This design comes from an exercise in tuning for small area on the open sky130 flow, not from production work. RTL that was checked went through simulation tests only; none was proved equivalent to the original. Some runs may be left out. An edit can pass the tests and still lose a function that they never use. Only the layout flow was run in runs 5 and 6; the RTL was not checked for function there.

==> design/flow/design.v <==
module xor_module (
    input   x_share0,
    input   x_share1,
    input   y_share0,
    input   y_share1,
    output  z_share0,
    output  z_share1
);
    assign z_share0 = x_share0 ^ y_share0;
    assign z_share1 = x_share1 ^ y_share1;
endmodule
module reg_module (
    input   clk,
    input   input_share0,
    input   input_share1,
    output reg  output_share0,
    output reg  output_share1
);
    always @(posedge clk) begin
        output_share0 <= input_share0;
        output_share1 <= input_share1;
    end
endmodule
module reg_26bits (
    input clk,
    input  [25:0] input_share0,
    output [25:0] output_share0
);
    reg [25:0] reg_share0;
    always @(posedge clk) begin
        reg_share0 <= input_share0;
    end
    assign output_share0 = reg_share0;
endmodule
module hpc3_and_module (
    input   clk,
    input   x_share0,
    input   x_share1,
    input   y_share0,
    input   y_share1,
    input   randa,
    input   randb,
    output  z_share0,
    output  z_share1
);
    reg t0,t1,t2,t3,t4,t5,t6,t7;
    always @(posedge clk) begin
        t0 <= x_share0 & y_share0;
        t1 <= (~x_share0 & randa) ^ randb;
        t2 <= x_share0;
        t3 <= y_share1 ^ randa;
        t4 <= x_share1 & y_share1;
        t5 <= (~x_share1 & randa) ^ randb;
        t6 <= x_share1;
        t7 <= y_share0 ^ randa;
    end
    assign z_share0 = t0 ^ t1 ^ (t2 & t3);
    assign z_share1 = t4 ^ t5 ^ (t6 & t7);
endmodule
`timescale 1ns / 1ps
module aes_bp_graph_coloring (
  input           clk,
  input  [7:0] share0_in,
  input  [7:0] share1_in,
  input  [51:0] rand_bit_share0,
  input  [51:0] rand_bit_share1,
  output [7:0] o_share0,
  output [7:0] o_share1
);
  reg ra9_d1;
  reg ra10_d1;
  reg ra10_d2;
  reg ra11_d1;
  reg ra11_d2;
  reg ra12_d1;
  reg ra12_d2;
  reg ra13_d1;
  reg ra13_d2;
  reg ra14_d1;
  reg ra14_d2;
  reg ra14_d3;
  reg ra15_d1;
  reg ra15_d2;
  reg ra15_d3;
  reg ra16_d1;
  reg ra16_d2;
  reg ra16_d3;
  reg ra17_d1;
  reg ra17_d2;
  reg ra17_d3;
  reg ra18_d1;
  reg ra18_d2;
  reg ra18_d3;
  reg ra19_d1;
  reg ra19_d2;
  reg ra19_d3;
  reg ra20_d1;
  reg ra20_d2;
  reg ra20_d3;
  reg ra21_d1;
  reg ra21_d2;
  reg ra21_d3;
  reg ra22_d1;
  reg ra22_d2;
  reg ra22_d3;
  reg ra23_d1;
  reg ra23_d2;
  reg ra23_d3;
  reg ra24_d1;
  reg ra24_d2;
  reg ra24_d3;
  reg ra25_d1;
  reg ra25_d2;
  reg ra25_d3;
  wire c0_9;
  reg c9_d1;
  wire c0_14;
  reg c14_d1;
  wire c0_17;
  reg c17_d1;
  wire c0_10;
  reg c10_d1;
  reg c10_d2;
  wire c0_11;
  reg c11_d1;
  reg c11_d2;
  wire c0_12;
  reg c12_d1;
  reg c12_d2;
  wire c0_13;
  reg c13_d1;
  reg c13_d2;
  wire c0_0;
  wire c0_1;
  wire c0_2;
  wire c0_3;
  wire c0_4;
  wire c0_5;
  wire c0_6;
  wire c0_7;
  wire c0_8;
  wire rr1_x0;
  wire rr1_x1;
  wire rr1_x2;
  wire rr1_x3;
  wire rr1_x4;
  wire rr1_x5;
  wire rr1_x6;
  wire rr1_x7;
  wire rr1_x8;
  wire rr1_x9;
  wire c0_15;
  wire c0_16;
  wire c0_18;
  wire c0_19;
  wire c0_20;
  wire c0_21;
  wire c0_22;
  wire c0_23;
  wire c0_24;
  wire c0_25;
  wire rc_x0;
  wire rc_x1;
  wire rc_x2;
  wire rc_x3;
  wire rc_x4;
  wire rc_x5;
  wire rc_x6;
  wire rc_x7;
  wire rc_x8;
  wire rc_x9;
  wire rc_x10;
  wire rc_x11;
  wire rc_x12;
  wire rc_x13;
  wire rc_x14;
  wire rc_x15;
  wire rc_x16;
  wire rc_x17;
  wire rc_x18;
  wire rc_x19;
  wire rc_x20;
  reg rc0_d1;
  reg rc0_d2;
  reg rc0_d3;
  reg rc1_d1;
  reg rc1_d2;
  reg rc1_d3;
  reg rc2_d1;
  reg rc2_d2;
  reg rc2_d3;
  reg rc3_d1;
  reg rc3_d2;
  reg rc3_d3;
  reg rc4_d1;
  reg rc4_d2;
  reg rc4_d3;
  reg rc5_d1;
  reg rc5_d2;
  reg rc5_d3;
  reg rc6_d1;
  reg rc6_d2;
  reg rc6_d3;
  wire r4_x0;
  wire r4_x1;
  wire a0d0_x0;
  wire a0d0_x1;
  wire a0d0_x2;
  wire a0d0_x3;
  wire a0d0_x4;
  wire a0d0_x5;
  wire a0d0_x6;
  wire a0d0_x7;
  wire a0d0_x8;
  wire a0d0_x9;
  wire a0d0_x10;
  wire a0d0_x11;
  wire a0d0_x12;
  wire a0d0_x13;
  wire a0d0_x14;
  wire a0d0_x15;
  wire a0d0_x16;
  wire a0d0_x17;
  wire a0d0_x18;
  wire a0d0_x19;
  wire a0d0_x20;
  wire a0d0_x21;
  wire a0d0_x22;
  wire a0d0_x23;
  wire a0d0_x24;
  wire a0d0_x25;
  wire a0d0_x26;
  wire a0d0_x27;
  wire a0d0_x28;
  wire a0d0_x29;
  wire a0d0_x30;
  wire a0d0_x31;
  wire a0d0_x32;
  wire a0d0_x33;
  wire a0d0_x34;
  wire a0d0_x35;
  reg b0_d1_t9;
  reg b0_d1_t17;
  reg b0_d1_t1;
  reg b0_d1_t20;
  reg b0_d1_t4;
  reg b0_d1_t6;
  reg b0_d1_t3;
  reg b0_d1_i0;
  wire a0d1_x0;
  wire a0d1_x1;
  wire a0d1_x2;
  wire a0d1_x3;
  wire a0d1_x4;
  reg b0_d2_t9;
  reg b0_d2_t17;
  reg b0_d2_t1;
  reg b0_d2_t20;
  reg b0_d2_t4;
  reg b0_d2_t6;
  reg b0_d2_t3;
  reg b0_d2_i0;
  reg b0_d3_t9;
  reg b0_d3_t17;
  reg b0_d3_t1;
  reg b0_d3_t20;
  reg b0_d3_t4;
  reg b0_d3_t6;
  reg b0_d3_t3;
  reg b0_d3_i0;
  wire a0d3_x0;
  wire a0d3_x1;
  wire a0d3_x2;
  wire a0d3_x3;
  wire a0d3_x4;
  wire a0d3_x5;
  wire a0d3_x6;
  wire a0d3_x7;
  wire a0d3_x8;
  wire a0d3_x9;
  wire a0d3_x10;
  wire a0d3_x11;
  wire a0d3_x12;
  wire a0d3_x13;
  wire a0d3_x14;
  wire a0d3_x15;
  wire a0d3_x16;
  wire a0d3_x17;
  wire a0d3_x18;
  wire a0d3_x19;
  wire a0d3_x20;
  wire a0d3_x21;
  wire a0d3_x22;
  wire a0d3_x23;
  wire a1d0_x0;
  wire a1d0_x1;
  wire a1d0_x2;
  wire a1d0_x3;
  wire a1d0_x4;
  wire a1d0_x5;
  wire a1d0_x6;
  wire a1d0_x7;
  wire a1d0_x8;
  wire a1d0_x9;
  wire a1d0_x10;
  wire a1d0_x11;
  wire a1d0_x12;
  wire a1d0_x13;
  wire a1d0_x14;
  wire a1d0_x15;
  wire a1d0_x16;
  wire a1d0_x17;
  wire a1d0_x18;
  wire a1d0_x19;
  wire a1d0_x20;
  wire a1d0_x21;
  wire a1d0_x22;
  wire a1d0_x23;
  wire a1d0_x24;
  wire a1d0_x25;
  wire a1d0_x26;
  wire a1d0_x27;
  wire a1d0_x28;
  wire a1d0_x29;
  wire a1d0_x30;
  wire a1d0_x31;
  wire a1d0_x32;
  wire a1d0_x33;
  wire a1d0_x34;
  wire a1d0_x35;
  reg b1_d1_t9;
  reg b1_d1_t17;
  reg b1_d1_t1;
  reg b1_d1_t20;
  reg b1_d1_t4;
  reg b1_d1_t6;
  reg b1_d1_t3;
  reg b1_d1_i0;
  wire a1d1_x0;
  wire a1d1_x1;
  wire a1d1_x2;
  wire a1d1_x3;
  wire a1d1_x4;
  reg b1_d2_t9;
  reg b1_d2_t17;
  reg b1_d2_t1;
  reg b1_d2_t20;
  reg b1_d2_t4;
  reg b1_d2_t6;
  reg b1_d2_t3;
  reg b1_d2_i0;
  reg b1_d3_t9;
  reg b1_d3_t17;
  reg b1_d3_t1;
  reg b1_d3_t20;
  reg b1_d3_t4;
  reg b1_d3_t6;
  reg b1_d3_t3;
  reg b1_d3_i0;
  wire a1d3_x0;
  wire a1d3_x1;
  wire a1d3_x2;
  wire a1d3_x3;
  wire a1d3_x4;
  wire a1d3_x5;
  wire a1d3_x6;
  wire a1d3_x7;
  wire a1d3_x8;
  wire a1d3_x9;
  wire a1d3_x10;
  wire a1d3_x11;
  wire a1d3_x12;
  wire a1d3_x13;
  wire a1d3_x14;
  wire a1d3_x15;
  wire a1d3_x16;
  wire a1d3_x17;
  wire a1d3_x18;
  wire a1d3_x19;
  wire a1d3_x20;
  wire a1d3_x21;
  wire a1d3_x22;
  wire a1d3_x23;
  reg m1_t3_0;
  reg m1_t3_1;
  reg m2_t3_0;
  reg m2_t3_1;
  reg m4_t3_0;
  reg m4_t3_1;
  reg m6_t3_0;
  reg m6_t3_1;
  reg m7_t3_0;
  reg m7_t3_1;
  reg m9_t3_0;
  reg m9_t3_1;
  reg m11_t3_0;
  reg m11_t3_1;
  reg m12_t3_0;
  reg m12_t3_1;
  reg m14_t3_0;
  reg m14_t3_1;
  wire m1_p0;
  wire m2_p0;
  wire m4_p0;
  wire m6_p0;
  wire m7_p0;
  wire m9_p0;
  wire m11_p0;
  wire m12_p0;
  wire m14_p0;
  wire pre1_0_x0;
  wire pre1_0_x1;
  wire pre1_0_x2;
  wire pre1_0_x3;
  wire pre1_0_x4;
  wire pre1_0_x5;
  wire pre1_0_x6;
  wire pre1_0_x7;
  wire pre1_0_x8;
  wire pre1_0_x9;
  reg Tm20_0;
  reg Tm21_0;
  reg Tm22_0;
  reg Tm23_0;
  wire m1_p1;
  wire m2_p1;
  wire m4_p1;
  wire m6_p1;
  wire m7_p1;
  wire m9_p1;
  wire m11_p1;
  wire m12_p1;
  wire m14_p1;
  wire pre1_1_x0;
  wire pre1_1_x1;
  wire pre1_1_x2;
  wire pre1_1_x3;
  wire pre1_1_x4;
  wire pre1_1_x5;
  wire pre1_1_x6;
  wire pre1_1_x7;
  wire pre1_1_x8;
  wire pre1_1_x9;
  reg Tm20_1;
  reg Tm21_1;
  reg Tm22_1;
  reg Tm23_1;
  wire m1_q0;
  wire m2_q0;
  wire m4_q0;
  wire m6_q0;
  wire m7_q0;
  wire m9_q0;
  wire m11_q0;
  wire m12_q0;
  wire m14_q0;
  wire post1_0_x0;
  wire post1_0_x1;
  wire post1_0_x2;
  wire post1_0_x3;
  wire post1_0_x4;
  wire post1_0_x5;
  wire post1_0_x6;
  wire post1_0_x7;
  wire post1_0_x8;
  wire post1_0_x9;
  wire m20_v0;
  wire m21_v0;
  wire m22_v0;
  wire m23_v0;
  wire m1_q1;
  wire m2_q1;
  wire m4_q1;
  wire m6_q1;
  wire m7_q1;
  wire m9_q1;
  wire m11_q1;
  wire m12_q1;
  wire m14_q1;
  wire post1_1_x0;
  wire post1_1_x1;
  wire post1_1_x2;
  wire post1_1_x3;
  wire post1_1_x4;
  wire post1_1_x5;
  wire post1_1_x6;
  wire post1_1_x7;
  wire post1_1_x8;
  wire post1_1_x9;
  wire m20_v1;
  wire m21_v1;
  wire m22_v1;
  wire m23_v1;
  wire m25_w0;
  reg m25_t3_0;
  wire m25_w1;
  reg m25_t3_1;
  wire m31_w0;
  reg m31_t3_0;
  wire m31_w1;
  reg m31_t3_1;
  wire m34_w0;
  reg m34_t3_0;
  wire m34_w1;
  reg m34_t3_1;
  reg m25_t01_0;
  reg m31_t01_0;
  reg m34_t01_0;
  reg m20_r2_0;
  reg m21_r2_0;
  reg m22_r2_0;
  reg m23_r2_0;
  reg m25_t01_1;
  reg m31_t01_1;
  reg m34_t01_1;
  reg m20_r2_1;
  reg m21_r2_1;
  reg m22_r2_1;
  reg m23_r2_1;
  wire m25_z0;
  wire m31_z0;
  wire m34_z0;
  wire post2_0_m24;
  wire post2_0_m26;
  wire post2_0_m27;
  wire post2_0_m28;
  wire post2_0_m33;
  wire post2_0_m36;
  wire m25_z1;
  wire m31_z1;
  wire m34_z1;
  wire post2_1_m24;
  wire post2_1_m26;
  wire post2_1_m27;
  wire post2_1_m28;
  wire post2_1_m33;
  wire post2_1_m36;
  wire m29_w0;
  reg m29_t3_0;
  wire m29_w1;
  reg m29_t3_1;
  wire m30_w0;
  reg m30_t3_0;
  wire m30_w1;
  reg m30_t3_1;
  wire m32_w0;
  reg m32_t3_0;
  wire m32_w1;
  reg m32_t3_1;
  wire m35_w0;
  reg m35_t3_0;
  wire m35_w1;
  reg m35_t3_1;
  reg m29_xc_0;
  reg m30_xc_0;
  reg m32_xc_0;
  reg m35_xc_0;
  reg Tm37_0;
  reg Tm38_0;
  reg Tm39_0;
  reg Tm40_0;
  reg m29_xc_1;
  reg m30_xc_1;
  reg m32_xc_1;
  reg m35_xc_1;
  reg Tm37_1;
  reg Tm38_1;
  reg Tm39_1;
  reg Tm40_1;
  wire m37_v0;
  wire m38_v0;
  wire m39_v0;
  wire m40_v0;
  wire x3_0_m44;
  wire x3_0_m43;
  wire x3_0_m42;
  wire x3_0_m41;
  wire x3_0_m45;
  wire m37_v1;
  wire m38_v1;
  wire m39_v1;
  wire m40_v1;
  wire x3_1_m44;
  wire x3_1_m43;
  wire x3_1_m42;
  wire x3_1_m41;
  wire x3_1_m45;
  reg m46_t3_0;
  reg m46_t3_1;
  reg m47_t3_0;
  reg m47_t3_1;
  reg m48_t3_0;
  reg m48_t3_1;
  reg m49_t3_0;
  reg m49_t3_1;
  reg m50_t3_0;
  reg m50_t3_1;
  reg m51_t3_0;
  reg m51_t3_1;
  reg m52_t3_0;
  reg m52_t3_1;
  reg m53_t3_0;
  reg m53_t3_1;
  reg m54_t3_0;
  reg m54_t3_1;
  reg m55_t3_0;
  reg m55_t3_1;
  reg m56_t3_0;
  reg m56_t3_1;
  reg m57_t3_0;
  reg m57_t3_1;
  reg m58_t3_0;
  reg m58_t3_1;
  reg m59_t3_0;
  reg m59_t3_1;
  reg m60_t3_0;
  reg m60_t3_1;
  reg m61_t3_0;
  reg m61_t3_1;
  reg m62_t3_0;
  reg m62_t3_1;
  reg m63_t3_0;
  reg m63_t3_1;
  wire m46_p0;
  wire m47_p0;
  wire m48_p0;
  wire m49_p0;
  wire m50_p0;
  wire m51_p0;
  wire m52_p0;
  wire m53_p0;
  wire m54_p0;
  wire m55_p0;
  wire m56_p0;
  wire m57_p0;
  wire m58_p0;
  wire m59_p0;
  wire m60_p0;
  wire m61_p0;
  wire m62_p0;
  wire m63_p0;
  wire pre4_0_l5;
  wire pre4_0_l6;
  wire pre4_0_l8;
  wire pre4_0_l18;
  wire pre4_0_l2;
  wire pre4_0_l23;
  wire pre4_0_o0;
  reg T0_0;
  wire pre4_0_l0;
  wire pre4_0_l13;
  wire pre4_0_l4;
  wire pre4_0_l10;
  wire pre4_0_l27;
  wire pre4_0_o1;
  reg T1_0;
  wire pre4_0_l25;
  wire pre4_0_l11;
  wire pre4_0_l1;
  wire pre4_0_l17;
  wire pre4_0_l29;
  wire pre4_0_o2;
  reg T2_0;
  wire pre4_0_l20;
  wire pre4_0_l3;
  wire pre4_0_l12;
  wire pre4_0_l22;
  wire pre4_0_o3;
  reg T3_0;
  wire pre4_0_l7;
  wire pre4_0_l21;
  wire pre4_0_o4;
  reg T4_0;
  wire pre4_0_l19;
  wire pre4_0_l14;
  wire pre4_0_l28;
  wire pre4_0_o5;
  reg T5_0;
  wire pre4_0_l16;
  wire pre4_0_l9;
  wire pre4_0_l26;
  wire pre4_0_o6;
  reg T6_0;
  wire pre4_0_l15;
  wire pre4_0_l24;
  wire pre4_0_o7;
  reg T7_0;
  reg m37_r4_0;
  reg m38_r4_0;
  reg m39_r4_0;
  reg m40_r4_0;
  wire m46_p1;
  wire m47_p1;
  wire m48_p1;
  wire m49_p1;
  wire m50_p1;
  wire m51_p1;
  wire m52_p1;
  wire m53_p1;
  wire m54_p1;
  wire m55_p1;
  wire m56_p1;
  wire m57_p1;
  wire m58_p1;
  wire m59_p1;
  wire m60_p1;
  wire m61_p1;
  wire m62_p1;
  wire m63_p1;
  wire pre4_1_l5;
  wire pre4_1_l6;
  wire pre4_1_l8;
  wire pre4_1_l18;
  wire pre4_1_l2;
  wire pre4_1_l23;
  wire pre4_1_o0;
  reg T0_1;
  wire pre4_1_l0;
  wire pre4_1_l13;
  wire pre4_1_l4;
  wire pre4_1_l10;
  wire pre4_1_l27;
  wire pre4_1_o1;
  reg T1_1;
  wire pre4_1_l25;
  wire pre4_1_l11;
  wire pre4_1_l1;
  wire pre4_1_l17;
  wire pre4_1_l29;
  wire pre4_1_o2;
  reg T2_1;
  wire pre4_1_l20;
  wire pre4_1_l3;
  wire pre4_1_l12;
  wire pre4_1_l22;
  wire pre4_1_o3;
  reg T3_1;
  wire pre4_1_l7;
  wire pre4_1_l21;
  wire pre4_1_o4;
  reg T4_1;
  wire pre4_1_l19;
  wire pre4_1_l14;
  wire pre4_1_l28;
  wire pre4_1_o5;
  reg T5_1;
  wire pre4_1_l16;
  wire pre4_1_l9;
  wire pre4_1_l26;
  wire pre4_1_o6;
  reg T6_1;
  wire pre4_1_l15;
  wire pre4_1_l24;
  wire pre4_1_o7;
  reg T7_1;
  reg m37_r4_1;
  reg m38_r4_1;
  reg m39_r4_1;
  reg m40_r4_1;
  wire x4_0_m44;
  wire m46_q0;
  wire m47_q0;
  wire m48_q0;
  wire x4_0_m43;
  wire m49_q0;
  wire m50_q0;
  wire m51_q0;
  wire x4_0_m42;
  wire m52_q0;
  wire x4_0_m41;
  wire x4_0_m45;
  wire m53_q0;
  wire m54_q0;
  wire m55_q0;
  wire m56_q0;
  wire m57_q0;
  wire m58_q0;
  wire m59_q0;
  wire m60_q0;
  wire m61_q0;
  wire m62_q0;
  wire m63_q0;
  wire post4_0_l5;
  wire post4_0_l6;
  wire post4_0_l8;
  wire post4_0_l18;
  wire post4_0_l2;
  wire post4_0_l23;
  wire post4_0_o0;
  wire post4_0_l0;
  wire post4_0_l13;
  wire post4_0_l4;
  wire post4_0_l10;
  wire post4_0_l27;
  wire post4_0_o1;
  wire post4_0_l25;
  wire post4_0_l11;
  wire post4_0_l1;
  wire post4_0_l17;
  wire post4_0_l29;
  wire post4_0_o2;
  wire post4_0_l20;
  wire post4_0_l3;
  wire post4_0_l12;
  wire post4_0_l22;
  wire post4_0_o3;
  wire post4_0_l7;
  wire post4_0_l21;
  wire post4_0_o4;
  wire post4_0_l19;
  wire post4_0_l14;
  wire post4_0_l28;
  wire post4_0_o5;
  wire post4_0_l16;
  wire post4_0_l9;
  wire post4_0_l26;
  wire post4_0_o6;
  wire post4_0_l15;
  wire post4_0_l24;
  wire post4_0_o7;
  wire x4_1_m44;
  wire m46_q1;
  wire m47_q1;
  wire m48_q1;
  wire x4_1_m43;
  wire m49_q1;
  wire m50_q1;
  wire m51_q1;
  wire x4_1_m42;
  wire m52_q1;
  wire x4_1_m41;
  wire x4_1_m45;
  wire m53_q1;
  wire m54_q1;
  wire m55_q1;
  wire m56_q1;
  wire m57_q1;
  wire m58_q1;
  wire m59_q1;
  wire m60_q1;
  wire m61_q1;
  wire m62_q1;
  wire m63_q1;
  wire post4_1_l5;
  wire post4_1_l6;
  wire post4_1_l8;
  wire post4_1_l18;
  wire post4_1_l2;
  wire post4_1_l23;
  wire post4_1_o0;
  wire post4_1_l0;
  wire post4_1_l13;
  wire post4_1_l4;
  wire post4_1_l10;
  wire post4_1_l27;
  wire post4_1_o1;
  wire post4_1_l25;
  wire post4_1_l11;
  wire post4_1_l1;
  wire post4_1_l17;
  wire post4_1_l29;
  wire post4_1_o2;
  wire post4_1_l20;
  wire post4_1_l3;
  wire post4_1_l12;
  wire post4_1_l22;
  wire post4_1_o3;
  wire post4_1_l7;
  wire post4_1_l21;
  wire post4_1_o4;
  wire post4_1_l19;
  wire post4_1_l14;
  wire post4_1_l28;
  wire post4_1_o5;
  wire post4_1_l16;
  wire post4_1_l9;
  wire post4_1_l26;
  wire post4_1_o6;
  wire post4_1_l15;
  wire post4_1_l24;
  wire post4_1_o7;
  wire _g280;
  wire _g283;
  wire _g286;
  wire _g295;
  wire _g298;
  wire _g301;
  wire _g318;
  wire _g321;
  wire _g324;
  wire _g327;
  wire _g335;
  wire _g338;
  wire _g341;
  wire _g344;
  wire _g602;
  wire _g603;
  wire _g606;
  wire _g607;
  wire _g610;
  wire _g611;
  wire _g614;
  wire _g615;
  wire _g618;
  wire _g619;
  wire _g622;
  wire _g623;
  wire _g626;
  wire _g627;
  wire _g630;
  wire _g631;
  wire _g634;
  wire _g635;
  wire _g638;
  wire _g639;
  wire _g642;
  wire _g643;
  wire _g646;
  wire _g647;
  wire _g650;
  wire _g651;
  wire _g654;
  wire _g655;
  wire _g658;
  wire _g659;
  wire _g661;
  wire _g664;
  wire _g665;
  wire _g667;
  wire _g670;
  wire _g671;
  wire _g673;
  wire _g676;
  wire _g677;
  wire _g679;
  wire _g682;
  wire _g683;
  wire _g685;
  wire _g688;
  wire _g689;
  wire _g691;
  wire _g694;
  wire _g695;
  wire _g697;
  wire _g700;
  wire _g701;
  wire _g703;
  wire _g706;
  wire _g708;
  wire _g710;
  wire _g712;
  wire _g714;
  wire _g716;
  wire _g718;
  wire _g720;
  wire _g722;
  wire _g724;
  wire _g726;
  wire _g728;
  wire _g730;
  wire _g732;
  wire _g734;
  wire _g736;
  gxor2 u1 (.a(rand_bit_share0[9]), .b(rand_bit_share0[35]), .z(c0_9));
  gxor2 u2 (.a(rand_bit_share0[14]), .b(rand_bit_share0[40]), .z(c0_14));
  gxor2 u3 (.a(rand_bit_share0[17]), .b(rand_bit_share0[43]), .z(c0_17));
  gxor2 u4 (.a(rand_bit_share0[10]), .b(rand_bit_share0[36]), .z(c0_10));
  gxor2 u5 (.a(rand_bit_share0[11]), .b(rand_bit_share0[37]), .z(c0_11));
  gxor2 u6 (.a(rand_bit_share0[12]), .b(rand_bit_share0[38]), .z(c0_12));
  gxor2 u7 (.a(rand_bit_share0[13]), .b(rand_bit_share0[39]), .z(c0_13));
  gxor2 u8 (.a(rand_bit_share0[0]), .b(rand_bit_share0[26]), .z(c0_0));
  gxor2 u9 (.a(rand_bit_share0[1]), .b(rand_bit_share0[27]), .z(c0_1));
  gxor2 u10 (.a(rand_bit_share0[2]), .b(rand_bit_share0[28]), .z(c0_2));
  gxor2 u11 (.a(rand_bit_share0[3]), .b(rand_bit_share0[29]), .z(c0_3));
  gxor2 u12 (.a(rand_bit_share0[4]), .b(rand_bit_share0[30]), .z(c0_4));
  gxor2 u13 (.a(rand_bit_share0[5]), .b(rand_bit_share0[31]), .z(c0_5));
  gxor2 u14 (.a(rand_bit_share0[6]), .b(rand_bit_share0[32]), .z(c0_6));
  gxor2 u15 (.a(rand_bit_share0[7]), .b(rand_bit_share0[33]), .z(c0_7));
  gxor2 u16 (.a(rand_bit_share0[8]), .b(rand_bit_share0[34]), .z(c0_8));
  gxor2 u17 (.a(c0_3), .b(c0_6), .z(rr1_x0));
  gxor2 u18 (.a(c0_0), .b(c0_6), .z(rr1_x1));
  gxor2 u19 (.a(c0_2), .b(rr1_x1), .z(rr1_x2));
  gxor2 u20 (.a(c0_4), .b(rr1_x0), .z(rr1_x3));
  gxor2 u21 (.a(c0_8), .b(rr1_x2), .z(rr1_x4));
  gxor2 u22 (.a(c0_7), .b(rr1_x1), .z(rr1_x5));
  gxor2 u23 (.a(c0_8), .b(rr1_x0), .z(rr1_x6));
  gxor2 u24 (.a(c0_7), .b(rr1_x3), .z(rr1_x7));
  gxor2 u25 (.a(c0_1), .b(rr1_x5), .z(rr1_x8));
  gxor2 u26 (.a(c0_5), .b(rr1_x6), .z(rr1_x9));
  gxor2 u27 (.a(rand_bit_share0[15]), .b(rand_bit_share0[41]), .z(c0_15));
  gxor2 u28 (.a(rand_bit_share0[16]), .b(rand_bit_share0[42]), .z(c0_16));
  gxor2 u29 (.a(rand_bit_share0[18]), .b(rand_bit_share0[44]), .z(c0_18));
  gxor2 u30 (.a(rand_bit_share0[19]), .b(rand_bit_share0[45]), .z(c0_19));
  gxor2 u31 (.a(rand_bit_share0[20]), .b(rand_bit_share0[46]), .z(c0_20));
  gxor2 u32 (.a(rand_bit_share0[21]), .b(rand_bit_share0[47]), .z(c0_21));
  gxor2 u33 (.a(rand_bit_share0[22]), .b(rand_bit_share0[48]), .z(c0_22));
  gxor2 u34 (.a(rand_bit_share0[23]), .b(rand_bit_share0[49]), .z(c0_23));
  gxor2 u35 (.a(rand_bit_share0[24]), .b(rand_bit_share0[50]), .z(c0_24));
  gxor2 u36 (.a(rand_bit_share0[25]), .b(rand_bit_share0[51]), .z(c0_25));
  gxor2 u37 (.a(c0_21), .b(c0_23), .z(rc_x0));
  gxor2 u38 (.a(c0_24), .b(rc_x0), .z(rc_x1));
  gxor2 u39 (.a(c0_16), .b(c0_22), .z(rc_x2));
  gxor2 u40 (.a(c0_20), .b(rc_x1), .z(rc_x3));
  gxor2 u41 (.a(c0_14), .b(rc_x2), .z(rc_x4));
  gxor2 u42 (.a(c0_15), .b(rc_x3), .z(rc_x5));
  gxor2 u43 (.a(c0_18), .b(rc_x4), .z(rc_x6));
  gxor2 u44 (.a(c0_17), .b(rc_x5), .z(rc_x7));
  gxor2 u45 (.a(c0_19), .b(rc_x6), .z(rc_x8));
  gxor2 u46 (.a(c0_25), .b(rc_x7), .z(rc_x9));
  gxor2 u47 (.a(c0_19), .b(rc_x2), .z(rc_x10));
  gxor2 u48 (.a(c0_14), .b(rc_x9), .z(rc_x11));
  gxor2 u49 (.a(c0_20), .b(rc_x8), .z(rc_x12));
  gxor2 u50 (.a(c0_17), .b(rc_x10), .z(rc_x13));
  gxor2 u51 (.a(rc_x4), .b(rc_x5), .z(rc_x14));
  gxor2 u52 (.a(c0_17), .b(rc_x6), .z(rc_x15));
  gxor2 u53 (.a(rc_x1), .b(rc_x15), .z(rc_x16));
  gxor2 u54 (.a(rc_x0), .b(rc_x12), .z(rc_x17));
  gxor2 u55 (.a(rc_x3), .b(rc_x13), .z(rc_x18));
  gxor2 u56 (.a(rc_x5), .b(rc_x10), .z(rc_x19));
  gxor2 u57 (.a(rc_x8), .b(rc_x9), .z(rc_x20));
  gxor2 u58 (.a(rc3_d3), .b(rc6_d3), .z(r4_x0));
  gxor2 u59 (.a(rc0_d3), .b(r4_x0), .z(r4_x1));
  gxor2 u60 (.a(share0_in[1]), .b(share0_in[3]), .z(a0d0_x0));
  gxor2 u61 (.a(share0_in[5]), .b(share0_in[6]), .z(a0d0_x1));
  gxor2 u62 (.a(share0_in[4]), .b(share0_in[7]), .z(a0d0_x2));
  gxor2 u63 (.a(share0_in[2]), .b(a0d0_x0), .z(a0d0_x3));
  gxor2 u64 (.a(share0_in[0]), .b(a0d0_x1), .z(a0d0_x4));
  gxor2 u65 (.a(share0_in[6]), .b(a0d0_x3), .z(a0d0_x5));
  gxor2 u66 (.a(a0d0_x0), .b(a0d0_x2), .z(a0d0_x6));
  gxor2 u67 (.a(share0_in[2]), .b(share0_in[7]), .z(a0d0_x7));
  gxor2 u68 (.a(share0_in[5]), .b(a0d0_x3), .z(a0d0_x8));
  gxor2 u69 (.a(share0_in[0]), .b(a0d0_x5), .z(a0d0_x9));
  gxor2 u70 (.a(share0_in[1]), .b(a0d0_x4), .z(a0d0_x10));
  gxor2 u71 (.a(share0_in[2]), .b(a0d0_x2), .z(a0d0_x11));
  gxor2 u72 (.a(share0_in[4]), .b(a0d0_x4), .z(a0d0_x12));
  gxor2 u73 (.a(rand_bit_share0[8]), .b(a0d0_x6), .z(a0d0_x13));
  gxor2 u74 (.a(share0_in[4]), .b(a0d0_x3), .z(a0d0_x14));
  gxor2 u75 (.a(share0_in[0]), .b(rand_bit_share0[1]), .z(a0d0_x15));
  gxor2 u76 (.a(rand_bit_share0[5]), .b(a0d0_x9), .z(a0d0_x16));
  gxor2 u77 (.a(a0d0_x7), .b(a0d0_x10), .z(a0d0_x17));
  gxor2 u78 (.a(rand_bit_share0[6]), .b(a0d0_x5), .z(a0d0_x18));
  gxor2 u79 (.a(rand_bit_share0[0]), .b(a0d0_x6), .z(a0d0_x19));
  gxor2 u80 (.a(share0_in[0]), .b(rand_bit_share0[2]), .z(a0d0_x20));
  gxor2 u81 (.a(share0_in[3]), .b(share0_in[5]), .z(a0d0_x21));
  gxor2 u82 (.a(rand_bit_share0[3]), .b(a0d0_x8), .z(a0d0_x22));
  gxor2 u83 (.a(rand_bit_share0[7]), .b(a0d0_x11), .z(a0d0_x23));
  gxor2 u84 (.a(rand_bit_share0[4]), .b(a0d0_x4), .z(a0d0_x24));
  gxor2 u85 (.a(share0_in[5]), .b(a0d0_x23), .z(a0d0_x25));
  gxor2 u86 (.a(a0d0_x2), .b(a0d0_x5), .z(a0d0_x26));
  gxor2 u87 (.a(a0d0_x1), .b(a0d0_x14), .z(a0d0_x27));
  gxor2 u88 (.a(a0d0_x1), .b(a0d0_x13), .z(a0d0_x28));
  gxor2 u89 (.a(share0_in[1]), .b(share0_in[7]), .z(a0d0_x29));
  gxor2 u90 (.a(share0_in[7]), .b(a0d0_x8), .z(a0d0_x30));
  gxor2 u91 (.a(a0d0_x6), .b(a0d0_x15), .z(a0d0_x31));
  gxor2 u92 (.a(share0_in[1]), .b(a0d0_x11), .z(a0d0_x32));
  gxor2 u93 (.a(share0_in[7]), .b(a0d0_x4), .z(a0d0_x33));
  gxor2 u94 (.a(a0d0_x7), .b(a0d0_x21), .z(a0d0_x34));
  gxor2 u95 (.a(share0_in[2]), .b(share0_in[4]), .z(a0d0_x35));
  gxor2 u96 (.a(b0_d1_t20), .b(b0_d1_t3), .z(a0d1_x0));
  gxor2 u97 (.a(b0_d1_t1), .b(b0_d1_t4), .z(a0d1_x1));
  gxor2 u98 (.a(b0_d1_t1), .b(b0_d1_t20), .z(a0d1_x2));
  gxor2 u99 (.a(a0d1_x0), .b(a0d1_x1), .z(a0d1_x3));
  gxor2 u100 (.a(b0_d1_t4), .b(b0_d1_t3), .z(a0d1_x4));
  gxor2 u101 (.a(b0_d3_t20), .b(b0_d3_t3), .z(a0d3_x0));
  gxor2 u102 (.a(b0_d3_i0), .b(ra20_d3), .z(a0d3_x1));
  gxor2 u103 (.a(b0_d3_t9), .b(b0_d3_t17), .z(a0d3_x2));
  gxor2 u104 (.a(b0_d3_t6), .b(a0d3_x1), .z(a0d3_x3));
  gxor2 u105 (.a(b0_d3_t3), .b(ra23_d3), .z(a0d3_x4));
  gxor2 u106 (.a(b0_d3_t17), .b(ra24_d3), .z(a0d3_x5));
  gxor2 u107 (.a(ra22_d3), .b(a0d3_x0), .z(a0d3_x6));
  gxor2 u108 (.a(b0_d3_t1), .b(b0_d3_t4), .z(a0d3_x7));
  gxor2 u109 (.a(ra15_d3), .b(a0d3_x7), .z(a0d3_x8));
  gxor2 u110 (.a(b0_d3_t1), .b(ra21_d3), .z(a0d3_x9));
  gxor2 u111 (.a(b0_d3_t20), .b(ra24_d3), .z(a0d3_x10));
  gxor2 u112 (.a(b0_d3_t6), .b(a0d3_x2), .z(a0d3_x11));
  gxor2 u113 (.a(b0_d3_i0), .b(ra17_d3), .z(a0d3_x12));
  gxor2 u114 (.a(b0_d3_t9), .b(ra19_d3), .z(a0d3_x13));
  gxor2 u115 (.a(b0_d3_t6), .b(ra14_d3), .z(a0d3_x14));
  gxor2 u116 (.a(b0_d3_i0), .b(a0d3_x5), .z(a0d3_x15));
  gxor2 u117 (.a(b0_d3_t20), .b(ra25_d3), .z(a0d3_x16));
  gxor2 u118 (.a(ra18_d3), .b(a0d3_x2), .z(a0d3_x17));
  gxor2 u119 (.a(b0_d3_t4), .b(a0d3_x4), .z(a0d3_x18));
  gxor2 u120 (.a(b0_d3_t4), .b(ra16_d3), .z(a0d3_x19));
  gxor2 u121 (.a(b0_d3_t1), .b(a0d3_x10), .z(a0d3_x20));
  gxor2 u122 (.a(ra15_d3), .b(a0d3_x11), .z(a0d3_x21));
  gxor2 u123 (.a(b0_d3_t9), .b(a0d3_x3), .z(a0d3_x22));
  gxor2 u124 (.a(a0d3_x6), .b(a0d3_x7), .z(a0d3_x23));
  gxor2 u125 (.a(share1_in[1]), .b(share1_in[3]), .z(a1d0_x0));
  gxor2 u126 (.a(share1_in[5]), .b(share1_in[6]), .z(a1d0_x1));
  gxor2 u127 (.a(share1_in[4]), .b(share1_in[7]), .z(a1d0_x2));
  gxor2 u128 (.a(share1_in[2]), .b(a1d0_x0), .z(a1d0_x3));
  gxor2 u129 (.a(share1_in[0]), .b(a1d0_x1), .z(a1d0_x4));
  gxor2 u130 (.a(a1d0_x0), .b(a1d0_x2), .z(a1d0_x5));
  gxor2 u131 (.a(share1_in[6]), .b(a1d0_x3), .z(a1d0_x6));
  gxor2 u132 (.a(share1_in[2]), .b(share1_in[7]), .z(a1d0_x7));
  gxor2 u133 (.a(share1_in[1]), .b(a1d0_x4), .z(a1d0_x8));
  gxor2 u134 (.a(share1_in[2]), .b(a1d0_x2), .z(a1d0_x9));
  gxor2 u135 (.a(share1_in[5]), .b(a1d0_x3), .z(a1d0_x10));
  gxor2 u136 (.a(share1_in[0]), .b(a1d0_x6), .z(a1d0_x11));
  gxor2 u137 (.a(rand_bit_share0[8]), .b(a1d0_x5), .z(a1d0_x12));
  gxor2 u138 (.a(share1_in[1]), .b(share1_in[7]), .z(a1d0_x13));
  gxor2 u139 (.a(share1_in[5]), .b(a1d0_x7), .z(a1d0_x14));
  gxor2 u140 (.a(share1_in[3]), .b(a1d0_x14), .z(a1d0_x15));
  gxor2 u141 (.a(share1_in[7]), .b(a1d0_x10), .z(a1d0_x16));
  gxor2 u142 (.a(rand_bit_share0[5]), .b(a1d0_x11), .z(a1d0_x17));
  gxor2 u143 (.a(a1d0_x2), .b(a1d0_x6), .z(a1d0_x18));
  gxor2 u144 (.a(rand_bit_share0[7]), .b(a1d0_x9), .z(a1d0_x19));
  gxor2 u145 (.a(share1_in[4]), .b(a1d0_x1), .z(a1d0_x20));
  gxor2 u146 (.a(share1_in[5]), .b(a1d0_x19), .z(a1d0_x21));
  gxor2 u147 (.a(share1_in[7]), .b(a1d0_x4), .z(a1d0_x22));
  gxor2 u148 (.a(a1d0_x7), .b(a1d0_x8), .z(a1d0_x23));
  gxor2 u149 (.a(share1_in[2]), .b(share1_in[4]), .z(a1d0_x24));
  gxor2 u150 (.a(rand_bit_share0[6]), .b(a1d0_x6), .z(a1d0_x25));
  gxor2 u151 (.a(share1_in[0]), .b(rand_bit_share0[2]), .z(a1d0_x26));
  gxor2 u152 (.a(rand_bit_share0[0]), .b(a1d0_x5), .z(a1d0_x27));
  gxor2 u153 (.a(share1_in[1]), .b(a1d0_x9), .z(a1d0_x28));
  gxor2 u154 (.a(share1_in[0]), .b(rand_bit_share0[1]), .z(a1d0_x29));
  gxor2 u155 (.a(a1d0_x5), .b(a1d0_x29), .z(a1d0_x30));
  gxor2 u156 (.a(rand_bit_share0[3]), .b(a1d0_x10), .z(a1d0_x31));
  gxor2 u157 (.a(rand_bit_share0[4]), .b(a1d0_x4), .z(a1d0_x32));
  gxor2 u158 (.a(a1d0_x3), .b(a1d0_x20), .z(a1d0_x33));
  gxor2 u159 (.a(a1d0_x1), .b(a1d0_x12), .z(a1d0_x34));
  gxor2 u160 (.a(share1_in[4]), .b(a1d0_x4), .z(a1d0_x35));
  gxor2 u161 (.a(b1_d1_t20), .b(b1_d1_t3), .z(a1d1_x0));
  gxor2 u162 (.a(b1_d1_t1), .b(b1_d1_t4), .z(a1d1_x1));
  gxor2 u163 (.a(b1_d1_t1), .b(b1_d1_t20), .z(a1d1_x2));
  gxor2 u164 (.a(b1_d1_t4), .b(b1_d1_t3), .z(a1d1_x3));
  gxor2 u165 (.a(a1d1_x0), .b(a1d1_x1), .z(a1d1_x4));
  gxor2 u166 (.a(b1_d3_t1), .b(b1_d3_t4), .z(a1d3_x0));
  gxor2 u167 (.a(b1_d3_i0), .b(ra20_d3), .z(a1d3_x1));
  gxor2 u168 (.a(b1_d3_t6), .b(a1d3_x1), .z(a1d3_x2));
  gxor2 u169 (.a(b1_d3_t20), .b(ra22_d3), .z(a1d3_x3));
  gxor2 u170 (.a(b1_d3_t3), .b(ra23_d3), .z(a1d3_x4));
  gxor2 u171 (.a(b1_d3_t17), .b(ra24_d3), .z(a1d3_x5));
  gxor2 u172 (.a(b1_d3_t3), .b(a1d3_x3), .z(a1d3_x6));
  gxor2 u173 (.a(b1_d3_t9), .b(b1_d3_t17), .z(a1d3_x7));
  gxor2 u174 (.a(b1_d3_t6), .b(ra15_d3), .z(a1d3_x8));
  gxor2 u175 (.a(ra18_d3), .b(a1d3_x7), .z(a1d3_x9));
  gxor2 u176 (.a(b1_d3_t1), .b(b1_d3_t20), .z(a1d3_x10));
  gxor2 u177 (.a(b1_d3_t4), .b(a1d3_x4), .z(a1d3_x11));
  gxor2 u178 (.a(ra15_d3), .b(a1d3_x0), .z(a1d3_x12));
  gxor2 u179 (.a(b1_d3_t9), .b(a1d3_x2), .z(a1d3_x13));
  gxor2 u180 (.a(b1_d3_t20), .b(ra25_d3), .z(a1d3_x14));
  gxor2 u181 (.a(b1_d3_t1), .b(ra21_d3), .z(a1d3_x15));
  gxor2 u182 (.a(a1d3_x0), .b(a1d3_x6), .z(a1d3_x16));
  gxor2 u183 (.a(b1_d3_t4), .b(ra16_d3), .z(a1d3_x17));
  gxor2 u184 (.a(b1_d3_t6), .b(ra14_d3), .z(a1d3_x18));
  gxor2 u185 (.a(a1d3_x7), .b(a1d3_x8), .z(a1d3_x19));
  gxor2 u186 (.a(b1_d3_t9), .b(ra19_d3), .z(a1d3_x20));
  gxor2 u187 (.a(b1_d3_i0), .b(ra17_d3), .z(a1d3_x21));
  gxor2 u188 (.a(ra24_d3), .b(a1d3_x10), .z(a1d3_x22));
  gxor2 u189 (.a(b1_d3_i0), .b(a1d3_x5), .z(a1d3_x23));
  gnand2 u190 (.a(a0d0_x32), .b(a0d0_x19), .z(m1_p0));
  gnand2 u191 (.a(a0d0_x17), .b(a0d0_x31), .z(m2_p0));
  gnand2 u192 (.a(a0d0_x12), .b(a0d0_x20), .z(m4_p0));
  gnand2 u193 (.a(a0d0_x29), .b(a0d0_x22), .z(m6_p0));
  gnand2 u194 (.a(a0d0_x10), .b(a0d0_x24), .z(m7_p0));
  gnand2 u195 (.a(a0d0_x33), .b(a0d0_x16), .z(m9_p0));
  gnand2 u196 (.a(a0d0_x2), .b(a0d0_x18), .z(m11_p0));
  gnand2 u197 (.a(a0d0_x35), .b(a0d0_x25), .z(m12_p0));
  gnand2 u198 (.a(a0d0_x7), .b(a0d0_x28), .z(m14_p0));
  gxor2 u199 (.a(m1_p0), .b(m11_p0), .z(pre1_0_x0));
  gxor2 u200 (.a(m6_p0), .b(m11_p0), .z(pre1_0_x1));
  gxor2 u201 (.a(m14_p0), .b(pre1_0_x0), .z(pre1_0_x2));
  gxor2 u202 (.a(m4_p0), .b(pre1_0_x2), .z(pre1_0_x3));
  gxor2 u203 (.a(m14_p0), .b(pre1_0_x1), .z(pre1_0_x4));
  gxor2 u204 (.a(m2_p0), .b(pre1_0_x0), .z(pre1_0_x5));
  gxor2 u205 (.a(m12_p0), .b(pre1_0_x5), .z(pre1_0_x6));
  gxor2 u206 (.a(m12_p0), .b(pre1_0_x1), .z(pre1_0_x7));
  gxor2 u207 (.a(m7_p0), .b(pre1_0_x7), .z(pre1_0_x8));
  gxor2 u208 (.a(m9_p0), .b(pre1_0_x4), .z(pre1_0_x9));
  gnand2 u209 (.a(a1d0_x28), .b(a1d0_x27), .z(m1_p1));
  gnand2 u210 (.a(a1d0_x23), .b(a1d0_x30), .z(m2_p1));
  gnand2 u211 (.a(a1d0_x35), .b(a1d0_x26), .z(m4_p1));
  gnand2 u212 (.a(a1d0_x13), .b(a1d0_x31), .z(m6_p1));
  gnand2 u213 (.a(a1d0_x8), .b(a1d0_x32), .z(m7_p1));
  gnand2 u214 (.a(a1d0_x22), .b(a1d0_x17), .z(m9_p1));
  gnand2 u215 (.a(a1d0_x2), .b(a1d0_x25), .z(m11_p1));
  gnand2 u216 (.a(a1d0_x24), .b(a1d0_x21), .z(m12_p1));
  gnand2 u217 (.a(a1d0_x7), .b(a1d0_x34), .z(m14_p1));
  gxor2 u218 (.a(m11_p1), .b(m14_p1), .z(pre1_1_x0));
  gxor2 u219 (.a(m11_p1), .b(m12_p1), .z(pre1_1_x1));
  gxor2 u220 (.a(m6_p1), .b(m7_p1), .z(pre1_1_x2));
  gxor2 u221 (.a(m1_p1), .b(pre1_1_x1), .z(pre1_1_x3));
  gxor2 u222 (.a(m1_p1), .b(m4_p1), .z(pre1_1_x4));
  gxor2 u223 (.a(m6_p1), .b(pre1_1_x0), .z(pre1_1_x5));
  gxor2 u224 (.a(m9_p1), .b(pre1_1_x5), .z(pre1_1_x6));
  gxor2 u225 (.a(pre1_1_x1), .b(pre1_1_x2), .z(pre1_1_x7));
  gxor2 u226 (.a(m2_p1), .b(pre1_1_x3), .z(pre1_1_x8));
  gxor2 u227 (.a(pre1_1_x0), .b(pre1_1_x4), .z(pre1_1_x9));
  gnand2 u228 (.a(a0d1_x4), .b(m1_t3_0), .z(m1_q0));
  gnand2 u229 (.a(a0d1_x3), .b(m2_t3_0), .z(m2_q0));
  gnand2 u230 (.a(a0d1_x2), .b(m4_t3_0), .z(m4_q0));
  gnand2 u231 (.a(b0_d1_t3), .b(m6_t3_0), .z(m6_q0));
  gnand2 u232 (.a(a0d1_x0), .b(m7_t3_0), .z(m7_q0));
  gnand2 u233 (.a(b0_d1_t20), .b(m9_t3_0), .z(m9_q0));
  gnand2 u234 (.a(b0_d1_t1), .b(m11_t3_0), .z(m11_q0));
  gnand2 u235 (.a(b0_d1_t4), .b(m12_t3_0), .z(m12_q0));
  gnand2 u236 (.a(a0d1_x1), .b(m14_t3_0), .z(m14_q0));
  gxor2 u237 (.a(m1_q0), .b(m11_q0), .z(post1_0_x0));
  gxor2 u238 (.a(m6_q0), .b(m11_q0), .z(post1_0_x1));
  gxor2 u239 (.a(m2_q0), .b(m12_q0), .z(post1_0_x2));
  gxor2 u240 (.a(m7_q0), .b(m12_q0), .z(post1_0_x3));
  gxor2 u241 (.a(m14_q0), .b(post1_0_x0), .z(post1_0_x4));
  gxor2 u242 (.a(post1_0_x0), .b(post1_0_x2), .z(post1_0_x5));
  gxor2 u243 (.a(m9_q0), .b(post1_0_x1), .z(post1_0_x6));
  gxor2 u244 (.a(post1_0_x1), .b(post1_0_x3), .z(post1_0_x7));
  gxor2 u245 (.a(m4_q0), .b(post1_0_x4), .z(post1_0_x8));
  gxor2 u246 (.a(m14_q0), .b(post1_0_x6), .z(post1_0_x9));
  gxor2 u247 (.a(Tm20_0), .b(post1_0_x5), .z(m20_v0));
  gxor2 u248 (.a(Tm21_0), .b(post1_0_x8), .z(m21_v0));
  gxor2 u249 (.a(Tm22_0), .b(post1_0_x7), .z(m22_v0));
  gxor2 u250 (.a(Tm23_0), .b(post1_0_x9), .z(m23_v0));
  gnand2 u251 (.a(a1d1_x3), .b(m1_t3_1), .z(m1_q1));
  gnand2 u252 (.a(a1d1_x4), .b(m2_t3_1), .z(m2_q1));
  gnand2 u253 (.a(a1d1_x2), .b(m4_t3_1), .z(m4_q1));
  gnand2 u254 (.a(b1_d1_t3), .b(m6_t3_1), .z(m6_q1));
  gnand2 u255 (.a(a1d1_x0), .b(m7_t3_1), .z(m7_q1));
  gnand2 u256 (.a(b1_d1_t20), .b(m9_t3_1), .z(m9_q1));
  gnand2 u257 (.a(b1_d1_t1), .b(m11_t3_1), .z(m11_q1));
  gnand2 u258 (.a(b1_d1_t4), .b(m12_t3_1), .z(m12_q1));
  gnand2 u259 (.a(a1d1_x1), .b(m14_t3_1), .z(m14_q1));
  gxor2 u260 (.a(m11_q1), .b(m12_q1), .z(post1_1_x0));
  gxor2 u261 (.a(m11_q1), .b(m14_q1), .z(post1_1_x1));
  gxor2 u262 (.a(m1_q1), .b(m4_q1), .z(post1_1_x2));
  gxor2 u263 (.a(m6_q1), .b(m9_q1), .z(post1_1_x3));
  gxor2 u264 (.a(m2_q1), .b(post1_1_x0), .z(post1_1_x4));
  gxor2 u265 (.a(m1_q1), .b(post1_1_x4), .z(post1_1_x5));
  gxor2 u266 (.a(m7_q1), .b(post1_1_x0), .z(post1_1_x6));
  gxor2 u267 (.a(post1_1_x1), .b(post1_1_x2), .z(post1_1_x7));
  gxor2 u268 (.a(post1_1_x1), .b(post1_1_x3), .z(post1_1_x8));
  gxor2 u269 (.a(m6_q1), .b(post1_1_x6), .z(post1_1_x9));
  gxor2 u270 (.a(Tm20_1), .b(post1_1_x5), .z(m20_v1));
  gxor2 u271 (.a(Tm21_1), .b(post1_1_x7), .z(m21_v1));
  gxor2 u272 (.a(Tm22_1), .b(post1_1_x9), .z(m22_v1));
  gxor2 u273 (.a(Tm23_1), .b(post1_1_x8), .z(m23_v1));
  gxor2 u274 (.a(m20_v1), .b(ra9_d1), .z(m25_w0));
  gxor2 u275 (.a(m20_v0), .b(ra9_d1), .z(m25_w1));
  gxor2 u276 (.a(m23_v1), .b(ra14_d1), .z(m31_w0));
  gxor2 u277 (.a(m23_v0), .b(ra14_d1), .z(m31_w1));
  gxor2 u278 (.a(m22_v1), .b(ra17_d1), .z(m34_w0));
  gxor2 u279 (.a(m22_v0), .b(ra17_d1), .z(m34_w1));
  gnand2 u281 (.a(m22_r2_0), .b(m25_t3_0), .z(_g280));
  gxor2 u282 (.a(m25_t01_0), .b(_g280), .z(m25_z0));
  gnand2 u284 (.a(m20_r2_0), .b(m31_t3_0), .z(_g283));
  gxor2 u285 (.a(m31_t01_0), .b(_g283), .z(m31_z0));
  gnand2 u287 (.a(m21_r2_0), .b(m34_t3_0), .z(_g286));
  gxor2 u288 (.a(m34_t01_0), .b(_g286), .z(m34_z0));
  gxor2 u289 (.a(m22_r2_0), .b(m23_r2_0), .z(post2_0_m24));
  gxnor2 u290 (.a(m21_r2_0), .b(m25_z0), .z(post2_0_m26));
  gxor2 u291 (.a(m20_r2_0), .b(m21_r2_0), .z(post2_0_m27));
  gxnor2 u292 (.a(m23_r2_0), .b(m25_z0), .z(post2_0_m28));
  gxor2 u293 (.a(post2_0_m27), .b(m25_z0), .z(post2_0_m33));
  gxor2 u294 (.a(post2_0_m24), .b(m25_z0), .z(post2_0_m36));
  gnand2 u296 (.a(m22_r2_1), .b(m25_t3_1), .z(_g295));
  gxor2 u297 (.a(m25_t01_1), .b(_g295), .z(m25_z1));
  gnand2 u299 (.a(m20_r2_1), .b(m31_t3_1), .z(_g298));
  gxor2 u300 (.a(m31_t01_1), .b(_g298), .z(m31_z1));
  gnand2 u302 (.a(m21_r2_1), .b(m34_t3_1), .z(_g301));
  gxor2 u303 (.a(m34_t01_1), .b(_g301), .z(m34_z1));
  gxor2 u304 (.a(m22_r2_1), .b(m23_r2_1), .z(post2_1_m24));
  gxnor2 u305 (.a(m21_r2_1), .b(m25_z1), .z(post2_1_m26));
  gxor2 u306 (.a(m20_r2_1), .b(m21_r2_1), .z(post2_1_m27));
  gxnor2 u307 (.a(m23_r2_1), .b(m25_z1), .z(post2_1_m28));
  gxor2 u308 (.a(post2_1_m27), .b(m25_z1), .z(post2_1_m33));
  gxor2 u309 (.a(post2_1_m24), .b(m25_z1), .z(post2_1_m36));
  gxor2 u310 (.a(post2_1_m27), .b(ra10_d2), .z(m29_w0));
  gxor2 u311 (.a(post2_0_m27), .b(ra10_d2), .z(m29_w1));
  gxor2 u312 (.a(post2_1_m24), .b(ra11_d2), .z(m30_w0));
  gxor2 u313 (.a(post2_0_m24), .b(ra11_d2), .z(m30_w1));
  gxnor2 u314 (.a(m31_z1), .b(ra12_d2), .z(m32_w0));
  gxnor2 u315 (.a(m31_z0), .b(ra12_d2), .z(m32_w1));
  gxnor2 u316 (.a(m34_z1), .b(ra13_d2), .z(m35_w0));
  gxnor2 u317 (.a(m34_z0), .b(ra13_d2), .z(m35_w1));
  gnand2 u319 (.a(m29_xc_0), .b(m29_t3_0), .z(_g318));
  gxnor2 u320 (.a(Tm37_0), .b(_g318), .z(m37_v0));
  gnand2 u322 (.a(m32_xc_0), .b(m32_t3_0), .z(_g321));
  gxnor2 u323 (.a(Tm38_0), .b(_g321), .z(m38_v0));
  gnand2 u325 (.a(m30_xc_0), .b(m30_t3_0), .z(_g324));
  gxnor2 u326 (.a(Tm39_0), .b(_g324), .z(m39_v0));
  gnand2 u328 (.a(m35_xc_0), .b(m35_t3_0), .z(_g327));
  gxnor2 u329 (.a(Tm40_0), .b(_g327), .z(m40_v0));
  gxor2 u330 (.a(m39_v0), .b(m40_v0), .z(x3_0_m44));
  gxor2 u331 (.a(m37_v0), .b(m38_v0), .z(x3_0_m43));
  gxor2 u332 (.a(m37_v0), .b(m39_v0), .z(x3_0_m42));
  gxor2 u333 (.a(m38_v0), .b(m40_v0), .z(x3_0_m41));
  gxor2 u334 (.a(x3_0_m42), .b(x3_0_m41), .z(x3_0_m45));
  gnand2 u336 (.a(m29_xc_1), .b(m29_t3_1), .z(_g335));
  gxnor2 u337 (.a(Tm37_1), .b(_g335), .z(m37_v1));
  gnand2 u339 (.a(m32_xc_1), .b(m32_t3_1), .z(_g338));
  gxnor2 u340 (.a(Tm38_1), .b(_g338), .z(m38_v1));
  gnand2 u342 (.a(m30_xc_1), .b(m30_t3_1), .z(_g341));
  gxnor2 u343 (.a(Tm39_1), .b(_g341), .z(m39_v1));
  gnand2 u345 (.a(m35_xc_1), .b(m35_t3_1), .z(_g344));
  gxnor2 u346 (.a(Tm40_1), .b(_g344), .z(m40_v1));
  gxor2 u347 (.a(m39_v1), .b(m40_v1), .z(x3_1_m44));
  gxor2 u348 (.a(m37_v1), .b(m38_v1), .z(x3_1_m43));
  gxor2 u349 (.a(m37_v1), .b(m39_v1), .z(x3_1_m42));
  gxor2 u350 (.a(m38_v1), .b(m40_v1), .z(x3_1_m41));
  gxor2 u351 (.a(x3_1_m42), .b(x3_1_m41), .z(x3_1_m45));
  gnand2 u352 (.a(x3_0_m44), .b(a0d3_x14), .z(m46_p0));
  gnand2 u353 (.a(m40_v0), .b(a0d3_x3), .z(m47_p0));
  gnand2 u354 (.a(m39_v0), .b(a0d3_x12), .z(m48_p0));
  gnand2 u355 (.a(x3_0_m43), .b(a0d3_x17), .z(m49_p0));
  gnand2 u356 (.a(m38_v0), .b(a0d3_x13), .z(m50_p0));
  gnand2 u357 (.a(m37_v0), .b(a0d3_x5), .z(m51_p0));
  gnand2 u358 (.a(x3_0_m42), .b(a0d3_x15), .z(m52_p0));
  gnand2 u359 (.a(x3_0_m45), .b(a0d3_x21), .z(m53_p0));
  gnand2 u360 (.a(x3_0_m41), .b(a0d3_x22), .z(m54_p0));
  gnand2 u361 (.a(x3_0_m44), .b(a0d3_x18), .z(m55_p0));
  gnand2 u362 (.a(m40_v0), .b(a0d3_x23), .z(m56_p0));
  gnand2 u363 (.a(m39_v0), .b(a0d3_x20), .z(m57_p0));
  gnand2 u364 (.a(x3_0_m43), .b(a0d3_x4), .z(m58_p0));
  gnand2 u365 (.a(m38_v0), .b(a0d3_x6), .z(m59_p0));
  gnand2 u366 (.a(m37_v0), .b(a0d3_x16), .z(m60_p0));
  gnand2 u367 (.a(x3_0_m42), .b(a0d3_x9), .z(m61_p0));
  gnand2 u368 (.a(x3_0_m45), .b(a0d3_x19), .z(m62_p0));
  gnand2 u369 (.a(x3_0_m41), .b(a0d3_x8), .z(m63_p0));
  gxor2 u370 (.a(m49_p0), .b(m61_p0), .z(pre4_0_l5));
  gxor2 u371 (.a(m62_p0), .b(pre4_0_l5), .z(pre4_0_l6));
  gxor2 u372 (.a(m51_p0), .b(m59_p0), .z(pre4_0_l8));
  gxor2 u373 (.a(m58_p0), .b(pre4_0_l8), .z(pre4_0_l18));
  gxor2 u374 (.a(m46_p0), .b(m48_p0), .z(pre4_0_l2));
  gxor2 u375 (.a(pre4_0_l18), .b(pre4_0_l2), .z(pre4_0_l23));
  gxor2 u376 (.a(pre4_0_l6), .b(pre4_0_l23), .z(pre4_0_o0));
  gxor2 u377 (.a(m61_p0), .b(m62_p0), .z(pre4_0_l0));
  gxor2 u378 (.a(m50_p0), .b(pre4_0_l0), .z(pre4_0_l13));
  gxor2 u379 (.a(m54_p0), .b(m58_p0), .z(pre4_0_l4));
  gxor2 u380 (.a(m53_p0), .b(pre4_0_l4), .z(pre4_0_l10));
  gxor2 u381 (.a(pre4_0_l8), .b(pre4_0_l10), .z(pre4_0_l27));
  gxor2 u382 (.a(pre4_0_l13), .b(pre4_0_l27), .z(pre4_0_o1));
  gxor2 u383 (.a(pre4_0_l6), .b(pre4_0_l10), .z(pre4_0_l25));
  gxor2 u384 (.a(m60_p0), .b(pre4_0_l2), .z(pre4_0_l11));
  gxor2 u385 (.a(m50_p0), .b(m56_p0), .z(pre4_0_l1));
  gxor2 u386 (.a(m57_p0), .b(pre4_0_l1), .z(pre4_0_l17));
  gxor2 u387 (.a(pre4_0_l11), .b(pre4_0_l17), .z(pre4_0_l29));
  gxor2 u388 (.a(pre4_0_l25), .b(pre4_0_l29), .z(pre4_0_o2));
  gxor2 u389 (.a(pre4_0_l0), .b(pre4_0_l1), .z(pre4_0_l20));
  gxor2 u390 (.a(m47_p0), .b(m55_p0), .z(pre4_0_l3));
  gxor2 u391 (.a(m48_p0), .b(m51_p0), .z(pre4_0_l12));
  gxor2 u392 (.a(pre4_0_l3), .b(pre4_0_l12), .z(pre4_0_l22));
  gxor2 u393 (.a(pre4_0_l20), .b(pre4_0_l22), .z(pre4_0_o3));
  gxor2 u394 (.a(m46_p0), .b(pre4_0_l3), .z(pre4_0_l7));
  gxor2 u395 (.a(pre4_0_l1), .b(pre4_0_l7), .z(pre4_0_l21));
  gxor2 u396 (.a(pre4_0_l6), .b(pre4_0_l21), .z(pre4_0_o4));
  gxor2 u397 (.a(m63_p0), .b(pre4_0_l4), .z(pre4_0_l19));
  gxor2 u398 (.a(m52_p0), .b(m61_p0), .z(pre4_0_l14));
  gxor2 u399 (.a(pre4_0_l11), .b(pre4_0_l14), .z(pre4_0_l28));
  gxor2 u400 (.a(pre4_0_l19), .b(pre4_0_l28), .z(pre4_0_o5));
  gxor2 u401 (.a(m56_p0), .b(pre4_0_l0), .z(pre4_0_l16));
  gxor2 u402 (.a(m52_p0), .b(m53_p0), .z(pre4_0_l9));
  gxor2 u403 (.a(pre4_0_l7), .b(pre4_0_l9), .z(pre4_0_l26));
  gxor2 u404 (.a(pre4_0_l16), .b(pre4_0_l26), .z(pre4_0_o6));
  gxor2 u405 (.a(m55_p0), .b(pre4_0_l1), .z(pre4_0_l15));
  gxor2 u406 (.a(pre4_0_l15), .b(pre4_0_l9), .z(pre4_0_l24));
  gxor2 u407 (.a(pre4_0_l6), .b(pre4_0_l24), .z(pre4_0_o7));
  gnand2 u408 (.a(x3_1_m44), .b(a1d3_x18), .z(m46_p1));
  gnand2 u409 (.a(m40_v1), .b(a1d3_x2), .z(m47_p1));
  gnand2 u410 (.a(m39_v1), .b(a1d3_x21), .z(m48_p1));
  gnand2 u411 (.a(x3_1_m43), .b(a1d3_x9), .z(m49_p1));
  gnand2 u412 (.a(m38_v1), .b(a1d3_x20), .z(m50_p1));
  gnand2 u413 (.a(m37_v1), .b(a1d3_x5), .z(m51_p1));
  gnand2 u414 (.a(x3_1_m42), .b(a1d3_x23), .z(m52_p1));
  gnand2 u415 (.a(x3_1_m45), .b(a1d3_x19), .z(m53_p1));
  gnand2 u416 (.a(x3_1_m41), .b(a1d3_x13), .z(m54_p1));
  gnand2 u417 (.a(x3_1_m44), .b(a1d3_x11), .z(m55_p1));
  gnand2 u418 (.a(m40_v1), .b(a1d3_x16), .z(m56_p1));
  gnand2 u419 (.a(m39_v1), .b(a1d3_x22), .z(m57_p1));
  gnand2 u420 (.a(x3_1_m43), .b(a1d3_x4), .z(m58_p1));
  gnand2 u421 (.a(m38_v1), .b(a1d3_x6), .z(m59_p1));
  gnand2 u422 (.a(m37_v1), .b(a1d3_x14), .z(m60_p1));
  gnand2 u423 (.a(x3_1_m42), .b(a1d3_x15), .z(m61_p1));
  gnand2 u424 (.a(x3_1_m45), .b(a1d3_x17), .z(m62_p1));
  gnand2 u425 (.a(x3_1_m41), .b(a1d3_x12), .z(m63_p1));
  gxor2 u426 (.a(m49_p1), .b(m61_p1), .z(pre4_1_l5));
  gxor2 u427 (.a(m62_p1), .b(pre4_1_l5), .z(pre4_1_l6));
  gxor2 u428 (.a(m51_p1), .b(m59_p1), .z(pre4_1_l8));
  gxor2 u429 (.a(m58_p1), .b(pre4_1_l8), .z(pre4_1_l18));
  gxor2 u430 (.a(m46_p1), .b(m48_p1), .z(pre4_1_l2));
  gxor2 u431 (.a(pre4_1_l18), .b(pre4_1_l2), .z(pre4_1_l23));
  gxor2 u432 (.a(pre4_1_l6), .b(pre4_1_l23), .z(pre4_1_o0));
  gxor2 u433 (.a(m61_p1), .b(m62_p1), .z(pre4_1_l0));
  gxor2 u434 (.a(m50_p1), .b(pre4_1_l0), .z(pre4_1_l13));
  gxor2 u435 (.a(m54_p1), .b(m58_p1), .z(pre4_1_l4));
  gxor2 u436 (.a(m53_p1), .b(pre4_1_l4), .z(pre4_1_l10));
  gxor2 u437 (.a(pre4_1_l8), .b(pre4_1_l10), .z(pre4_1_l27));
  gxor2 u438 (.a(pre4_1_l13), .b(pre4_1_l27), .z(pre4_1_o1));
  gxor2 u439 (.a(pre4_1_l6), .b(pre4_1_l10), .z(pre4_1_l25));
  gxor2 u440 (.a(m60_p1), .b(pre4_1_l2), .z(pre4_1_l11));
  gxor2 u441 (.a(m50_p1), .b(m56_p1), .z(pre4_1_l1));
  gxor2 u442 (.a(m57_p1), .b(pre4_1_l1), .z(pre4_1_l17));
  gxor2 u443 (.a(pre4_1_l11), .b(pre4_1_l17), .z(pre4_1_l29));
  gxor2 u444 (.a(pre4_1_l25), .b(pre4_1_l29), .z(pre4_1_o2));
  gxor2 u445 (.a(pre4_1_l0), .b(pre4_1_l1), .z(pre4_1_l20));
  gxor2 u446 (.a(m47_p1), .b(m55_p1), .z(pre4_1_l3));
  gxor2 u447 (.a(m48_p1), .b(m51_p1), .z(pre4_1_l12));
  gxor2 u448 (.a(pre4_1_l3), .b(pre4_1_l12), .z(pre4_1_l22));
  gxor2 u449 (.a(pre4_1_l20), .b(pre4_1_l22), .z(pre4_1_o3));
  gxor2 u450 (.a(m46_p1), .b(pre4_1_l3), .z(pre4_1_l7));
  gxor2 u451 (.a(pre4_1_l1), .b(pre4_1_l7), .z(pre4_1_l21));
  gxor2 u452 (.a(pre4_1_l6), .b(pre4_1_l21), .z(pre4_1_o4));
  gxor2 u453 (.a(m63_p1), .b(pre4_1_l4), .z(pre4_1_l19));
  gxor2 u454 (.a(m52_p1), .b(m61_p1), .z(pre4_1_l14));
  gxor2 u455 (.a(pre4_1_l11), .b(pre4_1_l14), .z(pre4_1_l28));
  gxor2 u456 (.a(pre4_1_l19), .b(pre4_1_l28), .z(pre4_1_o5));
  gxor2 u457 (.a(m56_p1), .b(pre4_1_l0), .z(pre4_1_l16));
  gxor2 u458 (.a(m52_p1), .b(m53_p1), .z(pre4_1_l9));
  gxor2 u459 (.a(pre4_1_l7), .b(pre4_1_l9), .z(pre4_1_l26));
  gxor2 u460 (.a(pre4_1_l16), .b(pre4_1_l26), .z(pre4_1_o6));
  gxor2 u461 (.a(m55_p1), .b(pre4_1_l1), .z(pre4_1_l15));
  gxor2 u462 (.a(pre4_1_l15), .b(pre4_1_l9), .z(pre4_1_l24));
  gxor2 u463 (.a(pre4_1_l6), .b(pre4_1_l24), .z(pre4_1_o7));
  gxor2 u464 (.a(m39_r4_0), .b(m40_r4_0), .z(x4_0_m44));
  gnand2 u465 (.a(x4_0_m44), .b(m46_t3_0), .z(m46_q0));
  gnand2 u466 (.a(m40_r4_0), .b(m47_t3_0), .z(m47_q0));
  gnand2 u467 (.a(m39_r4_0), .b(m48_t3_0), .z(m48_q0));
  gxor2 u468 (.a(m37_r4_0), .b(m38_r4_0), .z(x4_0_m43));
  gnand2 u469 (.a(x4_0_m43), .b(m49_t3_0), .z(m49_q0));
  gnand2 u470 (.a(m38_r4_0), .b(m50_t3_0), .z(m50_q0));
  gnand2 u471 (.a(m37_r4_0), .b(m51_t3_0), .z(m51_q0));
  gxor2 u472 (.a(m37_r4_0), .b(m39_r4_0), .z(x4_0_m42));
  gnand2 u473 (.a(x4_0_m42), .b(m52_t3_0), .z(m52_q0));
  gxor2 u474 (.a(m38_r4_0), .b(m40_r4_0), .z(x4_0_m41));
  gxor2 u475 (.a(x4_0_m42), .b(x4_0_m41), .z(x4_0_m45));
  gnand2 u476 (.a(x4_0_m45), .b(m53_t3_0), .z(m53_q0));
  gnand2 u477 (.a(x4_0_m41), .b(m54_t3_0), .z(m54_q0));
  gnand2 u478 (.a(x4_0_m44), .b(m55_t3_0), .z(m55_q0));
  gnand2 u479 (.a(m40_r4_0), .b(m56_t3_0), .z(m56_q0));
  gnand2 u480 (.a(m39_r4_0), .b(m57_t3_0), .z(m57_q0));
  gnand2 u481 (.a(x4_0_m43), .b(m58_t3_0), .z(m58_q0));
  gnand2 u482 (.a(m38_r4_0), .b(m59_t3_0), .z(m59_q0));
  gnand2 u483 (.a(m37_r4_0), .b(m60_t3_0), .z(m60_q0));
  gnand2 u484 (.a(x4_0_m42), .b(m61_t3_0), .z(m61_q0));
  gnand2 u485 (.a(x4_0_m45), .b(m62_t3_0), .z(m62_q0));
  gnand2 u486 (.a(x4_0_m41), .b(m63_t3_0), .z(m63_q0));
  gxor2 u487 (.a(m49_q0), .b(m61_q0), .z(post4_0_l5));
  gxor2 u488 (.a(m62_q0), .b(post4_0_l5), .z(post4_0_l6));
  gxor2 u489 (.a(m51_q0), .b(m59_q0), .z(post4_0_l8));
  gxor2 u490 (.a(m58_q0), .b(post4_0_l8), .z(post4_0_l18));
  gxor2 u491 (.a(m46_q0), .b(m48_q0), .z(post4_0_l2));
  gxor2 u492 (.a(post4_0_l18), .b(post4_0_l2), .z(post4_0_l23));
  gxor2 u493 (.a(post4_0_l6), .b(post4_0_l23), .z(post4_0_o0));
  gxnor2 u494 (.a(T0_0), .b(post4_0_o0), .z(o_share0[0]));
  gxor2 u495 (.a(m61_q0), .b(m62_q0), .z(post4_0_l0));
  gxor2 u496 (.a(m50_q0), .b(post4_0_l0), .z(post4_0_l13));
  gxor2 u497 (.a(m54_q0), .b(m58_q0), .z(post4_0_l4));
  gxor2 u498 (.a(m53_q0), .b(post4_0_l4), .z(post4_0_l10));
  gxor2 u499 (.a(post4_0_l8), .b(post4_0_l10), .z(post4_0_l27));
  gxor2 u500 (.a(post4_0_l13), .b(post4_0_l27), .z(post4_0_o1));
  gxnor2 u501 (.a(T1_0), .b(post4_0_o1), .z(o_share0[1]));
  gxor2 u502 (.a(post4_0_l6), .b(post4_0_l10), .z(post4_0_l25));
  gxor2 u503 (.a(m60_q0), .b(post4_0_l2), .z(post4_0_l11));
  gxor2 u504 (.a(m50_q0), .b(m56_q0), .z(post4_0_l1));
  gxor2 u505 (.a(m57_q0), .b(post4_0_l1), .z(post4_0_l17));
  gxor2 u506 (.a(post4_0_l11), .b(post4_0_l17), .z(post4_0_l29));
  gxor2 u507 (.a(post4_0_l25), .b(post4_0_l29), .z(post4_0_o2));
  gxor2 u508 (.a(T2_0), .b(post4_0_o2), .z(o_share0[2]));
  gxor2 u509 (.a(post4_0_l0), .b(post4_0_l1), .z(post4_0_l20));
  gxor2 u510 (.a(m47_q0), .b(m55_q0), .z(post4_0_l3));
  gxor2 u511 (.a(m48_q0), .b(m51_q0), .z(post4_0_l12));
  gxor2 u512 (.a(post4_0_l3), .b(post4_0_l12), .z(post4_0_l22));
  gxor2 u513 (.a(post4_0_l20), .b(post4_0_l22), .z(post4_0_o3));
  gxor2 u514 (.a(T3_0), .b(post4_0_o3), .z(o_share0[3]));
  gxor2 u515 (.a(m46_q0), .b(post4_0_l3), .z(post4_0_l7));
  gxor2 u516 (.a(post4_0_l1), .b(post4_0_l7), .z(post4_0_l21));
  gxor2 u517 (.a(post4_0_l6), .b(post4_0_l21), .z(post4_0_o4));
  gxor2 u518 (.a(T4_0), .b(post4_0_o4), .z(o_share0[4]));
  gxor2 u519 (.a(m63_q0), .b(post4_0_l4), .z(post4_0_l19));
  gxor2 u520 (.a(m52_q0), .b(m61_q0), .z(post4_0_l14));
  gxor2 u521 (.a(post4_0_l11), .b(post4_0_l14), .z(post4_0_l28));
  gxor2 u522 (.a(post4_0_l19), .b(post4_0_l28), .z(post4_0_o5));
  gxnor2 u523 (.a(T5_0), .b(post4_0_o5), .z(o_share0[5]));
  gxor2 u524 (.a(m56_q0), .b(post4_0_l0), .z(post4_0_l16));
  gxor2 u525 (.a(m52_q0), .b(m53_q0), .z(post4_0_l9));
  gxor2 u526 (.a(post4_0_l7), .b(post4_0_l9), .z(post4_0_l26));
  gxor2 u527 (.a(post4_0_l16), .b(post4_0_l26), .z(post4_0_o6));
  gxnor2 u528 (.a(T6_0), .b(post4_0_o6), .z(o_share0[6]));
  gxor2 u529 (.a(m55_q0), .b(post4_0_l1), .z(post4_0_l15));
  gxor2 u530 (.a(post4_0_l15), .b(post4_0_l9), .z(post4_0_l24));
  gxor2 u531 (.a(post4_0_l6), .b(post4_0_l24), .z(post4_0_o7));
  gxor2 u532 (.a(T7_0), .b(post4_0_o7), .z(o_share0[7]));
  gxor2 u533 (.a(m39_r4_1), .b(m40_r4_1), .z(x4_1_m44));
  gnand2 u534 (.a(x4_1_m44), .b(m46_t3_1), .z(m46_q1));
  gnand2 u535 (.a(m40_r4_1), .b(m47_t3_1), .z(m47_q1));
  gnand2 u536 (.a(m39_r4_1), .b(m48_t3_1), .z(m48_q1));
  gxor2 u537 (.a(m37_r4_1), .b(m38_r4_1), .z(x4_1_m43));
  gnand2 u538 (.a(x4_1_m43), .b(m49_t3_1), .z(m49_q1));
  gnand2 u539 (.a(m38_r4_1), .b(m50_t3_1), .z(m50_q1));
  gnand2 u540 (.a(m37_r4_1), .b(m51_t3_1), .z(m51_q1));
  gxor2 u541 (.a(m37_r4_1), .b(m39_r4_1), .z(x4_1_m42));
  gnand2 u542 (.a(x4_1_m42), .b(m52_t3_1), .z(m52_q1));
  gxor2 u543 (.a(m38_r4_1), .b(m40_r4_1), .z(x4_1_m41));
  gxor2 u544 (.a(x4_1_m42), .b(x4_1_m41), .z(x4_1_m45));
  gnand2 u545 (.a(x4_1_m45), .b(m53_t3_1), .z(m53_q1));
  gnand2 u546 (.a(x4_1_m41), .b(m54_t3_1), .z(m54_q1));
  gnand2 u547 (.a(x4_1_m44), .b(m55_t3_1), .z(m55_q1));
  gnand2 u548 (.a(m40_r4_1), .b(m56_t3_1), .z(m56_q1));
  gnand2 u549 (.a(m39_r4_1), .b(m57_t3_1), .z(m57_q1));
  gnand2 u550 (.a(x4_1_m43), .b(m58_t3_1), .z(m58_q1));
  gnand2 u551 (.a(m38_r4_1), .b(m59_t3_1), .z(m59_q1));
  gnand2 u552 (.a(m37_r4_1), .b(m60_t3_1), .z(m60_q1));
  gnand2 u553 (.a(x4_1_m42), .b(m61_t3_1), .z(m61_q1));
  gnand2 u554 (.a(x4_1_m45), .b(m62_t3_1), .z(m62_q1));
  gnand2 u555 (.a(x4_1_m41), .b(m63_t3_1), .z(m63_q1));
  gxor2 u556 (.a(m49_q1), .b(m61_q1), .z(post4_1_l5));
  gxor2 u557 (.a(m62_q1), .b(post4_1_l5), .z(post4_1_l6));
  gxor2 u558 (.a(m51_q1), .b(m59_q1), .z(post4_1_l8));
  gxor2 u559 (.a(m58_q1), .b(post4_1_l8), .z(post4_1_l18));
  gxor2 u560 (.a(m46_q1), .b(m48_q1), .z(post4_1_l2));
  gxor2 u561 (.a(post4_1_l18), .b(post4_1_l2), .z(post4_1_l23));
  gxor2 u562 (.a(post4_1_l6), .b(post4_1_l23), .z(post4_1_o0));
  gxor2 u563 (.a(T0_1), .b(post4_1_o0), .z(o_share1[0]));
  gxor2 u564 (.a(m61_q1), .b(m62_q1), .z(post4_1_l0));
  gxor2 u565 (.a(m50_q1), .b(post4_1_l0), .z(post4_1_l13));
  gxor2 u566 (.a(m54_q1), .b(m58_q1), .z(post4_1_l4));
  gxor2 u567 (.a(m53_q1), .b(post4_1_l4), .z(post4_1_l10));
  gxor2 u568 (.a(post4_1_l8), .b(post4_1_l10), .z(post4_1_l27));
  gxor2 u569 (.a(post4_1_l13), .b(post4_1_l27), .z(post4_1_o1));
  gxor2 u570 (.a(T1_1), .b(post4_1_o1), .z(o_share1[1]));
  gxor2 u571 (.a(post4_1_l6), .b(post4_1_l10), .z(post4_1_l25));
  gxor2 u572 (.a(m60_q1), .b(post4_1_l2), .z(post4_1_l11));
  gxor2 u573 (.a(m50_q1), .b(m56_q1), .z(post4_1_l1));
  gxor2 u574 (.a(m57_q1), .b(post4_1_l1), .z(post4_1_l17));
  gxor2 u575 (.a(post4_1_l11), .b(post4_1_l17), .z(post4_1_l29));
  gxor2 u576 (.a(post4_1_l25), .b(post4_1_l29), .z(post4_1_o2));
  gxor2 u577 (.a(T2_1), .b(post4_1_o2), .z(o_share1[2]));
  gxor2 u578 (.a(post4_1_l0), .b(post4_1_l1), .z(post4_1_l20));
  gxor2 u579 (.a(m47_q1), .b(m55_q1), .z(post4_1_l3));
  gxor2 u580 (.a(m48_q1), .b(m51_q1), .z(post4_1_l12));
  gxor2 u581 (.a(post4_1_l3), .b(post4_1_l12), .z(post4_1_l22));
  gxor2 u582 (.a(post4_1_l20), .b(post4_1_l22), .z(post4_1_o3));
  gxor2 u583 (.a(T3_1), .b(post4_1_o3), .z(o_share1[3]));
  gxor2 u584 (.a(m46_q1), .b(post4_1_l3), .z(post4_1_l7));
  gxor2 u585 (.a(post4_1_l1), .b(post4_1_l7), .z(post4_1_l21));
  gxor2 u586 (.a(post4_1_l6), .b(post4_1_l21), .z(post4_1_o4));
  gxor2 u587 (.a(T4_1), .b(post4_1_o4), .z(o_share1[4]));
  gxor2 u588 (.a(m63_q1), .b(post4_1_l4), .z(post4_1_l19));
  gxor2 u589 (.a(m52_q1), .b(m61_q1), .z(post4_1_l14));
  gxor2 u590 (.a(post4_1_l11), .b(post4_1_l14), .z(post4_1_l28));
  gxor2 u591 (.a(post4_1_l19), .b(post4_1_l28), .z(post4_1_o5));
  gxor2 u592 (.a(T5_1), .b(post4_1_o5), .z(o_share1[5]));
  gxor2 u593 (.a(m56_q1), .b(post4_1_l0), .z(post4_1_l16));
  gxor2 u594 (.a(m52_q1), .b(m53_q1), .z(post4_1_l9));
  gxor2 u595 (.a(post4_1_l7), .b(post4_1_l9), .z(post4_1_l26));
  gxor2 u596 (.a(post4_1_l16), .b(post4_1_l26), .z(post4_1_o6));
  gxor2 u597 (.a(T6_1), .b(post4_1_o6), .z(o_share1[6]));
  gxor2 u598 (.a(m55_q1), .b(post4_1_l1), .z(post4_1_l15));
  gxor2 u599 (.a(post4_1_l15), .b(post4_1_l9), .z(post4_1_l24));
  gxor2 u600 (.a(post4_1_l6), .b(post4_1_l24), .z(post4_1_o7));
  gxor2 u601 (.a(T7_1), .b(post4_1_o7), .z(o_share1[7]));
  gxor2 u604 (.a(a0d0_x26), .b(pre1_0_x6), .z(_g603));
  gxor2 u605 (.a(_g603), .b(rr1_x8), .z(_g602));
  gxor2 u608 (.a(a0d0_x27), .b(pre1_0_x3), .z(_g607));
  gxor2 u609 (.a(_g607), .b(rr1_x4), .z(_g606));
  gxor2 u612 (.a(a0d0_x34), .b(pre1_0_x8), .z(_g611));
  gxor2 u613 (.a(_g611), .b(rr1_x7), .z(_g610));
  gxor2 u616 (.a(a0d0_x30), .b(pre1_0_x9), .z(_g615));
  gxor2 u617 (.a(_g615), .b(rr1_x9), .z(_g614));
  gxor2 u620 (.a(a1d0_x18), .b(pre1_1_x8), .z(_g619));
  gxor2 u621 (.a(_g619), .b(rr1_x8), .z(_g618));
  gxor2 u624 (.a(a1d0_x33), .b(pre1_1_x9), .z(_g623));
  gxor2 u625 (.a(_g623), .b(rr1_x4), .z(_g622));
  gxor2 u628 (.a(a1d0_x15), .b(pre1_1_x7), .z(_g627));
  gxor2 u629 (.a(_g627), .b(rr1_x7), .z(_g626));
  gxor2 u632 (.a(a1d0_x16), .b(pre1_1_x6), .z(_g631));
  gxor2 u633 (.a(_g631), .b(rr1_x9), .z(_g630));
  gnand2 u636 (.a(m22_v0), .b(m25_w1), .z(_g635));
  gxnor2 u637 (.a(_g635), .b(c9_d1), .z(_g634));
  gnand2 u640 (.a(m20_v0), .b(m31_w1), .z(_g639));
  gxnor2 u641 (.a(_g639), .b(c14_d1), .z(_g638));
  gnand2 u644 (.a(m21_v0), .b(m34_w1), .z(_g643));
  gxnor2 u645 (.a(_g643), .b(c17_d1), .z(_g642));
  gnand2 u648 (.a(m22_v1), .b(m25_w0), .z(_g647));
  gxnor2 u649 (.a(_g647), .b(c9_d1), .z(_g646));
  gnand2 u652 (.a(m20_v1), .b(m31_w0), .z(_g651));
  gxnor2 u653 (.a(_g651), .b(c14_d1), .z(_g650));
  gnand2 u656 (.a(m21_v1), .b(m34_w0), .z(_g655));
  gxnor2 u657 (.a(_g655), .b(c17_d1), .z(_g654));
  gnand2 u660 (.a(post2_0_m28), .b(m29_w1), .z(_g659));
  gxor2 u662 (.a(m21_r2_0), .b(_g659), .z(_g661));
  gxnor2 u663 (.a(_g661), .b(c10_d2), .z(_g658));
  gnand2 u666 (.a(post2_0_m27), .b(m32_w1), .z(_g665));
  gxor2 u668 (.a(post2_0_m33), .b(_g665), .z(_g667));
  gxor2 u669 (.a(_g667), .b(c12_d2), .z(_g664));
  gnand2 u672 (.a(post2_0_m26), .b(m30_w1), .z(_g671));
  gxor2 u674 (.a(m23_r2_0), .b(_g671), .z(_g673));
  gxnor2 u675 (.a(_g673), .b(c11_d2), .z(_g670));
  gnand2 u678 (.a(post2_0_m24), .b(m35_w1), .z(_g677));
  gxor2 u680 (.a(post2_0_m36), .b(_g677), .z(_g679));
  gxor2 u681 (.a(_g679), .b(c13_d2), .z(_g676));
  gnand2 u684 (.a(post2_1_m28), .b(m29_w0), .z(_g683));
  gxor2 u686 (.a(m21_r2_1), .b(_g683), .z(_g685));
  gxnor2 u687 (.a(_g685), .b(c10_d2), .z(_g682));
  gnand2 u690 (.a(post2_1_m27), .b(m32_w0), .z(_g689));
  gxor2 u692 (.a(post2_1_m33), .b(_g689), .z(_g691));
  gxor2 u693 (.a(_g691), .b(c12_d2), .z(_g688));
  gnand2 u696 (.a(post2_1_m26), .b(m30_w0), .z(_g695));
  gxor2 u698 (.a(m23_r2_1), .b(_g695), .z(_g697));
  gxnor2 u699 (.a(_g697), .b(c11_d2), .z(_g694));
  gnand2 u702 (.a(post2_1_m24), .b(m35_w0), .z(_g701));
  gxor2 u704 (.a(post2_1_m36), .b(_g701), .z(_g703));
  gxor2 u705 (.a(_g703), .b(c13_d2), .z(_g700));
  gxor2 u707 (.a(pre4_0_o0), .b(rc0_d3), .z(_g706));
  gxor2 u709 (.a(pre4_0_o1), .b(rc1_d3), .z(_g708));
  gxor2 u711 (.a(pre4_0_o2), .b(rc2_d3), .z(_g710));
  gxor2 u713 (.a(pre4_0_o3), .b(rc3_d3), .z(_g712));
  gxor2 u715 (.a(pre4_0_o4), .b(rc4_d3), .z(_g714));
  gxor2 u717 (.a(pre4_0_o5), .b(rc5_d3), .z(_g716));
  gxor2 u719 (.a(pre4_0_o6), .b(rc6_d3), .z(_g718));
  gxor2 u721 (.a(pre4_0_o7), .b(r4_x1), .z(_g720));
  gxor2 u723 (.a(pre4_1_o0), .b(rc0_d3), .z(_g722));
  gxor2 u725 (.a(pre4_1_o1), .b(rc1_d3), .z(_g724));
  gxor2 u727 (.a(pre4_1_o2), .b(rc2_d3), .z(_g726));
  gxor2 u729 (.a(pre4_1_o3), .b(rc3_d3), .z(_g728));
  gxor2 u731 (.a(pre4_1_o4), .b(rc4_d3), .z(_g730));
  gxor2 u733 (.a(pre4_1_o5), .b(rc5_d3), .z(_g732));
  gxor2 u735 (.a(pre4_1_o6), .b(rc6_d3), .z(_g734));
  gxor2 u737 (.a(pre4_1_o7), .b(r4_x1), .z(_g736));
  always @(posedge clk) begin
    ra9_d1 <= rand_bit_share0[9];
    ra10_d1 <= rand_bit_share0[10];
    ra10_d2 <= ra10_d1;
    ra11_d1 <= rand_bit_share0[11];
    ra11_d2 <= ra11_d1;
    ra12_d1 <= rand_bit_share0[12];
    ra12_d2 <= ra12_d1;
    ra13_d1 <= rand_bit_share0[13];
    ra13_d2 <= ra13_d1;
    ra14_d1 <= rand_bit_share0[14];
    ra14_d2 <= ra14_d1;
    ra14_d3 <= ra14_d2;
    ra15_d1 <= rand_bit_share0[15];
    ra15_d2 <= ra15_d1;
    ra15_d3 <= ra15_d2;
    ra16_d1 <= rand_bit_share0[16];
    ra16_d2 <= ra16_d1;
    ra16_d3 <= ra16_d2;
    ra17_d1 <= rand_bit_share0[17];
    ra17_d2 <= ra17_d1;
    ra17_d3 <= ra17_d2;
    ra18_d1 <= rand_bit_share0[18];
    ra18_d2 <= ra18_d1;
    ra18_d3 <= ra18_d2;
    ra19_d1 <= rand_bit_share0[19];
    ra19_d2 <= ra19_d1;
    ra19_d3 <= ra19_d2;
    ra20_d1 <= rand_bit_share0[20];
    ra20_d2 <= ra20_d1;
    ra20_d3 <= ra20_d2;
    ra21_d1 <= rand_bit_share0[21];
    ra21_d2 <= ra21_d1;
    ra21_d3 <= ra21_d2;
    ra22_d1 <= rand_bit_share0[22];
    ra22_d2 <= ra22_d1;
    ra22_d3 <= ra22_d2;
    ra23_d1 <= rand_bit_share0[23];
    ra23_d2 <= ra23_d1;
    ra23_d3 <= ra23_d2;
    ra24_d1 <= rand_bit_share0[24];
    ra24_d2 <= ra24_d1;
    ra24_d3 <= ra24_d2;
    ra25_d1 <= rand_bit_share0[25];
    ra25_d2 <= ra25_d1;
    ra25_d3 <= ra25_d2;
    c9_d1 <= c0_9;
    c14_d1 <= c0_14;
    c17_d1 <= c0_17;
    c10_d1 <= c0_10;
    c10_d2 <= c10_d1;
    c11_d1 <= c0_11;
    c11_d2 <= c11_d1;
    c12_d1 <= c0_12;
    c12_d2 <= c12_d1;
    c13_d1 <= c0_13;
    c13_d2 <= c13_d1;
    rc0_d1 <= rc_x16;
    rc0_d2 <= rc0_d1;
    rc0_d3 <= rc0_d2;
    rc1_d1 <= rc_x19;
    rc1_d2 <= rc1_d1;
    rc1_d3 <= rc1_d2;
    rc2_d1 <= rc_x20;
    rc2_d2 <= rc2_d1;
    rc2_d3 <= rc2_d2;
    rc3_d1 <= rc_x18;
    rc3_d2 <= rc3_d1;
    rc3_d3 <= rc3_d2;
    rc4_d1 <= rc_x17;
    rc4_d2 <= rc4_d1;
    rc4_d3 <= rc4_d2;
    rc5_d1 <= rc_x11;
    rc5_d2 <= rc5_d1;
    rc5_d3 <= rc5_d2;
    rc6_d1 <= rc_x14;
    rc6_d2 <= rc6_d1;
    rc6_d3 <= rc6_d2;
    b0_d1_t9 <= a0d0_x4;
    b0_d1_t17 <= a0d0_x9;
    b0_d1_t1 <= a0d0_x2;
    b0_d1_t20 <= a0d0_x33;
    b0_d1_t4 <= a0d0_x35;
    b0_d1_t6 <= a0d0_x6;
    b0_d1_t3 <= a0d0_x29;
    b0_d1_i0 <= share0_in[0];
    b0_d2_t9 <= b0_d1_t9;
    b0_d2_t17 <= b0_d1_t17;
    b0_d2_t1 <= b0_d1_t1;
    b0_d2_t20 <= b0_d1_t20;
    b0_d2_t4 <= b0_d1_t4;
    b0_d2_t6 <= b0_d1_t6;
    b0_d2_t3 <= b0_d1_t3;
    b0_d2_i0 <= b0_d1_i0;
    b0_d3_t9 <= b0_d2_t9;
    b0_d3_t17 <= b0_d2_t17;
    b0_d3_t1 <= b0_d2_t1;
    b0_d3_t20 <= b0_d2_t20;
    b0_d3_t4 <= b0_d2_t4;
    b0_d3_t6 <= b0_d2_t6;
    b0_d3_t3 <= b0_d2_t3;
    b0_d3_i0 <= b0_d2_i0;
    b1_d1_t9 <= a1d0_x4;
    b1_d1_t17 <= a1d0_x11;
    b1_d1_t1 <= a1d0_x2;
    b1_d1_t20 <= a1d0_x22;
    b1_d1_t4 <= a1d0_x24;
    b1_d1_t6 <= a1d0_x5;
    b1_d1_t3 <= a1d0_x13;
    b1_d1_i0 <= share1_in[0];
    b1_d2_t9 <= b1_d1_t9;
    b1_d2_t17 <= b1_d1_t17;
    b1_d2_t1 <= b1_d1_t1;
    b1_d2_t20 <= b1_d1_t20;
    b1_d2_t4 <= b1_d1_t4;
    b1_d2_t6 <= b1_d1_t6;
    b1_d2_t3 <= b1_d1_t3;
    b1_d2_i0 <= b1_d1_i0;
    b1_d3_t9 <= b1_d2_t9;
    b1_d3_t17 <= b1_d2_t17;
    b1_d3_t1 <= b1_d2_t1;
    b1_d3_t20 <= b1_d2_t20;
    b1_d3_t4 <= b1_d2_t4;
    b1_d3_t6 <= b1_d2_t6;
    b1_d3_t3 <= b1_d2_t3;
    b1_d3_i0 <= b1_d2_i0;
    m1_t3_0 <= a1d0_x27;
    m1_t3_1 <= a0d0_x19;
    m2_t3_0 <= a1d0_x30;
    m2_t3_1 <= a0d0_x31;
    m4_t3_0 <= a1d0_x26;
    m4_t3_1 <= a0d0_x20;
    m6_t3_0 <= a1d0_x31;
    m6_t3_1 <= a0d0_x22;
    m7_t3_0 <= a1d0_x32;
    m7_t3_1 <= a0d0_x24;
    m9_t3_0 <= a1d0_x17;
    m9_t3_1 <= a0d0_x16;
    m11_t3_0 <= a1d0_x25;
    m11_t3_1 <= a0d0_x18;
    m12_t3_0 <= a1d0_x21;
    m12_t3_1 <= a0d0_x25;
    m14_t3_0 <= a1d0_x34;
    m14_t3_1 <= a0d0_x28;
    Tm20_0 <= _g602;
    Tm21_0 <= _g606;
    Tm22_0 <= _g610;
    Tm23_0 <= _g614;
    Tm20_1 <= _g618;
    Tm21_1 <= _g622;
    Tm22_1 <= _g626;
    Tm23_1 <= _g630;
    m25_t3_0 <= m25_w0;
    m25_t3_1 <= m25_w1;
    m31_t3_0 <= m31_w0;
    m31_t3_1 <= m31_w1;
    m34_t3_0 <= m34_w0;
    m34_t3_1 <= m34_w1;
    m25_t01_0 <= _g634;
    m31_t01_0 <= _g638;
    m34_t01_0 <= _g642;
    m20_r2_0 <= m20_v0;
    m21_r2_0 <= m21_v0;
    m22_r2_0 <= m22_v0;
    m23_r2_0 <= m23_v0;
    m25_t01_1 <= _g646;
    m31_t01_1 <= _g650;
    m34_t01_1 <= _g654;
    m20_r2_1 <= m20_v1;
    m21_r2_1 <= m21_v1;
    m22_r2_1 <= m22_v1;
    m23_r2_1 <= m23_v1;
    m29_t3_0 <= m29_w0;
    m29_t3_1 <= m29_w1;
    m30_t3_0 <= m30_w0;
    m30_t3_1 <= m30_w1;
    m32_t3_0 <= m32_w0;
    m32_t3_1 <= m32_w1;
    m35_t3_0 <= m35_w0;
    m35_t3_1 <= m35_w1;
    m29_xc_0 <= post2_0_m28;
    m30_xc_0 <= post2_0_m26;
    m32_xc_0 <= post2_0_m27;
    m35_xc_0 <= post2_0_m24;
    Tm37_0 <= _g658;
    Tm38_0 <= _g664;
    Tm39_0 <= _g670;
    Tm40_0 <= _g676;
    m29_xc_1 <= post2_1_m28;
    m30_xc_1 <= post2_1_m26;
    m32_xc_1 <= post2_1_m27;
    m35_xc_1 <= post2_1_m24;
    Tm37_1 <= _g682;
    Tm38_1 <= _g688;
    Tm39_1 <= _g694;
    Tm40_1 <= _g700;
    m46_t3_0 <= a1d3_x18;
    m46_t3_1 <= a0d3_x14;
    m47_t3_0 <= a1d3_x2;
    m47_t3_1 <= a0d3_x3;
    m48_t3_0 <= a1d3_x21;
    m48_t3_1 <= a0d3_x12;
    m49_t3_0 <= a1d3_x9;
    m49_t3_1 <= a0d3_x17;
    m50_t3_0 <= a1d3_x20;
    m50_t3_1 <= a0d3_x13;
    m51_t3_0 <= a1d3_x5;
    m51_t3_1 <= a0d3_x5;
    m52_t3_0 <= a1d3_x23;
    m52_t3_1 <= a0d3_x15;
    m53_t3_0 <= a1d3_x19;
    m53_t3_1 <= a0d3_x21;
    m54_t3_0 <= a1d3_x13;
    m54_t3_1 <= a0d3_x22;
    m55_t3_0 <= a1d3_x11;
    m55_t3_1 <= a0d3_x18;
    m56_t3_0 <= a1d3_x16;
    m56_t3_1 <= a0d3_x23;
    m57_t3_0 <= a1d3_x22;
    m57_t3_1 <= a0d3_x20;
    m58_t3_0 <= a1d3_x4;
    m58_t3_1 <= a0d3_x4;
    m59_t3_0 <= a1d3_x6;
    m59_t3_1 <= a0d3_x6;
    m60_t3_0 <= a1d3_x14;
    m60_t3_1 <= a0d3_x16;
    m61_t3_0 <= a1d3_x15;
    m61_t3_1 <= a0d3_x9;
    m62_t3_0 <= a1d3_x17;
    m62_t3_1 <= a0d3_x19;
    m63_t3_0 <= a1d3_x12;
    m63_t3_1 <= a0d3_x8;
    T0_0 <= _g706;
    T1_0 <= _g708;
    T2_0 <= _g710;
    T3_0 <= _g712;
    T4_0 <= _g714;
    T5_0 <= _g716;
    T6_0 <= _g718;
    T7_0 <= _g720;
    m37_r4_0 <= m37_v0;
    m38_r4_0 <= m38_v0;
    m39_r4_0 <= m39_v0;
    m40_r4_0 <= m40_v0;
    T0_1 <= _g722;
    T1_1 <= _g724;
    T2_1 <= _g726;
    T3_1 <= _g728;
    T4_1 <= _g730;
    T5_1 <= _g732;
    T6_1 <= _g734;
    T7_1 <= _g736;
    m37_r4_1 <= m37_v1;
    m38_r4_1 <= m38_v1;
    m39_r4_1 <= m39_v1;
    m40_r4_1 <= m40_v1;
  end
endmodule
module gxor2 (input a, input b, output z); assign z = a ^ b; endmodule
module gxnor2 (input a, input b, output z); assign z = ~(a ^ b); endmodule
module gand2 (input a, input b, output z); assign z = a & b; endmodule
module gnand2 (input a, input b, output z); assign z = ~(a & b); endmodule
module ginv (input a, output z); assign z = ~a; endmodule
==> design/flow/flow/run.sh <==
#!/bin/bash
set -euo pipefail
bash standard.sh "BUFFER_PORTS_ARGS=-buffer_cell sky130_fd_sc_hd__buf_1" "CTS_ARGS=-sink_clustering_enable -repair_clock_nets -dont_use_dummy_load -buf_list {sky130_fd_sc_hd__clkbuf_2 sky130_fd_sc_hd__clkbuf_4}" finish > standard_flow.log 2>&1
==> design/flow/standard.sh <==
#!/bin/bash
# synth_recipe.tcl (not shown) runs the flow's synth.tcl, then flattens the netlist and writes it again
# the make line also repeats each setting of config.mk as NAME=value (left out here)
make -C /OpenROAD-flow-scripts/flow DESIGN_CONFIG=/design/flow/config.mk WORK_HOME=/design/flow/orfs CLKGATE_MAP_FILE= SYNTH_SCRIPT=/design/flow/synth_recipe.tcl "${@:-finish}"
==> design/flow/config.mk <==
export PLATFORM = sky130hd
export DESIGN_NAME = aes_bp_graph_coloring
export DESIGN_NICKNAME = aes_bp_graph_coloring
export VERILOG_FILES = /design/flow/design.v
export SDC_FILE = /design/flow/constraint.sdc
export NUM_CORES = 4
export LEC_CHECK = 0
export CAP_MARGIN = 20
export CORE_MARGIN = 2
export CORE_UTILIZATION = 40
export SLEW_MARGIN = 20
export SYNTH_HIERARCHICAL = 1
==> design/flow/constraint.sdc <==
create_clock -name core_clock -period 5.0 [get_ports {clk}]
set_input_delay 1.0000 -clock core_clock [delete_from_list [all_inputs] [get_ports {clk}]]
set_output_delay 1.0000 -clock core_clock [all_outputs]
set_load 0.01 [all_outputs]
==> reports/results.tsv, run 1 <==
stage	metric	value	unit
timing	setup-tns-final	0	ns
timing	slew_headroom	0.471	
min_path	hold-path-endpoint	ra16_d2	
critical_path	critPathMostFrequentCell	xor2_1	
clocking	clkSinkCount	255	
routing	drtAntennaViolNets	0	
synthesis	yosysUniqueCellTypes	4	
clocking	clk_path_buf_depth	3	
clocking	postCtsResizedCells	0	
critical_path	worst_r2r_path_depth	9	
routing	dr_total_vias	5642	
synthesis	synth_largest_area_cell	dfxtp_1	
global_routing	grt_pass1_wl	30.3	mm
critical_path	critical_path.startpoint_type	register	
synthesis	ys.warnings.count	7	
timing	finalCritPeriodShare	0.796	
clocking	cts_hold_repair.buffers	0	
routing	avgRoutedWirePerCell	13.7	um
placement	placed_cell_area	10900	um2
status	status	timing/DRC/antenna clean	
critical_path	r2r_slack	2.13	ns
placement	gp_congestion	0.838	
global_routing	grt_pass1_vias	5887	
critical_path	cp_max_fo	4	
cells_and_area	syn2layout_area_growth	11.5	%
clocking	cts_tree	yes	
global_routing	grt_max_degree	16	
clocking	cts_setup_buffers	0	
synthesis	synthesis.nets	1031	
critical_path	crit_cells	8	
cells_and_area	nNetsFinal	1175	
die	initial_core_util	0.406	
cells_and_area	drive_above_1_share	0.0551	
timing	tightest_slew	0.791	ns
synthesis	postSynthCellCount	910	
timing	setup_viol	0	
critical_path	slowest_delay	0.47	ns
routing	drt_first_pass_iters	4	
synthesis	syn_area	10200	um2
timing	finalHoldViolCount	0	
timing	rsz0062_at_grt	no	
min_path	holdCritStartpoint	ra16_d1	
critical_path	r2r-end	T2_0	
routing	first_iter_violations	180	
clocking	htreeDepth	2	
cells_and_area	final_common_cell	xor2_1	
global_routing	antenna_found_initial	1	
min_path	hp-class	register to register	
synthesis	ys_ff_latch	255	
critical_path	worstPathBufferInverterCount	1	
## run 1: layout make-up
class | instances | area (um2)
Fill cell | 2441 | 13700
Sequential cell | 255 | 5100
Multi-Input combinational cell | 655 | 5060
Clock buffer | 57 | 428
Tap cell | 330 | 413
Timing Repair Buffer | 85 | 323
Antenna cell | 1 | 2.50
## run 1: routing by layer
| metal | global-route usage | wire length (um) | vias to the layer above |
|---|---|---|---|
| li1 | - | - | 3052 |
| met1 | 0.186 | 8480 | 2453 |
| met2 | 0.252 | 9280 | 113 |
| met3 | 0.0322 | 798 | 24 |
| met4 | 0.0531 | 398 | 0 |
| met5 | 0 | 0 | - |
## run 1: modules after synthesis, one instance, submodules excluded
| module | area (um2) | flops+latches | cells | copies in the design |
|---|---|---|---|---|
| aes_bp_graph_coloring | 5100 | 255 | 255 | 1 |
| gxnor2 | 8.76 | 0 | 1 | 30 |
| gxor2 | 8.76 | 0 | 1 | 489 |
| gnand2 | 3.75 | 0 | 1 | 136 |
## run 1: worst register-to-register path, cell delays in order (launching register included)
cell	delay [ns]
dfxtp_1	0.31
nand2_1	0.06
xnor2_1	0.59
xor2_1	0.36
xor2_1	0.21
nand2_1	0.13
xor2_1	0.47
xor2_1	0.23
xor2_1	0.19
xor2_1	0.21
## run 1: cells by family (layout without fill, tap and decap cells)
| kind of cell | after synthesis | after routing | share of synthesized area |
|---|---|---|---|
| buffers and inverters | 0 | 142 | 0 |
| and+or+nand+nor | 136 | 136 | 0.0502 |
| DFF | 255 | 255 | 0.502 |
| other | 0 | 1 | 0 |
| xor gates and xnor gates | 519 | 519 | 0.447 |
## run 1: through the flow
stage / utilization / setup slack (ns) / hold WS, ns / cells
final: 0.452 / 1.02 / 0.302 / 1383
after global routing: 0.452 / 0.688 / 0.318 / 1383
after CTS: 0.452 / 0.923 / 0.310 / 1382
after detailed placement: 0.435 / 1.03 / 0.312 / 1325
after global placement: 0.435 / 1.11 / 0.310 / 1325
after floorplan: - / 1.86 / 0.310 / 910
## run 1: cell usage after synthesis (all sizes together)
cell type / count
xor2: 489
nand2: 136
xnor2: 30
dfxtp: 255
## run 1: how the worst max path moves through the flow
stage | from | endpoint | slack [ns]
after floorplan | share0_in[3] | Tm21_0 | 1.86
after global placement | share0_in[1] | Tm22_0 | 1.11
after detailed placement | share0_in[1] | Tm22_0 | 1.03
after CTS | m39_r4_1 | o_share1[2] | 0.92
after global routing | m39_r4_1 | o_share1[2] | 0.69
final | m39_r4_1 | o_share1[2] | 1.02
Figure 1. Power grid (run 1).
(2 px per um) Pins as bars on the die edge.
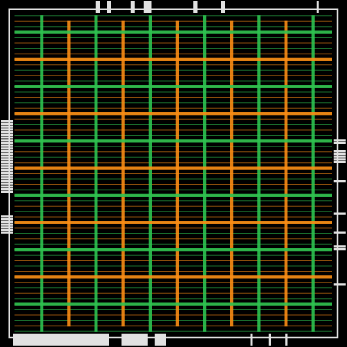
- VSS: green
- VDD: orange
- met1 rails: 59
- rows: 58
- signal pins: 137
- met5 straps: 11
Die Y-Extent: 163 um
Die X: 163 um

Figure 2. Placement by cell class (run 1).
(3 px per um)
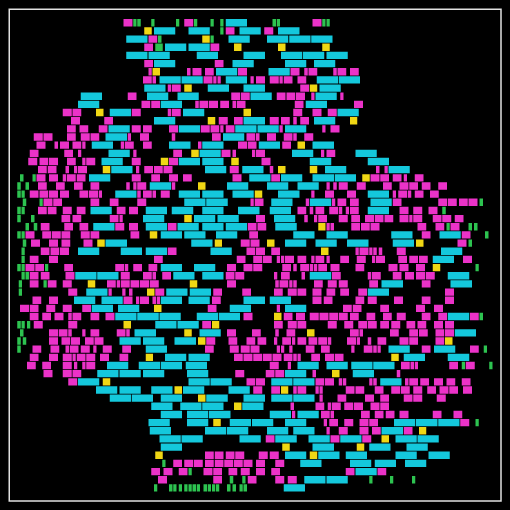
- remaining buffers and delay cells: green (cells 85; share of their area 3.0%)
- registers: cyan (cells 255; share of their area 47%)
- remaining logic cells: magenta (cells 655; share of their area 46%)
- clock-net drivers: yellow (cells 57; share of their area 3.9%)
final instance area: 11300 um2
final core utilization: 0.452
CORE AREA: 25000 um2
FP Rows: 58

Figure 3. Routed clock nets over the placement (run 1).
(4 px per um)
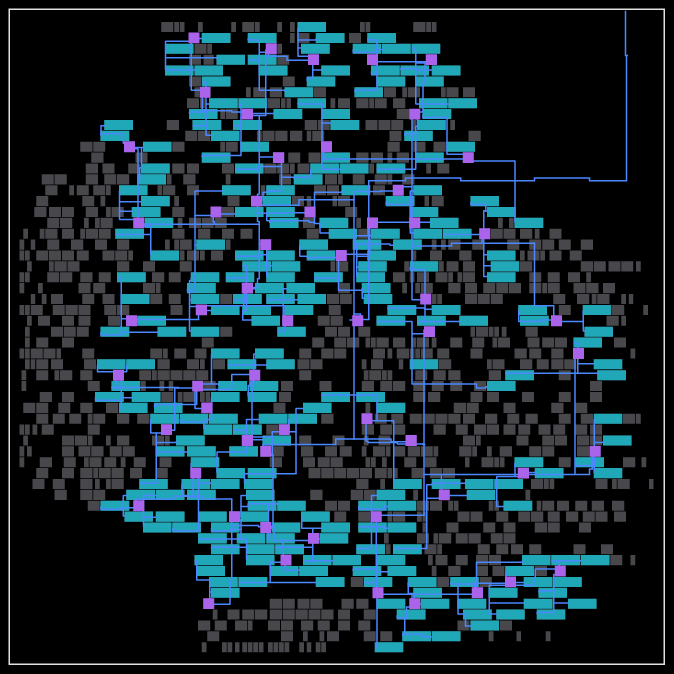
- clock-net drivers: purple (count 57)
- flip-flops: cyan (count 255)
- clock wires: blue (length 2830 um)
- routed clock nets: 58
clock latency (worst-skew pair): 0.64 ns
clk_skew: 0.0509 ns

Figure 4. Clock tree after CTS (run 1).
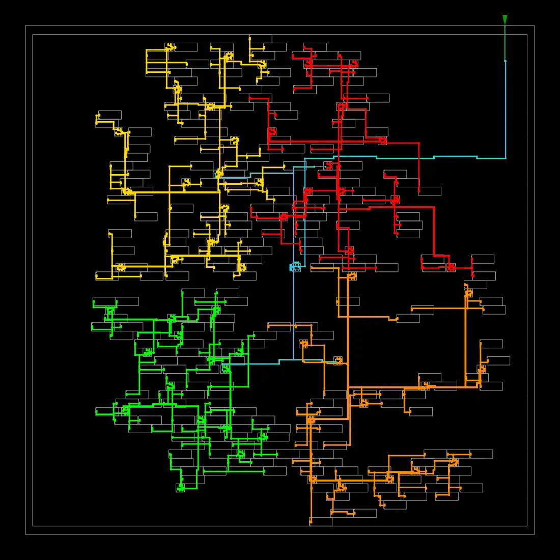

--- run 2 (diff from run 1) ---
==> design/flow/flow/run.sh (replaced) <==
#!/bin/bash
set -euo pipefail
bash standard.sh "BUFFER_PORTS_ARGS=-buffer_cell sky130_fd_sc_hd__buf_1" "CTS_ARGS=-sink_clustering_enable -repair_clock_nets -dont_use_dummy_load -buf_list sky130_fd_sc_hd__clkbuf_4 -sink_clustering_size 8 -sink_clustering_max_diameter 40" finish > standard_flow.log 2>&1
Figure 5. Clock tree after CTS (run 2).
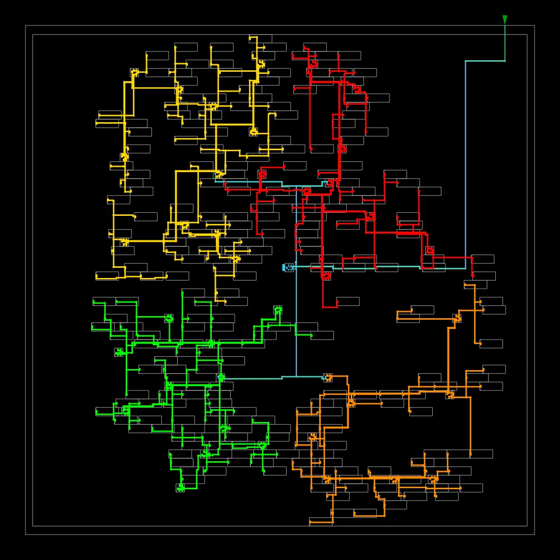
root buffer cell: clkbuf_4
htree depth: 2
Sink Count: 255
Num CTS Buffers: 40

Figure 6. Signal wires by layer (run 2).
(2 px per um) Two of the layers only.
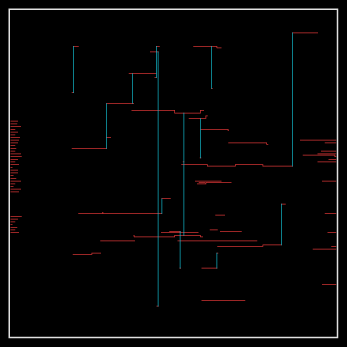
- M4: cyan (wire length 426 um)
- M3: red (wire length 733 um)
Via Count: 5600
drt wl/cell: 13.8 um

Figure 7. Placement by cell class (run 2).
(3 px per um)
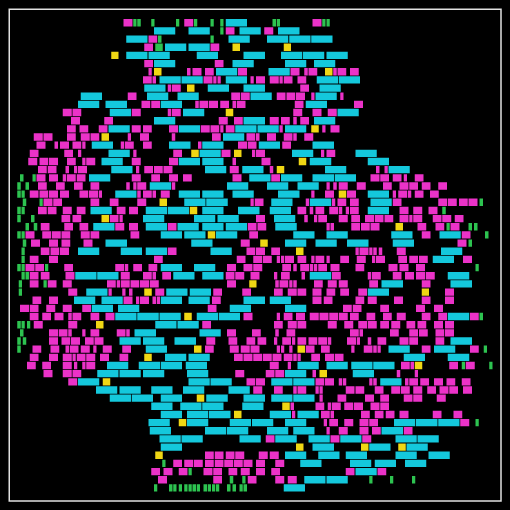
- remaining logic cells: magenta (cells 655; share of their area 47%)
- remaining buffers and delay cells: green (cells 85; share of their area 3.0%)
- registers: cyan (cells 255; share of their area 47%)
- clock-net drivers: yellow (cells 40; share of their area 2.8%)
final instance area: 11200 um2
register share of the cell area: 0.456
final core utilization: 0.447

==> reports/results.tsv, run 2 <==
stage	metric	value	unit	change
status	status	timing/DRC/antenna clean		unchanged
critical_path	r2r_slack	2.14	ns	was 2.13 ns
synthesis	async_flop_share	0		unchanged
die	num_rows	58		unchanged
synthesis	synth_edf_count	0		unchanged
synthesis	yosysUniqueCellTypes	4		unchanged
critical_path	worst_r2r_path_depth	9		unchanged
clocking	cts_tree	yes		unchanged
global_routing	use_met2	0.253		was 0.252
global_routing	grt_pass1_wl	30.1	mm	was 30.3 mm
routing	drtAntennaViolNets	0		unchanged
placement	gp_congestion	0.838		unchanged
timing	rsz0062_at_grt	no		unchanged
timing	finalHoldViolCount	0		unchanged
timing	setup-tns-final	0	ns	unchanged
synthesis	synth_largest_area_cell	dfxtp_1		unchanged
critical_path	critical_path.startpoint_type	register		unchanged
cells_and_area	final_common_cell	xor2_1		unchanged
die	die_h	163	um	unchanged
clocking	cts_setup_buffers	0		unchanged
synthesis	synth_common_cells	xor2_1 (489), dfxtp_1 (255), nand2_1 (136)		unchanged
critical_path	slowest_delay	0.47	ns	about the same
synthesis	syn_area	10200	um2	unchanged
timing	setup_slack	1.08	ns	was 1.02 ns
synthesis	postSynthCellCount	910		unchanged
global_routing	use_met1	0.186		about the same
timing	slew_headroom	0.464		was 0.471
cells_and_area	stdcell_count	1366		was 1383
timing	finalCritPeriodShare	0.783		was 0.796
clocking	clkLatencyLatePin	0.62	ns	was 0.64 ns
global_routing	use_met3	0.0292		was 0.0322
synthesis	yosysMostFrequentCell	xor2_1		unchanged
clocking	postCtsResizedCells	0		unchanged
timing	setup_viol	0		unchanged
timing	tightest_slew	0.801	ns	was 0.791 ns
die	initial_core_util	0.406		unchanged
synthesis	synth_flop_cell	dfxtp_1		unchanged
routing	drt_first_pass_iters	4		unchanged
clocking	cts_hold_repair.buffers	0		unchanged
global_routing	grt.busiest_layer	met2		unchanged
global_routing	grt_pass1_vias	5771		was 5887
placement	dp_slack	1.03	ns	unchanged
cells_and_area	syn2layout_area_growth	10.2	%	was 11.5%
critical_path	worstPathBufferInverterCount	1		unchanged
synthesis	synthesis.nets	1031		unchanged
placement	placed_cells	1325		unchanged
global_routing	antenna_found_initial	1		unchanged
critical_path	critPathMostFrequentCell	xor2_1		unchanged
synthesis	ys_ff_latch	255		unchanged
global_routing	grt_max_degree	11		was 16
routing	first_iter_violations	233		was 180
critical_path	cp_max_fo	4		unchanged
cells_and_area	drive_above_1_share	0.0396		was 0.0551
## run 2: modules after synthesis (local to each module, per instance)
module / copies in the design / flops+latches / cells
gnand2: 136 / 0 / 1
gxor2: 489 / 0 / 1
aes_bp_graph_coloring: 1 / 255 / 255
gxnor2: 30 / 0 / 1
## run 2: metal layers
metal / wire [um] / up-vias
met5: 0 / -
met2: 9320 / 107
met3: 732 / 30
li1: - / 3009
met4: 425 / 0
met1: 8440 / 2454
## run 2: cell families (layout without fill, tap and decap cells)
kind of cell           after synthesis  count (layout)  synth area share
flip-flops                         255             255             0.502
buffers and inverters                0             125                 0
AND/OR/NAND/NOR                    136             136            0.0502
other                                0               1                 0
XOR/XNOR                           519             519             0.447
## run 2: worst paths after layout
path	to	startpoint
min	ra22_d3	ra22_d2
min reg2reg	ra22_d3	ra22_d2
max reg2reg	T2_0	m32_xc_0
max	o_share1[2]	m39_r4_1
## run 2: worst reg2reg max path: cells and delay by family (launching register included)
kind | cells | cell delay (ns)
AND/OR/NAND/NOR | 2 | 0.19
flip-flops | 1 | 0.31
XOR/XNOR | 7 | 2.25
## run 2: layout make-up
class / instances / area [um2]
tap: 330 / 413
timing repair buffer: 85 / 323
clock buffer: 40 / 300
fill: 2458 / 13800
multi-input combinational: 655 / 5060
antenna: 1 / 2.50
sequential: 255 / 5100
## run 2: stage by stage
step | util | cell area [um2] | hold WS (ns)
6_report | 0.447 | 11200 | 0.293
3_5_place_dp | 0.435 | 10900 | 0.312
3_3_place_gp | 0.435 | 10900 | 0.310
4_1_cts | 0.447 | 11200 | 0.293
5_1_grt | 0.447 | 11200 | 0.301
2_1_floorplan | - | 10200 | 0.310
Figure 8. Routed clock nets over the placement (run 2).
(4 px per um)
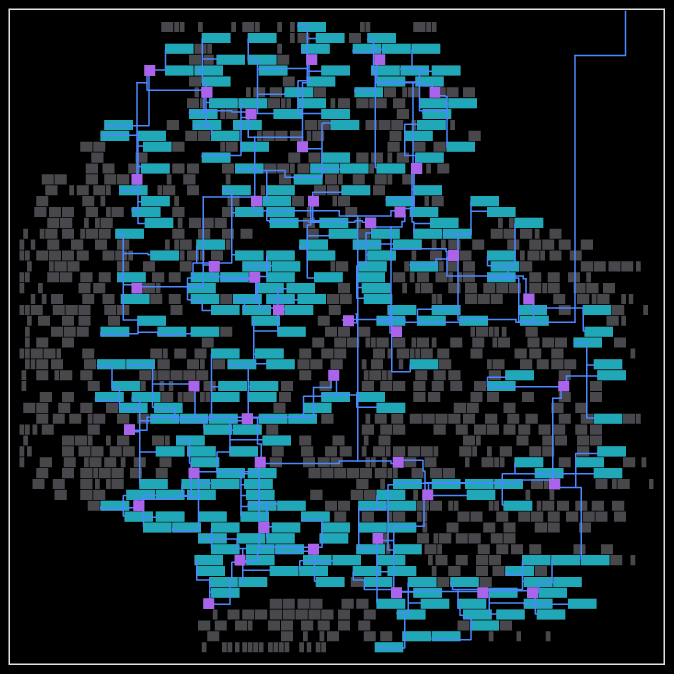

--- run 3 (diff from run 2) ---
==> design/flow/flow/run.sh (replaced) <==
#!/bin/bash
set -euo pipefail
bash standard.sh "BUFFER_PORTS_ARGS=-buffer_cell sky130_fd_sc_hd__buf_1" "CTS_ARGS=-sink_clustering_enable -repair_clock_nets -dont_use_dummy_load -buf_list sky130_fd_sc_hd__clkbuf_2 -sink_clustering_size 6 -sink_clustering_max_diameter 30" finish > standard_flow.log 2>&1
Figure 9. Routed clock nets over the placement (run 3).
(4 px per um)
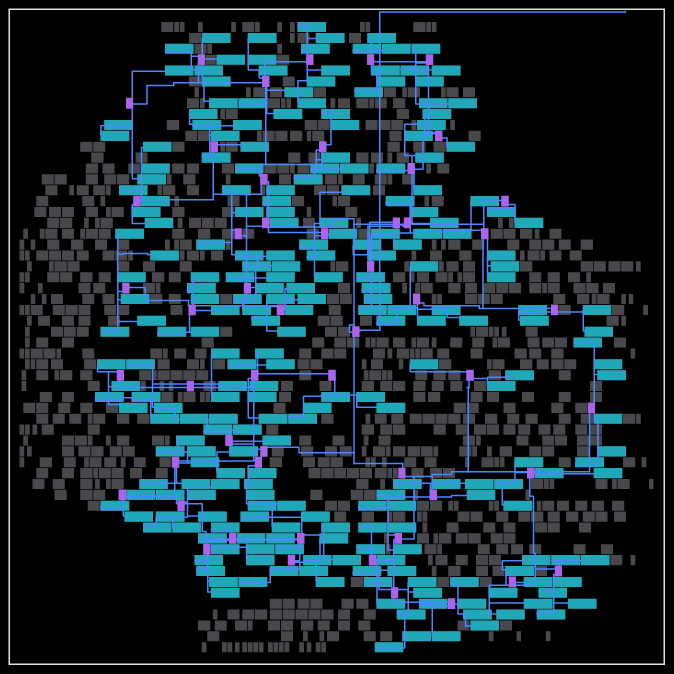
- clock-net drivers: purple (count 52)
- flip-flops: cyan (count 255)
- clock wires: blue (length 2710 um)
- routed clock nets: 53
clk_skew: 0.141 ns
clock latency (worst-skew pair): 0.79 ns

Figure 10. Signal wires by layer (run 3).
(2 px per um) Two of the layers only.
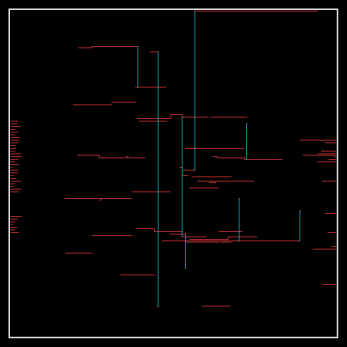
- M3: red (wire length 904 um)
- M4: cyan (wire length 358 um)
Tot GR Track Use: 0.148
Via Count: 5625
drt wl/cell: 13.7 um
Routed WL: 18.9 mm

==> reports/results.tsv, run 3 <==
stage	metric	value	unit	change
status	status	timing/DRC/antenna clean		unchanged
clocking	clk_path_buf_depth	3		unchanged
synthesis	postSynthCellCount	910		unchanged
cells_and_area	nFillCells	2443		was 2458
synthesis	yosysMostFrequentCell	xor2_1		unchanged
cells_and_area	multi_input_area	5060	um2	unchanged
clocking	clkSinkCount	255		unchanged
timing	finalHoldViolCount	0		unchanged
clocking	root_buffer	clkbuf_2		was clkbuf_4
timing	slew_headroom	0.460		was 0.464
timing	tightest_slew	0.807	ns	was 0.801 ns
clocking	postCtsResizedCells	0		unchanged
synthesis	synth_mux_area_frac	0		unchanged
synthesis	synthesis.nets	1031		unchanged
routing	drt_first_pass_iters	4		unchanged
cells_and_area	syn2layout_area_growth	9.83	%	was 10.2%
critical_path	slowest_delay	0.48	ns	was 0.47 ns
global_routing	grt_pass1_vias	5842		was 5771
min_path	holdCritStartpoint	ra22_d2		unchanged
critical_path	worstPathBufferInverterCount	1		unchanged
die	die_h	163	um	unchanged
critical_path	worstSetupStartpoint	m37_r4_1		was m39_r4_1
timing	setup-tns-final	0	ns	unchanged
cells_and_area	nNetsFinal	1170		was 1158
global_routing	grt_pass1_wl	30.1	mm	about the same
synthesis	synth_fa_ha_area_frac	0		unchanged
synthesis	synth_flop_cell	dfxtp_1		unchanged
synthesis	synth_common_cells	xor2_1 (489), dfxtp_1 (255), nand2_1 (136)		unchanged
clocking	cts_tree	yes		unchanged
global_routing	grt_max_degree	15		was 11
synthesis	synth_top_family_by_area	XOR/XNOR gates		unchanged
clocking	cts_hold_repair.buffers	0		unchanged
synthesis	yosysUniqueCellTypes	4		unchanged
cells_and_area	drive_above_1_share	0.0506		was 0.0396
synthesis	ys.warnings.count	7		unchanged
synthesis	synth-xor-area-share	0.447		unchanged
critical_path	cp_max_fo	4		unchanged
min_path	hp-class	register to register		unchanged
synthesis	ys_ff_latch	255		unchanged
placement	gp_congestion	0.838		unchanged
cells_and_area	final_common_cell	xor2_1		unchanged
die	initial_core_util	0.406		unchanged
Figure 11. Placement by cell class (run 3).
(3 px per um)
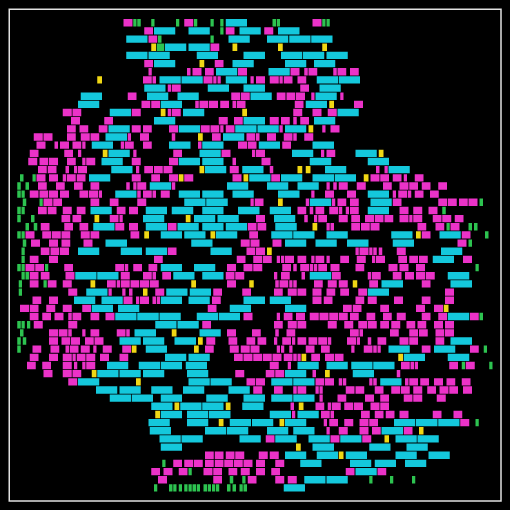
- remaining buffers and delay cells: green (cells 85; share of their area 3.0%)
- clock-net drivers: yellow (cells 52; share of their area 2.4%)
- registers: cyan (cells 255; share of their area 48%)
- remaining logic cells: magenta (cells 655; share of their area 47%)
final core utilization: 0.446
register share of the cell area: 0.457
final instance area: 11200 um2

==> run 3: cell counts after synthesis <==
No cell type changed its count.
==> run 3: worst paths after layout <==
kind / endpoint / slack, ns / cells past startpoint
worst max-delay path: o_share1[2] / 0.93 / 8
worst min-delay path: ra22_d3 / 0.30 / 0
worst min register to register: ra22_d3 / 0.30 / 0
worst max register to register: T2_0 / 2.05 / 9
==> run 3: layer usage <==
layer / track usage / up-vias / part of all wire / routed length [um]
met4: 0.0495 / 0 / 0.019 / 357
met2: 0.250 / 116 / 0.49 / 9280
met5: 0 / - / 0 / 0
met3: 0.0322 / 18 / 0.048 / 903
met1: 0.187 / 2451 / 0.44 / 8370
li1: - / 3040 / - / -
==> run 3: cells by family after synthesis <==
group | count (synthesis)
xor gates and xnor gates | 519
and+or+nand+nor | 136
DFF | 255
==> run 3: final cells by class <==
| class | count | area share |
|---|---|---|
| Multi-Input combinational cell | 655 | 0.453 |
| Tap cell | 330 | 0.0370 |
| Antenna cell | 1 | 0.000224 |
| Sequential cell | 255 | 0.457 |
| Timing Repair Buffer | 85 | 0.0289 |
| Clock buffer | 52 | 0.0233 |
==> run 3: Yosys stat by module (local to each module, per instance) <==
module | times used | flip-flops and latches
aes_bp_graph_coloring | 1 | 255
gxnor2 | 30 | 0
gxor2 | 489 | 0
gnand2 | 136 | 0
==> run 3: through the flow <==
stage / setup WS (ns) / cells / area (um2) / util / hold WS [ns]
after floorplan: 1.86 / 910 / 10200 / - / 0.310
after global placement: 1.11 / 1325 / 10900 / 0.435 / 0.310
final: 0.935 / 1378 / 11200 / 0.446 / 0.298
after CTS: 0.806 / 1377 / 11200 / 0.446 / 0.245
after detailed placement: 1.03 / 1325 / 10900 / 0.435 / 0.312
after global routing: 0.574 / 1378 / 11200 / 0.446 / 0.237
Figure 12. Clock tree after CTS (run 3).
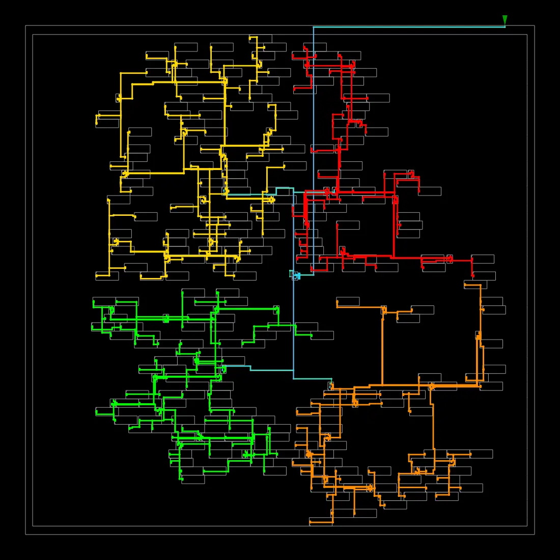

--- run 4 (diff from run 3) ---
==> design/flow/flow/run.sh (replaced) <==
#!/bin/bash
set -euo pipefail
bash standard.sh "BUFFER_PORTS_ARGS=-buffer_cell sky130_fd_sc_hd__buf_1" "CTS_ARGS=-sink_clustering_enable -repair_clock_nets -dont_use_dummy_load -buf_list sky130_fd_sc_hd__clkbuf_4 -sink_clustering_size 10 -sink_clustering_max_diameter 50" finish > standard_flow.log 2>&1
Figure 13. Clock tree after CTS (run 4).
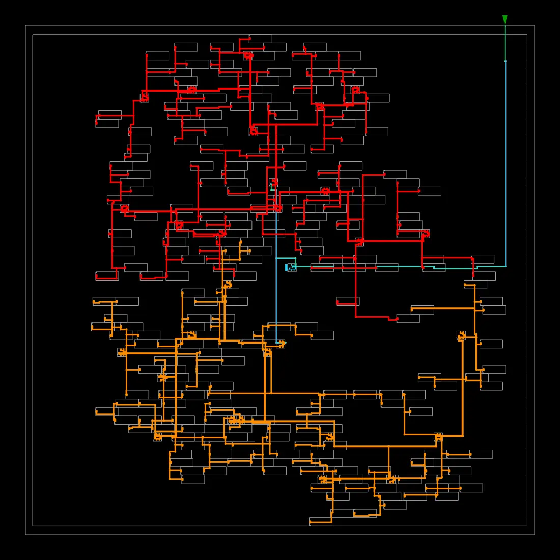
sequential cell count: 255
htree depth: 1
Num CTS Buffers: 29

Figure 14. Signal wires by layer (run 4).
(2 px per um) Two of the layers only.
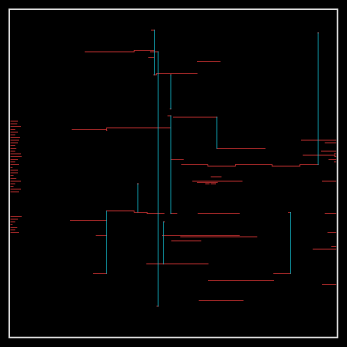
- M3: red (wire length 765 um)
- M4: cyan (wire length 394 um)
Routed WL: 18.8 mm
Tot GR Track Use: 0.146
Via Count: 5527
drt wl/cell: 13.9 um

Figure 15. Routed clock nets over the placement (run 4).
(4 px per um)
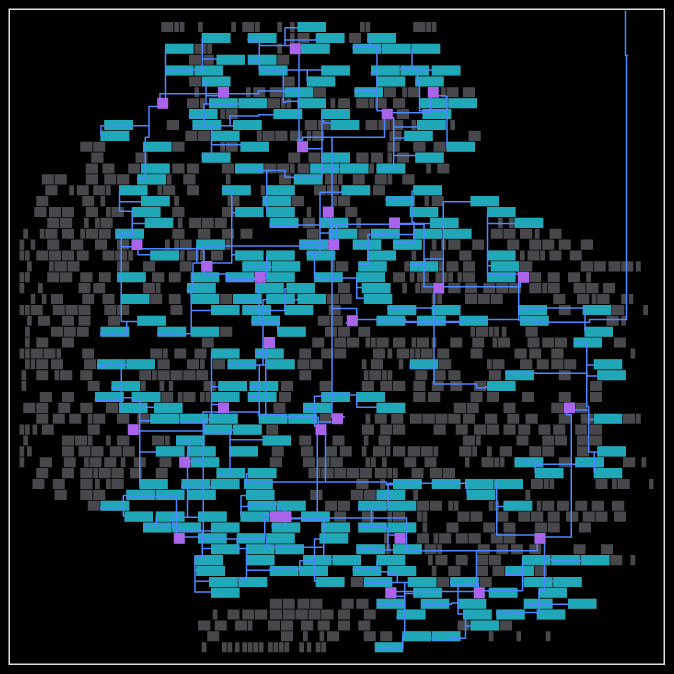
- clock wires: blue (length 2630 um)
- flip-flops: cyan (count 255)
- clock-net drivers: purple (count 29)
- routed clock nets: 30
clk_skew: 0.0339 ns
clock latency (worst-skew pair): 0.64 ns

==> reports/results.tsv, run 4 <==
stage	metric	value	unit	change
timing	slew_headroom	0.465		was 0.460
die	initial_core_util	0.406		unchanged
synthesis	ys_ff_latch	255		unchanged
min_path	hp-class	register to register		unchanged
critical_path	worstSetupStartpoint	m39_r4_1		was m37_r4_1
critical_path	cp_cell_sequence	xor2_1, nand2_1, xor2_1, xor2_1, xor2_1, xor2_1, xor2_1, buf_1		unchanged
clocking	cts_setup_buffers	0		unchanged
timing	fin_crit	4.01	ns	was 4.07 ns
clocking	cts_hold_repair.buffers	0		unchanged
synthesis	ys.warnings.count	7		unchanged
synthesis	syn_area	10200	um2	unchanged
critical_path	worstSetupEndpointType	primary output		unchanged
critical_path	cp-endpoint	o_share1[2]		unchanged
critical_path	worstPathBufferInverterCount	1		unchanged
placement	placed_cells	1325		unchanged
synthesis	synthesis.nets	1031		unchanged
critical_path	cp_data_arrival_time	3.01	ns	was 3.07 ns
clocking	cts_tree	yes		unchanged
synthesis	synth_largest_area_cell	dfxtp_1		unchanged
cells_and_area	final_common_cell	xor2_1		unchanged
placement	dp_hpwl	15.6	mm	unchanged
timing	finalHoldViolCount	0		unchanged
cells_and_area	syn2layout_area_growth	9.41	%	was 9.83%
synthesis	async_flop_share	0		unchanged
synthesis	synth_edf_count	0		unchanged
placement	placed_cell_area	10900	um2	unchanged
global_routing	overflow	0		unchanged
die	dieWidth	163	um	unchanged
critical_path	cp_max_fo	4		unchanged
routing	drt_first_pass_iters	4		unchanged
synthesis	synthTopCellsByArea	dfxtp_1 (50%), xor2_1 (42%), nand2_1 (5.0%)		unchanged
clocking	cts.clk_slew.worst_paths	0.11	ns	was 0.10 ns
cells_and_area	nNetsFinal	1147		was 1170
routing	via_per_inst	4.08		about the same
critical_path	rr_startpoint	m32_t3_0		unchanged
routing	drcViolationCount	0		unchanged
synthesis	synth.top_cell.area_share	0.502		unchanged
timing	tightest_slew	0.799	ns	was 0.807 ns
synthesis	yosysMostFrequentCell	xor2_1		unchanged
critical_path	r2r_slack	2.15	ns	was 2.05 ns
cells_and_area	layout_common_cells	xor2_1 (489), dfxtp_1 (255), nand2_1 (136)		unchanged
critical_path	crit_cells	8		unchanged
status	status	timing/DRC/antenna clean		unchanged
synthesis	postSynthCellCount	910		unchanged
die	dieArea	26700	um2	unchanged
cells_and_area	finish.utilization	0.444		was 0.446
die	num_rows	58		unchanged
clocking	root_buffer	clkbuf_4		was clkbuf_2
die	die_h	163	um	unchanged
die	ioPinCount	137		unchanged
critical_path	critPathMostFrequentCell	xor2_1		unchanged
die	core_region_area	25000	um2	unchanged
timing	setup_slack	0.994	ns	was 0.935 ns
critical_path	cp.required	4.00	ns	about the same
cells_and_area	drive_above_1_share	0.0293		was 0.0506
global_routing	grt_max_degree	14		was 15
placement	dp_slack	1.03	ns	unchanged
critical_path	worst_r2r_path_depth	9		unchanged
cells_and_area	stdcell_count	1355		was 1378
timing	slew_violations	0		unchanged
clocking	clkSinkCount	255		unchanged
global_routing	antenna_found_initial	1		unchanged
job	cap_violations	0		unchanged
timing	setup-tns-final	0	ns	unchanged
critical_path	crit_slowest_cell	xor2_1		unchanged
timing	finalCritPeriodShare	0.801		was 0.813
critical_path	slowest_delay	0.48	ns	about the same
placement	port_buffers	84		unchanged
critical_path	critical_path.startpoint_type	register		unchanged
synthesis	synth_common_cells	xor2_1 (489), dfxtp_1 (255), nand2_1 (136)		unchanged
global_routing	grt_pass1_wl	29.9	mm	was 30.1 mm
timing	fmax	250	MHz	was 246 MHz
critical_path	crit_type	register to primary output		unchanged
global_routing	grt_pass1_vias	5650		was 5842
timing	rsz0062_at_grt	no		unchanged
synthesis	synth_flop_cell	dfxtp_1		unchanged
critical_path	critical-path-top-delay-family	XOR/XNOR gates		unchanged
routing	drtAntennaViolNets	0		unchanged
synthesis	ys_seq_area_frac	0.502		unchanged
synthesis	yosysUniqueCellTypes	4		unchanged
routing	first_iter_violations	172		was 206
synthesis	avgSynthCellArea	11.2	um2	unchanged
clocking	clk_path_buf_depth	3		unchanged
cells_and_area	final_area	11100	um2	was 11200 um2
clocking	postCtsResizedCells	0		unchanged
critical_path	r2r-end	T2_0		unchanged
placement	gp_congestion	0.838		unchanged
timing	setup_viol	0		unchanged
==> run 4: cell counts after synthesis <==
No cell type changed its count.
==> run 4: cells by family after synthesis <==
| family | share of synthesized area |
|---|---|
| XOR/XNOR | 0.447 |
| AND/OR/NAND/NOR | 0.0502 |
| flip-flops | 0.502 |
==> run 4: worst register-to-register path: stages, from the launching register on <==
cell	delay, ns
dfxtp_1	0.33
nand2_1	0.06
xnor2_1	0.58
xor2_1	0.35
xor2_1	0.21
nand2_1	0.13
xor2_1	0.48
xor2_1	0.23
xor2_1	0.19
xor2_1	0.21
==> run 4: layer usage <==
metal | vias up | share of wire | track usage
li1 | 2981 | - | -
met1 | 2415 | 0.45 | 0.190
met2 | 107 | 0.49 | 0.251
met3 | 24 | 0.041 | 0.0213
met4 | 0 | 0.021 | 0.0410
met5 | - | 0 | 0
==> run 4: through the flow <==
step / hold slack (ns)
3_5_place_dp: 0.312
5_1_grt: 0.336
4_1_cts: 0.308
2_1_floorplan: 0.310
3_3_place_gp: 0.310
6_report: 0.322
==> run 4: worst min path at each step <==
| stage | end | cells after the start | from | slack (ns) |
|---|---|---|---|---|
| 2_1_floorplan | b0_d2_i0 | 0 | b0_d1_i0 | 0.31 |
| 3_3_place_gp | rc5_d2 | 0 | rc5_d1 | 0.31 |
| 3_5_place_dp | b0_d2_t17 | 0 | b0_d1_t17 | 0.31 |
| 4_1_cts | b1_d3_i0 | 0 | b1_d2_i0 | 0.31 |
| 5_1_grt | b1_d3_t6 | 0 | b1_d2_t6 | 0.34 |
| 6_report | b1_d3_i0 | 0 | b1_d2_i0 | 0.32 |
==> run 4: modules after synthesis (local to each module, per instance) <==
module	cell area, um2	cells
aes_bp_graph_coloring	5100	255
gxnor2	8.76	1
gxor2	8.76	1
gnand2	3.75	1
==> run 4: area by class of cell <==
class,count,area [um2]
Sequential cell,255,5100
Clock buffer,29,218
Tap cell,330,413
Fill cell,2447,13900
Multi-Input combinational cell,655,5060
Antenna cell,1,2.50
Timing Repair Buffer,85,323
Figure 16. Placement by cell class (run 4).
(3 px per um)
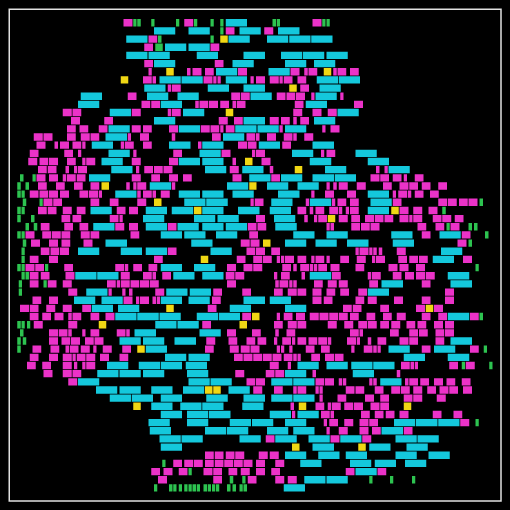

## Run 5: large edit since run 4, in outline
design/flow/design.v: 1881 -> 1799 lines; modules unchanged: 9
  aes_bp_graph_coloring: edited, 1816 -> 1734 lines
--- a/design/flow/config.mk
+++ b/design/flow/config.mk
@@ -9,4 +9,5 @@
 export CORE_MARGIN = 2
 export CORE_UTILIZATION = 40
+export GPL_TIMING_DRIVEN = 0
 export SLEW_MARGIN = 20
 export SYNTH_HIERARCHICAL = 1
Figure 17. Placement by cell class (run 5).
(4 px per um)
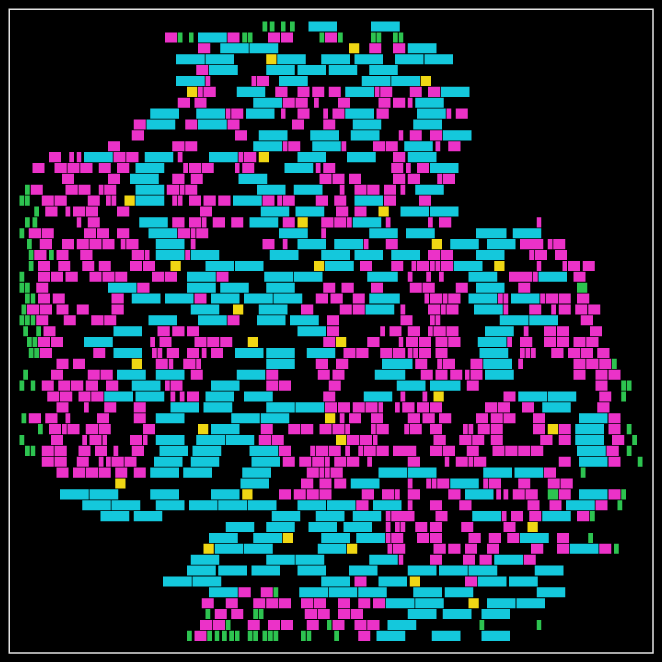
- remaining logic cells: magenta (cells 614; share of their area 46%)
- registers: cyan (cells 255; share of their area 49%)
- clock-net drivers: yellow (cells 29; share of their area 2.1%)
- remaining buffers and delay cells: green (cells 86; share of their area 3.2%)
final instance area: 10800 um2
FP Rows: 57
CORE AREA: 24200 um2
register share of the cell area: 0.474
final core utilization: 0.447

Figure 18. Power grid (run 5).
(2 px per um) Pins as bars on the die edge.
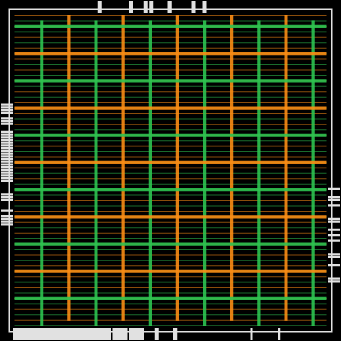
- VSS: green
- VDD: orange
- met4 straps: 11
- signal pins: 137
- met5 straps: 11
Die Y-Extent: 161 um
Die X: 161 um

Figure 19. Signal wires by layer (run 5).
(2 px per um) Two of the layers only.
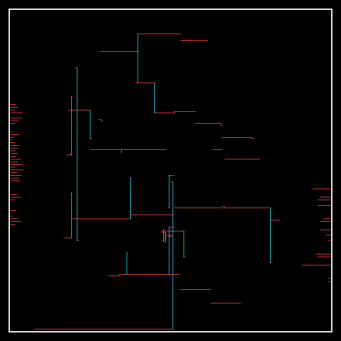
- M3: red (wire length 651 um)
- M4: cyan (wire length 387 um)
Via Count: 5338
Routed WL: 18.1 mm
Tot GR Track Use: 0.141
drt wl/cell: 13.8 um

==> reports/results.tsv, run 5 <==
stage	metric	value	unit	change
status	status	timing/DRC/antenna clean		unchanged
synthesis	synthTopCellsByArea	dfxtp_1 (52%), xor2_1 (40%), nand2_1 (5.2%)		was dfxtp_1 (50%), xor2_1 (42%), nand2_1 (5.0%)
synthesis	synth_largest_area_cell	dfxtp_1		unchanged
clocking	root_buffer	clkbuf_4		unchanged
cells_and_area	nNetsFinal	1107		was 1147
timing	finalHoldViolCount	0		unchanged
placement	gp_congestion	0.825		was 0.838
synthesis	syn_area	9800	um2	was 10200 um2
critical_path	cp.required	4.00	ns	about the same
placement	port_buffers	84		unchanged
critical_path	crit_type	register to primary output		unchanged
timing	slew_violations	0		unchanged
synthesis	ys_seq_area_frac	0.521		was 0.502
synthesis	yosysUniqueCellTypes	4		unchanged
timing	slew_headroom	0.467		was 0.465
synthesis	synth_edf_count	0		unchanged
placement	dp_slack	0.528	ns	was 1.03 ns
cells_and_area	layout_common_cells	xor2_1 (444), dfxtp_1 (249), nand2_1 (136)		was xor2_1 (489), dfxtp_1 (255), nand2_1 (136)
synthesis	synth_common_cells	xor2_1 (448), dfxtp_1 (255), nand2_1 (136)		was xor2_1 (489), dfxtp_1 (255), nand2_1 (136)
timing	tightest_slew	0.796	ns	was 0.799 ns
critical_path	worst_r2r_path_depth	13		was 9
min_path	whs_path_depth	0		unchanged
synthesis	avgSynthCellArea	11.3	um2	was 11.2 um2
routing	via_per_inst	4.08		about the same
placement	dp_hpwl	14.8	mm	was 15.6 mm
clocking	clkLatencyLatePin	0.65	ns	was 0.64 ns
timing	fmax	213	MHz	was 250 MHz
global_routing	overflow	0		unchanged
die	ioPinCount	137		unchanged
job	cap_violations	0		unchanged
critical_path	r2r-end	T6_1		was T2_0
critical_path	r2r_slack	1.25	ns	was 2.15 ns
critical_path	worstSetupEndpointType	primary output		unchanged
routing	drcViolationCount	0		unchanged
min_path	hold-path-endpoint	ra17_d3		was b1_d3_i0
timing	skew	0.0568	ns	was 0.0339 ns
critical_path	cp_data_arrival_time	3.70	ns	was 3.01 ns
synthesis	synth.top_cell.area_share	0.521		was 0.502
clocking	cts.clk_slew.worst_paths	0.10	ns	was 0.11 ns
synthesis	yosysMostFrequentCell	xor2_1		unchanged
global_routing	grt_max_degree	15		was 14
die	initial_core_util	0.405		was 0.406
timing	finalCritPeriodShare	0.939		was 0.801
global_routing	antenna_found_initial	1		unchanged
synthesis	ys_ff_latch	255		unchanged
clocking	htreeDepth	1		unchanged
timing	setup_viol	0		unchanged
routing	drtAntennaViolNets	0		unchanged
critical_path	critical_path.startpoint_type	register		unchanged
timing	fin_crit	4.70	ns	was 4.01 ns
critical_path	rr_startpoint	m30_xc_1		was m32_t3_0
clocking	numCtsBuffers	29		unchanged
synthesis	ys.warnings.count	7		unchanged
cells_and_area	syn2layout_area_growth	10.1	%	was 9.41%
clocking	cts_tree	yes		unchanged
die	dieArea	25800	um2	was 26700 um2
synthesis	postSynthCellCount	869		was 910
global_routing	grt_pass1_vias	5313		was 5650
cells_and_area	final_common_cell	xor2_1		unchanged
synthesis	synthesis.nets	990		was 1031
global_routing	grt_pass1_wl	28.3	mm	was 29.9 mm
min_path	holdCritStartpoint	ra17_d2		was b1_d2_i0
clocking	clk_path_buf_depth	3		unchanged
cells_and_area	drive_above_1_share	0.0417		was 0.0293
critical_path	cp_max_fo	4		unchanged
timing	setup_slack	0.304	ns	was 0.994 ns
synthesis	synth_flop_cell	dfxtp_1		unchanged
routing	first_iter_violations	166		was 172
clocking	clkSinkCount	255		unchanged
routing	drt_first_pass_iters	4		unchanged
synthesis	async_flop_share	0		unchanged
min_path	hp-class	register to register		unchanged
==> run 5: critical path: stages (launching register included) <==
cell and delay, ns:
dfxtp_1 0.46, xor2_2 0.21, xor2_1 0.22, nand2_1 0.09, xor2_1 0.27, xor2_1 0.26
xor2_1 0.29, xor2_1 0.27, xor2_1 0.20, xor2_1 0.30, xor2_1 0.22, xnor2_1 0.13
buf_1 0.16
==> run 5: layout make-up <==
cell class	instances	area (um2)
Fill cell	2286	13400
Sequential cell	255	5110
Multi-Input combinational cell	614	4730
Tap cell	324	405
Timing Repair Buffer	86	330
Clock buffer	29	218
Antenna cell	1	2.50
==> run 5: cells by family after synthesis <==
group,after synthesis,share of synthesized area
xor+xnor,478,0.427
flops,255,0.521
simple gates,136,0.0521
==> run 5: Yosys stat by module, one instance, submodules excluded <==
module | times used | flops+latches | area (um2) | cells
gxnor2 | 30 | 0 | 8.76 | 1
gnand2 | 136 | 0 | 3.75 | 1
gxor2 | 448 | 0 | 8.76 | 1
aes_bp_graph_coloring | 1 | 255 | 5100 | 255
==> run 5: what timing repair did <==
item,in CTS,in global routing
resized for setup,0,10
endpoints found under the hold margin,0,0
hold buffers,0,0
endpoints found under the setup margin,0,3
setup buffers,0,2
==> run 5: metrics by stage <==
step | util | instances | area [um2] | hold slack, ns | TNS, ns
after floorplan | - | 869 | 9800 | 0.310 | 0
after global placement | 0.435 | 1277 | 10500 | 0.311 | 0
after detailed placement | 0.435 | 1277 | 10500 | 0.312 | 0
after CTS | 0.444 | 1306 | 10700 | 0.296 | 0
after global routing | 0.447 | 1309 | 10800 | 0.300 | -0.0128
final | 0.447 | 1309 | 10800 | 0.291 | 0
==> run 5: worst max-delay path by stage <==
stage	startpoint	to
after global routing	m39_r4_0	o_share0[6]
after floorplan	m38_r4_1	o_share1[6]
after CTS	m40_r4_1	o_share1[6]
after detailed placement	share0_in[7]	Tm22_0
final	m39_r4_0	o_share0[6]
after global placement	share0_in[7]	Tm22_0
==> run 5: per-layer routing <==
| layer | GRT usage | routed length (um) |
|---|---|---|
| met1 | 0.178 | 8270 |
| met2 | 0.249 | 8780 |
| met3 | 0.0212 | 650 |
| met4 | 0.0430 | 386 |
| met5 | 0 | 0 |
Figure 20. Clock tree after CTS (run 5).
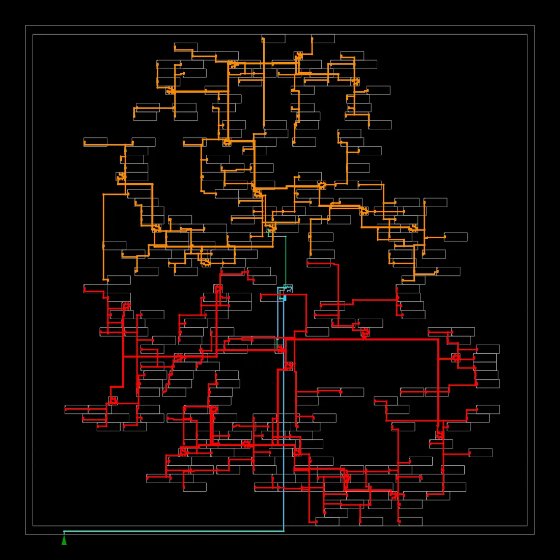

--- run 6 (diff from run 5) ---
==> design/flow/flow/run.sh (replaced) <==
#!/bin/bash
set -euo pipefail
bash standard.sh "BUFFER_PORTS_ARGS=-buffer_cell sky130_fd_sc_hd__buf_1" "CTS_ARGS=-sink_clustering_enable -repair_clock_nets -dont_use_dummy_load -buf_list sky130_fd_sc_hd__clkbuf_4 -sink_clustering_size 12 -sink_clustering_max_diameter 60" finish > standard_flow.log 2>&1
Figure 21. Clock tree after CTS (run 6).
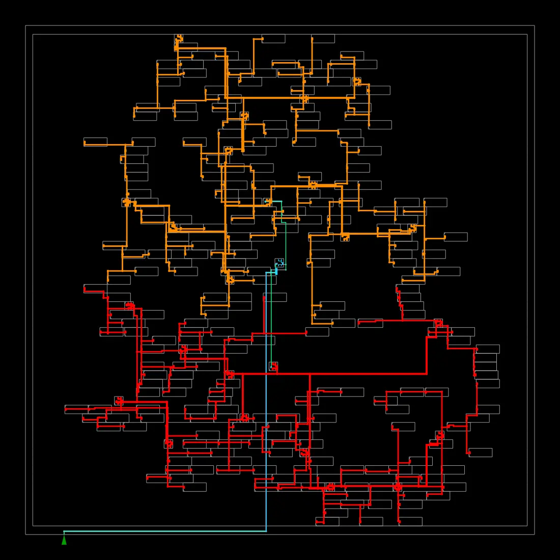
Num CTS Buffers: 25

Figure 22. Signal wires by layer (run 6).
(2 px per um) Two of the layers only.
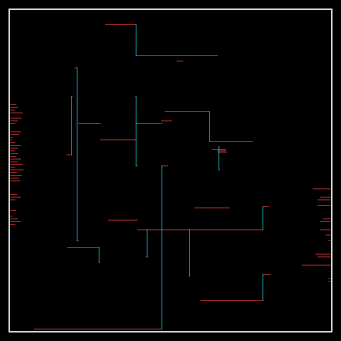
- M4: cyan (wire length 343 um)
- M3: red (wire length 573 um)
Via Count: 5296
drt wl/cell: 13.8 um

Figure 23. Routed clock nets over the placement (run 6).
(4 px per um)
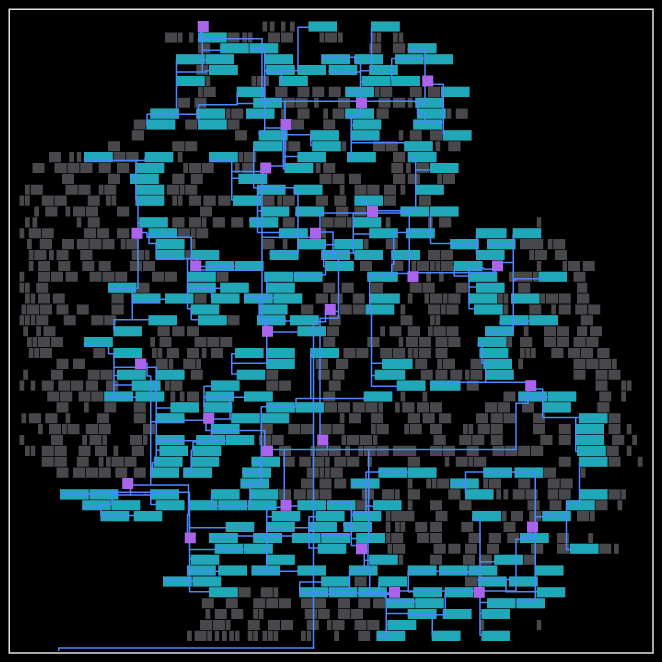
- flip-flops: cyan (count 255)
- clock-net drivers: purple (count 25)
- clock wires: blue (length 2520 um)
- routed clock nets: 26
clock latency (worst-skew pair): 0.63 ns
clk_skew: 0.0432 ns

==> reports/results.tsv, run 6 <==
stage	metric	value	unit	change
status	status	timing/DRC/antenna clean		unchanged
global_routing	grt_pass1_vias	5271		was 5313
global_routing	use_met3	0.0220		was 0.0212
critical_path	worstSetupEndpointType	primary output		unchanged
placement	placed_cells	1277		unchanged
critical_path	cp_max_fo	4		unchanged
synthesis	ys_ff_latch	255		unchanged
min_path	hp-class	register to register		unchanged
die	dieArea	25800	um2	unchanged
synthesis	synth_largest_area_cell	dfxtp_1		unchanged
synthesis	synthesis.nets	990		unchanged
placement	gp_congestion	0.825		unchanged
die	die_h	161	um	unchanged
clocking	cts_tree	yes		unchanged
synthesis	ys.warnings.count	7		unchanged
synthesis	synth_flop_cell	dfxtp_1		unchanged
synthesis	postSynthCellCount	869		unchanged
critical_path	rr_startpoint	m30_xc_1		unchanged
timing	fin_crit	4.65	ns	was 4.70 ns
synthesis	synth.top_cell.area_share	0.521		unchanged
synthesis	ys_seq_area_frac	0.521		unchanged
critical_path	crit_type	register to primary output		unchanged
cells_and_area	syn2layout_area_growth	9.91	%	was 10.1%
global_routing	grt_pass1_wl	28.1	mm	was 28.3 mm
routing	drt_first_pass_iters	4		unchanged
cells_and_area	final_common_cell	xor2_1		unchanged
global_routing	grt_max_degree	13		was 15
die	initial_core_util	0.405		unchanged
routing	wl	18.0	mm	was 18.1 mm
job	cap_violations	0		unchanged
synthesis	synth_edf_count	0		unchanged
clocking	cts.clk_slew.worst_paths	0.12	ns	was 0.10 ns
clocking	clk_path_buf_depth	3		unchanged
routing	via_per_inst	4.06		was 4.08
clocking	cts_hold_repair.buffers	0		unchanged
critical_path	worstSetupStartpoint	m39_r4_0		unchanged
die	dieWidth	161	um	unchanged
timing	setup-tns-final	0	ns	unchanged
timing	fmax	215	MHz	was 213 MHz
cells_and_area	stdcell_count	1306		was 1309
placement	port_buffers	84		unchanged
placement	dp_hpwl	14.8	mm	unchanged
global_routing	grt.busiest_layer	met2		unchanged
global_routing	overflow	0		unchanged
critical_path	r2r-end	T6_1		unchanged
global_routing	grt.total_usage	0.141		about the same
die	ioPinCount	137		unchanged
timing	setup_slack	0.345	ns	was 0.304 ns
synthesis	yosysMostFrequentCell	xor2_1		unchanged
routing	first_iter_violations	175		was 166
synthesis	yosysUniqueCellTypes	4		unchanged
timing	rsz0062_at_grt	no		
cells_and_area	layout_common_cells	xor2_1 (444), dfxtp_1 (249), nand2_1 (136)		unchanged
critical_path	cp-endpoint	o_share0[6]		unchanged
synthesis	synth_common_cells	xor2_1 (448), dfxtp_1 (255), nand2_1 (136)		unchanged
clocking	root_buffer	clkbuf_4		unchanged
timing	finalHoldViolCount	0		unchanged
routing	drcViolationCount	0		unchanged
critical_path	cp.required	4.00	ns	about the same
critical_path	cp_data_arrival_time	3.65	ns	was 3.70 ns
placement	dp_slack	0.528	ns	unchanged
timing	slew_headroom	0.468		was 0.467
die	core_region_area	24200	um2	unchanged
global_routing	use_met2	0.248		was 0.249
routing	drtAntennaViolNets	0		unchanged
critical_path	critical_path.startpoint_type	register		unchanged
synthesis	synthTopCellsByArea	dfxtp_1 (52%), xor2_1 (40%), nand2_1 (5.2%)		unchanged
critical_path	worst_r2r_path_depth	13		unchanged
cells_and_area	finish.utilization	0.446		was 0.447
critical_path	r2r_slack	1.24	ns	was 1.25 ns
timing	finalCritPeriodShare	0.931		was 0.939
timing	tightest_slew	0.796	ns	about the same
clocking	htreeDepth	1		unchanged
timing	setup_viol	0		unchanged
global_routing	use_met1	0.177		was 0.178
synthesis	syn_area	9800	um2	unchanged
die	num_rows	57		unchanged
timing	slew_violations	0		unchanged
synthesis	avgSynthCellArea	11.3	um2	unchanged
cells_and_area	nNetsFinal	1104		was 1107
clocking	clkSinkCount	255		unchanged
global_routing	antenna_found_initial	1		unchanged
cells_and_area	drive_above_1_share	0.0387		was 0.0417
synthesis	async_flop_share	0		unchanged
## run 6: area by class of cell
class                      count  area [um2]
antenna                        1        2.50
clock buffer                  25         188
fill                        2309       13400
multi-input combinational    614        4730
sequential                   255        5110
tap                          324         405
timing repair buffer          87         338
## run 6: cells by family (layout without fill, tap and decap cells)
logic type    after synthesis  after routing  synth area share
buf+inv                     0            112                 0
xor+xnor                  478            478             0.427
simple gates              136            136            0.0521
flops                     255            255             0.521
other cells                 0              1                 0
## run 6: stage by stage
stage          hold slack [ns]  area (um2)
2_1_floorplan            0.310        9800
3_3_place_gp             0.311       10500
3_5_place_dp             0.312       10500
4_1_cts                  0.291       10700
5_1_grt                  0.293       10800
6_report                 0.291       10800
## run 6: worst min-delay path by stage
stage	depth (start not counted)	slack, ns	startpoint	to
global route	0	0.29	b0_d2_t17	b0_d3_t17
global placement	0	0.31	b0_d1_t17	b0_d2_t17
finish	0	0.29	b0_d2_t17	b0_d3_t17
detailed placement	0	0.31	ra11_d1	ra11_d2
floorplan	0	0.31	b0_d1_i0	b0_d2_i0
CTS	0	0.29	b0_d2_t17	b0_d3_t17
## run 6: critical path: stages (launching register included)
cell     delay, ns
dfxtp_1       0.46
xor2_2        0.21
xor2_1        0.22
nand2_1       0.09
xor2_1        0.27
xor2_1        0.26
xor2_1        0.24
xor2_1        0.26
xor2_1        0.20
xor2_1        0.30
xor2_1        0.22
xnor2_1       0.13
buf_1         0.16
## run 6: modules after synthesis (local to each module, per instance)
module	times used	cells inside	flip-flops and latches	cell area (um2)
aes_bp_graph_coloring	1	255	255	5100
gxor2	448	1	0	8.76
gxnor2	30	1	0	8.76
gnand2	136	1	0	3.75
## run 6: layer usage
layer	part of all wire	up-vias
li1	-	2852
met1	0.46	2323
met2	0.49	95
met3	0.032	26
met4	0.019	0
met5	0	-
## run 6: repair_timing
action                     4_1_cts  5_1_grt
setup endpoints to repair        0        3
setup buffers                    0        3
resized for setup                0       10
Figure 24. Placement by cell class (run 6).
(4 px per um)
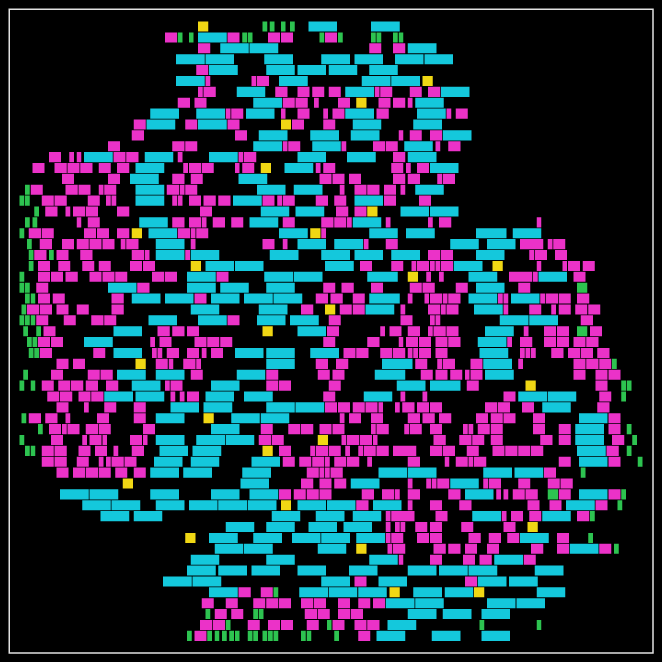

--- run 7: outline of the changes from run 6 ---
design/flow/design.v: 1799 -> 1799 lines; modules unchanged: 9
  aes_bp_graph_coloring: edited, 1734 -> 1734 lines
==> design/flow/flow/run.sh (replaced) <==
#!/bin/bash
set -euo pipefail
bash standard.sh "BUFFER_PORTS_ARGS=-buffer_cell sky130_fd_sc_hd__buf_1" "CTS_ARGS=-sink_clustering_enable -repair_clock_nets -dont_use_dummy_load -buf_list sky130_fd_sc_hd__clkbuf_4 -sink_clustering_size 10 -sink_clustering_max_diameter 50" finish > standard_flow.log 2>&1
--- a/design/flow/config.mk
+++ b/design/flow/config.mk
@@ -9,5 +9,4 @@
 export CORE_MARGIN = 2
 export CORE_UTILIZATION = 40
-export GPL_TIMING_DRIVEN = 0
 export SLEW_MARGIN = 20
 export SYNTH_HIERARCHICAL = 1
Figure 25. Placement by cell class (run 7).
(4 px per um)
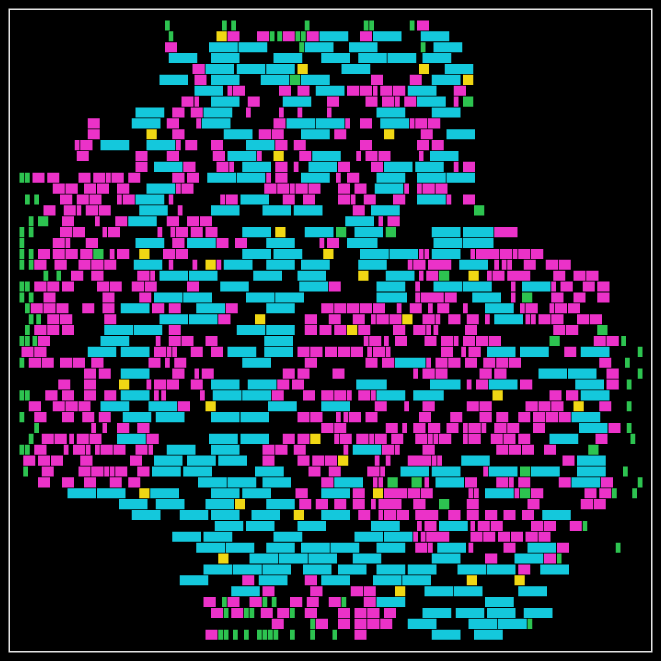
- clock-net drivers: yellow (cells 30; share of their area 2.1%)
- registers: cyan (cells 255; share of their area 49%)
- remaining logic cells: magenta (cells 610; share of their area 45%)
- remaining buffers and delay cells: green (cells 101; share of their area 4.2%)
register share of the cell area: 0.468
final instance area: 10900 um2
final core utilization: 0.452

Figure 26. Power grid (run 7).
(2 px per um) Pins as bars on the die edge.
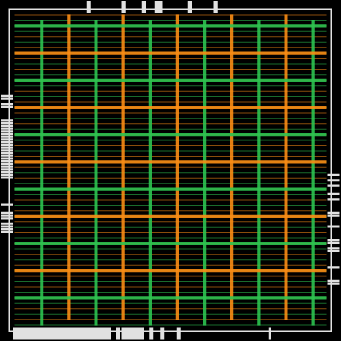
- VDD: orange
- VSS: green
- rows: 57
- met4 straps: 11
Die X: 160 um
Die Y-Extent: 160 um

==> reports/results.tsv, run 7 <==
stage	metric	value	unit	change
routing	via_per_inst	4.09		was 4.06
synthesis	yosysMostFrequentCell	xor2_1		unchanged
cells_and_area	register_area	5110	um2	about the same
cells_and_area	drive_above_1_share	0.0653		was 0.0387
clocking	root_buffer	clkbuf_4		unchanged
die	dieArea	25700	um2	was 25800 um2
synthesis	avgSynthCellArea	11.3	um2	about the same
clocking	numCtsBuffers	30		was 25
synthesis	synth_common_cells	xor2_1 (444), dfxtp_1 (255), nand2_1 (136)		was xor2_1 (448), dfxtp_1 (255), nand2_1 (136)
clocking	htreeDepth	1		unchanged
global_routing	grt_pass1_vias	5654		was 5271
routing	top_layer	met4		unchanged
critical_path	crit_slowest_cell	dfxtp_2		was dfxtp_1
timing	skew	0.0475	ns	was 0.0432 ns
clocking	clk_path_buf_depth	3		unchanged
routing	wl_met1	7.91	mm	was 8.21 mm
min_path	hp-class	register to register		unchanged
clocking	cts_tree	yes		unchanged
routing	wl_met2	8.83	mm	was 8.84 mm
timing	finalHoldViolCount	0		unchanged
critical_path	cp_cell_sequence	xor2_2, xor2_1, nand2_1, xor2_2, xor2_2, xor2_2, xor2_1, xor2_1, xor2_1, xor2_1, xor2_1, xnor2_1, buf_1		was xor2_2, xor2_1, nand2_1, xor2_1, xor2_1, xor2_1, xor2_1, xor2_1, xor2_1, xor2_1, xnor2_1, buf_1
critical_path	cp_data_arrival_time	3.71	ns	was 3.65 ns
clocking	cts_hold_repair.buffers	0		unchanged
timing	slew_violations	0		unchanged
synthesis	postSynthCellCount	865		was 869
timing	fmax	212	MHz	was 215 MHz
placement	placed_cell_area	10500	um2	about the same
routing	route.met3.wl	621	um	was 572 um
cells_and_area	layout_common_cells	xor2_1 (434), dfxtp_1 (247), nand2_1 (136)		was xor2_1 (444), dfxtp_1 (249), nand2_1 (136)
synthesis	ys_ff_latch	255		unchanged
cells_and_area	final_common_cell	xor2_1		unchanged
die	initial_core_util	0.404		was 0.405
routing	drcViolationCount	0		unchanged
synthesis	synth.top_cell.area_share	0.523		was 0.521
die	core_region_area	24200	um2	unchanged
synthesis	synthTopCellsByArea	dfxtp_1 (52%), xor2_1 (40%), nand2_1 (5.2%)		unchanged
clocking	clkSinkCount	255		unchanged
timing	fin_crit	4.71	ns	was 4.65 ns
synthesis	synth_flop_cell	dfxtp_1		unchanged
status	status	timing/DRC/antenna clean		unchanged
Figure 27. Signal wires by layer (run 7).
(2 px per um) Two of the layers only.
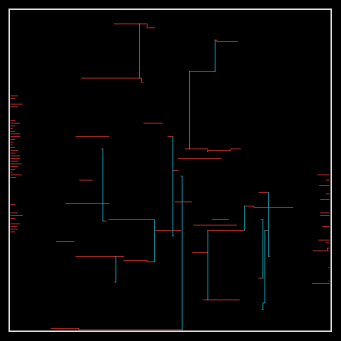
- M3: red (wire length 622 um)
- M4: cyan (wire length 427 um)
drt wl/cell: 13.5 um
Via Count: 5407
Routed WL: 17.8 mm

-- run 7: cell count changes after synthesis, sizes merged --
| cell | before | now |
|---|---|---|
| xor2 | 448 | 444 |
-- run 7: worst paths after layout --
kind / from / to / slack (ns) / cells past startpoint
worst max-delay path: m40_r4_0 / o_share0[6] / 0.29 / 13
worst min register to register: b1_d2_t20 / b1_d3_t20 / 0.32 / 0
worst min-delay path: b1_d2_t20 / b1_d3_t20 / 0.32 / 0
worst max register to register: m32_t3_1 / T6_1 / 0.99 / 14
-- run 7: kinds of logic (layout without fill, tap and decap cells) --
kind of cell / Yosys count / after routing / share of synthesized area
DFF: 255 / 255 / 0.523
xor gates and xnor gates: 474 / 474 / 0.425
and+or+nand+nor: 136 / 136 / 0.0523
other: 0 / 1 / 0
buffers and inverters: 0 / 131 / 0
-- run 7: final cells by class --
| cell class | instances | share of cell area |
|---|---|---|
| Sequential cell | 255 | 0.468 |
| Multi-Input combinational cell | 610 | 0.433 |
| Timing Repair Buffer | 101 | 0.0405 |
| Tap cell | 324 | 0.0371 |
| Clock buffer | 30 | 0.0206 |
| Antenna cell | 1 | 0.000229 |
-- run 7: worst max-delay path: cells and delay by family (launching register included) --
kind,cells,cell delay [ns]
simple gates,1,0.11
flops,1,0.41
buf+inv,1,0.16
xor+xnor,11,2.36
-- run 7: layer usage --
layer / vias up / GRT usage
li1: 2868 / -
met1: 2406 / 0.173
met2: 104 / 0.255
met3: 29 / 0.0229
met4: 0 / 0.0459
met5: - / 0
-- run 7: through the flow --
step | worst slack (ns) | cells | setup TNS [ns] | hold slack (ns)
finish | 0.288 | 1321 | 0 | 0.318
global route | -0.0446 | 1321 | -0.0894 | 0.330
CTS | 0.0103 | 1314 | 0 | 0.318
detailed placement | 0.414 | 1280 | 0 | 0.312
global placement | 0.464 | 1280 | 0 | 0.311
floorplan | 1.10 | 865 | 0 | 0.310
-- run 7: per-module statistics from Yosys (local to each module, per instance) --
module	flip-flops and latches	times used	cells inside
gnand2	0	136	1
gxor2	0	444	1
gxnor2	0	30	1
aes_bp_graph_coloring	255	1	255
-- run 7: what timing repair did --
action	CTS	global route
resized for setup	8	10
gates cloned	0	0
setup endpoints to repair	5	6
endpoints found under the hold margin	0	0
pin swaps	7	5
setup buffers	4	6
Figure 28. Routed clock nets over the placement (run 7).
(4 px per um)
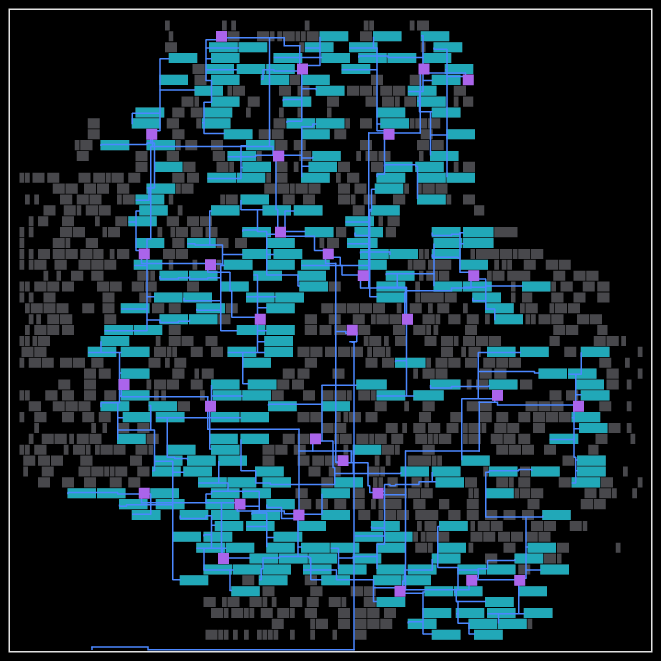

--- run 8: outline of the changes from run 7 ---
design/flow/design.v: 1799 -> 1803 lines; modules unchanged: 9
  aes_bp_graph_coloring: edited, 1734 -> 1738 lines
Figure 29. Routed clock nets over the placement (run 8).
(4 px per um)
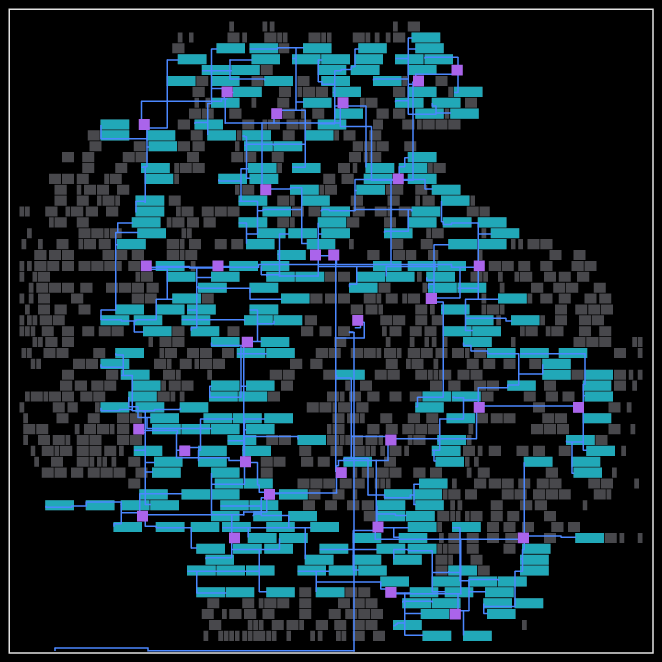
- clock-net drivers: purple (count 30)
- clock wires: blue (length 2620 um)
- flip-flops: cyan (count 255)
- routed clock nets: 31
clock latency (worst-skew pair): 0.66 ns
clk_skew: 0.0789 ns

Figure 30. Clock tree after CTS (run 8).
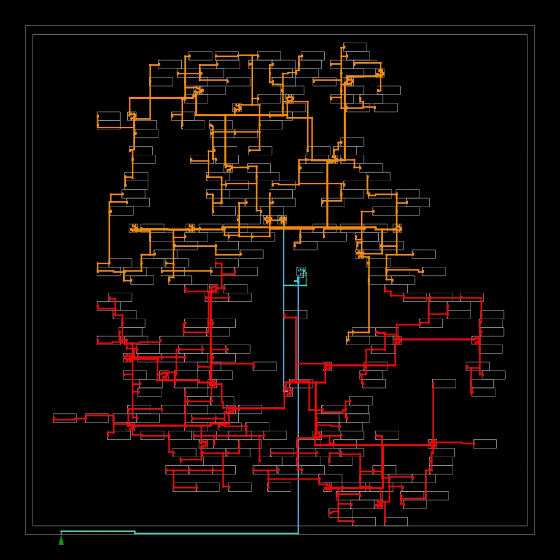
Num CTS Buffers: 30

==> reports/results.tsv, run 8 <==
stage	metric	value	unit	change
placement	port_buffers	84		unchanged
global_routing	grt_pass1_vias	5689		was 5654
synthesis	ys_seq_area_frac	0.521		was 0.523
die	ioPinCount	137		unchanged
clocking	cts.clk_slew.worst_paths	0.11	ns	was 0.10 ns
clocking	cts_hold_repair.buffers	0		unchanged
synthesis	avgSynthCellArea	11.3	um2	about the same
synthesis	ys_ff_latch	255		unchanged
routing	drtAntennaViolNets	0		unchanged
synthesis	synth_flop_cell	dfxtp_1		unchanged
die	die_h	161	um	was 160 um
synthesis	postSynthCellCount	869		was 865
routing	via_per_inst	4.12		was 4.09
cells_and_area	finish.utilization	0.447		was 0.452
synthesis	ys.warnings.count	7		unchanged
cells_and_area	stdcell_count	1315		was 1321
critical_path	worstSetupEndpointType	primary output		unchanged
timing	setup_viol	0		unchanged
timing	setup-tns-final	0	ns	unchanged
timing	finalHoldViolCount	0		unchanged
synthesis	synth_largest_area_cell	dfxtp_1		unchanged
placement	placed_cells	1284		was 1280
synthesis	async_flop_share	0		unchanged
global_routing	antenna_found_initial	1		unchanged
placement	dp_hpwl	15.0	mm	was 14.7 mm
critical_path	r2r_slack	0.93	ns	was 0.99 ns
die	num_rows	57		unchanged
critical_path	cp.required	4.00	ns	about the same
critical_path	crit_type	register to primary output		unchanged
cells_and_area	nFillCells	2292		was 2317
clocking	root_buffer	clkbuf_4		unchanged
timing	rsz0062_at_grt	no		
die	dieWidth	161	um	was 160 um
timing	slew_violations	0		unchanged
status	status	timing/DRC/antenna clean		unchanged
timing	fin_crit	4.60	ns	was 4.71 ns
clocking	clkSinkCount	255		unchanged
timing	tightest_slew	0.713	ns	was 0.733 ns
timing	finalCritPeriodShare	0.919		was 0.942
critical_path	critical_path.startpoint_type	register		unchanged
routing	first_iter_violations	191		was 207
clocking	htreeDepth	1		unchanged
placement	gp_congestion	0.810		was 0.844
Figure 31. Signal wires by layer (run 8).
(2 px per um) Two of the layers only.
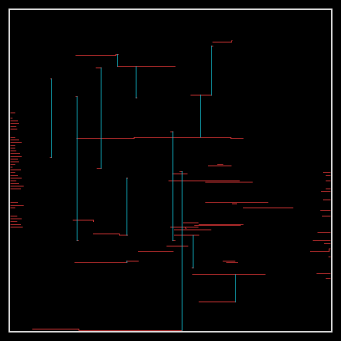
- M4: cyan (wire length 422 um)
- M3: red (wire length 820 um)
Tot GR Track Use: 0.145
Via Count: 5424
Routed WL: 18.2 mm
drt wl/cell: 13.9 um

[run 8: cell types whose count changed after synthesis]
cell	before	now
xor2_1	444	448
[run 8: worst paths after layout]
check,from,to,cells after the start
worst max-delay path,m39_r4_1,o_share1[3],11
worst min-delay path,b0_d2_t6,b0_d3_t6,0
worst max register to register,m30_xc_1,T6_1,14
worst min register to register,b0_d2_t6,b0_d3_t6,0
[run 8: logic make-up (layout without fill, tap and decap cells)]
kind of cell,count (synthesis),count (layout),share of synthesized area
xor gates and xnor gates,478,478,0.427
and+or+nand+nor,136,136,0.0521
DFF,255,255,0.521
buffers and inverters,0,121,0
other,0,1,0
[run 8: per-module statistics from Yosys, one instance, submodules excluded]
module | times used | flip-flops and latches | cells
gxor2 | 448 | 0 | 1
aes_bp_graph_coloring | 1 | 255 | 255
gxnor2 | 30 | 0 | 1
gnand2 | 136 | 0 | 1
[run 8: final cells by class]
cell class / instances / area (um2) / area share
multi-input cells: 614 / 4700 / 0.435
clock buffers: 30 / 225 / 0.0208
diodes: 1 / 2.50 / 0.000232
well taps: 324 / 405 / 0.0375
flip-flops and latches: 255 / 5100 / 0.473
repair buffers: 91 / 368 / 0.0341
[run 8: per-layer routing]
| metal | track usage | vias up | wire length (um) |
|---|---|---|---|
| met1 | 0.182 | 2396 | 8090 |
| met3 | 0.0227 | 27 | 819 |
| met4 | 0.0479 | 0 | 422 |
| met5 | 0 | - | 0 |
| li1 | - | 2878 | - |
| met2 | 0.255 | 123 | 8900 |
[run 8: worst max-delay path, stage by stage (launching register included)]
cell	delay, ns
dfxtp_1	0.42
xor2_1	0.32
xor2_1	0.22
nand2_1	0.09
xor2_1	0.26
xor2_1	0.30
xor2_1	0.20
xor2_1	0.33
xor2_1	0.28
xor2_1	0.19
xor2_1	0.15
buf_1	0.16
[run 8: through the flow]
stage | hold slack, ns | area [um2] | setup WS (ns)
after detailed placement | 0.312 | 10600 | 0.562
after CTS | 0.305 | 10800 | 0.329
after global placement | 0.310 | 10600 | 0.612
after floorplan | 0.310 | 9800 | 1.38
after global routing | 0.332 | 10800 | 0.0480
final | 0.321 | 10800 | 0.403
Figure 32. Placement by cell class (run 8).
(4 px per um)
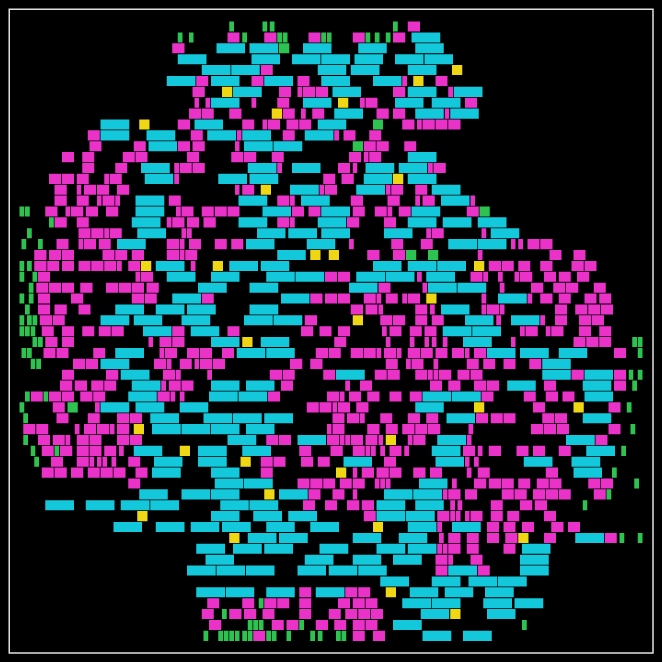

--- run 9 (diff from run 8) ---
--- a/design/flow/config.mk
+++ b/design/flow/config.mk
@@ -8,5 +8,6 @@
 export CAP_MARGIN = 20
 export CORE_MARGIN = 2
 export CORE_UTILIZATION = 40
+export GPL_TIMING_DRIVEN = 0
 export SLEW_MARGIN = 20
 export SYNTH_HIERARCHICAL = 1
Figure 33. Placement by cell class (run 9).
(4 px per um)
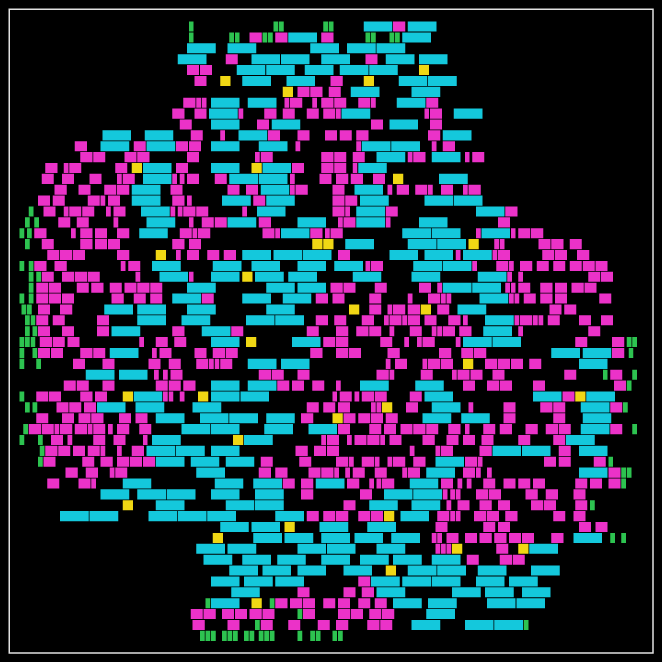
- clock-net drivers: yellow (cells 30; share of their area 2.2%)
- registers: cyan (cells 255; share of their area 49%)
- remaining buffers and delay cells: green (cells 84; share of their area 3.0%)
- remaining logic cells: magenta (cells 614; share of their area 45%)
final instance area: 10800 um2
final core utilization: 0.445
register share of the cell area: 0.475

Figure 34. Routed clock nets over the placement (run 9).
(4 px per um)
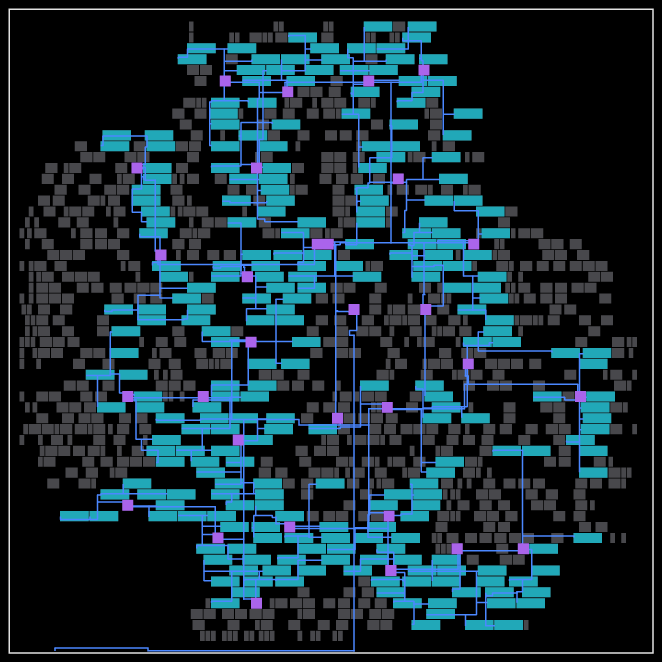
- flip-flops: cyan (count 255)
- clock-net drivers: purple (count 30)
- clock wires: blue (length 2550 um)
- routed clock nets: 31
clk_skew: 0.0821 ns
clock latency (worst-skew pair): 0.67 ns

Figure 35. Power grid (run 9).
(2 px per um) Pins as bars on the die edge.
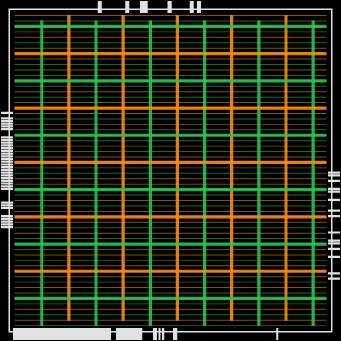
- VSS: green
- VDD: orange
- met5 straps: 11
- met4 straps: 11
- met1 rails: 58
- rows: 57
Die X: 161 um
Die Y-Extent: 161 um

==> reports/results.tsv, run 9 <==
stage	metric	value	unit	change
status	status	timing/DRC/antenna clean		unchanged
routing	drtAntennaViolNets	0		unchanged
critical_path	critical_path.startpoint_type	register		unchanged
clocking	cts_setup_buffers	0		unchanged
synthesis	synth_common_cells	xor2_1 (448), dfxtp_1 (255), nand2_1 (136)		unchanged
synthesis	synth_edf_count	0		unchanged
routing	dr_total_vias	5378		was 5424
job	cap_violations	0		unchanged
cells_and_area	nNetsFinal	1106		was 1113
synthesis	yosysUniqueCellTypes	4		unchanged
min_path	hp-class	register to register		unchanged
die	ioPinCount	137		unchanged
timing	fin_crit	4.62	ns	was 4.60 ns
routing	via_per_inst	4.11		was 4.12
clocking	cts_hold_repair.buffers	0		unchanged
timing	rsz0062_at_grt	no		unchanged
routing	drt_first_pass_iters	4		unchanged
clocking	root_buffer	clkbuf_4		unchanged
die	initial_core_util	0.405		unchanged
synthesis	synthesis.nets	990		unchanged
critical_path	worstSetupEndpointType	primary output		unchanged
synthesis	synth_largest_area_cell	dfxtp_1		unchanged
synthesis	avgSynthCellArea	11.3	um2	unchanged
global_routing	antenna_found_initial	1		unchanged
global_routing	overflow	0		unchanged
die	dieArea	25800	um2	unchanged
placement	gp_congestion	0.842		was 0.810
cells_and_area	drive_above_1_share	0.0305		was 0.0374
placement	placed_cells	1277		was 1284
routing	drcViolationCount	0		unchanged
critical_path	r2r_slack	0.94	ns	was 0.93 ns
timing	setup_viol	0		unchanged
clocking	cts_tree	yes		unchanged
global_routing	grt.total_usage	0.145		about the same
synthesis	yosysMostFrequentCell	xor2_1		unchanged
placement	dp_hpwl	15.0	mm	about the same
die	core_region_area	24200	um2	unchanged
global_routing	grt_max_degree	16		was 15
routing	first_iter_violations	204		was 191
placement	placed_cell_area	10500	um2	was 10600 um2
placement	port_buffers	84		unchanged
clocking	cts.clk_slew.worst_paths	0.10	ns	was 0.11 ns
synthesis	postSynthCellCount	869		unchanged
synthesis	ys_ff_latch	255		unchanged
global_routing	grt_pass1_vias	5659		was 5689
routing	avgRoutedWirePerCell	13.9	um	about the same
cells_and_area	stdcell_count	1308		was 1315
timing	finalHoldViolCount	0		unchanged
clocking	postCtsResizedCells	0		unchanged
synthesis	async_flop_share	0		unchanged
clocking	clk_path_buf_depth	3		unchanged
cells_and_area	layout_common_cells	xor2_1 (448), dfxtp_1 (255), nand2_1 (136)		unchanged
cells_and_area	final_common_cell	xor2_1		unchanged
clocking	numCtsBuffers	30		unchanged
synthesis	synth_flop_cell	dfxtp_1		unchanged
timing	tightest_slew	0.779	ns	was 0.713 ns
timing	slew_violations	0		unchanged
routing	wl	18.2	mm	about the same
global_routing	grt_pass1_wl	29.4	mm	was 29.3 mm
clocking	htreeDepth	1		unchanged
timing	fmax	216	MHz	was 218 MHz
synthesis	ys_seq_area_frac	0.521		unchanged
clocking	clkSinkCount	255		unchanged
critical_path	cp.required	4.00	ns	about the same
synthesis	synthTopCellsByArea	dfxtp_1 (52%), xor2_1 (40%), nand2_1 (5.2%)		unchanged
synthesis	syn_area	9800	um2	unchanged
timing	slew_headroom	0.479		was 0.523
critical_path	crit_type	register to primary output		unchanged
cells_and_area	syn2layout_area_growth	9.68	%	was 10.2%
synthesis	synth.top_cell.area_share	0.521		unchanged
die	num_rows	57		unchanged
critical_path	cp_max_fo	4		unchanged
critical_path	cp_data_arrival_time	3.62	ns	was 3.60 ns
timing	setup-tns-final	0	ns	unchanged
timing	finalCritPeriodShare	0.925		was 0.919
synthesis	ys.warnings.count	7		unchanged
run 9: changes by cell type in the layout (fill, tap and decap cells not counted):
cell | before | now
buf_4 | 7 | 0
run 9: per-layer routing:
metal | share of wire | track usage
met5 | 0 | 0
met4 | 0.027 | 0.0512
met3 | 0.038 | 0.0232
met2 | 0.48 | 0.254
met1 | 0.45 | 0.182
run 9: logic make-up (layout without fill, tap and decap cells):
kind of cell / after synthesis / after routing / share of synthesized area
xor+xnor: 478 / 478 / 0.427
buf+inv: 0 / 114 / 0
flops: 255 / 255 / 0.521
other cells: 0 / 1 / 0
simple gates: 136 / 136 / 0.0521
run 9: layout make-up:
class	instances	area, um2
multi-input combinational	614	4700
timing repair buffer	84	315
clock buffer	30	225
fill	2314	13400
antenna	1	2.50
sequential	255	5100
tap	324	405
run 9: critical path, stage by stage, from the launching register on:
cell and delay [ns]:
dfxtp_1 0.42, xor2_1 0.32, xor2_1 0.22, nand2_1 0.09
xor2_1 0.26, xor2_1 0.31, xor2_1 0.20, xor2_1 0.35
xor2_1 0.28, xor2_1 0.20, xor2_1 0.15, buf_1 0.16
run 9: worst paths after layout:
kind,from,end,cells after the start
worst max-delay path,m39_r4_1,o_share1[3],11
worst min-delay path,b1_d2_t17,b1_d3_t17,0
worst max register to register,m30_xc_1,T6_1,14
worst min register to register,b1_d2_t17,b1_d3_t17,0
run 9: Yosys stat by module, one instance, submodules excluded:
| module | copies in the design | cell area, um2 | cells inside | flip-flops and latches |
|---|---|---|---|---|
| aes_bp_graph_coloring | 1 | 5100 | 255 | 255 |
| gxnor2 | 30 | 8.76 | 1 | 0 |
| gxor2 | 448 | 8.76 | 1 | 0 |
| gnand2 | 136 | 3.75 | 1 | 0 |
run 9: through the flow:
| step | setup slack, ns | hold slack (ns) |
|---|---|---|
| after floorplan | 1.38 | 0.310 |
| after global placement | 0.544 | 0.311 |
| after detailed placement | 0.551 | 0.312 |
| after CTS | 0.297 | 0.268 |
| after global routing | 0.0723 | 0.276 |
| final | 0.377 | 0.258 |
--- run 10 (diff from run 9) ---
--- a/design/flow/config.mk
+++ b/design/flow/config.mk
@@ -5,9 +5,8 @@
 export SDC_FILE = /design/flow/constraint.sdc
 export NUM_CORES = 4
 export LEC_CHECK = 0
-export CAP_MARGIN = 20
+export CAP_MARGIN = 0
 export CORE_MARGIN = 2
 export CORE_UTILIZATION = 40
-export GPL_TIMING_DRIVEN = 0
-export SLEW_MARGIN = 20
+export SLEW_MARGIN = 0
 export SYNTH_HIERARCHICAL = 1
==> reports/results.tsv, run 10 <==
stage	metric	value	unit	change
die	die_h	161	um	unchanged
clocking	clkLatencyLatePin	0.66	ns	was 0.67 ns
synthesis	yosysUniqueCellTypes	4		unchanged
synthesis	synth_flop_cell	dfxtp_1		unchanged
critical_path	cp.required	4.00	ns	about the same
timing	slew_violations	0		unchanged
critical_path	worstPathBufferInverterCount	1		unchanged
status	status	timing/DRC/antenna clean		unchanged
die	dieWidth	161	um	unchanged
timing	setup_viol	0		unchanged
clocking	clkSinkCount	255		unchanged
global_routing	grt_pass1_vias	5689		was 5659
timing	skew	0.0789	ns	was 0.0821 ns
global_routing	grt_pass1_wl	29.3	mm	was 29.4 mm
synthesis	synth.top_cell.area_share	0.521		unchanged
synthesis	synth_edf_count	0		unchanged
synthesis	syn_area	9800	um2	unchanged
job	cap_violations	0		unchanged
critical_path	critical_path.startpoint_type	register		unchanged
critical_path	crit_cells	11		unchanged
synthesis	ys.warnings.count	7		unchanged
die	dieArea	25800	um2	unchanged
synthesis	synth_common_cells	xor2_1 (448), dfxtp_1 (255), nand2_1 (136)		unchanged
placement	gp_congestion	0.810		was 0.842
clocking	cts_setup_buffers	0		unchanged
min_path	hp-class	register to register		unchanged
min_path	whs_path_depth	0		unchanged
clocking	cts_hold_repair.buffers	0		unchanged
synthesis	ys_ff_latch	255		unchanged
die	core_region_area	24200	um2	unchanged
routing	drtAntennaViolNets	0		unchanged
die	initial_core_util	0.405		unchanged
synthesis	postSynthCellCount	869		unchanged
cells_and_area	syn2layout_area_growth	10.2	%	was 9.68%
timing	slew_headroom	0.523		was 0.479
critical_path	slowest_delay	0.42	ns	about the same
global_routing	grt.total_usage	0.145		about the same
timing	setup_slack	0.403	ns	was 0.377 ns
die	ioPinCount	137		unchanged
timing	fmax	218	MHz	was 216 MHz
[run 10: per-module statistics from Yosys (local to each module, per instance)]
module                 flip-flops and latches  copies in the design  cells
aes_bp_graph_coloring                     255                     1    255
gxor2                                       0                   448      1
gnand2                                      0                   136      1
gxnor2                                      0                    30      1
[run 10: worst paths after layout]
kind	end	from
max	o_share1[3]	m39_r4_1
min	b0_d3_t6	b0_d2_t6
max reg2reg	T6_1	m30_xc_1
min reg2reg	b0_d3_t6	b0_d2_t6
[run 10: logic make-up after synthesis]
| logic type | after synthesis | synth area share |
|---|---|---|
| DFF | 255 | 0.521 |
| and+or+nand+nor | 136 | 0.0521 |
| xor gates and xnor gates | 478 | 0.427 |
[run 10: worst reg2reg max path, delay by kind of cell, from the launching register on]
kind          cells  cell delay, ns
simple gates      2            0.15
xor+xnor         12            3.56
flops             1            0.32
[run 10: stage by stage]
stage / std cells / hold WS (ns) / utilization
after floorplan: 869 / 0.310 / -
after global placement: 1284 / 0.310 / 0.437
after detailed placement: 1284 / 0.312 / 0.437
after CTS: 1314 / 0.305 / 0.447
after global routing: 1315 / 0.332 / 0.447
final: 1315 / 0.321 / 0.447
[run 10: cell type report]
type	instances	area [um2]
flip-flops and latches	255	5100
fillers	2292	13400
clock buffers	30	225
multi-input cells	614	4700
repair buffers	91	368
diodes	1	2.50
well taps	324	405
[run 10: per-layer routing]
metal  GRT usage  vias to the layer above  share of wire
met5           0                        -              0
met4      0.0479                        0          0.023
met3      0.0227                       27          0.045
met2       0.255                      123           0.49
met1       0.182                     2396           0.44
li1            -                     2878              -
## Run 11: large edit since run 10, in outline
design/flow/design.v: 1803 -> 1793 lines; modules unchanged: 9
  aes_bp_graph_coloring: edited, 1738 -> 1728 lines
--- a/design/flow/config.mk
+++ b/design/flow/config.mk
@@ -6,7 +6,8 @@
 export NUM_CORES = 4
 export LEC_CHECK = 0
-export CAP_MARGIN = 0
+export CAP_MARGIN = 20
 export CORE_MARGIN = 2
 export CORE_UTILIZATION = 40
-export SLEW_MARGIN = 0
+export GPL_TIMING_DRIVEN = 0
+export SLEW_MARGIN = 20
 export SYNTH_HIERARCHICAL = 1
Figure 36. Routed clock nets over the placement (run 11).
(4 px per um)
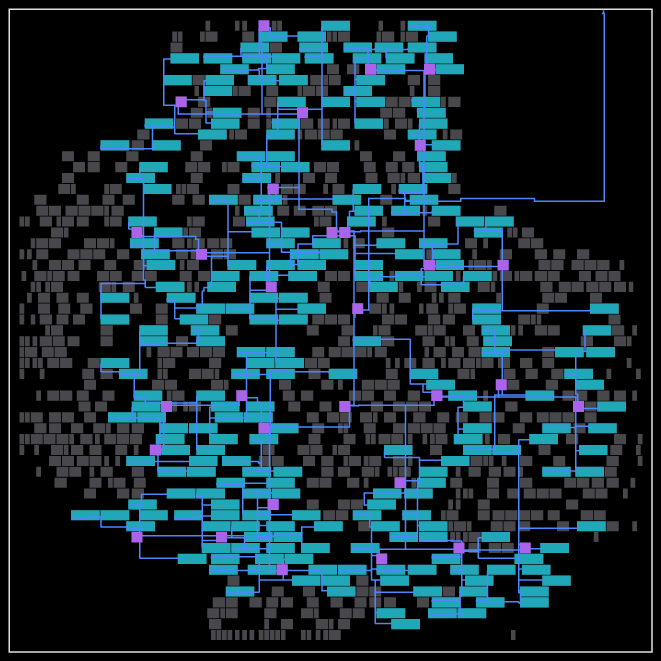
- clock wires: blue (length 2610 um)
- flip-flops: cyan (count 255)
- clock-net drivers: purple (count 31)
- routed clock nets: 32
clock latency (worst-skew pair): 0.65 ns
clk_skew: 0.0599 ns

Figure 37. Power grid (run 11).
(2 px per um) Pins as bars on the die edge.
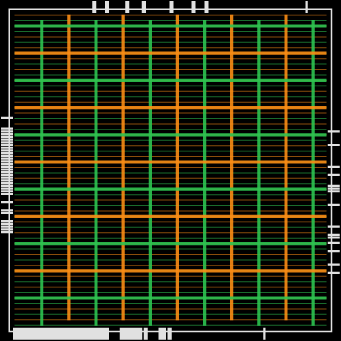
- VSS: green
- VDD: orange
- met1 rails: 58
- signal pins: 137
Die X: 160 um
Die Y-Extent: 160 um

==> reports/results.tsv, run 11 <==
stage	metric	value	unit	change
routing	first_iter_violations	166		was 191
clocking	clkSinkCount	255		unchanged
die	ioPinCount	137		unchanged
placement	port_buffers	84		unchanged
critical_path	cp.required	4.00	ns	about the same
routing	drt_first_pass_iters	6		was 4
global_routing	overflow	0		unchanged
critical_path	critical_path.startpoint_type	register		unchanged
placement	dp_hpwl	14.7	mm	was 15.0 mm
timing	rsz0062_at_grt	no		unchanged
synthesis	synthTopCellsByArea	dfxtp_1 (52%), xor2_1 (40%), nand2_1 (5.2%)		unchanged
clocking	clk_path_buf_depth	3		unchanged
synthesis	yosysMostFrequentCell	xor2_1		unchanged
die	dieArea	25700	um2	was 25800 um2
cells_and_area	nNetsFinal	1104		was 1113
clocking	htreeDepth	1		unchanged
synthesis	synth_largest_area_cell	dfxtp_1		unchanged
clocking	postCtsResizedCells	0		unchanged
die	core_region_area	24200	um2	unchanged
timing	setup_slack	0.478	ns	was 0.403 ns
critical_path	critPathMostFrequentCell	xor2_1		unchanged
clocking	root_buffer	clkbuf_4		unchanged
timing	fmax	221	MHz	was 218 MHz
timing	slew_violations	0		unchanged
min_path	hp-class	register to register		unchanged
critical_path	crit_slowest_cell	dfxtp_1		unchanged
global_routing	grt_pass1_wl	28.0	mm	was 29.3 mm
routing	top_layer	met4		unchanged
timing	tightest_slew	0.782	ns	was 0.713 ns
critical_path	crit_type	register to primary output		unchanged
global_routing	grt_pass1_vias	5369		was 5689
routing	route.met3.wl	703	um	was 819 um
routing	dr_total_vias	5338		was 5424
status	status	timing/DRC/antenna clean		unchanged
critical_path	critical-path-top-delay-family	XOR/XNOR gates		unchanged
placement	placed_cell_area	10500	um2	was 10600 um2
timing	slew_headroom	0.477		was 0.523
timing	finalHoldViolCount	0		unchanged
timing	finalCritPeriodShare	0.904		was 0.919
synthesis	synth.top_cell.area_share	0.522		was 0.521
synthesis	synthesis.nets	987		was 990
timing	setup-tns-final	0	ns	unchanged
critical_path	cp_max_fo	4		unchanged
cells_and_area	nFillCells	2310		was 2292
global_routing	grt_max_degree	16		was 15
cells_and_area	final_area	10700	um2	was 10800 um2
routing	wl	17.7	mm	was 18.2 mm
critical_path	cp_cell_sequence	xor2_1, xor2_1, nand2_1, xor2_1, xor2_1, xor2_1, xor2_1, xor2_1, xor2_1, xor2_1, buf_1		unchanged
cells_and_area	drive_above_1_share	0.0316		was 0.0374
synthesis	ys_ff_latch	255		unchanged
critical_path	worstSetupEndpointType	primary output		unchanged
synthesis	synth_common_cells	xor2_1 (445), dfxtp_1 (255), nand2_1 (136)		was xor2_1 (448), dfxtp_1 (255), nand2_1 (136)
clocking	cts_setup_buffers	0		unchanged
synthesis	ys_seq_area_frac	0.522		was 0.521
routing	drtAntennaViolNets	0		unchanged
global_routing	antenna_found_initial	1		unchanged
synthesis	syn_area	9780	um2	was 9800 um2
cells_and_area	syn2layout_area_growth	9.78	%	was 10.2%
cells_and_area	finish.utilization	0.444		was 0.447
synthesis	yosysUniqueCellTypes	4		unchanged
clocking	cts.clk_slew.worst_paths	0.09	ns	was 0.11 ns
clocking	cts_tree	yes		unchanged
routing	via_per_inst	4.09		was 4.12
global_routing	grt.total_usage	0.140		was 0.145
cells_and_area	layout_common_cells	xor2_1 (445), dfxtp_1 (255), nand2_1 (136)		was xor2_1 (448), dfxtp_1 (255), nand2_1 (136)
routing	avgRoutedWirePerCell	13.6	um	was 13.9 um
synthesis	ys.warnings.count	7		unchanged
synthesis	async_flop_share	0		unchanged
Figure 38. Clock tree after CTS (run 11).
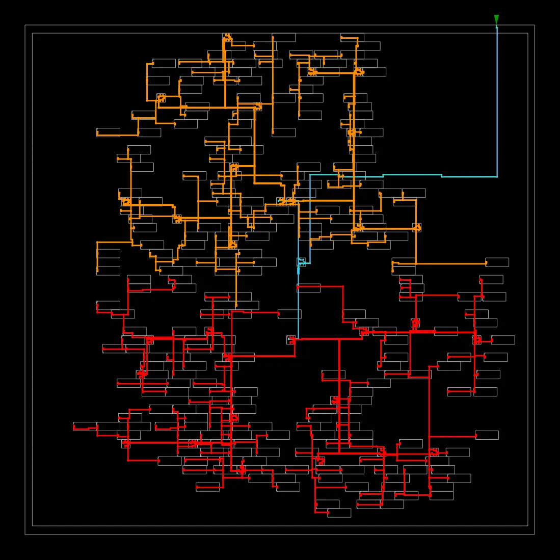
Num CTS Buffers: 31

## run 11: cells by family after synthesis
| logic type | count (synthesis) | synth area share |
|---|---|---|
| and+or+nand+nor | 136 | 0.0522 |
| xor gates and xnor gates | 475 | 0.426 |
| DFF | 255 | 0.522 |
## run 11: metal layers
metal,track usage,vias up
met2,0.246,119
met3,0.0199,32
met5,0,-
met1,0.177,2336
li1,-,2851
met4,0.0442,0
## run 11: Yosys stat by module, one instance, submodules excluded
module                 copies in the design  flip-flops and latches  cells inside  area, um2
gxnor2                                   30                       0             1       8.76
gnand2                                  136                       0             1       3.75
aes_bp_graph_coloring                     1                     255           255       5100
gxor2                                   445                       0             1       8.76
## run 11: layout make-up
type	count	area [um2]	share of cell area
flip-flops and latches	255	5100	0.476
multi-input cells	611	4670	0.435
well taps	324	405	0.0378
repair buffers	84	315	0.0294
clock buffers	31	233	0.0217
diodes	1	2.50	0.000233
## run 11: path summary, 6_finish.rpt
check | cells after the start | end | slack, ns | from
setup / recovery | 11 | o_share1[3] | 0.48 | m37_r4_1
hold / removal | 0 | b0_d3_t17 | 0.32 | b0_d2_t17
setup reg to reg | 14 | T3_0 | 0.80 | m30_xc_0
hold reg to reg | 0 | b0_d3_t17 | 0.32 | b0_d2_t17
## run 11: stage by stage
stage,cells,hold slack (ns)
2_1_floorplan,866,0.310
3_3_place_gp,1274,0.311
3_5_place_dp,1274,0.312
4_1_cts,1305,0.319
5_1_grt,1306,0.320
6_report,1306,0.316

==> layout pictures side by side <==
Signal wires by layer.
(2 px per um) Two of the layers only.
shot_01.png
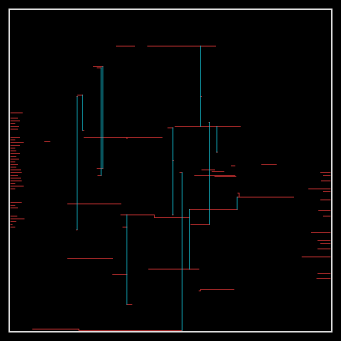
shot_02.png
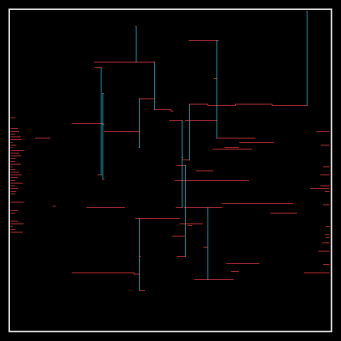
shot_03.png
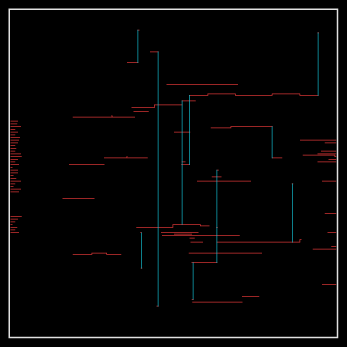
shot_01.png: run 9
shot_03.png: run 1
shot_02.png: run 11

## separate check: timing with driven ports
Ports are ideal in the flow. The routed layouts listed here were re-timed in OpenROAD. Step 1, drivers: a clkbuf_16 drives clk and a buf_2 each remaining input, both assumed. Step 2 adds t to the input delays and takes it off the output delays; t is the mean of the earliest and latest rising clock arrival at the registers after step 1. Input paths then give back, and output paths get back, about the clock's delay inside the block. Slacks: ideal ports / drivers / drivers and shift; pairs: ideal ports / drivers.
run | t (ns) | slack for setup (ns) | worst setup path at the end | worst slew at a driven data input, ns | cell pins on the clock port's net
run 1 | 0.662 | 1.022 / 0.983 / 1.080 | input to register | 0.04 | 1
run 2 | 0.631 | 1.085 / 1.045 / 1.064 | input to register | 0.04 | 1
run 3 | 0.760 | 0.935 / 0.897 / 1.134 | input to register | 0.04 | 1
run 4 | 0.665 | 0.994 / 0.954 / 1.065 | input to register | 0.04 | 1
run 5 | 0.668 | 0.304 / 0.265 / 0.517 | input to register | 0.03 | 1
run 6 | 0.651 | 0.345 / 0.305 / 0.550 | input to register | 0.03 | 1
run 7 | 0.680 | 0.288 / 0.250 / 0.513 | input to register | 0.03 | 1
run 8 | 0.667 | 0.403 / 0.360 / 0.642 | input to register | 0.03 | 1
run 9 | 0.670 | 0.377 / 0.335 / 0.542 | input to register | 0.04 | 1
run 10 | 0.667 | 0.403 / 0.360 / 0.642 | input to register | 0.03 | 1
run 11 | 0.656 | 0.478 / 0.441 / 0.598 | input to register | 0.03 | 1
After both steps setup and hold are still met in every run listed. The setup slack of run 2, which loses most, moves by -0.040 ns with the drivers and by -0.021 ns with both steps.
